This design comes from an exercise in tuning for small area on the open sky130 flow, not from production work.
The RTL was checked by simulation tests, not by an equivalence proof against the original design.
Not every run is shown, and edits may drop behaviour that the tests do not exercise.

--- flow/config.mk ---
export PLATFORM = sky130hd
export DESIGN_NAME = mips_top
export DESIGN_NICKNAME = mips_top
export VERILOG_FILES = /design/flow/design.v
export SDC_FILE = /design/flow/constraint.sdc
export NUM_CORES = 8
export LEC_CHECK = 0
export CAP_MARGIN = 20
export CORE_MARGIN = 2
export CORE_UTILIZATION = 35
export SLEW_MARGIN = 20
--- flow/constraint.sdc ---
create_clock -name core_clock -period 20.0 [get_ports {clk}]
set_input_delay 4.0000 -clock core_clock [delete_from_list [all_inputs] [get_ports {clk}]]
set_output_delay 4.0000 -clock core_clock [all_outputs]
set_load 0.01 [all_outputs]
--- flow/design.v ---
`timescale 1ns / 1ps
module regfile(
    input   wire        clk,
    input   wire        rst,
    input   wire        regfile_write_enable,
    input   wire[4:0]   regfile_write_addr,
    input   wire[31:0]  regfile_write_data,
    input   wire[4:0]   rs_read_addr,
    input   wire[4:0]   rt_read_addr,
    output  reg [31:0]  rs_data_o,
    output  reg [31:0]  rt_data_o
);
reg[31:0] regfile[31:0];
always @ (posedge clk) begin
    if(rst == 1'b1)
        if(regfile_write_enable == 1'b1 && regfile_write_addr != 5'h0) 
            regfile[regfile_write_addr] = regfile_write_data;
end
always @ (*) begin
    if(rst == 1'b0)
        rs_data_o <= 32'h0;
    else if(rs_read_addr == 5'h0)
        rs_data_o <= 32'h0;
    else if(rs_read_addr == regfile_write_addr && regfile_write_enable == 1'b1)
        rs_data_o <= regfile_write_data;
    else
        rs_data_o <= regfile[rs_read_addr];
end 
always @ (*) begin
    if(rst == 1'b0)
        rt_data_o <= 32'h0;
    else if(rt_read_addr == 5'h0)
        rt_data_o <= 32'h0;
    else if(rt_read_addr == regfile_write_addr && regfile_write_enable == 1'b1)
        rt_data_o <= regfile_write_data;
    else
        rt_data_o <= regfile[rt_read_addr];
end
endmodule
module hilo(
    input  wire         clk,
    input  wire         rst,
    input  wire         hi_write_enable_i,
    input  wire[31:0]   hi_write_data_i,
    input  wire         lo_write_enable_i,
    input  wire[31:0]   lo_write_data_i,
    input  wire         hilo_read_addr_i,    
    output wire[31:0]   hilo_read_data_o
);
reg [31:0] hi;
reg [31:0] lo;
assign hilo_read_data_o = (hilo_read_addr_i == 1'b1) ? (hi_write_enable_i ? hi_write_data_i : hi ): (lo_write_enable_i ? lo_write_data_i : lo);
always @ (posedge clk) begin
    if(rst == 1'b0) begin
        hi <= 32'b0;
        lo <= 32'b0;
    end else begin
        if(hi_write_enable_i == 1'b1)
            hi <= hi_write_data_i;
        if(lo_write_enable_i == 1'b1)
            lo <= lo_write_data_i;
    end
end
endmodule
`timescale 1ns / 1ps
module tlb(
    input   wire            clk,
    input   wire            rst,
    input   wire[4:0]       r_index,
    output  wire[89:0]      r_resp,
    input   wire            w_valid,
    input   wire[4:0]       w_index,
    input   wire[89:0]      w_data,
    input   wire[18:0]      p_vpn2,
    input   wire[7:0]       p_asid,
    output  wire[4:0]       p_index,
    output  wire            p_miss,
    input   wire[7:0]       qi_asid,
    input   wire[31:0]      qi_vaddr,
    output  reg [31:0]      qi_paddr,
    output  reg             qi_miss,
    output  reg             qi_invalid,
    output  reg             qi_cache,
    input   wire[7:0]       qd_asid,
    input   wire[31:0]      qd_vaddr,
    input   wire            qd_ren,
    input   wire            qd_wen,
    output  reg [31:0]      qd_paddr,
    output  reg             qd_miss,
    output  reg             qd_invalid,
    output  reg             qd_modified,
    output  reg             qd_cache
    );
reg[89:0] tlb_entry[31:0];
reg[89:0] get_r_resp;
assign r_resp = get_r_resp;
always @ (*)
begin
    case (r_index)
    5'd0: get_r_resp = tlb_entry[0];
    5'd1: get_r_resp = tlb_entry[1];
    5'd2: get_r_resp = tlb_entry[2];
    5'd3: get_r_resp = tlb_entry[3];
    5'd4: get_r_resp = tlb_entry[4];
    5'd5: get_r_resp = tlb_entry[5];
    5'd6: get_r_resp = tlb_entry[6];
    5'd7: get_r_resp = tlb_entry[7];
    5'd8: get_r_resp = tlb_entry[8];
    5'd9: get_r_resp = tlb_entry[9];
    5'd10: get_r_resp = tlb_entry[10];
    5'd11: get_r_resp = tlb_entry[11];
    5'd12: get_r_resp = tlb_entry[12];
    5'd13: get_r_resp = tlb_entry[13];
    5'd14: get_r_resp = tlb_entry[14];
    5'd15: get_r_resp = tlb_entry[15];
    5'd16: get_r_resp = tlb_entry[16];
    5'd17: get_r_resp = tlb_entry[17];
    5'd18: get_r_resp = tlb_entry[18];
    5'd19: get_r_resp = tlb_entry[19];
    5'd20: get_r_resp = tlb_entry[20];
    5'd21: get_r_resp = tlb_entry[21];
    5'd22: get_r_resp = tlb_entry[22];
    5'd23: get_r_resp = tlb_entry[23];
    5'd24: get_r_resp = tlb_entry[24];
    5'd25: get_r_resp = tlb_entry[25];
    5'd26: get_r_resp = tlb_entry[26];
    5'd27: get_r_resp = tlb_entry[27];
    5'd28: get_r_resp = tlb_entry[28];
    5'd29: get_r_resp = tlb_entry[29];
    5'd30: get_r_resp = tlb_entry[30];
    5'd31: get_r_resp = tlb_entry[31];
    default: get_r_resp = 90'b0;
    endcase
end
always @ (posedge clk) begin
    if (rst == 1'b0) begin
        tlb_entry[0] <= 90'b0;
        tlb_entry[1] <= 90'b0;
        tlb_entry[2] <= 90'b0;
        tlb_entry[3] <= 90'b0;
        tlb_entry[4] <= 90'b0;
        tlb_entry[5] <= 90'b0;
        tlb_entry[6] <= 90'b0;
        tlb_entry[7] <= 90'b0;
        tlb_entry[8] <= 90'b0;
        tlb_entry[9] <= 90'b0;
        tlb_entry[10] <= 90'b0;
        tlb_entry[11] <= 90'b0;
        tlb_entry[12] <= 90'b0;
        tlb_entry[13] <= 90'b0;
        tlb_entry[14] <= 90'b0;
        tlb_entry[15] <= 90'b0;
        tlb_entry[16] <= 90'b0;
        tlb_entry[17] <= 90'b0;
        tlb_entry[18] <= 90'b0;
        tlb_entry[19] <= 90'b0;
        tlb_entry[20] <= 90'b0;
        tlb_entry[21] <= 90'b0;
        tlb_entry[22] <= 90'b0;
        tlb_entry[23] <= 90'b0;
        tlb_entry[24] <= 90'b0;
        tlb_entry[25] <= 90'b0;
        tlb_entry[26] <= 90'b0;
        tlb_entry[27] <= 90'b0;
        tlb_entry[28] <= 90'b0;
        tlb_entry[29] <= 90'b0;
        tlb_entry[30] <= 90'b0;
        tlb_entry[31] <= 90'b0;
    end else begin
        if (w_valid == 1'b1) begin
            tlb_entry[w_index] = w_data;
        end
    end
end
reg[5:0] p_index_temp;
assign p_index = p_index_temp[4:0];
assign p_miss = p_index_temp[5] == 1'b1 ? 1'b1 : 1'b0;
always @ (*)
begin
    p_index_temp = (tlb_entry[0][89:71] == p_vpn2 && (tlb_entry[0][50] == 1'b1 || tlb_entry[0][70:63] == p_asid)) ? 6'd0 :
                   (tlb_entry[1][89:71] == p_vpn2 && (tlb_entry[1][50] == 1'b1 || tlb_entry[1][70:63] == p_asid)) ? 6'd1 :
                   (tlb_entry[2][89:71] == p_vpn2 && (tlb_entry[2][50] == 1'b1 || tlb_entry[2][70:63] == p_asid)) ? 6'd2 :
                   (tlb_entry[3][89:71] == p_vpn2 && (tlb_entry[3][50] == 1'b1 || tlb_entry[3][70:63] == p_asid)) ? 6'd3 :
                   (tlb_entry[4][89:71] == p_vpn2 && (tlb_entry[4][50] == 1'b1 || tlb_entry[4][70:63] == p_asid)) ? 6'd4 :
                   (tlb_entry[5][89:71] == p_vpn2 && (tlb_entry[5][50] == 1'b1 || tlb_entry[5][70:63] == p_asid)) ? 6'd5 :
                   (tlb_entry[6][89:71] == p_vpn2 && (tlb_entry[6][50] == 1'b1 || tlb_entry[6][70:63] == p_asid)) ? 6'd6 :
                   (tlb_entry[7][89:71] == p_vpn2 && (tlb_entry[7][50] == 1'b1 || tlb_entry[7][70:63] == p_asid)) ? 6'd7 :
                   (tlb_entry[8][89:71] == p_vpn2 && (tlb_entry[8][50] == 1'b1 || tlb_entry[8][70:63] == p_asid)) ? 6'd8 :
                   (tlb_entry[9][89:71] == p_vpn2 && (tlb_entry[9][50] == 1'b1 || tlb_entry[9][70:63] == p_asid)) ? 6'd9 :
                   (tlb_entry[10][89:71] == p_vpn2 && (tlb_entry[10][50] == 1'b1 || tlb_entry[10][70:63] == p_asid)) ? 6'd10 :
                   (tlb_entry[11][89:71] == p_vpn2 && (tlb_entry[11][50] == 1'b1 || tlb_entry[11][70:63] == p_asid)) ? 6'd11 :
                   (tlb_entry[12][89:71] == p_vpn2 && (tlb_entry[12][50] == 1'b1 || tlb_entry[12][70:63] == p_asid)) ? 6'd12 :
                   (tlb_entry[13][89:71] == p_vpn2 && (tlb_entry[13][50] == 1'b1 || tlb_entry[13][70:63] == p_asid)) ? 6'd13 :
                   (tlb_entry[14][89:71] == p_vpn2 && (tlb_entry[14][50] == 1'b1 || tlb_entry[14][70:63] == p_asid)) ? 6'd14 :
                   (tlb_entry[15][89:71] == p_vpn2 && (tlb_entry[15][50] == 1'b1 || tlb_entry[15][70:63] == p_asid)) ? 6'd15 :
                   (tlb_entry[16][89:71] == p_vpn2 && (tlb_entry[16][50] == 1'b1 || tlb_entry[16][70:63] == p_asid)) ? 6'd16 :
                   (tlb_entry[17][89:71] == p_vpn2 && (tlb_entry[17][50] == 1'b1 || tlb_entry[17][70:63] == p_asid)) ? 6'd17 :
                   (tlb_entry[18][89:71] == p_vpn2 && (tlb_entry[18][50] == 1'b1 || tlb_entry[18][70:63] == p_asid)) ? 6'd18 :
                   (tlb_entry[19][89:71] == p_vpn2 && (tlb_entry[19][50] == 1'b1 || tlb_entry[19][70:63] == p_asid)) ? 6'd19 :
                   (tlb_entry[20][89:71] == p_vpn2 && (tlb_entry[20][50] == 1'b1 || tlb_entry[20][70:63] == p_asid)) ? 6'd20 :
                   (tlb_entry[21][89:71] == p_vpn2 && (tlb_entry[21][50] == 1'b1 || tlb_entry[21][70:63] == p_asid)) ? 6'd21 :
                   (tlb_entry[22][89:71] == p_vpn2 && (tlb_entry[22][50] == 1'b1 || tlb_entry[22][70:63] == p_asid)) ? 6'd22 :
                   (tlb_entry[23][89:71] == p_vpn2 && (tlb_entry[23][50] == 1'b1 || tlb_entry[23][70:63] == p_asid)) ? 6'd23 :
                   (tlb_entry[24][89:71] == p_vpn2 && (tlb_entry[24][50] == 1'b1 || tlb_entry[24][70:63] == p_asid)) ? 6'd24 :
                   (tlb_entry[25][89:71] == p_vpn2 && (tlb_entry[25][50] == 1'b1 || tlb_entry[25][70:63] == p_asid)) ? 6'd25 :
                   (tlb_entry[26][89:71] == p_vpn2 && (tlb_entry[26][50] == 1'b1 || tlb_entry[26][70:63] == p_asid)) ? 6'd26 :
                   (tlb_entry[27][89:71] == p_vpn2 && (tlb_entry[27][50] == 1'b1 || tlb_entry[27][70:63] == p_asid)) ? 6'd27 :
                   (tlb_entry[28][89:71] == p_vpn2 && (tlb_entry[28][50] == 1'b1 || tlb_entry[28][70:63] == p_asid)) ? 6'd28 :
                   (tlb_entry[29][89:71] == p_vpn2 && (tlb_entry[29][50] == 1'b1 || tlb_entry[29][70:63] == p_asid)) ? 6'd29 :
                   (tlb_entry[30][89:71] == p_vpn2 && (tlb_entry[30][50] == 1'b1 || tlb_entry[30][70:63] == p_asid)) ? 6'd30 :
                   (tlb_entry[31][89:71] == p_vpn2 && (tlb_entry[31][50] == 1'b1 || tlb_entry[31][70:63] == p_asid)) ? 6'd31 :
                   6'd32;
end
reg[5:0] itlb_hit_index;
always @ (*) begin
    if (rst == 1'b0) begin
        qi_paddr = 32'b0;
        qi_miss  = 1'b0;
        qi_invalid = 1'b0;
        qi_cache = 1'b0;
        itlb_hit_index = 6'b0;
    end else begin
        if (qi_vaddr[31:29] == 3'b100) begin
            qi_paddr = {3'b000, qi_vaddr[28:0]};
            qi_miss = 1'b0;
            qi_invalid = 1'b0;
            qi_cache = 1'b1;
            itlb_hit_index = 6'b0;
        end else if (qi_vaddr[31:29] == 3'b101) begin
            qi_paddr = {3'b000, qi_vaddr[28:0]};
            qi_miss = 1'b0;
            qi_invalid = 1'b0;
            qi_cache = 1'b0;
            itlb_hit_index = 6'b0;
        end else begin
            itlb_hit_index = (tlb_entry[0][89:71] == qi_vaddr[31:13] && (tlb_entry[0][50] == 1'b1 || tlb_entry[0][70:63] == qi_asid)) ? 6'd0 :
                             (tlb_entry[1][89:71] == qi_vaddr[31:13] && (tlb_entry[1][50] == 1'b1 || tlb_entry[1][70:63] == qi_asid)) ? 6'd1 :
                             (tlb_entry[2][89:71] == qi_vaddr[31:13] && (tlb_entry[2][50] == 1'b1 || tlb_entry[2][70:63] == qi_asid)) ? 6'd2 :
                             (tlb_entry[3][89:71] == qi_vaddr[31:13] && (tlb_entry[3][50] == 1'b1 || tlb_entry[3][70:63] == qi_asid)) ? 6'd3 :
                             (tlb_entry[4][89:71] == qi_vaddr[31:13] && (tlb_entry[4][50] == 1'b1 || tlb_entry[4][70:63] == qi_asid)) ? 6'd4 :
                             (tlb_entry[5][89:71] == qi_vaddr[31:13] && (tlb_entry[5][50] == 1'b1 || tlb_entry[5][70:63] == qi_asid)) ? 6'd5 :
                             (tlb_entry[6][89:71] == qi_vaddr[31:13] && (tlb_entry[6][50] == 1'b1 || tlb_entry[6][70:63] == qi_asid)) ? 6'd6 :
                             (tlb_entry[7][89:71] == qi_vaddr[31:13] && (tlb_entry[7][50] == 1'b1 || tlb_entry[7][70:63] == qi_asid)) ? 6'd7 :
                             (tlb_entry[8][89:71] == qi_vaddr[31:13] && (tlb_entry[8][50] == 1'b1 || tlb_entry[8][70:63] == qi_asid)) ? 6'd8 :
                             (tlb_entry[9][89:71] == qi_vaddr[31:13] && (tlb_entry[9][50] == 1'b1 || tlb_entry[9][70:63] == qi_asid)) ? 6'd9 :
                             (tlb_entry[10][89:71] == qi_vaddr[31:13] && (tlb_entry[10][50] == 1'b1 || tlb_entry[10][70:63] == qi_asid)) ? 6'd10 :
                             (tlb_entry[11][89:71] == qi_vaddr[31:13] && (tlb_entry[11][50] == 1'b1 || tlb_entry[11][70:63] == qi_asid)) ? 6'd11 :
                             (tlb_entry[12][89:71] == qi_vaddr[31:13] && (tlb_entry[12][50] == 1'b1 || tlb_entry[12][70:63] == qi_asid)) ? 6'd12 :
                             (tlb_entry[13][89:71] == qi_vaddr[31:13] && (tlb_entry[13][50] == 1'b1 || tlb_entry[13][70:63] == qi_asid)) ? 6'd13 :
                             (tlb_entry[14][89:71] == qi_vaddr[31:13] && (tlb_entry[14][50] == 1'b1 || tlb_entry[14][70:63] == qi_asid)) ? 6'd14 :
                             (tlb_entry[15][89:71] == qi_vaddr[31:13] && (tlb_entry[15][50] == 1'b1 || tlb_entry[15][70:63] == qi_asid)) ? 6'd15 :
                             (tlb_entry[16][89:71] == qi_vaddr[31:13] && (tlb_entry[16][50] == 1'b1 || tlb_entry[16][70:63] == qi_asid)) ? 6'd16 :
                             (tlb_entry[17][89:71] == qi_vaddr[31:13] && (tlb_entry[17][50] == 1'b1 || tlb_entry[17][70:63] == qi_asid)) ? 6'd17 :
                             (tlb_entry[18][89:71] == qi_vaddr[31:13] && (tlb_entry[18][50] == 1'b1 || tlb_entry[18][70:63] == qi_asid)) ? 6'd18 :
                             (tlb_entry[19][89:71] == qi_vaddr[31:13] && (tlb_entry[19][50] == 1'b1 || tlb_entry[19][70:63] == qi_asid)) ? 6'd19 :
                             (tlb_entry[20][89:71] == qi_vaddr[31:13] && (tlb_entry[20][50] == 1'b1 || tlb_entry[20][70:63] == qi_asid)) ? 6'd20 :
                             (tlb_entry[21][89:71] == qi_vaddr[31:13] && (tlb_entry[21][50] == 1'b1 || tlb_entry[21][70:63] == qi_asid)) ? 6'd21 :
                             (tlb_entry[22][89:71] == qi_vaddr[31:13] && (tlb_entry[22][50] == 1'b1 || tlb_entry[22][70:63] == qi_asid)) ? 6'd22 :
                             (tlb_entry[23][89:71] == qi_vaddr[31:13] && (tlb_entry[23][50] == 1'b1 || tlb_entry[23][70:63] == qi_asid)) ? 6'd23 :
                             (tlb_entry[24][89:71] == qi_vaddr[31:13] && (tlb_entry[24][50] == 1'b1 || tlb_entry[24][70:63] == qi_asid)) ? 6'd24 :
                             (tlb_entry[25][89:71] == qi_vaddr[31:13] && (tlb_entry[25][50] == 1'b1 || tlb_entry[25][70:63] == qi_asid)) ? 6'd25 :
                             (tlb_entry[26][89:71] == qi_vaddr[31:13] && (tlb_entry[26][50] == 1'b1 || tlb_entry[26][70:63] == qi_asid)) ? 6'd26 :
                             (tlb_entry[27][89:71] == qi_vaddr[31:13] && (tlb_entry[27][50] == 1'b1 || tlb_entry[27][70:63] == qi_asid)) ? 6'd27 :
                             (tlb_entry[28][89:71] == qi_vaddr[31:13] && (tlb_entry[28][50] == 1'b1 || tlb_entry[28][70:63] == qi_asid)) ? 6'd28 :
                             (tlb_entry[29][89:71] == qi_vaddr[31:13] && (tlb_entry[29][50] == 1'b1 || tlb_entry[29][70:63] == qi_asid)) ? 6'd29 :
                             (tlb_entry[30][89:71] == qi_vaddr[31:13] && (tlb_entry[30][50] == 1'b1 || tlb_entry[30][70:63] == qi_asid)) ? 6'd30 :
                             (tlb_entry[31][89:71] == qi_vaddr[31:13] && (tlb_entry[31][50] == 1'b1 || tlb_entry[31][70:63] == qi_asid)) ? 6'd31 :
                             6'd32;
            qi_miss = itlb_hit_index[5] == 1'b1 ? 1'b1 : 1'b0;
            if (qi_vaddr[12] == 1'b0) begin
                qi_paddr = {tlb_entry[itlb_hit_index[4:0]][49:30], qi_vaddr[11:0]};
                qi_invalid = tlb_entry[itlb_hit_index[4:0]][25] == 1'b0 ? 1'b1 : 1'b0;
                qi_cache = tlb_entry[itlb_hit_index[4:0]][29:27] == 3'b011 ? 1'b1 : 1'b0;
            end else begin
                qi_paddr = {tlb_entry[itlb_hit_index[4:0]][24:5], qi_vaddr[11:0]};
                qi_invalid = tlb_entry[itlb_hit_index[4:0]][0] == 1'b0 ? 1'b1 : 1'b0;
                qi_cache = tlb_entry[itlb_hit_index[4:0]][4:2] == 3'b011 ? 1'b1 : 1'b0;
            end
        end
    end
end
reg[5:0] dtlb_hit_index;
always @ (*) begin
    if (rst == 1'b0) begin
        qd_paddr = 32'b0;
        qd_miss  = 1'b0;
        qd_invalid = 1'b0;
        qd_modified = 1'b0;
        qd_cache = 1'b0;
        dtlb_hit_index = 6'b0;
    end else begin
        if (qd_vaddr[31:29] == 3'b100) begin
            qd_paddr = {3'b000, qd_vaddr[28:0]};
            qd_miss = 1'b0;
            qd_invalid = 1'b0;
            qd_modified = 1'b0;
            qd_cache = 1'b1;
            dtlb_hit_index = 6'b0;
        end else if (qd_vaddr[31:29] == 3'b101) begin
            qd_paddr = {3'b000, qd_vaddr[28:0]};
            qd_miss = 1'b0;
            qd_invalid = 1'b0;
            qd_modified = 1'b0;
            qd_cache = 1'b0;
            dtlb_hit_index = 6'b0;
        end else begin
            dtlb_hit_index = (tlb_entry[0][89:71] == qd_vaddr[31:13] && (tlb_entry[0][50] == 1'b1 || tlb_entry[0][70:63] == qd_asid)) ? 6'd0 :
                             (tlb_entry[1][89:71] == qd_vaddr[31:13] && (tlb_entry[1][50] == 1'b1 || tlb_entry[1][70:63] == qd_asid)) ? 6'd1 :
                             (tlb_entry[2][89:71] == qd_vaddr[31:13] && (tlb_entry[2][50] == 1'b1 || tlb_entry[2][70:63] == qd_asid)) ? 6'd2 :
                             (tlb_entry[3][89:71] == qd_vaddr[31:13] && (tlb_entry[3][50] == 1'b1 || tlb_entry[3][70:63] == qd_asid)) ? 6'd3 :
                             (tlb_entry[4][89:71] == qd_vaddr[31:13] && (tlb_entry[4][50] == 1'b1 || tlb_entry[4][70:63] == qd_asid)) ? 6'd4 :
                             (tlb_entry[5][89:71] == qd_vaddr[31:13] && (tlb_entry[5][50] == 1'b1 || tlb_entry[5][70:63] == qd_asid)) ? 6'd5 :
                             (tlb_entry[6][89:71] == qd_vaddr[31:13] && (tlb_entry[6][50] == 1'b1 || tlb_entry[6][70:63] == qd_asid)) ? 6'd6 :
                             (tlb_entry[7][89:71] == qd_vaddr[31:13] && (tlb_entry[7][50] == 1'b1 || tlb_entry[7][70:63] == qd_asid)) ? 6'd7 :
                             (tlb_entry[8][89:71] == qd_vaddr[31:13] && (tlb_entry[8][50] == 1'b1 || tlb_entry[8][70:63] == qd_asid)) ? 6'd8 :
                             (tlb_entry[9][89:71] == qd_vaddr[31:13] && (tlb_entry[9][50] == 1'b1 || tlb_entry[9][70:63] == qd_asid)) ? 6'd9 :
                             (tlb_entry[10][89:71] == qd_vaddr[31:13] && (tlb_entry[10][50] == 1'b1 || tlb_entry[10][70:63] == qd_asid)) ? 6'd10 :
                             (tlb_entry[11][89:71] == qd_vaddr[31:13] && (tlb_entry[11][50] == 1'b1 || tlb_entry[11][70:63] == qd_asid)) ? 6'd11 :
                             (tlb_entry[12][89:71] == qd_vaddr[31:13] && (tlb_entry[12][50] == 1'b1 || tlb_entry[12][70:63] == qd_asid)) ? 6'd12 :
                             (tlb_entry[13][89:71] == qd_vaddr[31:13] && (tlb_entry[13][50] == 1'b1 || tlb_entry[13][70:63] == qd_asid)) ? 6'd13 :
                             (tlb_entry[14][89:71] == qd_vaddr[31:13] && (tlb_entry[14][50] == 1'b1 || tlb_entry[14][70:63] == qd_asid)) ? 6'd14 :
                             (tlb_entry[15][89:71] == qd_vaddr[31:13] && (tlb_entry[15][50] == 1'b1 || tlb_entry[15][70:63] == qd_asid)) ? 6'd15 :
                             (tlb_entry[16][89:71] == qd_vaddr[31:13] && (tlb_entry[16][50] == 1'b1 || tlb_entry[16][70:63] == qd_asid)) ? 6'd16 :
                             (tlb_entry[17][89:71] == qd_vaddr[31:13] && (tlb_entry[17][50] == 1'b1 || tlb_entry[17][70:63] == qd_asid)) ? 6'd17 :
                             (tlb_entry[18][89:71] == qd_vaddr[31:13] && (tlb_entry[18][50] == 1'b1 || tlb_entry[18][70:63] == qd_asid)) ? 6'd18 :
                             (tlb_entry[19][89:71] == qd_vaddr[31:13] && (tlb_entry[19][50] == 1'b1 || tlb_entry[19][70:63] == qd_asid)) ? 6'd19 :
                             (tlb_entry[20][89:71] == qd_vaddr[31:13] && (tlb_entry[20][50] == 1'b1 || tlb_entry[20][70:63] == qd_asid)) ? 6'd20 :
                             (tlb_entry[21][89:71] == qd_vaddr[31:13] && (tlb_entry[21][50] == 1'b1 || tlb_entry[21][70:63] == qd_asid)) ? 6'd21 :
                             (tlb_entry[22][89:71] == qd_vaddr[31:13] && (tlb_entry[22][50] == 1'b1 || tlb_entry[22][70:63] == qd_asid)) ? 6'd22 :
                             (tlb_entry[23][89:71] == qd_vaddr[31:13] && (tlb_entry[23][50] == 1'b1 || tlb_entry[23][70:63] == qd_asid)) ? 6'd23 :
                             (tlb_entry[24][89:71] == qd_vaddr[31:13] && (tlb_entry[24][50] == 1'b1 || tlb_entry[24][70:63] == qd_asid)) ? 6'd24 :
                             (tlb_entry[25][89:71] == qd_vaddr[31:13] && (tlb_entry[25][50] == 1'b1 || tlb_entry[25][70:63] == qd_asid)) ? 6'd25 :
                             (tlb_entry[26][89:71] == qd_vaddr[31:13] && (tlb_entry[26][50] == 1'b1 || tlb_entry[26][70:63] == qd_asid)) ? 6'd26 :
                             (tlb_entry[27][89:71] == qd_vaddr[31:13] && (tlb_entry[27][50] == 1'b1 || tlb_entry[27][70:63] == qd_asid)) ? 6'd27 :
                             (tlb_entry[28][89:71] == qd_vaddr[31:13] && (tlb_entry[28][50] == 1'b1 || tlb_entry[28][70:63] == qd_asid)) ? 6'd28 :
                             (tlb_entry[29][89:71] == qd_vaddr[31:13] && (tlb_entry[29][50] == 1'b1 || tlb_entry[29][70:63] == qd_asid)) ? 6'd29 :
                             (tlb_entry[30][89:71] == qd_vaddr[31:13] && (tlb_entry[30][50] == 1'b1 || tlb_entry[30][70:63] == qd_asid)) ? 6'd30 :
                             (tlb_entry[31][89:71] == qd_vaddr[31:13] && (tlb_entry[31][50] == 1'b1 || tlb_entry[31][70:63] == qd_asid)) ? 6'd31 :
                             6'd32;
            if (qd_ren || qd_wen) begin
                qd_miss = dtlb_hit_index[5] == 1'b1 ? 1'b1 : 1'b0;
                if (qd_vaddr[12] == 1'b0) begin
                    qd_paddr = {tlb_entry[dtlb_hit_index[4:0]][49:30], qd_vaddr[11:0]};
                    qd_invalid = tlb_entry[dtlb_hit_index[4:0]][25] == 1'b0 ? 1'b1 : 1'b0;
                    qd_modified = (tlb_entry[dtlb_hit_index[4:0]][26] == 1'b0 && qd_wen == 1'b1) ? 1'b1 : 1'b0;
                    qd_cache = tlb_entry[dtlb_hit_index[4:0]][29:27] == 3'b011 ? 1'b1 : 1'b0;
                end else begin
                    qd_paddr = {tlb_entry[dtlb_hit_index[4:0]][24:5], qd_vaddr[11:0]};
                    qd_invalid = tlb_entry[dtlb_hit_index[4:0]][0] == 1'b0 ? 1'b1 : 1'b0;
                    qd_modified = (tlb_entry[dtlb_hit_index[4:0]][1] == 1'b0 && qd_wen == 1'b1) ? 1'b1 : 1'b0;
                    qd_cache = tlb_entry[dtlb_hit_index[4:0]][4:2] == 3'b011 ? 1'b1 : 1'b0;
                end
            end else begin
                qd_paddr = 32'b0;
                qd_miss  = 1'b0;
                qd_invalid = 1'b0;
                qd_modified = 1'b0;
                qd_cache = 1'b0;
                dtlb_hit_index = 6'b0;
            end
        end
    end
end
endmodule
`default_nettype wire
`timescale 1ns / 10ps
module div_uu(clk, ena, z, d, q, s, div0, ovf);
	parameter z_width = 16;
	parameter d_width = z_width /2;
	input clk;                
	input ena;                
	input  [z_width -1:0] z;  
	input  [d_width -1:0] d;  
	output [d_width -1:0] q;  
	output [d_width -1:0] s;  
	output div0;
	output ovf;
	reg [d_width-1:0] q;
	reg [d_width-1:0] s;
	reg div0;
	reg ovf;
	function [z_width:0] gen_s;
		input [z_width:0] si;
		input [z_width:0] di;
	begin
	  if(si[z_width])
	    gen_s = {si[z_width-1:0], 1'b0} + di;
	  else
	    gen_s = {si[z_width-1:0], 1'b0} - di;
	end
	endfunction
	function [d_width-1:0] gen_q;
		input [d_width-1:0] qi;
		input [z_width:0] si;
	begin
	  gen_q = {qi[d_width-2:0], ~si[z_width]};
	end
	endfunction
	function [d_width-1:0] assign_s;
		input [z_width:0] si;
		input [z_width:0] di;
		reg [z_width:0] tmp;
	begin
	  if(si[z_width])
	    tmp = si + di;
	  else
	    tmp = si;
	  assign_s = tmp[z_width-1:z_width-d_width];
	end
	endfunction
	reg [d_width-1:0] q_pipe  [d_width-1:0];
	reg [z_width:0] s_pipe  [d_width:0];
	reg [z_width:0] d_pipe  [d_width:0];
	reg [d_width:0] div0_pipe, ovf_pipe;
	initial
	begin
	  if(d_width !== z_width / 2)
	    $display("div.v parameter error (d_width != z_width/2).");
	end
	integer n0, n1, n2, n3;
	always @(*)
	  d_pipe[0] <= {1'b0, d, {(z_width-d_width){1'b0}} };
	always @(posedge clk)
	  if(ena)
	    for(n0=1; n0 <= d_width; n0=n0+1)
	       d_pipe[n0] <= d_pipe[n0-1];
	always @(*)
	  s_pipe[0] <= z;
	always @(posedge clk)
	  if(ena)
	    for(n1=1; n1 <= d_width; n1=n1+1)
	       s_pipe[n1] <= gen_s(s_pipe[n1-1], d_pipe[n1-1]);
	always @(posedge clk)
	  q_pipe[0] <= 0;
	always @(posedge clk)
	  if(ena)
	    for(n2=1; n2 < d_width; n2=n2+1)
	       q_pipe[n2] <= gen_q(q_pipe[n2-1], s_pipe[n2]);
	always @(*)
	begin
	  ovf_pipe[0]  <= !(z[z_width-1:d_width] < d);
	  div0_pipe[0] <= ~|d;
	end
	always @(posedge clk)
	  if(ena)
	    for(n3=1; n3 <= d_width; n3=n3+1)
	    begin
	        ovf_pipe[n3] <= ovf_pipe[n3-1];
	        div0_pipe[n3] <= div0_pipe[n3-1];
	    end
	always @(posedge clk)
	  if(ena)
	    ovf <= ovf_pipe[d_width];
	always @(posedge clk)
	  if(ena)
	    div0 <= div0_pipe[d_width];
	always @(posedge clk)
	  if(ena)
	    q <= gen_q(q_pipe[d_width-1], s_pipe[d_width]);
	always @(posedge clk)
	  if(ena)
	    s <= assign_s(s_pipe[d_width], d_pipe[d_width]);
endmodule
`timescale 1ns / 1ps
module div_wrapper(
		input             clock,
		input             reset,
		input             start,
		input             flag_unsigned,
		input      [31:0] operand1,
		input      [31:0] operand2,
		output     [63:0] result,
		output            done
);
parameter DIV_CYCLES = 36;
wire [31:0] abs_opa1;
wire [31:0] abs_opa2;
wire [31:0] tmp_quotient;
wire [31:0] tmp_remain;
wire [31:0] dquotient;
wire [31:0] dremain;
wire div_done;
reg [DIV_CYCLES:0] div_stage;
div_uu #(.z_width(64)) div_uu0(
    .clk (clock),
    .ena (start),
    .z   ({32'h0, abs_opa1}),
    .d   (abs_opa2),
    .q   (tmp_quotient),
    .s   (tmp_remain),
    .div0(),
    .ovf ()
);
assign abs_opa1 = (flag_unsigned || !operand1[31]) ? operand1 : -operand1;
assign abs_opa2 = (flag_unsigned || !operand2[31]) ? operand2 : -operand2;
assign div_done = div_stage[0];
assign dquotient = (flag_unsigned || !(operand1[31]^operand2[31])) ? tmp_quotient : -tmp_quotient;
assign dremain = (flag_unsigned || !(operand1[31]^tmp_remain[31])) ? tmp_remain : -tmp_remain;
assign done = div_done;
assign result = {dremain, dquotient};
always @(posedge clock) begin
    if (reset == 1'b0) begin
        div_stage <= 'b0;
    end
    else if(!start) begin
        div_stage <= 'b0;
    end
    else if(div_stage != 'b0) begin
        div_stage <= div_stage >> 1; 
    end
	else begin
        div_stage <= 'b1 << (DIV_CYCLES-1);
    end
end
endmodule
`timescale 1ns / 1ps
module pc(
    input   wire        rst,
    input   wire        clk,
    input   wire        exception,
    input   wire[31:0]  exception_pc,
    input   wire        branch,
    input   wire[31:0]  branch_pc,
    output  reg [31:0]  pc,
    output  wire[31:0]  exception_type,
    input   wire[3:0]   stall,
    input   wire        inst_paddr_refill,
    input   wire        inst_paddr_invalid
    );
    always @ (posedge clk) begin
        if (rst == 1'b0) begin
            pc <= 32'hbfc0_0000;
        end else if (exception == 1'b1) begin
            pc <= exception_pc;
        end else begin
            if (branch == 1'b1) begin
                if (stall == 4'b0000) pc <= branch_pc;
            end else begin
                if (stall == 4'b0000) pc <= pc + 4;
            end
        end 
    end
    wire non_word_aligned = (pc[1:0] == 2'b00) ? 1'b0 : 1'b1;
    assign exception_type = {1'b0, non_word_aligned, inst_paddr_refill, inst_paddr_invalid, 28'b0};
endmodule
`timescale 1ns / 1ps
module if_id(
    input   wire        rst,
    input   wire        clk,
    input   wire        exception,
    input   wire[3:0]   stall,
    input   wire[31:0]  pc_i,
    input   wire[31:0]  exception_type_i,
    output  reg [31:0]  pc_o,
    output  reg [31:0]  exception_type_o
    );
    always @ (posedge clk) begin
        if (rst == 1'b0) begin
            pc_o <= 32'b0;
            exception_type_o <= 32'b0;
        end else if (exception == 1'b1)begin
            pc_o <= 32'b0;
            exception_type_o <= 32'b0;
        end else begin
            if (stall == 4'b0000) begin
                pc_o <= pc_i;
                exception_type_o <= exception_type_i;
            end
        end
    end
endmodule
`timescale 1ns / 1ps
module id(
    input   wire[31:0]  pc_i,
    input   wire[31:0]  exception_type_i,
    input   wire[31:0]  instruction_i,
    input   wire[31:0]  rs_data_i,
    input   wire[31:0]  rt_data_i,
    input   wire[31:0]  bypass_ex_regfile_wdata_i,
    input   wire[4:0]   bypass_ex_regfile_waddr_i,
    input   wire        bypass_ex_regfile_wen_i,
    input   wire[31:0]  bypass_mem_regfile_wdata_i,
    input   wire[4:0]   bypass_mem_regfile_waddr_i,
    input   wire        bypass_mem_regfile_wen_i,
    input   wire        ex_mem_to_reg_i,   
    input   wire        mem_mem_to_reg_i,  
    input   wire        now_in_delayslot_i,
    output  wire        id_stall_o,
    output  wire[31:0]  pc_o,
    output  wire[31:0]  exception_type_o,
    output  wire[31:0]  instruction_o,
    output  wire        next_in_delayslot_o,
    output  wire        in_delayslot_o,
    output  wire[7:0]   aluop_o,
    output  wire        regfile_wen_o,
    output  wire[4:0]   regfile_waddr_o,
    output  wire        hi_wen_o,
    output  wire        lo_wen_o,
    output  wire        hilo_addr_o,
    output  wire        mem_en_o,
    output  wire        mem_to_reg_o,
    output  wire        cp0_wen_o,
    output  wire[4:0]   cp0_addr_o,
    output  wire[2:0]   cp0_sel_o,
    output  wire[31:0]  rs_data_o,
    output  wire[31:0]  rt_data_o,
    output  wire        branch,
    output  wire[31:0]  branch_pc
    );
    wire[7:0] aluop;
    wire[5:0] op;
    wire[5:0] funct;
    wire[4:0] rs,rt,rd,sa;
    assign op = instruction_i[31:26];
    assign rs = instruction_i[25:21];
    assign rt = instruction_i[20:16];
    assign rd = instruction_i[15:11];
    assign sa = instruction_i[10:6];
    assign funct = instruction_i[5:0];
    assign in_delayslot_o = now_in_delayslot_i;
    assign pc_o = pc_i;
    assign aluop_o = aluop;
    assign instruction_o = instruction_i;
    assign aluop = get_aluop(op, rs, rt, rd, sa, funct);
function [7:0] get_aluop(input [5:0] op, input [4:0] rs, input [4:0] rt, input [4:0] rd, input [4:0] sa, input [5:0] funct);
begin
    if ({op, rs, rt, rd, sa, funct} == 32'b00000000_00000000_00000000_00000000) get_aluop = 8'b11111110;
    else begin
        case (op)
        6'b000000: begin
            case (funct)
            6'b100100     : get_aluop = 8'b00001110     ;
            6'b100000     : get_aluop = 8'b00000000     ;
            6'b100001    : get_aluop = 8'b00000010    ;
            6'b100111     : get_aluop = 8'b00010001     ;
            6'b100101      : get_aluop = 8'b00010010      ;
            6'b100110     : get_aluop = 8'b00010100     ;
            6'b000000     : get_aluop = 8'b00010111     ;
            6'b000100    : get_aluop = 8'b00010110    ;
            6'b000010     : get_aluop = 8'b00011011     ;
            6'b000110    : get_aluop = 8'b00011010    ;
            6'b000011     : get_aluop = 8'b00011001     ;
            6'b000111    : get_aluop = 8'b00011000    ;
            6'b101010     : get_aluop = 8'b00000110     ;
            6'b101011    : get_aluop = 8'b00001000    ;
            6'b100010     : get_aluop = 8'b00000100     ;
            6'b100011    : get_aluop = 8'b00000101    ;
            6'b011000    : get_aluop = 8'b00001100    ;
            6'b011001   : get_aluop = 8'b00001101   ;
            6'b011010     : get_aluop = 8'b00001010     ;
            6'b011011    : get_aluop = 8'b00001011    ;
            6'b001001    : get_aluop = 8'b00100110    ;
            6'b001000      : get_aluop = 8'b00100101      ;
            6'b001100 : get_aluop = 8'b00101100 ;
            6'b001101   : get_aluop = 8'b00101011   ;
            6'b010000    : get_aluop = 8'b00100111    ;
            6'b010001    : get_aluop = 8'b00101001    ;
            6'b010010    : get_aluop = 8'b00101000    ;
            6'b010011    : get_aluop = 8'b00101010    ;
            6'b110100     : get_aluop = 8'b00111101     ;
            6'b110000     : get_aluop = 8'b00111110     ;
            6'b110001    : get_aluop = 8'b00111111    ;
            6'b110010     : get_aluop = 8'b01000000     ;
            6'b110011    : get_aluop = 8'b01000001    ;
            6'b110110     : get_aluop = 8'b01000010     ;
            6'b001011    : get_aluop = 8'b00111001    ;
            6'b001010    : get_aluop = 8'b00111010    ;
            default: get_aluop = 8'b11111111;
            endcase
        end
        6'b011100: begin
            if (funct == 6'b100001 && sa == 5'b0) get_aluop = 8'b00111011;
            else if (funct == 6'b100000 && sa == 5'b0) get_aluop = 8'b00111100;
            else get_aluop = 8'b11111111;
        end
        6'b000001: begin
            case (rt)
            5'b00001    : get_aluop = 8'b00011110    ;
            5'b10001  : get_aluop = 8'b00100001  ;
            5'b00000    : get_aluop = 8'b00111000    ;
            5'b10000  : get_aluop = 8'b00100010  ;
            5'b01100    : get_aluop = 8'b01000011    ;
            5'b01000    : get_aluop = 8'b01000100    ;
            5'b01001   : get_aluop = 8'b01000101   ;
            5'b01010    : get_aluop = 8'b01000110    ;
            5'b01011   : get_aluop = 8'b01000111   ;
            5'b01110    : get_aluop = 8'b01001000    ;
            default: get_aluop = 8'b11111111;
            endcase
        end
        6'b010000: begin
            if (rs == 5'b00000) get_aluop = 8'b00110110;
            else if (rs == 5'b00100) get_aluop = 8'b00110111;
            else if ({op, rs, rt, rd, sa, funct} == 32'b01000010_00000000_00000000_00011000) get_aluop = 8'b00110101;
            else if ({op, rs, rt, rd, sa, funct} == 32'b01000010_00000000_00000000_00001000) get_aluop = 8'b01001111;
            else if ({op, rs, rt, rd, sa, funct} == 32'b01000010_00000000_00000000_00000001) get_aluop = 8'b01010000;
            else if ({op, rs, rt, rd, sa, funct} == 32'b01000010_00000000_00000000_00000010) get_aluop = 8'b01010001;
            else if ({op, rs, rt, rd, sa, funct} == 32'b01000010_00000000_00000000_00000110) get_aluop = 8'b01010010;
            else get_aluop = 8'b11111111;
        end
        6'b001000    : get_aluop = 8'b00000001    ;
        6'b001001   : get_aluop = 8'b00000011   ;
        6'b001100    : get_aluop = 8'b00001111    ;
        6'b001101     : get_aluop = 8'b00010011     ;
        6'b001110    : get_aluop = 8'b00010101    ;
        6'b001111     : get_aluop = 8'b00010000     ;
        6'b001010    : get_aluop = 8'b00000111    ;
        6'b001011   : get_aluop = 8'b00001001   ;
        6'b000100     : get_aluop = 8'b00011100     ;
        6'b000101     : get_aluop = 8'b00011101     ;
        6'b000111    : get_aluop = 8'b00011111    ;
        6'b000110    : get_aluop = 8'b00100000    ;
        6'b100000      : get_aluop = 8'b00101101      ;
        6'b100100     : get_aluop = 8'b00101110     ;
        6'b100001      : get_aluop = 8'b00101111      ;
        6'b100101     : get_aluop = 8'b00110000     ;
        6'b100011      : get_aluop = 8'b00110001      ;
        6'b101000      : get_aluop = 8'b00110010      ;
        6'b101001      : get_aluop = 8'b00110011      ;
        6'b101011      : get_aluop = 8'b00110100      ;
        6'b100010     : get_aluop = 8'b01001001     ;
        6'b100110     : get_aluop = 8'b01001010     ;
        6'b101010     : get_aluop = 8'b01001011     ;
        6'b101110     : get_aluop = 8'b01001100     ;
        6'b000010       : get_aluop = 8'b00100011       ;
        6'b000011     : get_aluop = 8'b00100100     ;
        default: get_aluop = 8'b11111111;
        endcase
    end
end
endfunction
    wire is_NOP      = aluop == 8'b11111110      ? 1'b1 : 1'b0;
    wire is_AND      = aluop == 8'b00001110      ? 1'b1 : 1'b0;
    wire is_ADD      = aluop == 8'b00000000      ? 1'b1 : 1'b0;
    wire is_ADDU     = aluop == 8'b00000010     ? 1'b1 : 1'b0;
    wire is_NOR      = aluop == 8'b00010001      ? 1'b1 : 1'b0;
    wire is_OR       = aluop == 8'b00010010       ? 1'b1 : 1'b0;
    wire is_XOR      = aluop == 8'b00010100      ? 1'b1 : 1'b0;
    wire is_SLL      = aluop == 8'b00010111      ? 1'b1 : 1'b0;
    wire is_SLLV     = aluop == 8'b00010110     ? 1'b1 : 1'b0;
    wire is_SRL      = aluop == 8'b00011011      ? 1'b1 : 1'b0;
    wire is_SRLV     = aluop == 8'b00011010     ? 1'b1 : 1'b0;
    wire is_SRA      = aluop == 8'b00011001      ? 1'b1 : 1'b0;
    wire is_SRAV     = aluop == 8'b00011000     ? 1'b1 : 1'b0;
    wire is_SLT      = aluop == 8'b00000110      ? 1'b1 : 1'b0;
    wire is_SLTU     = aluop == 8'b00001000     ? 1'b1 : 1'b0;
    wire is_SUB      = aluop == 8'b00000100      ? 1'b1 : 1'b0;
    wire is_SUBU     = aluop == 8'b00000101     ? 1'b1 : 1'b0;
    wire is_MULT     = aluop == 8'b00001100     ? 1'b1 : 1'b0;
    wire is_MULTU    = aluop == 8'b00001101    ? 1'b1 : 1'b0;
    wire is_DIV      = aluop == 8'b00001010      ? 1'b1 : 1'b0;
    wire is_DIVU     = aluop == 8'b00001011     ? 1'b1 : 1'b0;
    wire is_JALR     = aluop == 8'b00100110     ? 1'b1 : 1'b0;
    wire is_JR       = aluop == 8'b00100101       ? 1'b1 : 1'b0;
    wire is_SYSCALL  = aluop == 8'b00101100  ? 1'b1 : 1'b0;
    wire is_BREAK    = aluop == 8'b00101011    ? 1'b1 : 1'b0;
    wire is_MFHI     = aluop == 8'b00100111     ? 1'b1 : 1'b0;
    wire is_MTHI     = aluop == 8'b00101001     ? 1'b1 : 1'b0;
    wire is_MFLO     = aluop == 8'b00101000     ? 1'b1 : 1'b0;
    wire is_MTLO     = aluop == 8'b00101010     ? 1'b1 : 1'b0;
    wire is_TEQ      = aluop == 8'b00111101      ? 1'b1 : 1'b0;
    wire is_TGE      = aluop == 8'b00111110      ? 1'b1 : 1'b0;
    wire is_TGEU     = aluop == 8'b00111111     ? 1'b1 : 1'b0;
    wire is_TLT      = aluop == 8'b01000000      ? 1'b1 : 1'b0;
    wire is_TLTU     = aluop == 8'b01000001     ? 1'b1 : 1'b0;
    wire is_TNE      = aluop == 8'b01000010      ? 1'b1 : 1'b0;
    wire is_MOVN     = aluop == 8'b00111001     ? 1'b1 : 1'b0;
    wire is_MOVZ     = aluop == 8'b00111010     ? 1'b1 : 1'b0;
    wire is_CLO      = aluop == 8'b00111011      ? 1'b1 : 1'b0;
    wire is_CLZ      = aluop == 8'b00111100      ? 1'b1 : 1'b0;
    wire is_BGEZ     = aluop == 8'b00011110     ? 1'b1 : 1'b0;
    wire is_BGEZAL   = aluop == 8'b00100001   ? 1'b1 : 1'b0;
    wire is_BLTZ     = aluop == 8'b00111000     ? 1'b1 : 1'b0;
    wire is_BLTZAL   = aluop == 8'b00100010   ? 1'b1 : 1'b0;
    wire is_TEQI     = aluop == 8'b01000011     ? 1'b1 : 1'b0;
    wire is_TGEI     = aluop == 8'b01000100     ? 1'b1 : 1'b0;
    wire is_TGEIU    = aluop == 8'b01000101    ? 1'b1 : 1'b0;
    wire is_TLTI     = aluop == 8'b01000110     ? 1'b1 : 1'b0;
    wire is_TLTIU    = aluop == 8'b01000111    ? 1'b1 : 1'b0;
    wire is_TNEI     = aluop == 8'b01001000     ? 1'b1 : 1'b0;
    wire is_MFC0     = aluop == 8'b00110110     ? 1'b1 : 1'b0;
    wire is_MTC0     = aluop == 8'b00110111     ? 1'b1 : 1'b0;
    wire is_ERET     = aluop == 8'b00110101     ? 1'b1 : 1'b0; 
    wire is_TLBP     = aluop == 8'b01001111     ? 1'b1 : 1'b0;
    wire is_TLBR     = aluop == 8'b01010000     ? 1'b1 : 1'b0;
    wire is_TLBWR    = aluop == 8'b01010010    ? 1'b1 : 1'b0;
    wire is_TLBWI    = aluop == 8'b01010001    ? 1'b1 : 1'b0; 
    wire is_ADDI     = aluop == 8'b00000001     ? 1'b1 : 1'b0;
    wire is_ADDIU    = aluop == 8'b00000011    ? 1'b1 : 1'b0;
    wire is_ANDI     = aluop == 8'b00001111     ? 1'b1 : 1'b0;
    wire is_ORI      = aluop == 8'b00010011      ? 1'b1 : 1'b0;
    wire is_XORI     = aluop == 8'b00010101     ? 1'b1 : 1'b0;
    wire is_LUI      = aluop == 8'b00010000      ? 1'b1 : 1'b0;
    wire is_SLTI     = aluop == 8'b00000111     ? 1'b1 : 1'b0;
    wire is_SLTIU    = aluop == 8'b00001001    ? 1'b1 : 1'b0;
    wire is_BEQ      = aluop == 8'b00011100      ? 1'b1 : 1'b0;
    wire is_BNE      = aluop == 8'b00011101      ? 1'b1 : 1'b0;
    wire is_BGTZ     = aluop == 8'b00011111     ? 1'b1 : 1'b0;
    wire is_BLEZ     = aluop == 8'b00100000     ? 1'b1 : 1'b0;
    wire is_LB       = aluop == 8'b00101101       ? 1'b1 : 1'b0;
    wire is_LBU      = aluop == 8'b00101110      ? 1'b1 : 1'b0;
    wire is_LH       = aluop == 8'b00101111       ? 1'b1 : 1'b0;
    wire is_LHU      = aluop == 8'b00110000      ? 1'b1 : 1'b0;
    wire is_LW       = aluop == 8'b00110001       ? 1'b1 : 1'b0;
    wire is_SB       = aluop == 8'b00110010       ? 1'b1 : 1'b0;
    wire is_SH       = aluop == 8'b00110011       ? 1'b1 : 1'b0;
    wire is_SW       = aluop == 8'b00110100       ? 1'b1 : 1'b0;
    wire is_LWL      = aluop == 8'b01001001      ? 1'b1 : 1'b0;
    wire is_LWR      = aluop == 8'b01001010      ? 1'b1 : 1'b0;
    wire is_SWL      = aluop == 8'b01001011      ? 1'b1 : 1'b0;
    wire is_SWR      = aluop == 8'b01001100      ? 1'b1 : 1'b0;
    wire is_J        = aluop == 8'b00100011        ? 1'b1 : 1'b0;
    wire is_JAL      = aluop == 8'b00100100      ? 1'b1 : 1'b0;
    wire is_RI       = aluop == 8'b11111111       ? 1'b1 : 1'b0;
    wire rs_read_en, rt_read_en;
    assign rs_read_en = is_AND | is_ADD | is_ADDU | is_NOR | is_OR | is_XOR | is_SLLV | is_SRLV | is_SRAV | is_SLT | is_SLTU |
                        is_SUB | is_SUBU | is_MULT | is_MULTU | is_DIV | is_DIVU | is_JR | is_JALR | is_MTHI | is_MTLO | is_TEQ |
                        is_TGE | is_TGEU | is_TLT | is_TLTU | is_TNE | is_MOVN | is_MOVZ | is_CLO | is_CLZ | is_BGEZ | is_BGEZAL |
                        is_BLTZ | is_BLTZAL | is_TEQI | is_TGEI | is_TGEIU | is_TLTI | is_TLTIU | is_TNEI | is_ADDI | is_ADDIU |
                        is_ANDI | is_ORI | is_XORI | is_SLTI | is_SLTIU | is_BEQ | is_BNE | is_BGTZ | is_BLEZ | is_LB | is_LBU | 
                        is_LH | is_LHU | is_LW | is_SB | is_SH | is_SW | is_LWL | is_LWR | is_SWL | is_SWR;
    assign rt_read_en = is_AND | is_ADD | is_ADDU | is_NOR | is_OR | is_XOR | is_SLL | is_SLLV | is_SRL | is_SRLV | is_SRA | is_SRAV |
                        is_SLT | is_SLTU | is_SUB | is_SUBU | is_MULT | is_MULTU | is_DIV | is_DIVU | is_TEQ | is_TGE | is_TGEU | is_TLT |
                        is_TLTU | is_TNE | is_MOVN | is_MOVZ | is_MTC0 | is_BEQ | is_BNE | is_BGTZ | is_BLEZ | is_SB | is_SH | is_SW | 
                        is_LWL | is_LWR | is_SWL | is_SWR;
    wire[4:0] ex_mem_reg_waddr, mem_mem_reg_waddr;
    wire[4:0] rs_reg_read_addr, rt_reg_read_addr;
    assign ex_mem_reg_waddr = bypass_ex_regfile_waddr_i & {5{ex_mem_to_reg_i}};
    assign mem_mem_reg_waddr = bypass_mem_regfile_waddr_i & {5{mem_mem_to_reg_i}};
    assign rs_reg_read_addr = {5{rs_read_en}} & rs;
    assign rt_reg_read_addr = {5{rt_read_en}} & rt;
    assign id_stall_o = (ex_mem_reg_waddr != 5'b0 && (ex_mem_reg_waddr == rs_reg_read_addr || ex_mem_reg_waddr == rt_reg_read_addr)) ||
                        (mem_mem_reg_waddr != 5'b0 && (mem_mem_reg_waddr == rs_reg_read_addr || mem_mem_reg_waddr == rt_reg_read_addr));
    assign rs_data_o = get_reg_data_o(rs_data_i, rs_reg_read_addr,
                                     bypass_ex_regfile_wdata_i, bypass_ex_regfile_waddr_i, bypass_ex_regfile_wen_i,
                                     bypass_mem_regfile_wdata_i, bypass_mem_regfile_waddr_i, bypass_mem_regfile_wen_i);
    assign rt_data_o = get_reg_data_o(rt_data_i, rt_reg_read_addr,
                                     bypass_ex_regfile_wdata_i, bypass_ex_regfile_waddr_i, bypass_ex_regfile_wen_i,
                                     bypass_mem_regfile_wdata_i, bypass_mem_regfile_waddr_i, bypass_mem_regfile_wen_i);
function [31:0] get_reg_data_o(input [31:0] reg_data, input [4:0] reg_read_addr, 
                              input [31:0] ex_regfile_wdata,  input [4:0] ex_regfile_waddr, input ex_regfile_wen,
                              input [31:0] mem_regfile_wdata,  input [4:0] mem_regfile_waddr, input mem_regfile_wen);
    begin
        if (reg_read_addr != 5'b0 && reg_read_addr == ex_regfile_waddr && ex_regfile_wen)
            get_reg_data_o = ex_regfile_wdata;
        else if (reg_read_addr != 5'b0 && reg_read_addr == mem_regfile_waddr && mem_regfile_wen)
            get_reg_data_o = mem_regfile_wdata;
        else get_reg_data_o = reg_data;
    end
endfunction
    assign regfile_wen_o = is_AND | is_ADD | is_ADDU | is_NOR | is_OR | is_XOR | is_SLL | is_SLLV | is_SRL | is_SRLV | is_SRA | is_SRAV |
                           is_SLT | is_SLTU | is_SUB | is_SUBU | is_JALR | is_MFHI | is_MFLO | is_MOVN | is_MOVZ | is_CLO | is_CLZ | 
                           is_BGEZAL | is_BLTZAL | is_MFC0 | is_ADDI | is_ADDIU | is_ANDI | is_ORI | is_XORI | is_LUI | is_SLTI | is_SLTIU |
                           is_LB | is_LBU | is_LH | is_LHU | is_LW | is_LWL | is_LWR | is_JAL;
    wire waddr_is_rt, waddr_is_31;
    assign waddr_is_rt = is_MFC0 | is_ADDI | is_ADDIU | is_ANDI | is_ORI | is_XORI | is_LUI | is_SLTI | is_SLTIU | is_LB | is_LBU | is_LH | 
                         is_LHU | is_LW | is_LWL | is_LWR;
    assign waddr_is_31 = is_BGEZAL | is_BLTZAL | is_JAL;
    assign regfile_waddr_o = waddr_is_31 ? 5'b11111 : (waddr_is_rt ? rt : rd);
    assign hi_wen_o = is_DIV || is_DIVU || is_MULT || is_MULTU || is_MTHI;
    assign lo_wen_o = is_DIV || is_DIVU || is_MULT || is_MULTU || is_MTLO;
    assign hilo_addr_o = (is_MFHI == 1'b1) ? 1'b1 : 1'b0;
    assign mem_to_reg_o = is_LB || is_LBU || is_LH || is_LHU || is_LW || is_LWL || is_LWR;
    assign cp0_wen_o = is_MTC0;
    assign cp0_addr_o = rd;
    assign cp0_sel_o = instruction_i[2:0];
    wire is_jump, is_branch;
    wire exe_BEQ, exe_BNE, exe_BGEZ, exe_BGEZAL, exe_BLTZ, exe_BLTZAL, exe_BGTZ, exe_BLEZ, exe_branch;
    wire exe_jump;
    wire[31:0] pc_add4 = pc_i + 4;
    assign next_in_delayslot_o = is_jump || is_branch;
    assign is_jump = is_J || is_JAL || is_JR || is_JALR;
    assign is_branch = is_BEQ || is_BNE || is_BGEZ || is_BGEZAL || is_BLTZ || is_BLTZAL || is_BGTZ || is_BLEZ;
    assign exe_jump = is_jump;
    assign exe_branch = exe_BEQ | exe_BNE | exe_BGEZ | exe_BGEZAL | exe_BLTZ | exe_BLTZAL | exe_BGTZ | exe_BLEZ;
    assign branch = exe_jump || exe_branch;
    assign branch_pc = (exe_branch == 1'b1) ? pc_add4 + {{14{instruction_i[15]}}, instruction_i[15:0], 2'b00} : 
                       (is_JR || is_JALR) ? rs_data_o : {pc_add4[31:28], instruction_i[25:0], 2'b00};
    assign exe_BEQ = (rs_data_o == rt_data_o && is_BEQ == 1'b1) ? 1'b1 : 1'b0;
    assign exe_BNE = (rs_data_o != rt_data_o && is_BNE == 1'b1) ? 1'b1 : 1'b0;
    assign exe_BGEZ = (rs_data_o[31] == 1'b0 && is_BGEZ == 1'b1) ? 1'b1 : 1'b0;
    assign exe_BGEZAL = (rs_data_o[31] == 1'b0 && is_BGEZAL == 1'b1) ? 1'b1 : 1'b0;
    assign exe_BLTZ = (rs_data_o[31] == 1'b1 && is_BLTZ == 1'b1) ? 1'b1 : 1'b0;
    assign exe_BLTZAL = (rs_data_o[31] == 1'b1 && is_BLTZAL == 1'b1) ? 1'b1 : 1'b0;
    assign exe_BGTZ = (rs_data_o[31] == 1'b0 && rs_data_o != 32'b0 && is_BGTZ == 1'b1) ? 1'b1 : 1'b0;
    assign exe_BLEZ = ((rs_data_o[31] == 1'b1 || rs_data_o == 32'b0) && is_BLEZ == 1'b1) ? 1'b1 : 1'b0;
    wire is_write_mem;
    assign mem_en_o = is_write_mem || is_LW || is_LH || is_LHU || is_LB || is_LBU || is_LWL || is_LWR;
    assign is_write_mem = is_SB || is_SH || is_SW || is_SWL || is_SWR;
    assign exception_type_o = {exception_type_i[31:28], is_RI, exception_type_i[26:25], is_SYSCALL, is_BREAK, exception_type_i[22:2], is_write_mem, is_ERET};
endmodule
`timescale 1ns / 1ps
module id_ex(
    input   wire        clk,
    input   wire        rst,
    input   wire        exception,
    input   wire[3:0]   stall,
    input   wire[31:0]  pc_i,
    input   wire[31:0]  exception_type_i,
    input   wire[31:0]  instruction_i,
    input   wire        next_in_delayslot_i,
    input   wire        in_delayslot_i,
    input   wire[7:0]   aluop_i,
    input   wire        regfile_wen_i,
    input   wire[4:0]   regfile_waddr_i,
    input   wire        hi_wen_i,
    input   wire        lo_wen_i,
    input   wire        hilo_addr_i,
    input   wire        mem_en_i,
    input   wire        mem_to_reg_i,
    input   wire        cp0_wen_i,
    input   wire[4:0]   cp0_addr_i,
    input   wire[2:0]   cp0_sel_i,
    input   wire[31:0]  rs_data_i,
    input   wire[31:0]  rt_data_i,
    output  reg [31:0]  pc_o,
    output  reg [31:0]  exception_type_o,
    output  reg [31:0]  instruction_o,
    output  reg         next_in_delayslot_o,
    output  reg         in_delayslot_o,
    output  reg [7:0]   aluop_o,
    output  reg         regfile_wen_o,
    output  reg [4:0]   regfile_waddr_o,
    output  reg         hi_wen_o,
    output  reg         lo_wen_o,
    output  reg         hilo_addr_o,
    output  reg         mem_en_o,
    output  reg         mem_to_reg_o,
    output  reg         cp0_wen_o,
    output  reg [4:0]   cp0_addr_o,
    output  reg [2:0]   cp0_sel_o,
    output  reg [31:0]  rs_data_o,
    output  reg [31:0]  rt_data_o
    );
    wire inst_stall = stall[3];
    wire id_stall = stall[2];
    wire ex_stall = stall[1];
    wire data_stall = stall[0];
    always @ (posedge clk) begin
        if (rst == 1'b0) begin
            pc_o <= 32'b0;
            exception_type_o <= 32'b0;
            instruction_o <= 32'b0;
            next_in_delayslot_o <= 1'b0;
            in_delayslot_o <= 1'b0;
            aluop_o <= 8'b0;
            regfile_wen_o <= 1'b0;
            regfile_waddr_o <= 5'b0;
            hi_wen_o <= 1'b0;
            lo_wen_o <= 1'b0;
            hilo_addr_o <= 1'b0;
            mem_en_o <= 1'b0;
            mem_to_reg_o <= 1'b0;
            cp0_wen_o <= 1'b0;
            cp0_addr_o <= 5'b0;
            cp0_sel_o <= 3'b0;
            rs_data_o <= 32'b0;
            rt_data_o <= 32'b0;
        end else if (exception == 1'b1) begin
            pc_o <= 32'b0;
            exception_type_o <= 32'b0;
            instruction_o <= 32'b0;
            next_in_delayslot_o <= 1'b0;
            in_delayslot_o <= 1'b0;
            aluop_o <= 8'b0;
            regfile_wen_o <= 1'b0;
            regfile_waddr_o <= 5'b0;
            hi_wen_o <= 1'b0;
            lo_wen_o <= 1'b0;
            hilo_addr_o <= 1'b0;
            mem_en_o <= 1'b0;
            mem_to_reg_o <= 1'b0;
            cp0_wen_o <= 1'b0;
            cp0_addr_o <= 5'b0;
            cp0_sel_o <= 3'b0;
            rs_data_o <= 32'b0;
            rt_data_o <= 32'b0;
        end else begin
            if (ex_stall || data_stall) begin  
            end else if (inst_stall || id_stall) begin
                pc_o <= 32'b0;
                exception_type_o <= 32'b0;
                instruction_o <= 32'b0;
                in_delayslot_o <= 1'b0;
                aluop_o <= 8'b0;
                regfile_wen_o <= 1'b0;
                regfile_waddr_o <= 5'b0;
                hi_wen_o <= 1'b0;
                lo_wen_o <= 1'b0;
                hilo_addr_o <= 1'b0;
                mem_en_o <= 1'b0;
                mem_to_reg_o <= 1'b0;
                cp0_wen_o <= 1'b0;
                cp0_addr_o <= 5'b0;
                cp0_sel_o <= 3'b0;
                rs_data_o <= 32'b0;
                rt_data_o <= 32'b0;
            end else begin
                pc_o <= pc_i;
                exception_type_o <= exception_type_i;
                instruction_o <= instruction_i;
                next_in_delayslot_o <= next_in_delayslot_i;
                in_delayslot_o <= in_delayslot_i;
                aluop_o <= aluop_i;
                regfile_wen_o <= regfile_wen_i;
                regfile_waddr_o <= regfile_waddr_i;
                hi_wen_o <= hi_wen_i;
                lo_wen_o <= lo_wen_i;
                hilo_addr_o <= hilo_addr_i;
                mem_en_o <= mem_en_i;
                mem_to_reg_o <= mem_to_reg_i;
                cp0_wen_o <= cp0_wen_i;
                cp0_addr_o <= cp0_addr_i;
                cp0_sel_o <= cp0_sel_i;
                rs_data_o <= rs_data_i;
                rt_data_o <= rt_data_i;
            end
        end
    end
endmodule
`timescale 1ns / 1ps
module ex(
    input   wire        rst,
    input   wire        clk,  
    input   wire[31:0]  pc_i,
    input   wire[31:0]  exception_type_i,
    input   wire[31:0]  instruction_i,
    input   wire        in_delayslot_i,
    input   wire[7:0]   aluop_i,
    input   wire        regfile_wen_i,
    input   wire[4:0]   regfile_waddr_i,
    input   wire        hi_wen_i,
    input   wire        lo_wen_i,
    input   wire        mem_en_i,
    input   wire        mem_to_reg_i,
    input   wire        cp0_wen_i,
    input   wire[4:0]   cp0_addr_i,
    input   wire[2:0]   cp0_sel_i,
    input   wire[31:0]  rs_data_i,
    input   wire[31:0]  rt_data_i,
    input   wire[31:0]  cp0_rdata_i,
    input   wire[31:0]  hilo_rdata_i,
    output  wire[31:0]  pc_o,
    output  wire[31:0]  exception_type_o,
    output  wire[31:0]  instruction_o,
    output  wire        in_delayslot_o,
    output  wire[7:0]   aluop_o,
    output  wire        regfile_wen_o,
    output  wire[4:0]   regfile_waddr_o,
    output  wire        hi_wen_o,
    output  wire[31:0]  hi_wdata_o,
    output  wire        lo_wen_o,
    output  wire[31:0]  lo_wdata_o,
    output  wire        cp0_wen_o,
    output  wire[4:0]   cp0_addr_o,
    output  wire[2:0]   cp0_sel_o,
    output  wire        mem_en_o,
    output  wire        mem_to_reg_o,
    output  wire[31:0]  alu_data_o,
    output  wire[31:0]  rt_data_o,
    output  wire        ex_stall_o
    );
    wire[31:0] sign_extend_imm16;
    assign sign_extend_imm16 = {{16{instruction_i[15]}}, instruction_i[15:0]};
    wire[15:0] imm16;
    assign imm16 = instruction_i[15:0];
    wire[4:0] sa;
    assign sa = instruction_i[10:6];
    wire[31:0] pc_return_addr;
    assign pc_return_addr = pc_i + 8;
    wire[31:0] alu_output_data;
    wire is_overflow;
    wire[63:0] mul_data, div_data, hilo_write_data;
    assign pc_o = pc_i;
    assign instruction_o = instruction_i;
    assign in_delayslot_o = in_delayslot_i;
    assign aluop_o = aluop_i;
    assign regfile_wen_o = regfile_wen_i;
    assign hi_wen_o = hi_wen_i;
    assign hi_wdata_o = hilo_write_data[63:32];
    assign lo_wen_o = lo_wen_i;
    assign lo_wdata_o = hilo_write_data[31:0];
    assign cp0_wen_o = cp0_wen_i;
    assign cp0_addr_o = cp0_addr_i;
    assign cp0_sel_o = cp0_sel_i;
    assign mem_en_o = mem_en_i;
    assign mem_to_reg_o = mem_to_reg_i;
    assign alu_data_o = alu_output_data;
    assign rt_data_o = rt_data_i;
    wire div_stall, start, flag_unsigned, div_done;
    assign start = (aluop_i == 8'b00001010 || aluop_i == 8'b00001011) ? 1 : 0;
    assign flag_unsigned = (aluop_i == 8'b00001011) ? 1 : 0;
    assign div_stall = (aluop_i == 8'b00001010 || aluop_i == 8'b00001011) ? !div_done : 0;
    assign ex_stall_o  = rst == 1'b0 ? 1'b0 : div_stall;
    div_wrapper div_wrapper0(
        .clock(clk),
        .reset(rst),
        .start(start),
        .flag_unsigned(flag_unsigned),
        .operand1(rs_data_i),
        .operand2(rt_data_i),
        .result(div_data),
        .done(div_done)
    );
    assign alu_output_data = get_alu_data(aluop_i, sa, rs_data_i, rt_data_i, imm16, pc_return_addr, hilo_rdata_i, cp0_rdata_i);
function [31:0] get_alu_data(input [7:0] aluop, input [4:0] sa, input [31:0] rs_value, input [31:0] rt_value,
                             input [15:0] imm16, input [31:0] pc_return_addr, input [31:0] hilo_rdata, input [31:0] cp0_rdata);
    case (aluop)
        8'b00000000, 8'b00000010 : begin
            get_alu_data = rs_value + rt_value;
        end
        8'b00000001 : begin
            get_alu_data = rs_value + {{16{imm16[15]}}, imm16};
        end
        8'b00000011 : begin
            get_alu_data = rs_value + {{16{imm16[15]}}, imm16};
        end
        8'b00000100, 8'b00000101 : begin
            get_alu_data = rs_value - rt_value;
        end
        8'b00000110 : begin
            get_alu_data = $signed(rs_value) < $signed(rt_value);
        end
        8'b00000111 : begin
            get_alu_data = $signed(rs_value) < $signed({{16{imm16[15]}}, imm16});
        end
        8'b00001000 : begin
            get_alu_data = $unsigned(rs_value) < $unsigned(rt_value);
        end
        8'b00001001 : begin
            get_alu_data = $unsigned(rs_value) < $unsigned({{16{imm16[15]}}, imm16});
        end
        8'b00001110 : begin
            get_alu_data = rs_value & rt_value;
        end
        8'b00001111 : begin
            get_alu_data = rs_value & {16'b0, imm16};
        end
        8'b00010000 : begin
            get_alu_data = {imm16, 16'b0};
        end
        8'b00010001 : begin
            get_alu_data = ~(rs_value | rt_value);
        end
        8'b00010010 : begin
            get_alu_data = rs_value | rt_value;
        end
        8'b00010011 : begin
            get_alu_data = rs_value | {16'b0, imm16};
        end
        8'b00010100 : begin
            get_alu_data = rs_value ^ rt_value;
        end
        8'b00010101 : begin
            get_alu_data = rs_value ^ {16'b0, imm16};
        end
        8'b00010111 : begin
            get_alu_data = rt_value << sa;
        end
        8'b00010110 : begin
            get_alu_data = rt_value << rs_value[4:0];
        end
        8'b00011001 : begin
            get_alu_data = $signed(rt_value) >>> sa;
        end
        8'b00011000 : begin
            get_alu_data = $signed(rt_value) >>> rs_value[4:0];
        end
        8'b00011011 : begin
            get_alu_data = rt_value >> sa;
        end
        8'b00011010 : begin
            get_alu_data = rt_value >> rs_value[4:0];
        end
        8'b00100001, 8'b00100010, 8'b00100100, 8'b00100110 : begin
            get_alu_data = pc_return_addr;
        end
        8'b00100111, 8'b00101000: begin
            get_alu_data = hilo_rdata;
        end
        8'b00101101, 8'b00101110, 8'b00101111, 8'b00110000, 8'b00110001, 8'b01001001, 8'b01001010,
        8'b00110010, 8'b00110011, 8'b00110100, 8'b01001011, 8'b01001100 : begin
            get_alu_data = rs_value + {{16{imm16[15]}}, imm16};
        end
        8'b00110110 : begin
            get_alu_data = cp0_rdata;
        end
        8'b00111001, 8'b00111010 : begin
            get_alu_data = rs_value;
        end
        8'b00111100 : begin
            get_alu_data =  rs_value[31] ? 0 : rs_value[30] ? 1 : rs_value[29] ? 2 : rs_value[28] ? 3 :
                            rs_value[27] ? 4 : rs_value[26] ? 5 : rs_value[25] ? 6 : rs_value[24] ? 7 :
                            rs_value[23] ? 8 : rs_value[22] ? 9 : rs_value[21] ? 10 : rs_value[20] ? 11 :
                            rs_value[19] ? 12 : rs_value[18] ? 13 : rs_value[17] ? 14 : rs_value[16] ? 15 :
                            rs_value[15] ? 16 : rs_value[14] ? 17 : rs_value[13] ? 18 : rs_value[12] ? 19 :
                            rs_value[11] ? 20 : rs_value[10] ? 21 : rs_value[9] ? 22 : rs_value[8] ? 23 :
                            rs_value[7] ? 24 : rs_value[6] ? 25 : rs_value[5] ? 26 : rs_value[4] ? 27 :
                            rs_value[3] ? 28 : rs_value[2] ? 29 : rs_value[1] ? 30 : rs_value[0] ? 31 : 32;
        end
        8'b00111011 : begin
            get_alu_data =  ~rs_value[31] ? 0 : ~rs_value[30] ? 1 : ~rs_value[29] ? 2 : ~rs_value[28] ? 3 :
                            ~rs_value[27] ? 4 : ~rs_value[26] ? 5 : ~rs_value[25] ? 6 : ~rs_value[24] ? 7 :
                            ~rs_value[23] ? 8 : ~rs_value[22] ? 9 : ~rs_value[21] ? 10 : ~rs_value[20] ? 11 :
                            ~rs_value[19] ? 12 : ~rs_value[18] ? 13 : ~rs_value[17] ? 14 : ~rs_value[16] ? 15 :
                            ~rs_value[15] ? 16 : ~rs_value[14] ? 17 : ~rs_value[13] ? 18 : ~rs_value[12] ? 19 :
                            ~rs_value[11] ? 20 : ~rs_value[10] ? 21 : ~rs_value[9] ? 22 : ~rs_value[8] ? 23 :
                            ~rs_value[7] ? 24 : ~rs_value[6] ? 25 : ~rs_value[5] ? 26 : ~rs_value[4] ? 27 :
                            ~rs_value[3] ? 28 : ~rs_value[2] ? 29 : ~rs_value[1] ? 30 : ~rs_value[0] ? 31 : 32;
        end
        default : begin
            get_alu_data = 0;
        end
    endcase
endfunction
    assign is_overflow = get_is_overflow(aluop_i, rs_data_i, rt_data_i, sign_extend_imm16, alu_output_data);
function get_is_overflow(input [7:0] aluop, input [31:0] rs_value, input [31:0] rt_value, 
                         input [31:0] sign_extend_imm16, input [31:0] alu_output_data);
    begin
        if (aluop == 8'b00000000) begin
            if ((rs_value[31] == 0 && rt_value[31] == 0 && alu_output_data[31] == 1) 
	    		|| (rs_value[31] == 1 && rt_value[31] == 1 && alu_output_data[31] == 0)) begin
	            get_is_overflow = 1;
	        end else get_is_overflow = 0;
        end
        else if (aluop == 8'b00000001) begin
            if ((rs_value[31] == 0 && sign_extend_imm16[31] == 0 && alu_output_data[31] == 1) 
	    		|| (rs_value[31] == 1 && sign_extend_imm16[31] == 1 && alu_output_data[31] == 0)) begin
	            get_is_overflow = 1;
	        end else get_is_overflow = 0;
        end
        else if (aluop == 8'b00000100) begin
            if ((rs_value[31] == 0 && rt_value[31] == 1 && alu_output_data[31] == 1)
                || rs_value[31] == 1 && rt_value[31] == 0 && alu_output_data[31] == 0) begin
                get_is_overflow = 1;
            end else get_is_overflow = 0;
        end else get_is_overflow = 0;
    end
endfunction
    assign regfile_waddr_o = (is_overflow == 1'b1 || (aluop_i == 8'b00111001 && rt_data_i == 32'b0) || 
                                (aluop_i == 8'b00111010 && rt_data_i != 32'b0)) ? 5'b0 : regfile_waddr_i;
    assign hilo_write_data = get_hilo_write_data(aluop_i, mul_data, div_data, rs_data_i);
function [63:0] get_hilo_write_data(input [7:0] aluop, input [63:0] mul_data, input [63:0] div_data, input [31:0] rs_value);
    begin
        case (aluop)
            8'b00101001, 8'b00101010 : begin
                get_hilo_write_data = {rs_value, rs_value};
            end
            8'b00001100, 8'b00001101 : begin
                get_hilo_write_data = mul_data;
            end
            8'b00001010, 8'b00001011 : begin
                get_hilo_write_data = div_data;
            end
            default : begin
                get_hilo_write_data = 0;
            end
        endcase
    end
endfunction
    assign mul_data = get_mult_data(aluop_i, rs_data_i, rt_data_i); 
function [63:0] get_mult_data(input [7:0] aluop, input [31:0] rs_value, input [31:0] rt_value);
    begin
        case (aluop)
            8'b00001100 : begin
                get_mult_data = $signed(rs_value) * $signed(rt_value);
            end
            8'b00001101 : begin
                get_mult_data = $unsigned(rs_value) * $unsigned(rt_value);
            end
            default : begin
                get_mult_data = 0;
            end
        endcase
    end
endfunction
    wire is_trap;
    assign is_trap = get_is_trap(aluop_i, rs_data_i, rt_data_i, sign_extend_imm16);
function get_is_trap(input [7:0] aluop, input [31:0] rs_value, input [31:0] rt_value, input [31:0] sign_extend_imm16);
begin
    case (aluop)
        8'b00111101 : begin
            get_is_trap = (rs_value == rt_value) ? 1'b1 : 1'b0;
        end
        8'b00111110 : begin
            get_is_trap = ($signed(rs_value) >= $signed(rt_value)) ? 1'b1 : 1'b0;
        end
        8'b00111111 : begin
            get_is_trap = ($unsigned(rs_value) >= $unsigned(rt_value)) ? 1'b1 : 1'b0;
        end
        8'b01000000  : begin
            get_is_trap = ($signed(rs_value) < $signed(rt_value)) ? 1'b1 : 1'b0;
        end
        8'b01000001 : begin
            get_is_trap = ($unsigned(rs_value) < $unsigned(rt_value)) ? 1'b1 : 1'b0;
        end
        8'b01000010  : begin
            get_is_trap = (rs_value != rt_value) ? 1'b1 : 1'b0;
        end
        8'b01000011 : begin
            get_is_trap = (rs_value == sign_extend_imm16) ? 1'b1 : 1'b0;
        end
        8'b01000100 : begin
            get_is_trap = ($signed(rs_value) >= $signed(sign_extend_imm16)) ? 1'b1 : 1'b0;
        end
        8'b01000101: begin
            get_is_trap = ($unsigned(rs_value) >= $unsigned(sign_extend_imm16)) ? 1'b1 : 1'b0;
        end
        8'b01000110 : begin
            get_is_trap = ($signed(rs_value) < $signed(sign_extend_imm16)) ? 1'b1 : 1'b0;
        end
        8'b01000111: begin
            get_is_trap = ($unsigned(rs_value) < $unsigned(sign_extend_imm16)) ? 1'b1 : 1'b0;
        end
        8'b01001000 : begin
            get_is_trap = (rs_value != sign_extend_imm16) ? 1'b1 : 1'b0;
        end
        default : begin
            get_is_trap = 1'b0;
        end
    endcase
end
endfunction
    assign exception_type_o = {exception_type_i[31:27], is_overflow, is_trap, exception_type_i[24:0]};
endmodule
`timescale 1ns / 1ps
module ex_mem(
    input   wire        clk,
    input   wire        rst,
    input   wire        exception,
    input   wire[3:0]   stall,
    input   wire[31:0]  pc_i,
    input   wire[31:0]  exception_type_i,
    input   wire[31:0]  instruction_i,
    input   wire        in_delayslot_i,
    input   wire[7:0]   aluop_i,
    input   wire        regfile_wen_i,
    input   wire[4:0]   regfile_waddr_i,
    input   wire        hi_wen_i,
    input   wire[31:0]  hi_wdata_i,
    input   wire        lo_wen_i,
    input   wire[31:0]  lo_wdata_i,
    input   wire        cp0_wen_i,
    input   wire[4:0]   cp0_addr_i,
    input   wire[2:0]   cp0_sel_i,
    input   wire        mem_en_i,
    input   wire        mem_to_reg_i,
    input   wire[31:0]  alu_data_i,
    input   wire[31:0]  rt_data_i,
    output  reg [31:0]  pc_o,
    output  reg [31:0]  exception_type_o,
    output  reg [31:0]  instruction_o,
    output  reg         in_delayslot_o,
    output  reg [7:0]   aluop_o,
    output  reg         regfile_wen_o,
    output  reg [4:0]   regfile_waddr_o,
    output  reg         hi_wen_o,
    output  reg [31:0]  hi_wdata_o,
    output  reg         lo_wen_o,
    output  reg [31:0]  lo_wdata_o,
    output  reg         cp0_wen_o,
    output  reg [4:0]   cp0_addr_o,
    output  reg [2:0]   cp0_sel_o,
    output  reg         mem_en_o,
    output  reg         mem_to_reg_o,
    output  reg [31:0]  alu_data_o,
    output  reg [31:0]  rt_data_o
    );
    wire inst_stall = stall[3];
    wire id_stall = stall[2];
    wire ex_stall = stall[1];
    wire data_stall = stall[0];
    always @ (posedge clk) begin
        if (rst == 1'b0) begin
            pc_o <= 32'b0;
            exception_type_o <= 32'b0;
            instruction_o <= 32'b0;
            in_delayslot_o <= 1'b0;
            aluop_o <= 8'b0;
            regfile_wen_o <= 1'b0;
            regfile_waddr_o <= 5'b0;
            hi_wen_o <= 1'b0;
            hi_wdata_o <= 32'b0;
            lo_wen_o <= 1'b0;
            lo_wdata_o <= 32'b0;
            cp0_wen_o <= 1'b0;
            cp0_addr_o <= 5'b0;
            cp0_sel_o <= 3'b0;
            mem_en_o <= 1'b0;
            mem_to_reg_o <= 1'b0;
            alu_data_o <= 32'b0;
            rt_data_o <= 32'b0;
        end else if (exception) begin
            pc_o <= 32'b0;
            exception_type_o <= 32'b0;
            instruction_o <= 32'b0;
            in_delayslot_o <= 1'b0;
            aluop_o <= 8'b0;
            regfile_wen_o <= 1'b0;
            regfile_waddr_o <= 5'b0;
            hi_wen_o <= 1'b0;
            hi_wdata_o <= 32'b0;
            lo_wen_o <= 1'b0;
            lo_wdata_o <= 32'b0;
            cp0_wen_o <= 1'b0;
            cp0_addr_o <= 5'b0;
            cp0_sel_o <= 3'b0;
            mem_en_o <= 1'b0;
            mem_to_reg_o <= 1'b0;
            alu_data_o <= 32'b0;
            rt_data_o <= 32'b0;
        end else if (data_stall) begin
        end else if (ex_stall == 1'b1) begin
            pc_o <= 32'b0;
            exception_type_o <= 32'b0;
            instruction_o <= 32'b0;
            in_delayslot_o <= 1'b0;
            aluop_o <= 8'b0;
            regfile_wen_o <= 1'b0;
            regfile_waddr_o <= 5'b0;
            hi_wen_o <= 1'b0;
            hi_wdata_o <= 32'b0;
            lo_wen_o <= 1'b0;
            lo_wdata_o <= 32'b0;
            cp0_wen_o <= 1'b0;
            cp0_addr_o <= 5'b0;
            cp0_sel_o <= 3'b0;
            mem_en_o <= 1'b0;
            mem_to_reg_o <= 1'b0;
            alu_data_o <= 32'b0;
            rt_data_o <= 32'b0;
        end else begin
            pc_o <= pc_i;
            exception_type_o <= exception_type_i;
            instruction_o <= instruction_i;
            in_delayslot_o <= in_delayslot_i;
            aluop_o <= aluop_i;
            regfile_wen_o <= regfile_wen_i;
            regfile_waddr_o <= regfile_waddr_i;
            hi_wen_o <= hi_wen_i;
            hi_wdata_o <= hi_wdata_i;
            lo_wen_o <= lo_wen_i;
            lo_wdata_o <= lo_wdata_i;
            cp0_wen_o <= cp0_wen_i;
            cp0_addr_o <= cp0_addr_i;
            cp0_sel_o <= cp0_sel_i;
            mem_en_o <= mem_en_i;
            mem_to_reg_o <= mem_to_reg_i;
            alu_data_o <= alu_data_i;
            rt_data_o <= rt_data_i;
        end
    end
endmodule
`timescale 1ns / 1ps
module mem(
    input   wire        exception_i,
    input   wire[31:0]  pc_i,
    input   wire[31:0]  exception_type_i,
    input   wire[31:0]  instruction_i,
    input   wire[7:0]   aluop_i,
    input   wire        regfile_wen_i,
    input   wire[4:0]   regfile_waddr_i,
    input   wire        mem_en_i,
    input   wire        mem_to_reg_i,
    input   wire[31:0]  alu_data_i,
    input   wire[31:0]  rt_data_i,
    input   wire        data_paddr_refill_i,
    input   wire        data_paddr_invalid_i,
    input   wire        data_paddr_modify_i,
    output  wire[31:0]  pc_o,
    output  wire[31:0]  exception_type_o,
    output  wire[31:0]  instruction_o,
    output  wire[7:0]   aluop_o,
    output  wire        regfile_wen_o,
    output  wire[4:0]   regfile_waddr_o,
    output  wire[31:0]  alu_data_o,
    output  wire        mem_to_reg_o,
    output  wire[31:0]  rt_data_o,
    output  wire        mem_en_o,
    output  wire[3:0]   mem_wen_o,
    output  wire[31:0]  mem_wdata_o,
    output  wire[31:0]  mem_addr_o
    );
    assign pc_o = pc_i;
    assign instruction_o = instruction_i;
    assign aluop_o = aluop_i;
    assign regfile_wen_o = regfile_wen_i;
    assign regfile_waddr_o = regfile_waddr_i;
    assign alu_data_o = alu_data_i;
    assign mem_to_reg_o = mem_to_reg_i;
    assign rt_data_o = rt_data_i;
    assign mem_addr_o = alu_data_i;
    assign mem_en_o = exception_i ? 1'b0 : mem_en_i;
    assign mem_wen_o = get_mem_wen_o(aluop_i, mem_addr_o);
function [3:0] get_mem_wen_o(input [7:0] aluop, input [31:0] mem_addr);
    begin
        case(aluop)
        8'b00110010: begin
            case(mem_addr[1:0])
            2'b00: get_mem_wen_o = 4'b0001;
            2'b01: get_mem_wen_o = 4'b0010;
            2'b10: get_mem_wen_o = 4'b0100;
            2'b11: get_mem_wen_o = 4'b1000;
            default: get_mem_wen_o = 4'b0000;
            endcase
        end
        8'b00110011: begin
            get_mem_wen_o = mem_addr[1] == 1'b0 ? 4'b0011 : 4'b1100;
        end
        8'b00110100: get_mem_wen_o = 4'b1111;
        8'b01001011: begin
            case(mem_addr[1:0])
            2'b00: get_mem_wen_o = 4'b0001;
            2'b01: get_mem_wen_o = 4'b0011;
            2'b10: get_mem_wen_o = 4'b0111;
            2'b11: get_mem_wen_o = 4'b1111;
            default: get_mem_wen_o = 4'b0000;
            endcase
        end 
        8'b01001100: begin
            case(mem_addr[1:0])
            2'b00: get_mem_wen_o = 4'b1111;
            2'b01: get_mem_wen_o = 4'b1110;
            2'b10: get_mem_wen_o = 4'b1100;
            2'b11: get_mem_wen_o = 4'b1000;
            default: get_mem_wen_o = 4'b0000;
            endcase
        end
        default: get_mem_wen_o = 4'b0000;
        endcase
    end
endfunction
    assign mem_wdata_o = get_mem_wdata_o(aluop_i, rt_data_i, mem_addr_o);
function [31:0] get_mem_wdata_o(input [7:0] aluop, input [31:0] rt_data, input [31:0] mem_addr);
begin
    case(aluop)
    8'b00110010: begin
        get_mem_wdata_o = {rt_data[7:0], rt_data[7:0], rt_data[7:0], rt_data[7:0]};
    end
    8'b00110011: begin
        get_mem_wdata_o = {rt_data[15:0], rt_data[15:0]};
    end
    8'b00110100: begin
        get_mem_wdata_o = rt_data;
    end
    8'b01001011: begin
        case(mem_addr[1:0])
        2'b00: get_mem_wdata_o = {24'b0, rt_data[31:24]};
        2'b01: get_mem_wdata_o = {16'b0, rt_data[31:16]};
        2'b10: get_mem_wdata_o = {8'b0,  rt_data[31:8]};
        2'b11: get_mem_wdata_o = rt_data;
        default: get_mem_wdata_o = 32'b0;
        endcase
    end
    8'b01001100: begin
        case(mem_addr[1:0])
        2'b00: get_mem_wdata_o = rt_data;
        2'b01: get_mem_wdata_o = {rt_data[23:0], 8'b0};
        2'b10: get_mem_wdata_o = {rt_data[15:0], 16'b0};
        2'b11: get_mem_wdata_o = {rt_data[7:0],  24'b0};
        default: get_mem_wdata_o = 32'b0;
        endcase
    end
    default: get_mem_wdata_o = 32'b0;
    endcase
end
endfunction
    wire is_mem_ADE;
    assign exception_type_o = {exception_type_i[31:23], is_mem_ADE, data_paddr_refill_i, data_paddr_invalid_i, data_paddr_modify_i, 
                               exception_type_i[18:0]};
    assign is_mem_ADE = get_is_mem_ADE(aluop_i, mem_addr_o);
function get_is_mem_ADE(input [7:0] aluop, input [31:0] mem_addr);
    begin
        case(aluop)
        8'b00110011, 8'b00101111, 8'b00110000: begin
            get_is_mem_ADE = mem_addr[0] == 1'b0 ? 1'b0 : 1'b1;
        end
        8'b00110100, 8'b00110001: begin
            get_is_mem_ADE = mem_addr[1:0] == 2'b00 ? 1'b0 : 1'b1;
        end
        default: get_is_mem_ADE = 1'b0;
        endcase
    end
endfunction
endmodule
`timescale 1ns / 1ps
module mem_wb(
    input   wire        clk,
    input   wire        rst,
    input   wire        exception,
    input   wire[3:0]   stall,
    input   wire[31:0]  pc_i,
    input   wire[31:0]  instruction_i,
    input   wire[7:0]   aluop_i,
    input   wire        regfile_wen_i,
    input   wire[4:0]   regfile_waddr_i,
    input   wire[31:0]  alu_data_i,
    input   wire[31:0]  rt_data_i,
    input   wire        mem_to_reg_i,
    input   wire[31:0]  mem_addr_i,
    output  reg [31:0]  pc_o,
    output  reg [31:0]  instruction_o,
    output  reg [7:0]   aluop_o,
    output  reg         regfile_wen_o,
    output  reg [4:0]   regfile_waddr_o,
    output  reg [31:0]  alu_data_o,
    output  reg [31:0]  rt_data_o,
    output  reg         mem_to_reg_o,
    output  reg [31:0]  mem_addr_o
    );
    wire inst_stall = stall[3];
    wire id_stall = stall[2];
    wire ex_stall = stall[1];
    wire data_stall = stall[0];
    always @ (posedge clk) begin
        if (rst == 1'b0) begin
            pc_o <= 32'b0;
            instruction_o <= 32'b0;
            aluop_o <= 8'b0;
            regfile_wen_o <= 1'b0;
            regfile_waddr_o <= 5'b0;
            alu_data_o <= 32'b0;
            rt_data_o <= 32'b0;
            mem_to_reg_o <= 1'b0;
            mem_addr_o <= 32'b0;
        end else begin
            if (data_stall) begin
            end else begin
                if (exception) begin
                    pc_o <= 32'b0;
                    instruction_o <= 32'b0;
                    aluop_o <= 8'b0;
                    regfile_wen_o <= 1'b0;
                    regfile_waddr_o <= 5'b0;
                    alu_data_o <= 32'b0;
                    rt_data_o <= 32'b0;
                    mem_to_reg_o <= 1'b0;
                    mem_addr_o <= 32'b0;
                end else begin
                    pc_o <= pc_i;
                    instruction_o <= instruction_i;
                    aluop_o <= aluop_i;
                    regfile_wen_o <= regfile_wen_i;
                    regfile_waddr_o <= regfile_waddr_i;
                    alu_data_o <= alu_data_i;
                    rt_data_o <= rt_data_i;
                    mem_to_reg_o <= mem_to_reg_i;
                    mem_addr_o <= mem_addr_i;
                end
            end
        end
    end
endmodule
`timescale 1ns / 1ps
module wb(
    input   wire[3:0]   stall,
    input   wire[31:0]  pc_i,
    input   wire[31:0]  instruction_i,
    input   wire[7:0]   aluop_i,
    input   wire        regfile_wen_i,
    input   wire[4:0]   regfile_waddr_i,
    input   wire[31:0]  alu_data_i,
    input   wire[31:0]  rt_data_i,
    input   wire[31:0]  mem_rdata_i,
    input   wire[31:0]  mem_addr_i,
    input   wire        mem_to_reg_i,
    output  wire        regfile_wen_o,
    output  wire[4:0]   regfile_waddr_o,
    output  wire[31:0]  regfile_wdata_o,
    output  wire[31:0]  debug_pc,
    output  wire[3:0]   debug_regfile_wen,
    output  wire[4:0]   debug_regfile_waddr,
    output  wire[31:0]  debug_regfile_wdata
    );
    wire data_stall = stall[0];
    assign regfile_wen_o = data_stall ? 1'b0 : regfile_wen_i;
    assign regfile_waddr_o = regfile_waddr_i;
    assign regfile_wdata_o = (mem_to_reg_i == 1'b0) ? alu_data_i : get_load_data(aluop_i, rt_data_i, mem_rdata_i, mem_addr_i);
function [31:0] get_load_data(input [7:0] aluop, input [31:0] rt_data, input [31:0] mem_rdata, input [31:0] mem_addr);
    begin
        case(aluop)
        8'b00101101: begin
            case(mem_addr[1:0])
            2'b00: get_load_data = {{24{mem_rdata[7]}}, mem_rdata[7:0]};
            2'b01: get_load_data = {{24{mem_rdata[15]}}, mem_rdata[15:8]};
            2'b10: get_load_data = {{24{mem_rdata[23]}}, mem_rdata[23:16]};
            2'b11: get_load_data = {{24{mem_rdata[31]}}, mem_rdata[31:24]};
            default: get_load_data = 32'b0;
            endcase
        end
        8'b00101110: begin
            case(mem_addr[1:0])
            2'b00: get_load_data = {24'b0, mem_rdata[7:0]};
            2'b01: get_load_data = {24'b0, mem_rdata[15:8]};
            2'b10: get_load_data = {24'b0, mem_rdata[23:16]};
            2'b11: get_load_data = {24'b0, mem_rdata[31:24]};
            default: get_load_data = 32'b0;
            endcase
        end
        8'b00101111: begin
            case(mem_addr[1])
            1'b0: get_load_data = {{16{mem_rdata[15]}}, mem_rdata[15:0]};
            1'b1: get_load_data = {{16{mem_rdata[31]}}, mem_rdata[31:16]};
            default: get_load_data = 32'b0;
            endcase
        end
        8'b00110000: begin
            case(mem_addr[1])
            1'b0: get_load_data = {16'b0, mem_rdata[15:0]};
            1'b1: get_load_data = {16'b0, mem_rdata[31:16]};
            default: get_load_data = 32'b0;
            endcase
        end
        8'b00110001: begin
            get_load_data = mem_rdata;
        end
        8'b01001001: begin
            case(mem_addr[1:0])
            2'b00: get_load_data = {mem_rdata[7:0], rt_data[23:0]};
            2'b01: get_load_data = {mem_rdata[15:0], rt_data[15:0]};
            2'b10: get_load_data = {mem_rdata[23:0], rt_data[7:0]};
            2'b11: get_load_data = mem_rdata;
            default: get_load_data = 32'b0;
            endcase
        end
        8'b01001010: begin
            case(mem_addr[1:0])
            2'b00: get_load_data = mem_rdata;
            2'b01: get_load_data = {rt_data[31:24], mem_rdata[31:8]};
            2'b10: get_load_data = {rt_data[31:16], mem_rdata[31:16]};
            2'b11: get_load_data = {rt_data[31:8], mem_rdata[31:24]};
            default: get_load_data = 32'b0;
            endcase
        end
        default: get_load_data = 32'b0;
        endcase
    end
endfunction
    assign debug_pc = pc_i;
    assign debug_regfile_wen = data_stall ? 4'b0000 : {4{regfile_wen_i}};
    assign debug_regfile_waddr = regfile_waddr_o;
    assign debug_regfile_wdata = regfile_wdata_o;
endmodule
`timescale 1ns / 1ps
module cp0 (
    input   wire        rst,
    input   wire        clk,
    input   wire[4:0]   cp0_read_addr,
    input   wire[2:0]   cp0_read_sel,
    output  wire[31:0]  cp0_read_data,
    input   wire[4:0]   cp0_write_addr,
    input   wire[2:0]   cp0_write_sel,
    input   wire[31:0]  cp0_write_data,
    input   wire        cp0_write_enable,
    input   wire[7:0]   aluop,
    input   wire[5:0]   int_i,
    input   wire[31:0]  pc,
    input   wire[31:0]  mem_bad_vaddr,
    input   wire[31:0]  exception_type,
    input   wire        in_delayslot,
    output  wire[31:0]  return_pc,
    output  wire        exception,
    input   wire[31:0]  inst_vaddr,
    output  wire[31:0]  inst_paddr,
    output  wire        inst_miss,
    output  wire        inst_invalid,
    output  wire        inst_cache,
    input   wire[31:0]  data_vaddr,
    input   wire        data_ren,
    input   wire        data_wen,
    output  wire[31:0]  data_paddr,
    output  wire        data_miss,
    output  wire        data_invalid,
    output  wire        data_modified,
    output  wire        data_cache
    );
    reg[31:0] cp0_index;     
    reg[31:0] cp0_random;    
    reg[31:0] cp0_entrylo0;  
    reg[31:0] cp0_entrylo1;  
    reg[31:0] cp0_pagemask;  
    reg[31:0] cp0_badvaddr;  
    reg[31:0] cp0_count;     
    reg[31:0] cp0_entryhi;   
    reg[31:0] cp0_compare;   
    reg[31:0] cp0_status;    
    reg[31:0] cp0_cause;     
    reg[31:0] cp0_epc;       
    reg[31:0] cp0_prid;      
    reg[31:0] cp0_config0;   
    reg[31:0] cp0_config1;   
    reg[31:0] pc_r;
    reg in_delayslot_r;
    always @ (posedge clk) begin
        pc_r <= pc;
        in_delayslot_r <= in_delayslot;
    end
    wire[89:0] r_resp;
    wire w_valid;
    wire[4:0] w_index;
    wire[4:0] p_index;
    wire p_miss;
    wire[5:0] interrupt;
    wire timer_int;
    assign timer_int = (cp0_compare != 32'b0 && cp0_count == cp0_compare) ? 1'b1 : 1'b0;
    assign interrupt = {timer_int | int_i[5], int_i[4:0]};
    wire int_sig;
    assign int_sig = cp0_cause[15:8] & cp0_status[15:8] && !cp0_status[1] && cp0_status[0];
    wire[31:0] exception_type_final;
    assign exception_type_final = {int_sig, exception_type[30:0]};
    wire commit_exception, commit_bd, commit_eret;
    assign exception = commit_exception || commit_eret;
    assign commit_exception = |exception_type_final[31:2] && !cp0_status[1];
    assign commit_bd = (int_sig) ? in_delayslot_r : in_delayslot;
    assign commit_eret = (exception_type_final == 31'b1) ? 1'b1 : 1'b0;
    wire[31:0] commit_epc;
    assign commit_epc = (int_sig) ? ((in_delayslot_r == 1'b1) ? pc_r - 4  : pc_r + 4) : 
                        (in_delayslot == 1'b1) ? pc - 4 : pc;
    reg exception_tlb;
    reg[31:0] commit_bvaddr;
    reg[4:0] commit_code;
    reg[31:0] return_pc_r;
    assign return_pc = return_pc_r;
    always @ (*) begin
        if (exception_type_final[31] == 1'b1) begin
            commit_code <= 5'h0;
            return_pc_r <= 32'hbfc00380;
            exception_tlb <= 1'b0;
            commit_bvaddr <= 32'b0;
        end else if (exception_type_final[30] == 1'b1) begin
            commit_code <= 5'h4;
            return_pc_r <= 32'hbfc00380;
            exception_tlb <= 1'b0;
            commit_bvaddr <= pc;
        end else if (exception_type_final[29] == 1'b1) begin
            commit_code <= 5'h2;
            return_pc_r <= 32'hbfc00200;
            exception_tlb <= 1'b1;
            commit_bvaddr <= pc;
        end else if (exception_type_final[28] == 1'b1) begin
            commit_code <= 5'h2;
            return_pc_r <= 32'hbfc00380;
            exception_tlb <= 1'b1;
            commit_bvaddr <= pc;
        end else if (exception_type_final[27] == 1'b1) begin
            commit_code <= 5'ha;
            return_pc_r <= 32'hbfc00380;
            exception_tlb <= 1'b0;
            commit_bvaddr <= 32'b0;
        end else if (exception_type_final[26] == 1'b1) begin
            commit_code <= 5'hc;
            return_pc_r <= 32'hbfc00380;
            exception_tlb <= 1'b0;
            commit_bvaddr <= 32'b0;
        end else if (exception_type_final[25] == 1'b1) begin
            commit_code <= 5'hd;
            return_pc_r <= 32'hbfc00380;
            exception_tlb <= 1'b0;
            commit_bvaddr <= 32'b0;
        end else if (exception_type_final[24] == 1'b1) begin
            commit_code <= 5'h8;
            return_pc_r <= 32'hbfc00380;
            exception_tlb <= 1'b0;
            commit_bvaddr <= 32'b0;
        end else if (exception_type_final[23] == 1'b1) begin
            commit_code <= 5'h9;
            return_pc_r <= 32'hbfc00380;
            exception_tlb <= 1'b0;
            commit_bvaddr <= 32'b0;
        end else if (exception_type_final[22] == 1'b1) begin
            if (exception_type_final[1] == 1'b0) begin
                commit_code <= 5'h4;
            end else begin
                commit_code <= 5'h5;
            end
            return_pc_r <= 32'hbfc00380;
            exception_tlb <= 1'b0;
            commit_bvaddr <= mem_bad_vaddr;
        end else if (exception_type_final[21] == 1'b1) begin
            if (exception_type_final[1] == 1'b0) begin
                commit_code <= 5'h2;
            end else begin
                commit_code <= 5'h3;
            end
            return_pc_r <= 32'hbfc00200;
            exception_tlb <= 1'b1;
            commit_bvaddr <= mem_bad_vaddr;
        end else if (exception_type_final[20] == 1'b1) begin
            if (exception_type_final[1] == 1'b0) begin
                commit_code <= 5'h2;
            end else begin
                commit_code <= 5'h3;
            end
            return_pc_r <= 32'hbfc00380;
            exception_tlb <= 1'b1;
            commit_bvaddr <= mem_bad_vaddr;
        end else if (exception_type_final[19] == 1'b1) begin
            commit_code <= 5'b1;
            return_pc_r <= 32'hbfc00380;
            exception_tlb <= 1'b1;
            commit_bvaddr <= mem_bad_vaddr;
        end else if (exception_type_final[0] == 1'b1) begin
            commit_code <= 5'h1f;
            return_pc_r <= cp0_epc;
            exception_tlb <= 1'b0;
            commit_bvaddr <= 32'b0;
        end else begin
            commit_code <= 5'h0;
            return_pc_r <= 32'h0;
            exception_tlb <= 1'b0;
            commit_bvaddr <= 32'b0;
        end
    end
    reg[31:0] cp0_read_data_r;
    wire[7:0] read_addr_sel;
    wire[7:0] write_addr_sel;
    assign read_addr_sel = {cp0_read_addr, cp0_read_sel};
    assign write_addr_sel = {cp0_write_addr, cp0_write_sel};
    assign cp0_read_data = cp0_read_data_r;
    always @ (*) begin
        case(read_addr_sel)
        {5'b00000, 3'b000}: begin
            if (cp0_write_enable && write_addr_sel == read_addr_sel) cp0_read_data_r = {cp0_index[31:5], cp0_write_data[4:0]};
            else if (aluop == 8'b01001111) cp0_read_data_r = {p_miss, cp0_index[30:5], p_index};
            else cp0_read_data_r = cp0_index;
        end
        {5'b00001, 3'b000}: begin
            cp0_read_data_r = cp0_random;
        end
        {5'b00010, 3'b000}: begin
            if (cp0_write_enable && write_addr_sel == read_addr_sel) cp0_read_data_r = {cp0_entrylo0[31:26], cp0_write_data[25:0]};
            else if (aluop == 8'b01010000) cp0_read_data_r = {cp0_entrylo0[31:26], r_resp[49:25], r_resp[50]};
            else cp0_read_data_r = cp0_entrylo0;
        end
        {5'b00011, 3'b000}: begin
            if (cp0_write_enable && write_addr_sel == read_addr_sel) cp0_read_data_r = {cp0_entrylo1[31:26], cp0_write_data[25:0]};
            else if (aluop == 8'b01010000) cp0_read_data_r = {cp0_entrylo1[31:26], r_resp[24:0], r_resp[50]};
            else cp0_read_data_r = cp0_entrylo1;
        end
        {5'b00101, 3'b000}: begin
            if (cp0_write_enable && write_addr_sel == read_addr_sel) cp0_read_data_r = {cp0_pagemask[31:25], cp0_write_data[24:13], cp0_pagemask[12:0]};
            else if (aluop == 8'b01010000) cp0_read_data_r = {cp0_pagemask[31:25], r_resp[62:51], cp0_pagemask[12:0]};
            else cp0_read_data_r = cp0_pagemask;
        end
        {5'b01000, 3'b000}: begin
            cp0_read_data_r = cp0_badvaddr;
        end
        {5'b01001, 3'b000}: begin
            if (cp0_write_enable && write_addr_sel == read_addr_sel) cp0_read_data_r = cp0_write_data;
            else cp0_read_data_r = cp0_count;
        end
        {5'b01010, 3'b000}: begin
            if (cp0_write_enable && write_addr_sel == read_addr_sel) cp0_read_data_r = {cp0_write_data[31:13], cp0_entryhi[12:8], cp0_write_data[7:0]};
            else if (aluop == 8'b01010000) cp0_read_data_r = {r_resp[89:71], cp0_entryhi[12:8], r_resp[70:63]};
            else cp0_read_data_r = cp0_entryhi;
        end
        {5'b01011, 3'b000}: begin
            if (cp0_write_enable && write_addr_sel == read_addr_sel) cp0_read_data_r = cp0_write_data;
            else cp0_read_data_r = cp0_compare;
        end
        {5'b01100, 3'b000}: begin
            if (cp0_write_enable && write_addr_sel == read_addr_sel) cp0_read_data_r = {cp0_status[31:16], cp0_write_data[15:8], cp0_status[7:2], cp0_write_data[1:0]};
            else cp0_read_data_r = cp0_status;
        end
        {5'b01101, 3'b000}: begin
            cp0_read_data_r = cp0_cause;
        end
        {5'b01110, 3'b000}: begin
            if (cp0_write_enable && write_addr_sel == read_addr_sel) cp0_read_data_r = cp0_write_data;
            else cp0_read_data_r = cp0_epc;
        end
        {5'b01111, 3'b000}: begin
            cp0_read_data_r = cp0_prid;
        end
        {5'b10000, 3'b000}: begin
            if (cp0_write_enable && write_addr_sel == read_addr_sel) cp0_read_data_r = {cp0_config0[31:3], cp0_write_data[2:0]};
            else cp0_read_data_r = cp0_config0;
        end
        {5'b00000, 3'b001}: begin
            cp0_read_data_r = cp0_config1;
        end
        default: begin
            cp0_read_data_r = 32'b0;
        end
        endcase
    end
    always @ (posedge clk) begin
        if (rst == 1'b0) begin
            cp0_index <= 32'b0;   
        end else if (cp0_write_enable && cp0_write_addr == 5'd0 && cp0_write_sel == 3'b0) begin
            cp0_index[4:0] <= cp0_write_data[4:0];
        end else if (aluop == 8'b01001111) begin
            cp0_index[31] <= p_miss;
            cp0_index[4:0] <= p_index;
        end
    end
    always @ (posedge clk) begin
        if (rst == 1'b0) begin
            cp0_random <= 32'b0;   
        end else begin
            cp0_random[4:0] <= cp0_random[4:0] + 1;
        end
    end
    always @ (posedge clk) begin
        if (rst == 1'b0) begin
            cp0_entrylo0 <= 32'b0;
        end else if (cp0_write_enable && cp0_write_addr == 5'd2 && cp0_write_sel == 3'b0) begin
            cp0_entrylo0[25:0] <= cp0_write_data[25:0];
        end else if (aluop == 8'b01010000) begin
            cp0_entrylo0[25:1] <= r_resp[49:25];
            cp0_entrylo0[0] <= r_resp[50];
        end
    end
    always @ (posedge clk) begin
        if (rst == 1'b0) begin
            cp0_entrylo1 <= 32'b0;
        end else if (cp0_write_enable && cp0_write_addr == 5'd3 && cp0_write_sel == 3'b0) begin
            cp0_entrylo1[25:0] <= cp0_write_data[25:0];
        end else if (aluop == 8'b01010000) begin
            cp0_entrylo1[25:1] <= r_resp[24:0];
            cp0_entrylo1[0] <= r_resp[50];
        end
    end
    always @ (posedge clk) begin
        if (rst == 1'b0) begin
            cp0_pagemask <= 32'b0;
        end else if (cp0_write_enable && cp0_write_addr == 5'd5 && cp0_write_sel == 3'b0) begin
            cp0_pagemask[24:13] <= cp0_write_data[24:13];
        end else if (aluop == 8'b01010000) begin
            cp0_pagemask[24:13] <= r_resp[62:51];
        end
    end
    always @ (posedge clk) begin
        if (rst == 1'b0) begin
            cp0_badvaddr <= 32'b0;
        end else if (commit_exception) begin
            cp0_badvaddr <= commit_bvaddr;
        end
    end
    always @ (posedge clk) begin
        if (rst == 1'b0) begin
            cp0_count <= 32'b0;
        end else if (cp0_write_enable && cp0_write_addr == 5'd9 && cp0_write_sel == 3'b0) begin
            cp0_count <= cp0_write_data;
        end else begin
            cp0_count <= cp0_count + 1;
        end
    end
    always @ (posedge clk) begin
        if (rst == 1'b0) begin
            cp0_entryhi <= 32'b0;
        end else if (commit_exception && exception_tlb) begin
            cp0_entryhi[31:13] <= commit_bvaddr[31:13];
        end else if (cp0_write_enable && cp0_write_addr == 5'd10 && cp0_write_sel == 3'b0) begin
            cp0_entryhi[31:13] <= cp0_write_data[31:13];
            cp0_entryhi[7:0] <= cp0_write_data[7:0];
        end else if (aluop == 8'b01010000) begin
            cp0_entryhi[31:13] = r_resp[89:71];
            cp0_entryhi[7:0] = r_resp[70:63];
        end
    end
    always @ (posedge clk) begin
        if (rst == 1'b0) begin
            cp0_compare <= 32'b0;
        end else if (cp0_write_enable && cp0_write_addr == 5'd11 && cp0_write_sel == 3'b0) begin
            cp0_compare <= cp0_write_data;
        end
    end
    always @ (posedge clk) begin
        if (rst == 1'b0) begin
            cp0_status <= 32'b00000000010000000000000000000000;
        end if (exception) begin
            cp0_status[1] <= !commit_eret;
        end else if (cp0_write_enable && cp0_write_addr == 5'd12 && cp0_write_sel == 3'b0) begin
            cp0_status[15:8] <= cp0_write_data[15:8];
            cp0_status[1:0] <= cp0_write_data[1:0];
        end
    end
    always @ (posedge clk) begin
        if (rst == 1'b0) begin
            cp0_cause <= 32'b0;
        end else begin
            cp0_cause[30] <= timer_int;  
            cp0_cause[15:10] <= interrupt;  
            if (commit_exception) begin
                cp0_cause[31] <= commit_bd;
                cp0_cause[6:2] <= commit_code;
            end else if (cp0_write_enable && cp0_write_addr == 5'd13 && cp0_write_sel == 3'b0) begin
                cp0_cause[9:8] <= cp0_write_data[9:8];
            end
        end
    end
    always @ (posedge clk) begin
        if (rst == 1'b0) begin
            cp0_epc <= 32'b0;
        end else if (commit_exception) begin
            cp0_epc <= commit_epc;
        end else if (cp0_write_enable && cp0_write_addr == 5'd14 && cp0_write_sel == 3'b0) begin
            cp0_epc <= cp0_write_data;
        end
    end
    always @ (posedge clk) begin
        if (rst == 1'b0) begin
            cp0_prid <= 32'b0;
        end
    end
    always @ (posedge clk) begin
        if (rst == 1'b0) begin
            cp0_config0 <= {1'b1,  
                            15'b000000000000000, 
                            1'b0,  
                            2'b00,  
                            3'b000,  
                            3'b001,  
                            4'b0000, 
                            3'b010  
                            };
        end else if (cp0_write_enable && cp0_write_addr == 5'd16 && cp0_write_sel == 3'b0) begin
            cp0_config0[2:0] <= cp0_write_data[2:0];
        end
    end
    always @ (posedge clk) begin
        if (rst == 1'b0) begin
            cp0_config1 <= {1'b0,  
                            6'b011111,  
                            3'b001,  
                            3'b100,  
                            3'b001,  
                            3'b001,  
                            3'b100,  
                            3'b001,  
                            7'b0000000  
                            };
        end
    end
    assign w_valid = (!commit_exception && (aluop == 8'b01010001 || aluop == 8'b01010010));
    assign w_index = (aluop == 8'b01010010) ? cp0_random[4:0] : cp0_index[4:0];
    assign r_resp = 90'b0;
    assign p_index = 5'b0;
    assign p_miss = 1'b0;
    assign inst_paddr = {3'b000, inst_vaddr[28:0]};
    assign inst_miss = 1'b0;
    assign inst_invalid = 1'b0;
    assign inst_cache = inst_vaddr[31:29] == 3'b100 ? 1'b1 : 1'b0;
    assign data_paddr = {3'b000, data_vaddr[28:0]};
    assign data_miss = 1'b0;
    assign data_invalid = 1'b0;
    assign data_modified = 1'b0;
    assign data_cache = data_vaddr[31:29] == 3'b100 ? 1'b1 : 1'b0;
endmodule
`timescale 1ns / 1ps
module mips_top(
    input   wire        clk,
    input   wire        rst,
    input   wire[5:0]   interrupt,
    output  wire[31:0]  inst_sram_addr,
    input   wire[31:0]  inst_sram_rdata,
    output  wire        inst_sram_cache,
    output  wire        data_sram_en,
    output  wire[3:0]   data_sram_wen,
    output  wire[31:0]  data_sram_addr,
    output  wire[31:0]  data_sram_wdata,
    input   wire[31:0]  data_sram_rdata,
    output  wire        data_sram_cache,
    output  wire[31:0]  debug_wb_pc,
    output  wire[3:0]   debug_wb_wen,
    output  wire[4:0]   debug_wb_num,
    output  wire[31:0]  debug_wb_data,
    input   wire        inst_stall,
    input   wire        data_stall,
    output  wire        flush,
    output  wire[3:0]   stall_o
    );
    wire id_stall, ex_stall;
    wire[3:0] stall;
    assign stall = {inst_stall, id_stall, ex_stall, data_stall};
    assign stall_o = stall;
    wire exception_global;
    wire[31:0] exception_pc;
    wire branch_enable;
    wire[31:0] branch_pc;
    assign flush = exception_global;
    wire[31:0] cp0_rdata;
    wire[31:0] hilo_rdata;
    wire[31:0] if_pc_o;
    wire[31:0] if_exception_type_o;
    wire inst_paddr_refill, inst_paddr_invalid;
    wire inst_cache;
    wire[31:0] inst_paddr;
    assign inst_sram_addr = inst_paddr;
    assign inst_sram_cache = inst_cache;
    wire data_paddr_refill, data_paddr_invalid, data_paddr_modify;
    wire data_cache;
    wire[31:0] data_paddr;
    assign data_sram_addr = data_paddr;
    assign data_sram_cache = data_cache;
    wire[31:0] id_pc_i, id_pc_o;
    wire[31:0] id_exception_type_i, id_exception_type_o;
    wire[31:0] id_instruction_i, id_instruction_o;
    assign id_instruction_i = inst_sram_rdata;
    wire[31:0] id_rs_data_i, id_rt_data_i;
    wire[31:0] bypass_ex_regfile_wdata, bypass_mem_regfile_wdata;
    wire[4:0] bypass_ex_regfile_waddr, bypass_mem_regfile_waddr;
    wire bypass_ex_regfile_wen, bypass_mem_regfile_wen;
    wire ex_mem_to_reg, mem_mem_to_reg;
    wire now_in_delayslot;
    wire id_next_in_delayslot_o;
    wire id_in_delayslot_o;
    wire[7:0] id_aluop_o;
    wire id_regfile_wen_o;
    wire[4:0] id_regfile_waddr_o;
    wire id_hi_wen_o, id_lo_wen_o, id_hilo_addr_o;
    wire id_mem_en_o, id_mem_to_reg_o;
    wire id_cp0_wen_o;
    wire[4:0] id_cp0_addr_o;
    wire[2:0] id_cp0_sel_o;
    wire[31:0] id_rs_data_o, id_rt_data_o;
    wire[31:0] ex_pc_i;
    wire[31:0] ex_exception_type_i;
    wire[31:0] ex_instruction_i;
    wire ex_next_in_delayslot_i;
    assign now_in_delayslot = ex_next_in_delayslot_i;
    wire ex_in_delayslot_i;
    wire[7:0] ex_aluop_i;
    wire ex_regfile_wen_i;
    wire[4:0] ex_regfile_waddr_i;
    wire ex_hi_wen_i, ex_lo_wen_i, ex_hilo_addr_i;
    wire ex_mem_en_i, ex_mem_to_reg_i;
    wire ex_cp0_wen_i;
    wire[4:0] ex_cp0_addr_i;
    wire[2:0] ex_cp0_sel_i;
    wire[31:0] ex_rs_data_i, ex_rt_data_i;
    wire[31:0] ex_pc_o;
    wire[31:0] ex_exception_type_o;
    wire[31:0] ex_instruction_o;
    wire ex_in_delayslot_o;
    wire[7:0] ex_aluop_o;
    wire ex_regfile_wen_o;
    assign bypass_ex_regfile_wen = ex_regfile_wen_o;
    wire[4:0] ex_regfile_waddr_o;
    assign bypass_ex_regfile_waddr = ex_regfile_waddr_o;
    wire ex_hi_wen_o;
    wire[31:0] ex_hi_wdata_o;
    wire ex_lo_wen_o;
    wire[31:0] ex_lo_wdata_o;
    wire ex_cp0_wen_o;
    wire[4:0] ex_cp0_addr_o;
    wire[2:0] ex_cp0_sel_o;
    wire ex_mem_en_o;
    wire ex_mem_to_reg_o;
    assign ex_mem_to_reg = ex_mem_to_reg_o;
    wire[31:0] ex_alu_data_o;
    assign bypass_ex_regfile_wdata = ex_alu_data_o;
    wire[31:0] ex_rt_data_o;
    wire[31:0] mem_pc_i;
    wire[31:0] mem_exception_type_i;
    wire[31:0] mem_instruction_i;
    wire  mem_in_delayslot_i;
    wire[7:0]  mem_aluop_i;
    wire  mem_regfile_wen_i;
    wire[4:0] mem_regfile_waddr_i;
    wire  mem_hi_wen_i;
    wire[31:0] mem_hi_wdata_i;
    wire  mem_lo_wen_i;
    wire[31:0] mem_lo_wdata_i;
    wire mem_cp0_wen_i;
    wire[4:0] mem_cp0_addr_i;
    wire[2:0] mem_cp0_sel_i;
    wire mem_mem_en_i;
    wire mem_mem_to_reg_i;
    wire[31:0] mem_alu_data_i;
    wire[31:0] mem_rt_data_i;
    wire[31:0] mem_pc_o;
    wire[31:0] mem_exception_type_o;
    wire[31:0] mem_instruction_o;
    wire[7:0] mem_aluop_o;
    wire mem_regfile_wen_o;
    assign bypass_mem_regfile_wen = mem_regfile_wen_o;
    wire[4:0] mem_regfile_waddr_o;
    assign bypass_mem_regfile_waddr = mem_regfile_waddr_o;
    wire[31:0] mem_alu_data_o;
    assign bypass_mem_regfile_wdata = mem_alu_data_o;
    wire  mem_mem_to_reg_o;
    assign mem_mem_to_reg = mem_mem_to_reg_o;
    wire[31:0] mem_rt_data_o;
    wire mem_en_o;
    wire[3:0] mem_wen_o;
    wire[31:0] mem_wdata_o;
    wire[31:0] mem_addr_o;
    assign data_sram_en = mem_en_o;
    assign data_sram_wen = mem_wen_o;
    assign data_sram_wdata = mem_wdata_o;
    wire[31:0] wb_pc_i;
    wire[31:0] wb_instruction_i;
    wire[7:0] wb_aluop_i;
    wire wb_regfile_wen_i;
    wire[4:0] wb_regfile_waddr_i;
    wire[31:0] wb_alu_data_i;
    wire[31:0] wb_rt_data_i;
    wire wb_mem_to_reg_i;
    wire[31:0] wb_mem_addr_i;
    wire[31:0] mem_rdata;
    assign mem_rdata = data_sram_rdata;
    wire wb_regfile_wen_o;
    wire [4:0] wb_regfile_waddr_o;
    wire [31:0] wb_regfile_wdata_o;
    cp0 mips_cp0(
        .rst(rst),
        .clk(clk),
        .cp0_read_addr(ex_cp0_addr_i),           
        .cp0_read_sel(ex_cp0_sel_i),             
        .cp0_read_data(cp0_rdata),               
        .cp0_write_addr(mem_cp0_addr_i),         
        .cp0_write_sel(mem_cp0_sel_i),           
        .cp0_write_data(mem_rt_data_i),          
        .cp0_write_enable(mem_cp0_wen_i),        
        .aluop(mem_aluop_i),                     
        .int_i(interrupt),                       
        .pc(mem_pc_i),                           
        .mem_bad_vaddr(mem_addr_o),              
        .exception_type(mem_exception_type_o),   
        .in_delayslot(mem_in_delayslot_i),       
        .return_pc(exception_pc),                
        .exception(exception_global),            
        .inst_vaddr(if_pc_o),                    
        .inst_paddr(inst_paddr),                 
        .inst_miss(inst_paddr_refill),           
        .inst_invalid(inst_paddr_invalid),       
        .inst_cache(inst_cache),                 
        .data_vaddr(mem_addr_o),                 
        .data_ren(mem_en_o),                     
        .data_wen(|mem_wen_o),                   
        .data_paddr(data_paddr),                 
        .data_miss(data_paddr_refill),           
        .data_invalid(data_paddr_invalid),       
        .data_modified(data_paddr_modify),       
        .data_cache(data_cache)                  
    );
    pc mips_pc(
        .rst(rst),
        .clk(clk),
        .exception(exception_global),            
        .exception_pc(exception_pc),             
        .branch(branch_enable),                  
        .branch_pc(branch_pc),                   
        .pc(if_pc_o),                            
        .exception_type(if_exception_type_o),    
        .stall(stall),                           
        .inst_paddr_refill(inst_paddr_refill),   
        .inst_paddr_invalid(inst_paddr_invalid)  
    );
    if_id mips_if_id(
        .rst(rst),
        .clk(clk),
        .exception(exception_global),
        .stall(stall),
        .pc_i(if_pc_o),
        .exception_type_i(if_exception_type_o),
        .pc_o(id_pc_i),
        .exception_type_o(id_exception_type_i)
    );
    id mips_id(
        .pc_i(id_pc_i),                          
        .exception_type_i(id_exception_type_i),  
        .instruction_i(id_instruction_i),        
        .rs_data_i(id_rs_data_i),                
        .rt_data_i(id_rt_data_i),                
        .bypass_ex_regfile_wdata_i(bypass_ex_regfile_wdata),     
        .bypass_ex_regfile_waddr_i(bypass_ex_regfile_waddr),     
        .bypass_ex_regfile_wen_i(bypass_ex_regfile_wen),         
        .bypass_mem_regfile_wdata_i(bypass_mem_regfile_wdata),   
        .bypass_mem_regfile_waddr_i(bypass_mem_regfile_waddr),   
        .bypass_mem_regfile_wen_i(bypass_mem_regfile_wen),       
        .ex_mem_to_reg_i(ex_mem_to_reg),         
        .mem_mem_to_reg_i(mem_mem_to_reg),       
        .now_in_delayslot_i(now_in_delayslot),   
        .id_stall_o(id_stall),                   
        .pc_o(id_pc_o),                          
        .exception_type_o(id_exception_type_o),  
        .instruction_o(id_instruction_o),        
        .next_in_delayslot_o(id_next_in_delayslot_o),            
        .in_delayslot_o(id_in_delayslot_o),      
        .aluop_o(id_aluop_o),                    
        .regfile_wen_o(id_regfile_wen_o),        
        .regfile_waddr_o(id_regfile_waddr_o),    
        .hi_wen_o(id_hi_wen_o),                  
        .lo_wen_o(id_lo_wen_o),                  
        .hilo_addr_o(id_hilo_addr_o),            
        .mem_en_o(id_mem_en_o),                  
        .mem_to_reg_o(id_mem_to_reg_o),          
        .cp0_wen_o(id_cp0_wen_o),                
        .cp0_addr_o(id_cp0_addr_o),              
        .cp0_sel_o(id_cp0_sel_o),                
        .rs_data_o(id_rs_data_o),                
        .rt_data_o(id_rt_data_o),                
        .branch(branch_enable),                  
        .branch_pc(branch_pc)                    
    );
    id_ex mips_id_ex(
        .clk(clk),
        .rst(rst),
        .exception(exception_global),
        .stall(stall),
        .pc_i(id_pc_o),
        .exception_type_i(id_exception_type_o),
        .instruction_i(id_instruction_o),
        .next_in_delayslot_i(id_next_in_delayslot_o),
        .in_delayslot_i(id_in_delayslot_o),
        .aluop_i(id_aluop_o),
        .regfile_wen_i(id_regfile_wen_o),
        .regfile_waddr_i(id_regfile_waddr_o),
        .hi_wen_i(id_hi_wen_o),
        .lo_wen_i(id_lo_wen_o),
        .hilo_addr_i(id_hilo_addr_o),
        .mem_en_i(id_mem_en_o),
        .mem_to_reg_i(id_mem_to_reg_o),
        .cp0_wen_i(id_cp0_wen_o),
        .cp0_addr_i(id_cp0_addr_o),
        .cp0_sel_i(id_cp0_sel_o),
        .rs_data_i(id_rs_data_o),
        .rt_data_i(id_rt_data_o),
        .pc_o(ex_pc_i),
        .exception_type_o(ex_exception_type_i),
        .instruction_o(ex_instruction_i),
        .next_in_delayslot_o(ex_next_in_delayslot_i),
        .in_delayslot_o(ex_in_delayslot_i),
        .aluop_o(ex_aluop_i),
        .regfile_wen_o(ex_regfile_wen_i),
        .regfile_waddr_o(ex_regfile_waddr_i),
        .hi_wen_o(ex_hi_wen_i),
        .lo_wen_o(ex_lo_wen_i),
        .hilo_addr_o(ex_hilo_addr_i),
        .mem_en_o(ex_mem_en_i),
        .mem_to_reg_o(ex_mem_to_reg_i),
        .cp0_wen_o(ex_cp0_wen_i),
        .cp0_addr_o(ex_cp0_addr_i),
        .cp0_sel_o(ex_cp0_sel_i),
        .rs_data_o(ex_rs_data_i),
        .rt_data_o(ex_rt_data_i)
    );
    ex mips_ex(
        .rst(rst),
        .clk(clk),  
        .pc_i(ex_pc_i),                          
        .exception_type_i(ex_exception_type_i),  
        .instruction_i(ex_instruction_i),        
        .in_delayslot_i(ex_in_delayslot_i),      
        .aluop_i(ex_aluop_i),                    
        .regfile_wen_i(ex_regfile_wen_i),        
        .regfile_waddr_i(ex_regfile_waddr_i),    
        .hi_wen_i(ex_hi_wen_i),                  
        .lo_wen_i(ex_lo_wen_i),                  
        .mem_en_i(ex_mem_en_i),                  
        .mem_to_reg_i(ex_mem_to_reg_i),          
        .cp0_wen_i(ex_cp0_wen_i),                
        .cp0_addr_i(ex_cp0_addr_i),              
        .cp0_sel_i(ex_cp0_sel_i),                
        .rs_data_i(ex_rs_data_i),                
        .rt_data_i(ex_rt_data_i),                
        .cp0_rdata_i(cp0_rdata),                 
        .hilo_rdata_i(hilo_rdata),               
        .pc_o(ex_pc_o),                          
        .exception_type_o(ex_exception_type_o),  
        .instruction_o(ex_instruction_o),        
        .in_delayslot_o(ex_in_delayslot_o),      
        .aluop_o(ex_aluop_o),                    
        .regfile_wen_o(ex_regfile_wen_o),        
        .regfile_waddr_o(ex_regfile_waddr_o),    
        .hi_wen_o(ex_hi_wen_o),                  
        .hi_wdata_o(ex_hi_wdata_o),              
        .lo_wen_o(ex_lo_wen_o),                  
        .lo_wdata_o(ex_lo_wdata_o),              
        .cp0_wen_o(ex_cp0_wen_o),                
        .cp0_addr_o(ex_cp0_addr_o),              
        .cp0_sel_o(ex_cp0_sel_o),                
        .mem_en_o(ex_mem_en_o),                  
        .mem_to_reg_o(ex_mem_to_reg_o),          
        .alu_data_o(ex_alu_data_o),              
        .rt_data_o(ex_rt_data_o),                
        .ex_stall_o(ex_stall)                    
    );
    ex_mem mips_ex_mem(
        .clk(clk),
        .rst(rst),
        .exception(exception_global),
        .stall(stall),
        .pc_i(ex_pc_o),
        .exception_type_i(ex_exception_type_o),
        .instruction_i(ex_instruction_o),
        .in_delayslot_i(ex_in_delayslot_o),
        .aluop_i(ex_aluop_o),
        .regfile_wen_i(ex_regfile_wen_o),
        .regfile_waddr_i(ex_regfile_waddr_o),
        .hi_wen_i(ex_hi_wen_o),
        .hi_wdata_i(ex_hi_wdata_o),
        .lo_wen_i(ex_lo_wen_o),
        .lo_wdata_i(ex_lo_wdata_o),
        .cp0_wen_i(ex_cp0_wen_o),
        .cp0_addr_i(ex_cp0_addr_o),
        .cp0_sel_i(ex_cp0_sel_o),
        .mem_en_i(ex_mem_en_o),
        .mem_to_reg_i(ex_mem_to_reg_o),
        .alu_data_i(ex_alu_data_o),
        .rt_data_i(ex_rt_data_o),
        .pc_o(mem_pc_i),
        .exception_type_o(mem_exception_type_i),
        .instruction_o(mem_instruction_i),
        .in_delayslot_o(mem_in_delayslot_i),
        .aluop_o(mem_aluop_i),
        .regfile_wen_o(mem_regfile_wen_i),
        .regfile_waddr_o(mem_regfile_waddr_i),
        .hi_wen_o(mem_hi_wen_i),
        .hi_wdata_o(mem_hi_wdata_i),
        .lo_wen_o(mem_lo_wen_i),
        .lo_wdata_o(mem_lo_wdata_i),
        .cp0_wen_o(mem_cp0_wen_i),
        .cp0_addr_o(mem_cp0_addr_i),
        .cp0_sel_o(mem_cp0_sel_i),
        .mem_en_o(mem_mem_en_i),
        .mem_to_reg_o(mem_mem_to_reg_i),
        .alu_data_o(mem_alu_data_i),
        .rt_data_o(mem_rt_data_i)
    );
    mem mips_mem(
        .exception_i(exception_global),          
        .pc_i(mem_pc_i),                         
        .exception_type_i(mem_exception_type_i), 
        .instruction_i(mem_instruction_i),       
        .aluop_i(mem_aluop_i),                   
        .regfile_wen_i(mem_regfile_wen_i),       
        .regfile_waddr_i(mem_regfile_waddr_i),   
        .mem_en_i(mem_mem_en_i),                 
        .mem_to_reg_i(mem_mem_to_reg_i),         
        .alu_data_i(mem_alu_data_i),             
        .rt_data_i(mem_rt_data_i),               
        .data_paddr_refill_i(data_paddr_refill), 
        .data_paddr_invalid_i(data_paddr_invalid), 
        .data_paddr_modify_i(data_paddr_modify), 
        .pc_o(mem_pc_o),                         
        .exception_type_o(mem_exception_type_o), 
        .instruction_o(mem_instruction_o),       
        .aluop_o(mem_aluop_o),                   
        .regfile_wen_o(mem_regfile_wen_o),       
        .regfile_waddr_o(mem_regfile_waddr_o),   
        .alu_data_o(mem_alu_data_o),             
        .mem_to_reg_o(mem_mem_to_reg_o),         
        .rt_data_o(mem_rt_data_o),               
        .mem_en_o(mem_en_o),                     
        .mem_wen_o(mem_wen_o),                   
        .mem_wdata_o(mem_wdata_o),               
        .mem_addr_o(mem_addr_o)                  
    );
    mem_wb mips_mem_wb(
        .clk(clk),
        .rst(rst),
        .exception(exception_global),
        .stall(stall),
        .pc_i(mem_pc_o),
        .instruction_i(mem_instruction_o),
        .aluop_i(mem_aluop_o),
        .regfile_wen_i(mem_regfile_wen_o),
        .regfile_waddr_i(mem_regfile_waddr_o),
        .alu_data_i(mem_alu_data_o),
        .rt_data_i(mem_rt_data_o),
        .mem_to_reg_i(mem_mem_to_reg_o),
        .mem_addr_i(mem_addr_o),
        .pc_o(wb_pc_i),
        .instruction_o(wb_instruction_i),
        .aluop_o(wb_aluop_i),
        .regfile_wen_o(wb_regfile_wen_i),
        .regfile_waddr_o(wb_regfile_waddr_i),
        .alu_data_o(wb_alu_data_i),
        .rt_data_o(wb_rt_data_i),
        .mem_to_reg_o(wb_mem_to_reg_i),
        .mem_addr_o(wb_mem_addr_i)
    );
    wb mips_wb(
        .stall(stall),
        .pc_i(wb_pc_i),
        .instruction_i(wb_instruction_i),
        .aluop_i(wb_aluop_i),
        .regfile_wen_i(wb_regfile_wen_i),
        .regfile_waddr_i(wb_regfile_waddr_i),
        .alu_data_i(wb_alu_data_i),
        .rt_data_i(wb_rt_data_i),
        .mem_rdata_i(mem_rdata),
        .mem_addr_i(wb_mem_addr_i),
        .mem_to_reg_i(wb_mem_to_reg_i),
        .regfile_wen_o(wb_regfile_wen_o),
        .regfile_waddr_o(wb_regfile_waddr_o),
        .regfile_wdata_o(wb_regfile_wdata_o),
        .debug_pc(debug_wb_pc),
        .debug_regfile_wen(debug_wb_wen),
        .debug_regfile_waddr(debug_wb_num),
        .debug_regfile_wdata(debug_wb_data)
    );
    regfile mips_regfile(
        .clk(clk),
        .rst(rst),
        .regfile_write_enable(wb_regfile_wen_o), 
        .regfile_write_addr(wb_regfile_waddr_o), 
        .regfile_write_data(wb_regfile_wdata_o), 
        .rs_read_addr(id_instruction_i[25:21]),  
        .rt_read_addr(id_instruction_i[20:16]),  
        .rs_data_o(id_rs_data_i),                
        .rt_data_o(id_rt_data_i)                 
    );
    hilo mips_hilo(
        .clk(clk),
        .rst(rst),
        .hi_write_enable_i(mem_hi_wen_i),        
        .hi_write_data_i(mem_hi_wdata_i),        
        .lo_write_enable_i(mem_lo_wen_i),        
        .lo_write_data_i(mem_lo_wdata_i),        
        .hilo_read_addr_i(ex_hilo_addr_i),       
        .hilo_read_data_o(hilo_rdata)            
    );
endmodule
--- flow/run.sh ---
#!/bin/bash
# synth_recipe.tcl (not shown) runs the flow's synth.tcl, then flattens the netlist and writes it again
# the make line also repeats each setting of config.mk as NAME=value (left out here)
make -C /OpenROAD-flow-scripts/flow DESIGN_CONFIG=/design/flow/config.mk WORK_HOME=/design/flow/orfs CLKGATE_MAP_FILE= SYNTH_SCRIPT=/design/flow/synth_recipe.tcl finish
run_1/final_routing.png
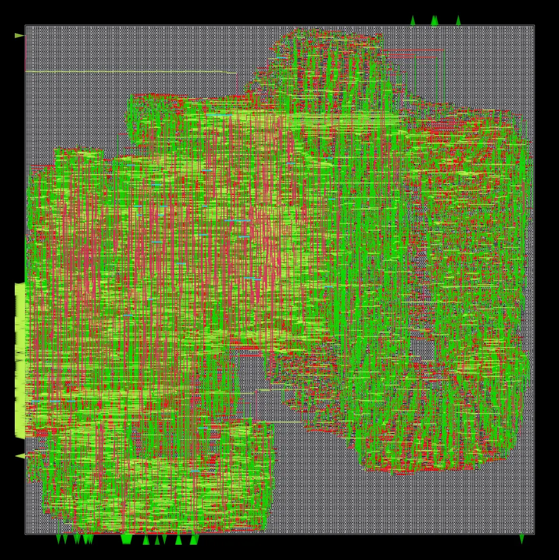
WL met1: 485000 um
drt total wl: 1220000 um
global-route total usage across every layer: 0.253

run_1/met3.png
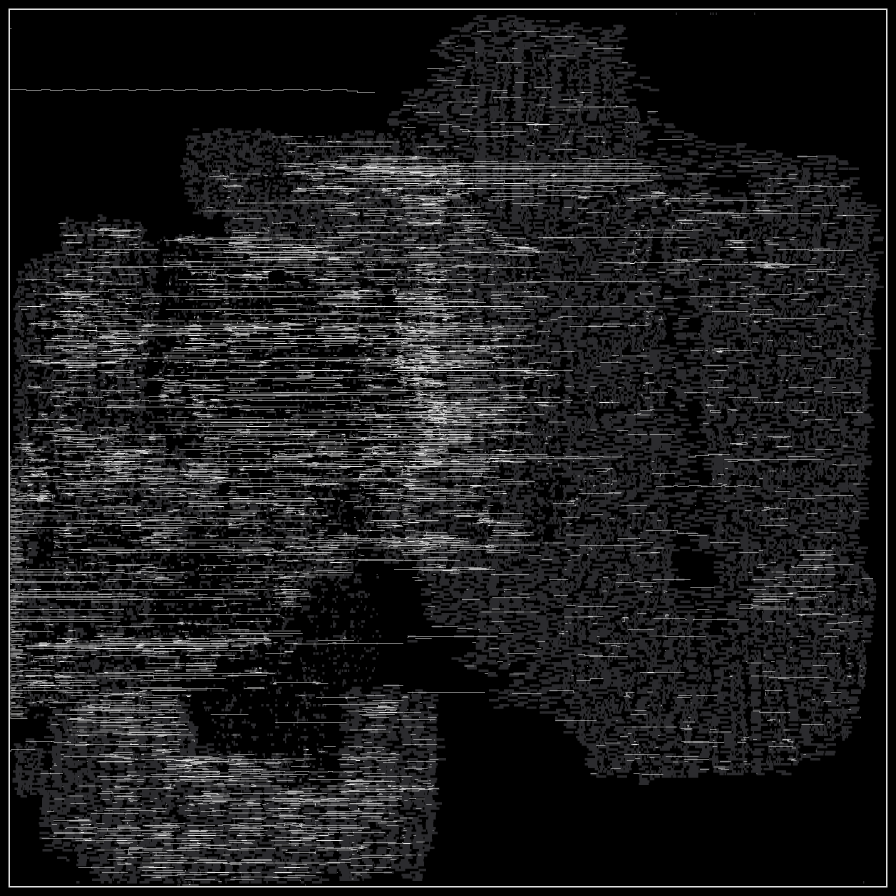
- longest straight run: 358 um
- share of all routed wire: 8.3%
- wire length on this layer: 102 mm
- nets with wire on the layer: 2699
- main direction: horizontal

==> run_results.csv, run 1 <==
group,metric,value,unit
die,ioPinCount,255,
drt,initialDrtViolationCount,24662,
logic_synthesis,synth_fa_ha_area_frac,0.159,
drt,drc,0,
worst_setup_path,crit_cells,22,
timing,clock.fmax,64.1,MHz
place,io_buffer_count,248,
layout,final_nets,32998,
cts,ctsRootBufferMaster,"clkbuf_16",
cts,cts_post_setup_buffers_inserted,0,
layout,multiInputGateArea,0.168,mm2
worst_setup_path,cp_max_fo,17,
run_status,run_status,"finished clean",
job,cap_viol_max_count,0,
drt,vias,240187,
logic_synthesis,synth_enable_flop_cells,4161,
worst_setup_path,cp_slowest_cell,"nor4_4",
worst_setup_path,reg2reg_setup_slack,7.74,ns
timing,rsz0062_at_grt,"no",
logic_synthesis,synth_area_per_cell,11.1,um2
drt,drt-wirelength-per-cell,28.8,um
die,std_cell_rows,354,
worst_setup_path,critPathTopFamily,"simple AND/OR/NAND/NOR gates",
logic_synthesis,post_synth_and_or_nand_nor_area_fraction,0.112,
worst_setup_path,r2r-end,"mips_ex_mem.hi_wdata_o[30]",
logic_synthesis,largest_family_of_logic_cells_by_synthesized_area,"adder cells",
timing,finalCritPeriodShare,0.780,
layout,seqCellArea,0.143,mm2
logic_synthesis,seq_area_frac_synth,0.439,
layout,num-fill-cells,88664,
timing,worst_slew_margin_rel,0.115,
worst_setup_path,worst_setup_path_endpoint,"stall_o[2]",
timing,setup_tns,0,ns
drt,firstDrtPassIters,10,
worst_setup_path,reg2reg_depth,37,
cts,clkSlewWorstSetupHoldPaths,0.06,ns
drt,route.detailed.vias_per_inst,5.65,
cts,insertion_delay,1.12,ns
timing,final.setup_skew,0.151,ns
layout,drive_gt1_frac,0.0917,
cts,ctsHtreeMaxLevel,6,
cts,cts.sink_count,5062,
logic_synthesis,syn_area,0.326,mm2
logic_synthesis,yosysWarningCount,17,
logic_synthesis,synth_compound_gate_area_share,0.115,
run_1/clock_map.png
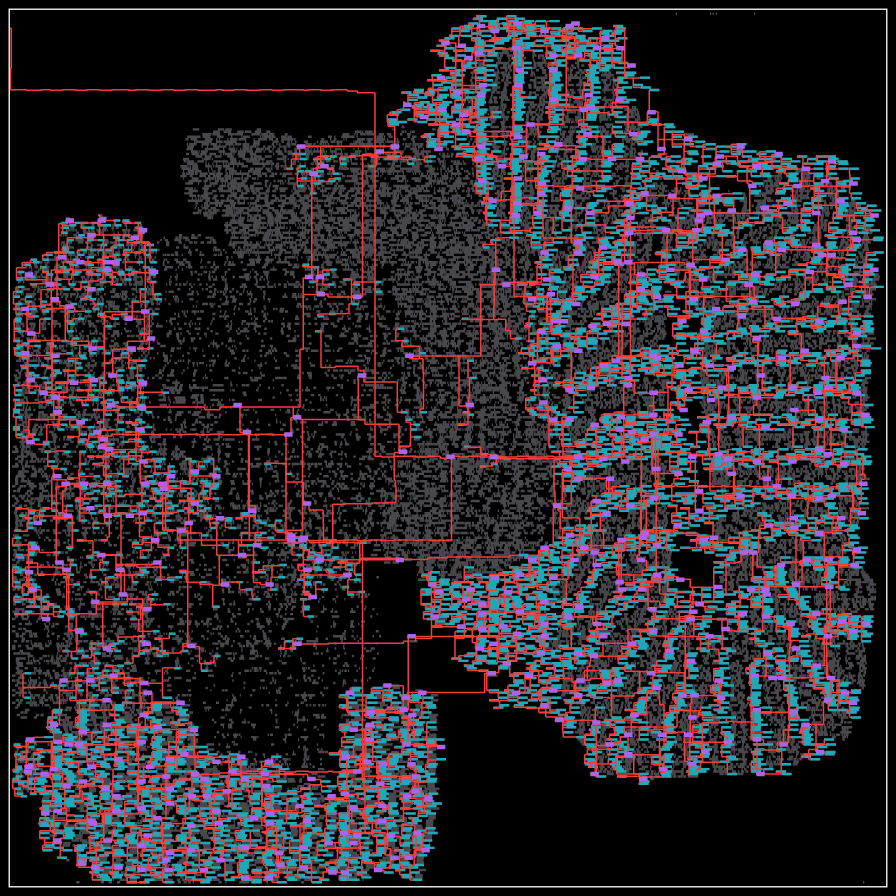
- cells driving clock nets: purple (count 598)
- clock wires: red (length 72.8 mm)
- flip-flops: cyan (count 5062)
- routed clock nets: 599

-- run 1: Yosys cell counts, types with 77 or more instances --
master,instances,area share
dfxtp_1,901,0.055
mux2_2,116,0.0040
a221oi_1,122,0.0033
a22o_1,157,0.0042
nor2_1,2509,0.029
a22oi_1,273,0.0063
nand2b_1,184,0.0035
edfxtp_1,4161,0.38
mux2i_1,395,0.012
fa_1,1508,0.093
a21o_1,241,0.0056
buf_1,303,0.0035
clkbuf_1,951,0.011
a21boi_0,200,0.0046
o31ai_1,120,0.0028
nor4_1,252,0.0048
nor3_1,878,0.013
o211ai_1,152,0.0035
mux4_2,667,0.046
nor2b_1,275,0.0053
o41ai_1,91,0.0024
nand2_1,2183,0.025
nand4_1,104,0.0020
a21oi_1,1762,0.027
and3_1,168,0.0032
o21ai_0,814,0.013
a2111oi_0,77,0.0021
xnor2_1,1389,0.037
or3_1,236,0.0045
nand3_1,562,0.0086
ha_1,1717,0.066
o21bai_1,310,0.0071
and2_1,185,0.0036
inv_1,2583,0.030
a211oi_1,178,0.0041
o21a_1,221,0.0051
xor2_1,1055,0.028
a31oi_1,237,0.0046
-- run 1: cell families (layout without fill, tap and decap cells) --
group / Yosys count / in the layout
flops: 5062 / 5062
simple gates: 7881 / 7881
buf+inv: 3992 / 4665
other cells: 1 / 88
fa+ha+maj: 3225 / 3225
xor+xnor: 2444 / 2444
mux: 1180 / 1180
compound gates: 5659 / 5659
-- run 1: metal layers --
layer | vias to the layer above | share of wire | global-route usage
li1 | 106030 | - | -
met1 | 120805 | 0.40 | 0.318
met2 | 10435 | 0.45 | 0.403
met3 | 2861 | 0.083 | 0.0578
met4 | 56 | 0.068 | 0.145
met5 | - | 0.00036 | 0
-- run 1: worst min-delay path by stage --
stage                                           startpoint                                    endpoint  slack (ns)
6_report         mips_ex.div_wrapper0.div_uu0.q_pipe[3][0]   mips_ex.div_wrapper0.div_uu0.q_pipe[4][1]        0.32
5_1_grt          mips_ex.div_wrapper0.div_uu0.q_pipe[3][0]   mips_ex.div_wrapper0.div_uu0.q_pipe[4][1]        0.32
4_1_cts          mips_ex.div_wrapper0.div_uu0.q_pipe[3][0]   mips_ex.div_wrapper0.div_uu0.q_pipe[4][1]        0.29
3_5_place_dp   mips_ex.div_wrapper0.div_uu0.q_pipe[31][12]          mips_ex.div_wrapper0.div_uu0.q[13]        0.40
3_3_place_gp    mips_ex.div_wrapper0.div_uu0.s_pipe[1][11]  mips_ex.div_wrapper0.div_uu0.s_pipe[2][12]        0.40
2_1_floorplan                         mips_ex_mem.pc_o[12]                           mips_cp0.pc_r[12]        0.33
-- run 1: sequential cells by signal (all words and copies together), names as in the netlist, 36 cells and up --
name,flops
mips_ex.div_wrapper0.div_stage,36
mips_ex.div_wrapper0.div_uu0.d_pipe,1024
mips_ex.div_wrapper0.div_uu0.q_pipe,496
mips_ex.div_wrapper0.div_uu0.s_pipe,1552
mips_regfile.regfile,1024
-- run 1: through the flow --
| step | hold WS, ns | cells | instance area (um2) | util |
|---|---|---|---|---|
| 2_1_floorplan | 0.329 | 29481 | 326000 | - |
| 3_3_place_gp | 0.400 | 41377 | 345000 | 0.371 |
| 3_5_place_dp | 0.405 | 41379 | 345000 | 0.372 |
| 4_1_cts | 0.287 | 42434 | 364000 | 0.392 |
| 5_1_grt | 0.320 | 42449 | 364000 | 0.393 |
| 6_report | 0.318 | 42486 | 364000 | 0.393 |
-- run 1: cell type report --
cell class | instances | share of cell area
multi-input cells | 20427 | 0.462
flip-flops and latches | 5062 | 0.393
clock buffers | 750 | 0.0443
well taps | 12282 | 0.0422
inverters | 2633 | 0.0271
repair buffers | 977 | 0.0224
clock inverters | 305 | 0.00890
diodes | 50 | 0.000343
## Run 2: what changed since run 1
--- a/flow/design.v
+++ b/flow/design.v
@@ -362,105 +362,6 @@
     end
 end
 endmodule
-`default_nettype wire
-`timescale 1ns / 10ps
-module div_uu(clk, ena, z, d, q, s, div0, ovf);
-	parameter z_width = 16;
-	parameter d_width = z_width /2;
-	input clk;                
-	input ena;                
-	input  [z_width -1:0] z;  
-	input  [d_width -1:0] d;  
-	output [d_width -1:0] q;  
-	output [d_width -1:0] s;  
-	output div0;
-	output ovf;
-	reg [d_width-1:0] q;
-	reg [d_width-1:0] s;
-	reg div0;
-	reg ovf;
-	function [z_width:0] gen_s;
-		input [z_width:0] si;
-		input [z_width:0] di;
-	begin
-	  if(si[z_width])
-	    gen_s = {si[z_width-1:0], 1'b0} + di;
-	  else
-	    gen_s = {si[z_width-1:0], 1'b0} - di;
-	end
-	endfunction
-	function [d_width-1:0] gen_q;
-		input [d_width-1:0] qi;
-		input [z_width:0] si;
-	begin
-	  gen_q = {qi[d_width-2:0], ~si[z_width]};
-	end
-	endfunction
-	function [d_width-1:0] assign_s;
-		input [z_width:0] si;
-		input [z_width:0] di;
-		reg [z_width:0] tmp;
-	begin
-	  if(si[z_width])
-	    tmp = si + di;
-	  else
-	    tmp = si;
-	  assign_s = tmp[z_width-1:z_width-d_width];
-	end
-	endfunction
-	reg [d_width-1:0] q_pipe  [d_width-1:0];
-	reg [z_width:0] s_pipe  [d_width:0];
-	reg [z_width:0] d_pipe  [d_width:0];
-	reg [d_width:0] div0_pipe, ovf_pipe;
-	initial
-	begin
-	  if(d_width !== z_width / 2)
-	    $display("div.v parameter error (d_width != z_width/2).");
-	end
-	integer n0, n1, n2, n3;
-	always @(*)
-	  d_pipe[0] <= {1'b0, d, {(z_width-d_width){1'b0}} };
-	always @(posedge clk)
-	  if(ena)
-	    for(n0=1; n0 <= d_width; n0=n0+1)
-	       d_pipe[n0] <= d_pipe[n0-1];
-	always @(*)
-	  s_pipe[0] <= z;
-	always @(posedge clk)
-	  if(ena)
-	    for(n1=1; n1 <= d_width; n1=n1+1)
-	       s_pipe[n1] <= gen_s(s_pipe[n1-1], d_pipe[n1-1]);
-	always @(posedge clk)
-	  q_pipe[0] <= 0;
-	always @(posedge clk)
-	  if(ena)
-	    for(n2=1; n2 < d_width; n2=n2+1)
-	       q_pipe[n2] <= gen_q(q_pipe[n2-1], s_pipe[n2]);
-	always @(*)
-	begin
-	  ovf_pipe[0]  <= !(z[z_width-1:d_width] < d);
-	  div0_pipe[0] <= ~|d;
-	end
-	always @(posedge clk)
-	  if(ena)
-	    for(n3=1; n3 <= d_width; n3=n3+1)
-	    begin
-	        ovf_pipe[n3] <= ovf_pipe[n3-1];
-	        div0_pipe[n3] <= div0_pipe[n3-1];
-	    end
-	always @(posedge clk)
-	  if(ena)
-	    ovf <= ovf_pipe[d_width];
-	always @(posedge clk)
-	  if(ena)
-	    div0 <= div0_pipe[d_width];
-	always @(posedge clk)
-	  if(ena)
-	    q <= gen_q(q_pipe[d_width-1], s_pipe[d_width]);
-	always @(posedge clk)
-	  if(ena)
-	    s <= assign_s(s_pipe[d_width], d_pipe[d_width]);
-endmodule
 `timescale 1ns / 1ps
 module div_wrapper(
 		input             clock,
@@ -472,46 +373,34 @@
 		output     [63:0] result,
 		output            done
 );
-parameter DIV_CYCLES = 36;
-wire [31:0] abs_opa1;
-wire [31:0] abs_opa2;
-wire [31:0] tmp_quotient;
-wire [31:0] tmp_remain;
-wire [31:0] dquotient;
-wire [31:0] dremain;
-wire div_done;
-reg [DIV_CYCLES:0] div_stage;
-div_uu #(.z_width(64)) div_uu0(
-    .clk (clock),
-    .ena (start),
-    .z   ({32'h0, abs_opa1}),
-    .d   (abs_opa2),
-    .q   (tmp_quotient),
-    .s   (tmp_remain),
-    .div0(),
-    .ovf ()
-);
-assign abs_opa1 = (flag_unsigned || !operand1[31]) ? operand1 : -operand1;
-assign abs_opa2 = (flag_unsigned || !operand2[31]) ? operand2 : -operand2;
-assign div_done = div_stage[0];
-assign dquotient = (flag_unsigned || !(operand1[31]^operand2[31])) ? tmp_quotient : -tmp_quotient;
-assign dremain = (flag_unsigned || !(operand1[31]^tmp_remain[31])) ? tmp_remain : -tmp_remain;
-assign done = div_done;
-assign result = {dremain, dquotient};
+wire [31:0] abs_opa1 = (flag_unsigned || !operand1[31]) ? operand1 : -operand1;
+wire [31:0] abs_opa2 = (flag_unsigned || !operand2[31]) ? operand2 : -operand2;
+reg  [5:0]  cnt;
+reg  [32:0] h;       
+reg  [31:0] l;       
+assign done = (cnt == 6'd36);
+wire [32:0] hs   = {h[31:0], l[31]};
+wire [32:0] hn   = h[32] ? hs + {1'b0, abs_opa2} : hs - {1'b0, abs_opa2};
 always @(posedge clock) begin
-    if (reset == 1'b0) begin
-        div_stage <= 'b0;
-    end
-    else if(!start) begin
-        div_stage <= 'b0;
-    end
-    else if(div_stage != 'b0) begin
-        div_stage <= div_stage >> 1; 
-    end
-	else begin
-        div_stage <= 'b1 << (DIV_CYCLES-1);
+    if (reset == 1'b0 || !start || done)
+        cnt <= 6'd0;
+    else
+        cnt <= cnt + 6'd1;
+end
+always @(posedge clock) begin
+    if (cnt == 6'd0) begin
+        h <= 33'd0;
+        l <= abs_opa1;
+    end else if (cnt <= 6'd32) begin
+        h <= hn;
+        l <= {l[30:0], ~hn[32]};
     end
 end
+wire [31:0] tmp_quotient = l;
+wire [31:0] tmp_remain   = h[32] ? h[31:0] + abs_opa2 : h[31:0];
+wire [31:0] dquotient = (flag_unsigned || !(operand1[31]^operand2[31])) ? tmp_quotient : -tmp_quotient;
+wire [31:0] dremain   = (flag_unsigned || !(operand1[31]^tmp_remain[31])) ? tmp_remain : -tmp_remain;
+assign result = {dremain, dquotient};
 endmodule
 `timescale 1ns / 1ps
 module pc(
==> run 2 against run 1 <==
Against the previous run:
- area after synthesis decreased by 46%
- synthesized cell count fell by 39%
- register-to-register slack worse by 0.04 ns
- sequential share of layout area shrank 13 points
- largest cell class unchanged
==> run_results.csv, run 2 <==
group,metric,value,unit
run_status,run_status,"finished clean",
place,io_buffer_count,248,
die,std_cell_rows,259,
worst_setup_path,cp_slowest_cell,"a21oi_1",
global_route,gr-usage-all-layers,0.332,
drt,initialDrtViolationCount,22033,
logic_synthesis,synthesis.instances,17920,
layout,drive_gt1_frac,0.117,
timing,final.setup_skew,0.128,ns
timing,clock.fmax,61.0,MHz
logic_synthesis,synth_area_per_cell,9.74,um2
logic_synthesis,synth_area_leader_cell,"edfxtp_1",
global_route,first_pass_grt_wire_length,1180000,um
layout,largest_register_ff_count,1024,
cts,cts_post_setup_buffers_inserted,0,
logic_synthesis,synth_fa_ha_area_frac,0.222,
job,cap_viol_max_count,0,
cts,ctsRootBufferMaster,"clkbuf_16",
worst_setup_path,cp_max_fo,16,
logic_synthesis,synth_compound_gate_area_share,0.134,
worst_setup_path,crit_chain,"clkdlybuf4s50_1 > inv_1 > ha_1 > or3b_1 > o31a_1 > a41oi_1 > nand4_1 > a21oi_1 > nor2_1 > a32oi_1 > or3b_1 > or2_1 > a21oi_1 > a211oi_1 > o21ai_0 > o31ai_1 > a31oi_1 > inv_1 > clkdlybuf4s50_1",
logic_synthesis,seq_area_frac_synth,0.286,
logic_synthesis,synth_enable_flop_cells,1057,
timing,worst_pin_slew,1.31,ns
die,ioPinCount,255,
timing,worst_slew_margin_rel,0.123,
drt,drc,0,
cts,ctsHtreeMaxLevel,4,
cts,cts.sink_count,1961,
drt,firstDrtPassIters,19,
drt,route.detailed.vias_per_inst,6.15,
drt,detail_route.wirelength,859000,um
drt,vias,151747,
cts,insertion_delay,0.99,ns
cts,clkSlewWorstSetupHoldPaths,0.06,ns
timing,rsz0062_at_grt,"no",
logic_synthesis,yosysMostFrequentCell,"inv_1",
logic_synthesis,syn_area,0.174,mm2
worst_setup_path,cp-start-kind,"input port",
layout,num-fill-cells,49301,
logic_synthesis,post_synth_and_or_nand_nor_area_fraction,0.129,
timing,finalCritPeriodShare,0.819,
logic_synthesis,yosysWarningCount,13,
layout,final_nets,20037,
logic_synthesis,largest_family_of_logic_cells_by_synthesized_area,"adder cells",
timing,setup_tns,0,ns
global_route,first_global_vias,145726,
-- run 2: path summary, 6_finish.rpt --
kind / from / to / slack (ns) / cells after the start
setup reg to reg: mips_id_ex.rs_data_o[14] / mips_ex_mem.hi_wdata_o[30] / 7.70 / 39
hold / removal: mips_ex_mem.pc_o[19] / mips_cp0.pc_r[19] / 0.42 / 0
setup / recovery: inst_sram_rdata[0] / stall_o[2] / 3.61 / 19
hold reg to reg: mips_ex_mem.pc_o[19] / mips_cp0.pc_r[19] / 0.42 / 0
-- run 2: kinds of logic (layout without fill, tap and decap cells) --
| group | Yosys count | count (layout) |
|---|---|---|
| buf+inv | 3450 | 3430 |
| other cells | 1 | 104 |
| flops | 1961 | 1961 |
| xor+xnor | 661 | 661 |
| compound gates | 3473 | 3473 |
| mux | 1206 | 1206 |
| simple gates | 4964 | 4964 |
| fa+ha+maj | 2204 | 2204 |
-- run 2: stage by stage --
step,util,hold WS (ns),area [um2],std cells
floorplan,-,0.329,175000,17957
global placement,0.374,0.445,186000,24193
detailed placement,0.374,0.450,186000,24193
CTS,0.389,0.409,193000,24590
global route,0.389,0.401,193000,24599
finish,0.389,0.425,193000,24658
-- run 2: worst max-delay path: cells and delay by family --
family                     cells  cell delay [ns]
AOI/OAI and AO/OA              9             3.41
buffers and inverters          4             1.91
adders and majority gates      1             0.34
and+or+nand+nor                5             2.69
-- run 2: cell type report --
cell class                 instances  area, um2  area share
antenna                           66        165    0.000854
clock buffer                     290       6070      0.0314
clock inverter                   107       1180     0.00609
inverter                        2125       7990      0.0413
multi-input combinational      12546     112000       0.580
sequential                      1961      49900       0.258
tap                             6655       8330      0.0430
timing repair buffer             908       7560      0.0391
-- run 2: routing by layer --
layer  routed length (um)  up-vias  GRT usage
li1                     -    62397          -
met1               322000    77024      0.422
met2               371000     9805      0.499
met3                92300     2483     0.0795
met4                73300       38      0.234
met5                  255        -          0
run_2/final_routing.png
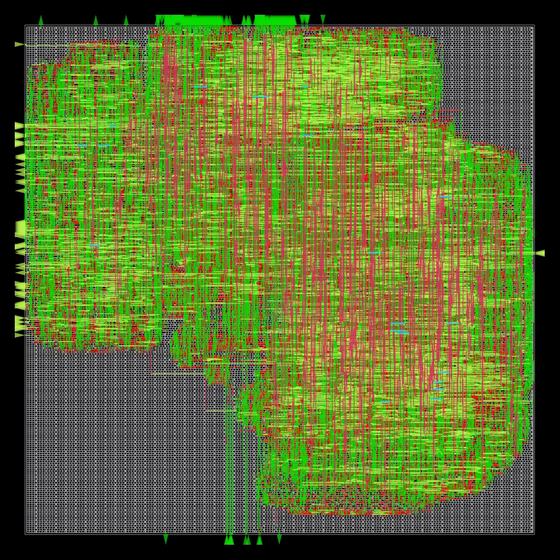
WL met1: 322000 um
Top Metal Used: met5
final routed wire length divided by cell count: 34.8 um

run_2/clock_map.png
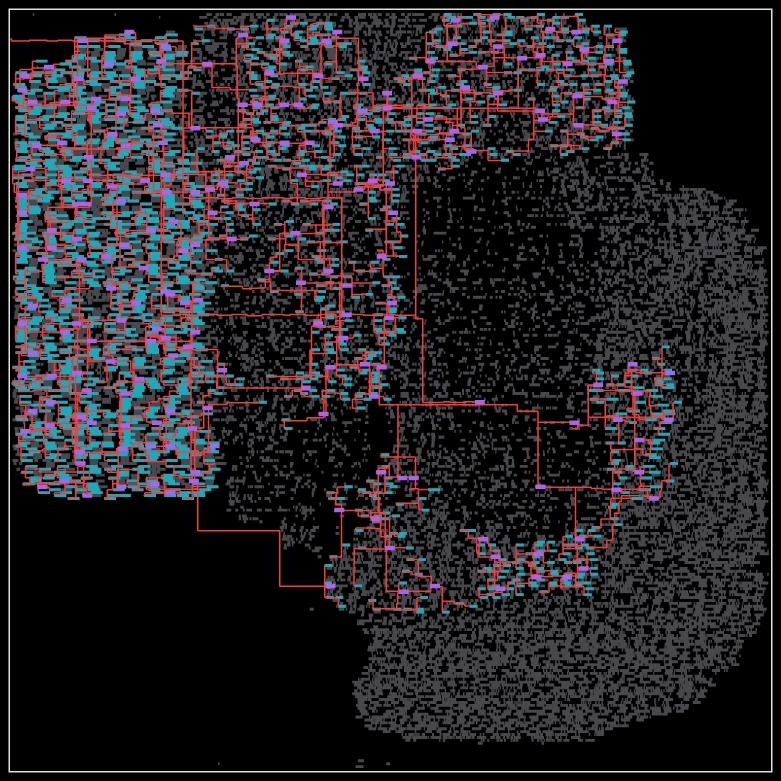
- cells driving clock nets: purple (count 217)
- clock wires: red (length 27.6 mm)
- flip-flops: cyan (count 1961)
- routed clock nets: 218

--- run 3: outline of the changes from run 2 ---
flow/design.v: 2507 -> 2698 lines; modules unchanged: 0
  rf_aoi222: new, 3 lines
  rf_aoi22: new, 3 lines
  rf_nand11: new, 3 lines
  rf_read32: new, 12 lines
  booth_mul: new, 1742 lines
  mul_fa: new, 4 lines
  mul_ha: new, 4 lines
  mul_bsel: new, 3 lines
  mul_bsel2: new, 4 lines
  mul_bsel2n: new, 4 lines
  mul_bseln: new, 3 lines
  rc_add: new, 12 lines
  rc_inc: new, 10 lines
  mips_top: edited, 467 -> 888 lines
  removed: regfile, hilo, tlb, div_wrapper, pc, if_id, id, id_ex, ex, ex_mem, mem, mem_wb, wb, cp0
==> module mul_fa as of run 3 <==
module mul_fa(input wire a, input wire b, input wire c, output wire s, output wire co);
    assign s = a ^ b ^ c;
    assign co = (a & b) | (a & c) | (b & c);
endmodule
==> module mul_bseln as of run 3 <==
module mul_bseln(input wire one, input wire two, input wire neg, input wire a, input wire am1, output wire y);
    assign y = ~(((one & a) | (two & am1)) ^ neg);
endmodule
==> module rf_aoi222 as of run 3 <==
module rf_aoi222(input wire a1, input wire b1, input wire a2, input wire b2, input wire a3, input wire b3, output wire y);
    assign y = ~((a1 & b1) | (a2 & b2) | (a3 & b3));
endmodule
==> module rc_add as of run 3 <==
module rc_add #(parameter N = 32) (input wire [N-1:0] a, input wire [N-1:0] b, input wire ci,
                                   output wire [N-1:0] s, output wire co);
    wire [N:0] c;
    assign c[0] = ci;
    genvar i;
    generate
        for (i = 0; i < N; i = i + 1) begin : b_
            mul_fa u(.a(a[i]), .b(b[i]), .c(c[i]), .s(s[i]), .co(c[i+1]));
        end
    endgenerate
    assign co = c[N];
endmodule
==> module mul_bsel2n as of run 3 <==
module mul_bsel2n(input wire one, input wire two, input wire neg, input wire [2:0] a, output wire y0, output wire y1);
    assign y0 = ((one & a[1]) | (two & a[0])) ^ neg;
    assign y1 = ~(((one & a[2]) | (two & a[1])) ^ neg);
endmodule
==> module mul_bsel as of run 3 <==
module mul_bsel(input wire one, input wire two, input wire neg, input wire a, input wire am1, output wire y);
    assign y = ((one & a) | (two & am1)) ^ neg;
endmodule
==> module mul_bsel2 as of run 3 <==
module mul_bsel2(input wire one, input wire two, input wire neg, input wire [2:0] a, output wire y0, output wire y1);
    assign y0 = ((one & a[1]) | (two & a[0])) ^ neg;
    assign y1 = ((one & a[2]) | (two & a[1])) ^ neg;
endmodule
==> module mul_ha as of run 3 <==
module mul_ha(input wire a, input wire b, output wire s, output wire co);
    assign s = a ^ b;
    assign co = a & b;
endmodule
==> module rc_inc as of run 3 <==
module rc_inc #(parameter N = 32) (input wire [N-1:0] a, input wire ci, output wire [N-1:0] s);
    wire [N:0] c;
    assign c[0] = ci;
    genvar i;
    generate
        for (i = 0; i < N; i = i + 1) begin : b_
            mul_ha u(.a(a[i]), .b(c[i]), .s(s[i]), .co(c[i+1]));
        end
    endgenerate
endmodule
==> module rf_aoi22 as of run 3 <==
module rf_aoi22(input wire a1, input wire b1, input wire a2, input wire b2, output wire y);
    assign y = ~((a1 & b1) | (a2 & b2));
endmodule
==> module rf_read32 as of run 3 <==
module rf_read32(input wire [31:0] sel, input wire [31:0] d, output wire y);
    wire [10:0] o;
    genvar k;
    generate
        for (k = 0; k < 10; k = k + 1) begin : g
            rf_aoi222 u(.a1(sel[3*k]), .b1(d[3*k]), .a2(sel[3*k+1]), .b2(d[3*k+1]),
                        .a3(sel[3*k+2]), .b3(d[3*k+2]), .y(o[k]));
        end
    endgenerate
    rf_aoi22 u10(.a1(sel[30]), .b1(d[30]), .a2(sel[31]), .b2(d[31]), .y(o[10]));
    rf_nand11 un(.a(o), .y(y));
endmodule
==> module rf_nand11 as of run 3 <==
module rf_nand11(input wire [10:0] a, output wire y);
    assign y = ~&a;
endmodule
--- a/flow/config.mk
+++ b/flow/config.mk
@@ -6,6 +6,8 @@
 export NUM_CORES = 8
 export LEC_CHECK = 0
-export CAP_MARGIN = 20
+export CAP_MARGIN = 30
 export CORE_MARGIN = 2
 export CORE_UTILIZATION = 35
+export CTS_BUF_LIST = sky130_fd_sc_hd__clkbuf_8
 export SLEW_MARGIN = 20
+export SYNTH_HIERARCHICAL = 1
==> run 3 against run 2 <==
Against the previous run:
- first-iteration DRC count is 11% higher
- wire length is 24% lower
==> run_results.csv, run 3 <==
group,metric,value,unit
run_status,run_status,"finished clean",
timing,worst_pin_slew,1.35,ns
worst_setup_path,cp_slowest_cell,"nor2b_1",
drt,route.layer.met1.wl,235000,um
layout,final_nets,13678,
drt,detail_route.wirelength,655000,um
global_route,gr-usage-all-layers,0.339,
timing,finalCritPeriodShare,0.833,
logic_synthesis,synth_top_cell_area_share,0.295,
cts,insertion_delay,1.06,ns
layout,drive_gt1_frac,0.123,
worst_setup_path,r2r-end,"div_h[32]",
global_route,first_global_vias,113491,
logic_synthesis,yosysMostFrequentCell,"edfxtp_1",
worst_setup_path,worst_setup_path_endpoint,"div_h[32]",
timing,final.setup_skew,0.111,ns
logic_synthesis,synth_fa_ha_area_frac,0.123,
cts,clkSlewWorstSetupHoldPaths,0.06,ns
logic_synthesis,ys_top_cells_by_count,"1256 x edfxtp_1, 1075 x nand2_1, 816 x nor2_1",
logic_synthesis,synth_area_per_cell,10.4,um2
drt,vias,122008,
logic_synthesis,synthesis.instances,12309,
worst_setup_path,reg2reg_depth,45,
worst_setup_path,timing.critical_path.from,"ex_aluop[2]",
timing,setup_tns,0,ns
logic_synthesis,largest_family_of_logic_cells_by_synthesized_area,"compound AO/OA/AOI/OAI gates",
die,std_cell_rows,221,
logic_synthesis,netlist_top_cells_area,"edfxtp_1 30%, fa_1 9.4%, dfxtp_1 9.2%, a222oi_1 5.4%, xnor2_1 5.3%",
logic_synthesis,seq_area_frac_synth,0.387,
drt,firstDrtPassIters,14,
cts,ctsHtreeMaxLevel,5,
drt,detailroute.wirelength.met2,268000,um
drt,top_layer_used,"met5",
worst_setup_path,reg2reg_from,"ex_aluop[2]",
timing,worst_slew_margin_rel,0.102,
[run 3: worst max-delay path, delay by kind of cell (launching register included)]
kind | cells | cell delay, ns
adders and majority gates | 33 | 13.26
and+or+nand+nor | 5 | 1.45
buffers and inverters | 3 | 1.01
xor gates and xnor gates | 2 | 0.31
DFF | 1 | 0.29
AOI/OAI and AO/OA | 2 | 0.24
[run 3: layer usage]
layer / up-vias / track usage
li1: 48807 / -
met1: 60066 / 0.425
met2: 10602 / 0.479
met3: 2479 / 0.114
met4: 54 / 0.257
met5: - / 0
[run 3: cells by family (layout without fill, tap and decap cells)]
family,Yosys count,in the layout
XOR/XNOR,974,974
other,4,160
AO/OA/AOI/OAI,3618,3618
multiplexers,614,614
flip-flops,1842,1842
buffers and inverters,989,1553
adder cells (fa/ha/maj),893,893
AND/OR/NAND/NOR,3375,3375
[run 3: worst min path at each step]
stage,endpoint,cells past startpoint
after floorplan,in_ds_r,0
after global placement,in_ds_r,0
after detailed placement,in_ds_r,0
after CTS,in_ds_r,0
after global routing,in_ds_r,0
final,in_ds_r,0
[run 3: layout make-up]
cell class              instances  area (um2)
fillers                     35595      218000
multi-input cells            9548       75900
flip-flops and latches       1842       49400
repair buffers                863        7180
well taps                    4794        6000
clock buffers                 347        4780
clock inverters               197        1070
inverters                     146         563
diodes                         86         215
[run 3: per-stage QoR]
| step | area [um2] | setup slack [ns] | std cells | hold WS, ns | util |
|---|---|---|---|---|---|
| after CTS | 145000 | 3.51 | 17726 | 0.370 | 0.399 |
| after global routing | 145000 | 3.01 | 17748 | 0.379 | 0.399 |
| after global placement | 139000 | 2.62 | 17154 | 0.357 | 0.382 |
| final | 145000 | 3.35 | 17823 | 0.386 | 0.400 |
| after detailed placement | 139000 | 2.63 | 17182 | 0.361 | 0.383 |
| after floorplan | 128000 | 3.86 | 12379 | 0.347 | - |
[run 3: per-module statistics from Yosys, one instance, submodules excluded, a selection]
module      cells  times used  flops+latches  area [um2]
booth_mul     395           1              0        2780
mips_top     9070           1           1842       93100
mul_bsel2       4         272              0        32.5
mul_bsel2n      4          16              0        42.5
mul_fa          1         598              0        20.0
mul_ha          1         134              0        12.5
rf_aoi22        1          64              0        12.5
rf_aoi222       1         640              0        10.0
rf_nand11       4          64              0        23.8
run_3/met3.png
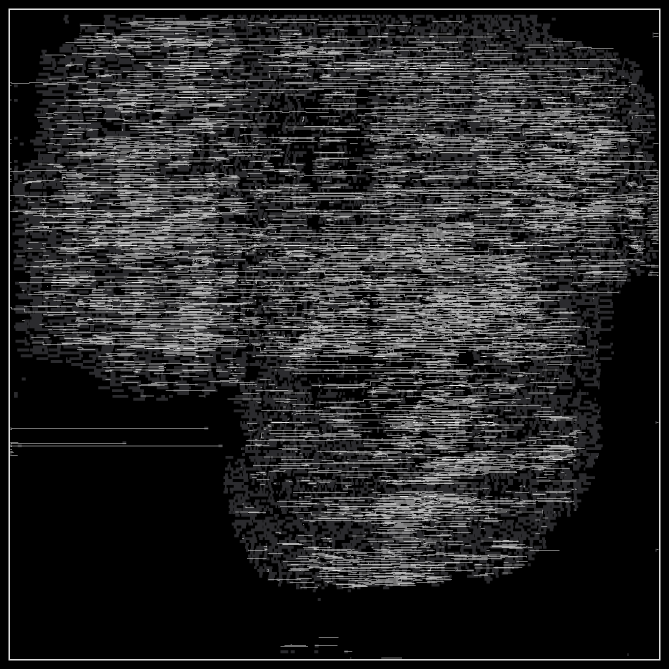
- share of all routed wire: 14%
- wire length on this layer: 93.7 mm
- longest straight run: 207 um
- main direction: horizontal

run_3/clock_map.png
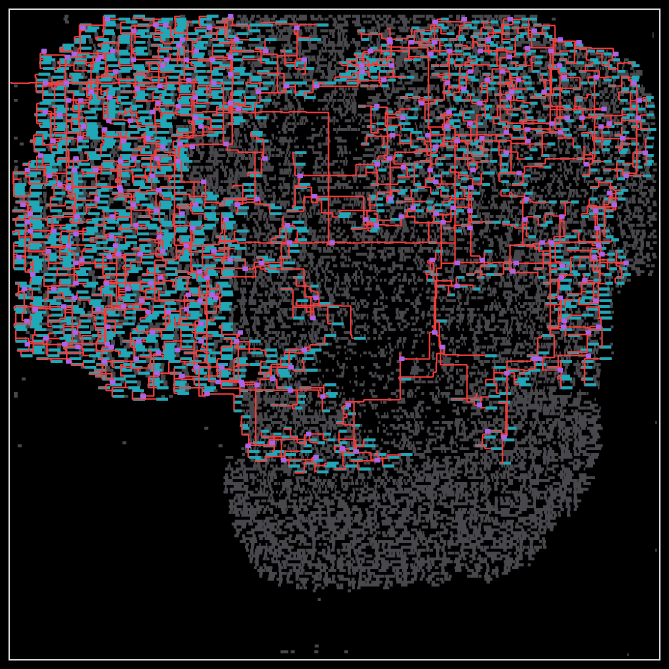
- clock wires: red (length 27.1 mm)
- cells driving clock nets: purple (count 313)
- flip-flops: cyan (count 1842)
- routed clock nets: 314


## Gallery

Pin placement.
The bar under the picture is 200 um long. Pins as bars across the die edge, other pins in grey.
Plate I
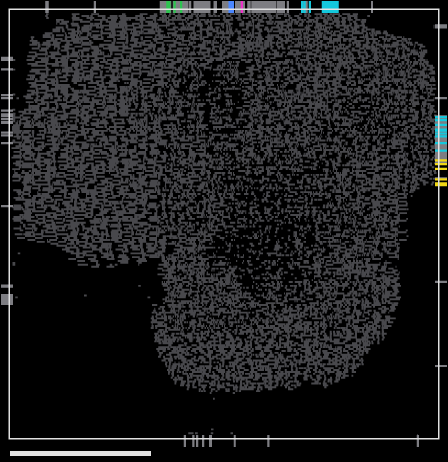
Plate II
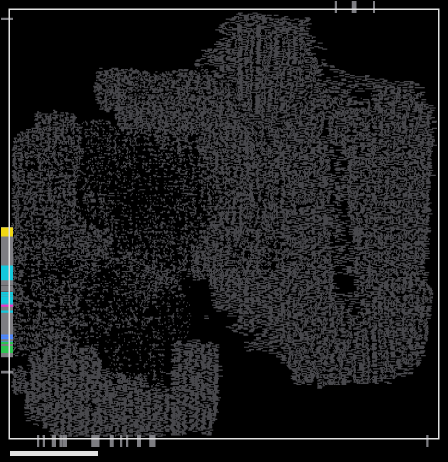
Plate III
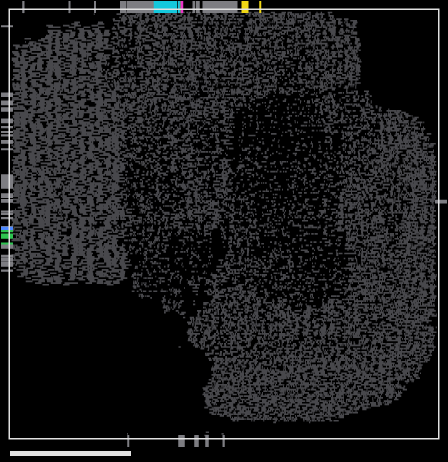
- run 3 = Plate I
- run 2 = Plate III
- run 1 = Plate II
The one with the smallest die is Plate I.
The one with the largest die is Plate II.

separate check: timing with driven ports:
Ports are ideal in the flow. The routed layouts listed here were re-timed in OpenROAD.
Step 1 assumes that a clkbuf_16 drives the clock port and a buf_2 every other input.
Step 2 moves the port delays by t, midway between the first and last clock arrival at a register: inputs arrive t later, outputs are due t later. That takes back most of the time a late clock gives input paths.
a / b / c = ideal ports / drivers / drivers and shift; a / b = the first two.
| run | shift t [ns] | slack for setup (ns) | slew at the worst register clock pin (ns) | worst data-port slew with drivers (ns) | pins driven straight from the clock port |
|---|---|---|---|---|---|
| run 1 | 1.202 | 4.398 / 4.375 / 4.375 | 0.08 / 0.08 | 0.13 | 1 |
| run 2 | 1.050 | 3.612 / 3.510 / 3.510 | 0.07 / 0.07 | 0.38 | 1 |
| run 3 | 1.100 | 3.345 / 3.345 / 2.546 | 0.09 / 0.09 | 0.26 | 1 |
After both steps every run listed still meets setup and hold. For run 3, which loses most, drivers alone change the setup slack by 0.000 ns; drivers and shift together by -0.799 ns.
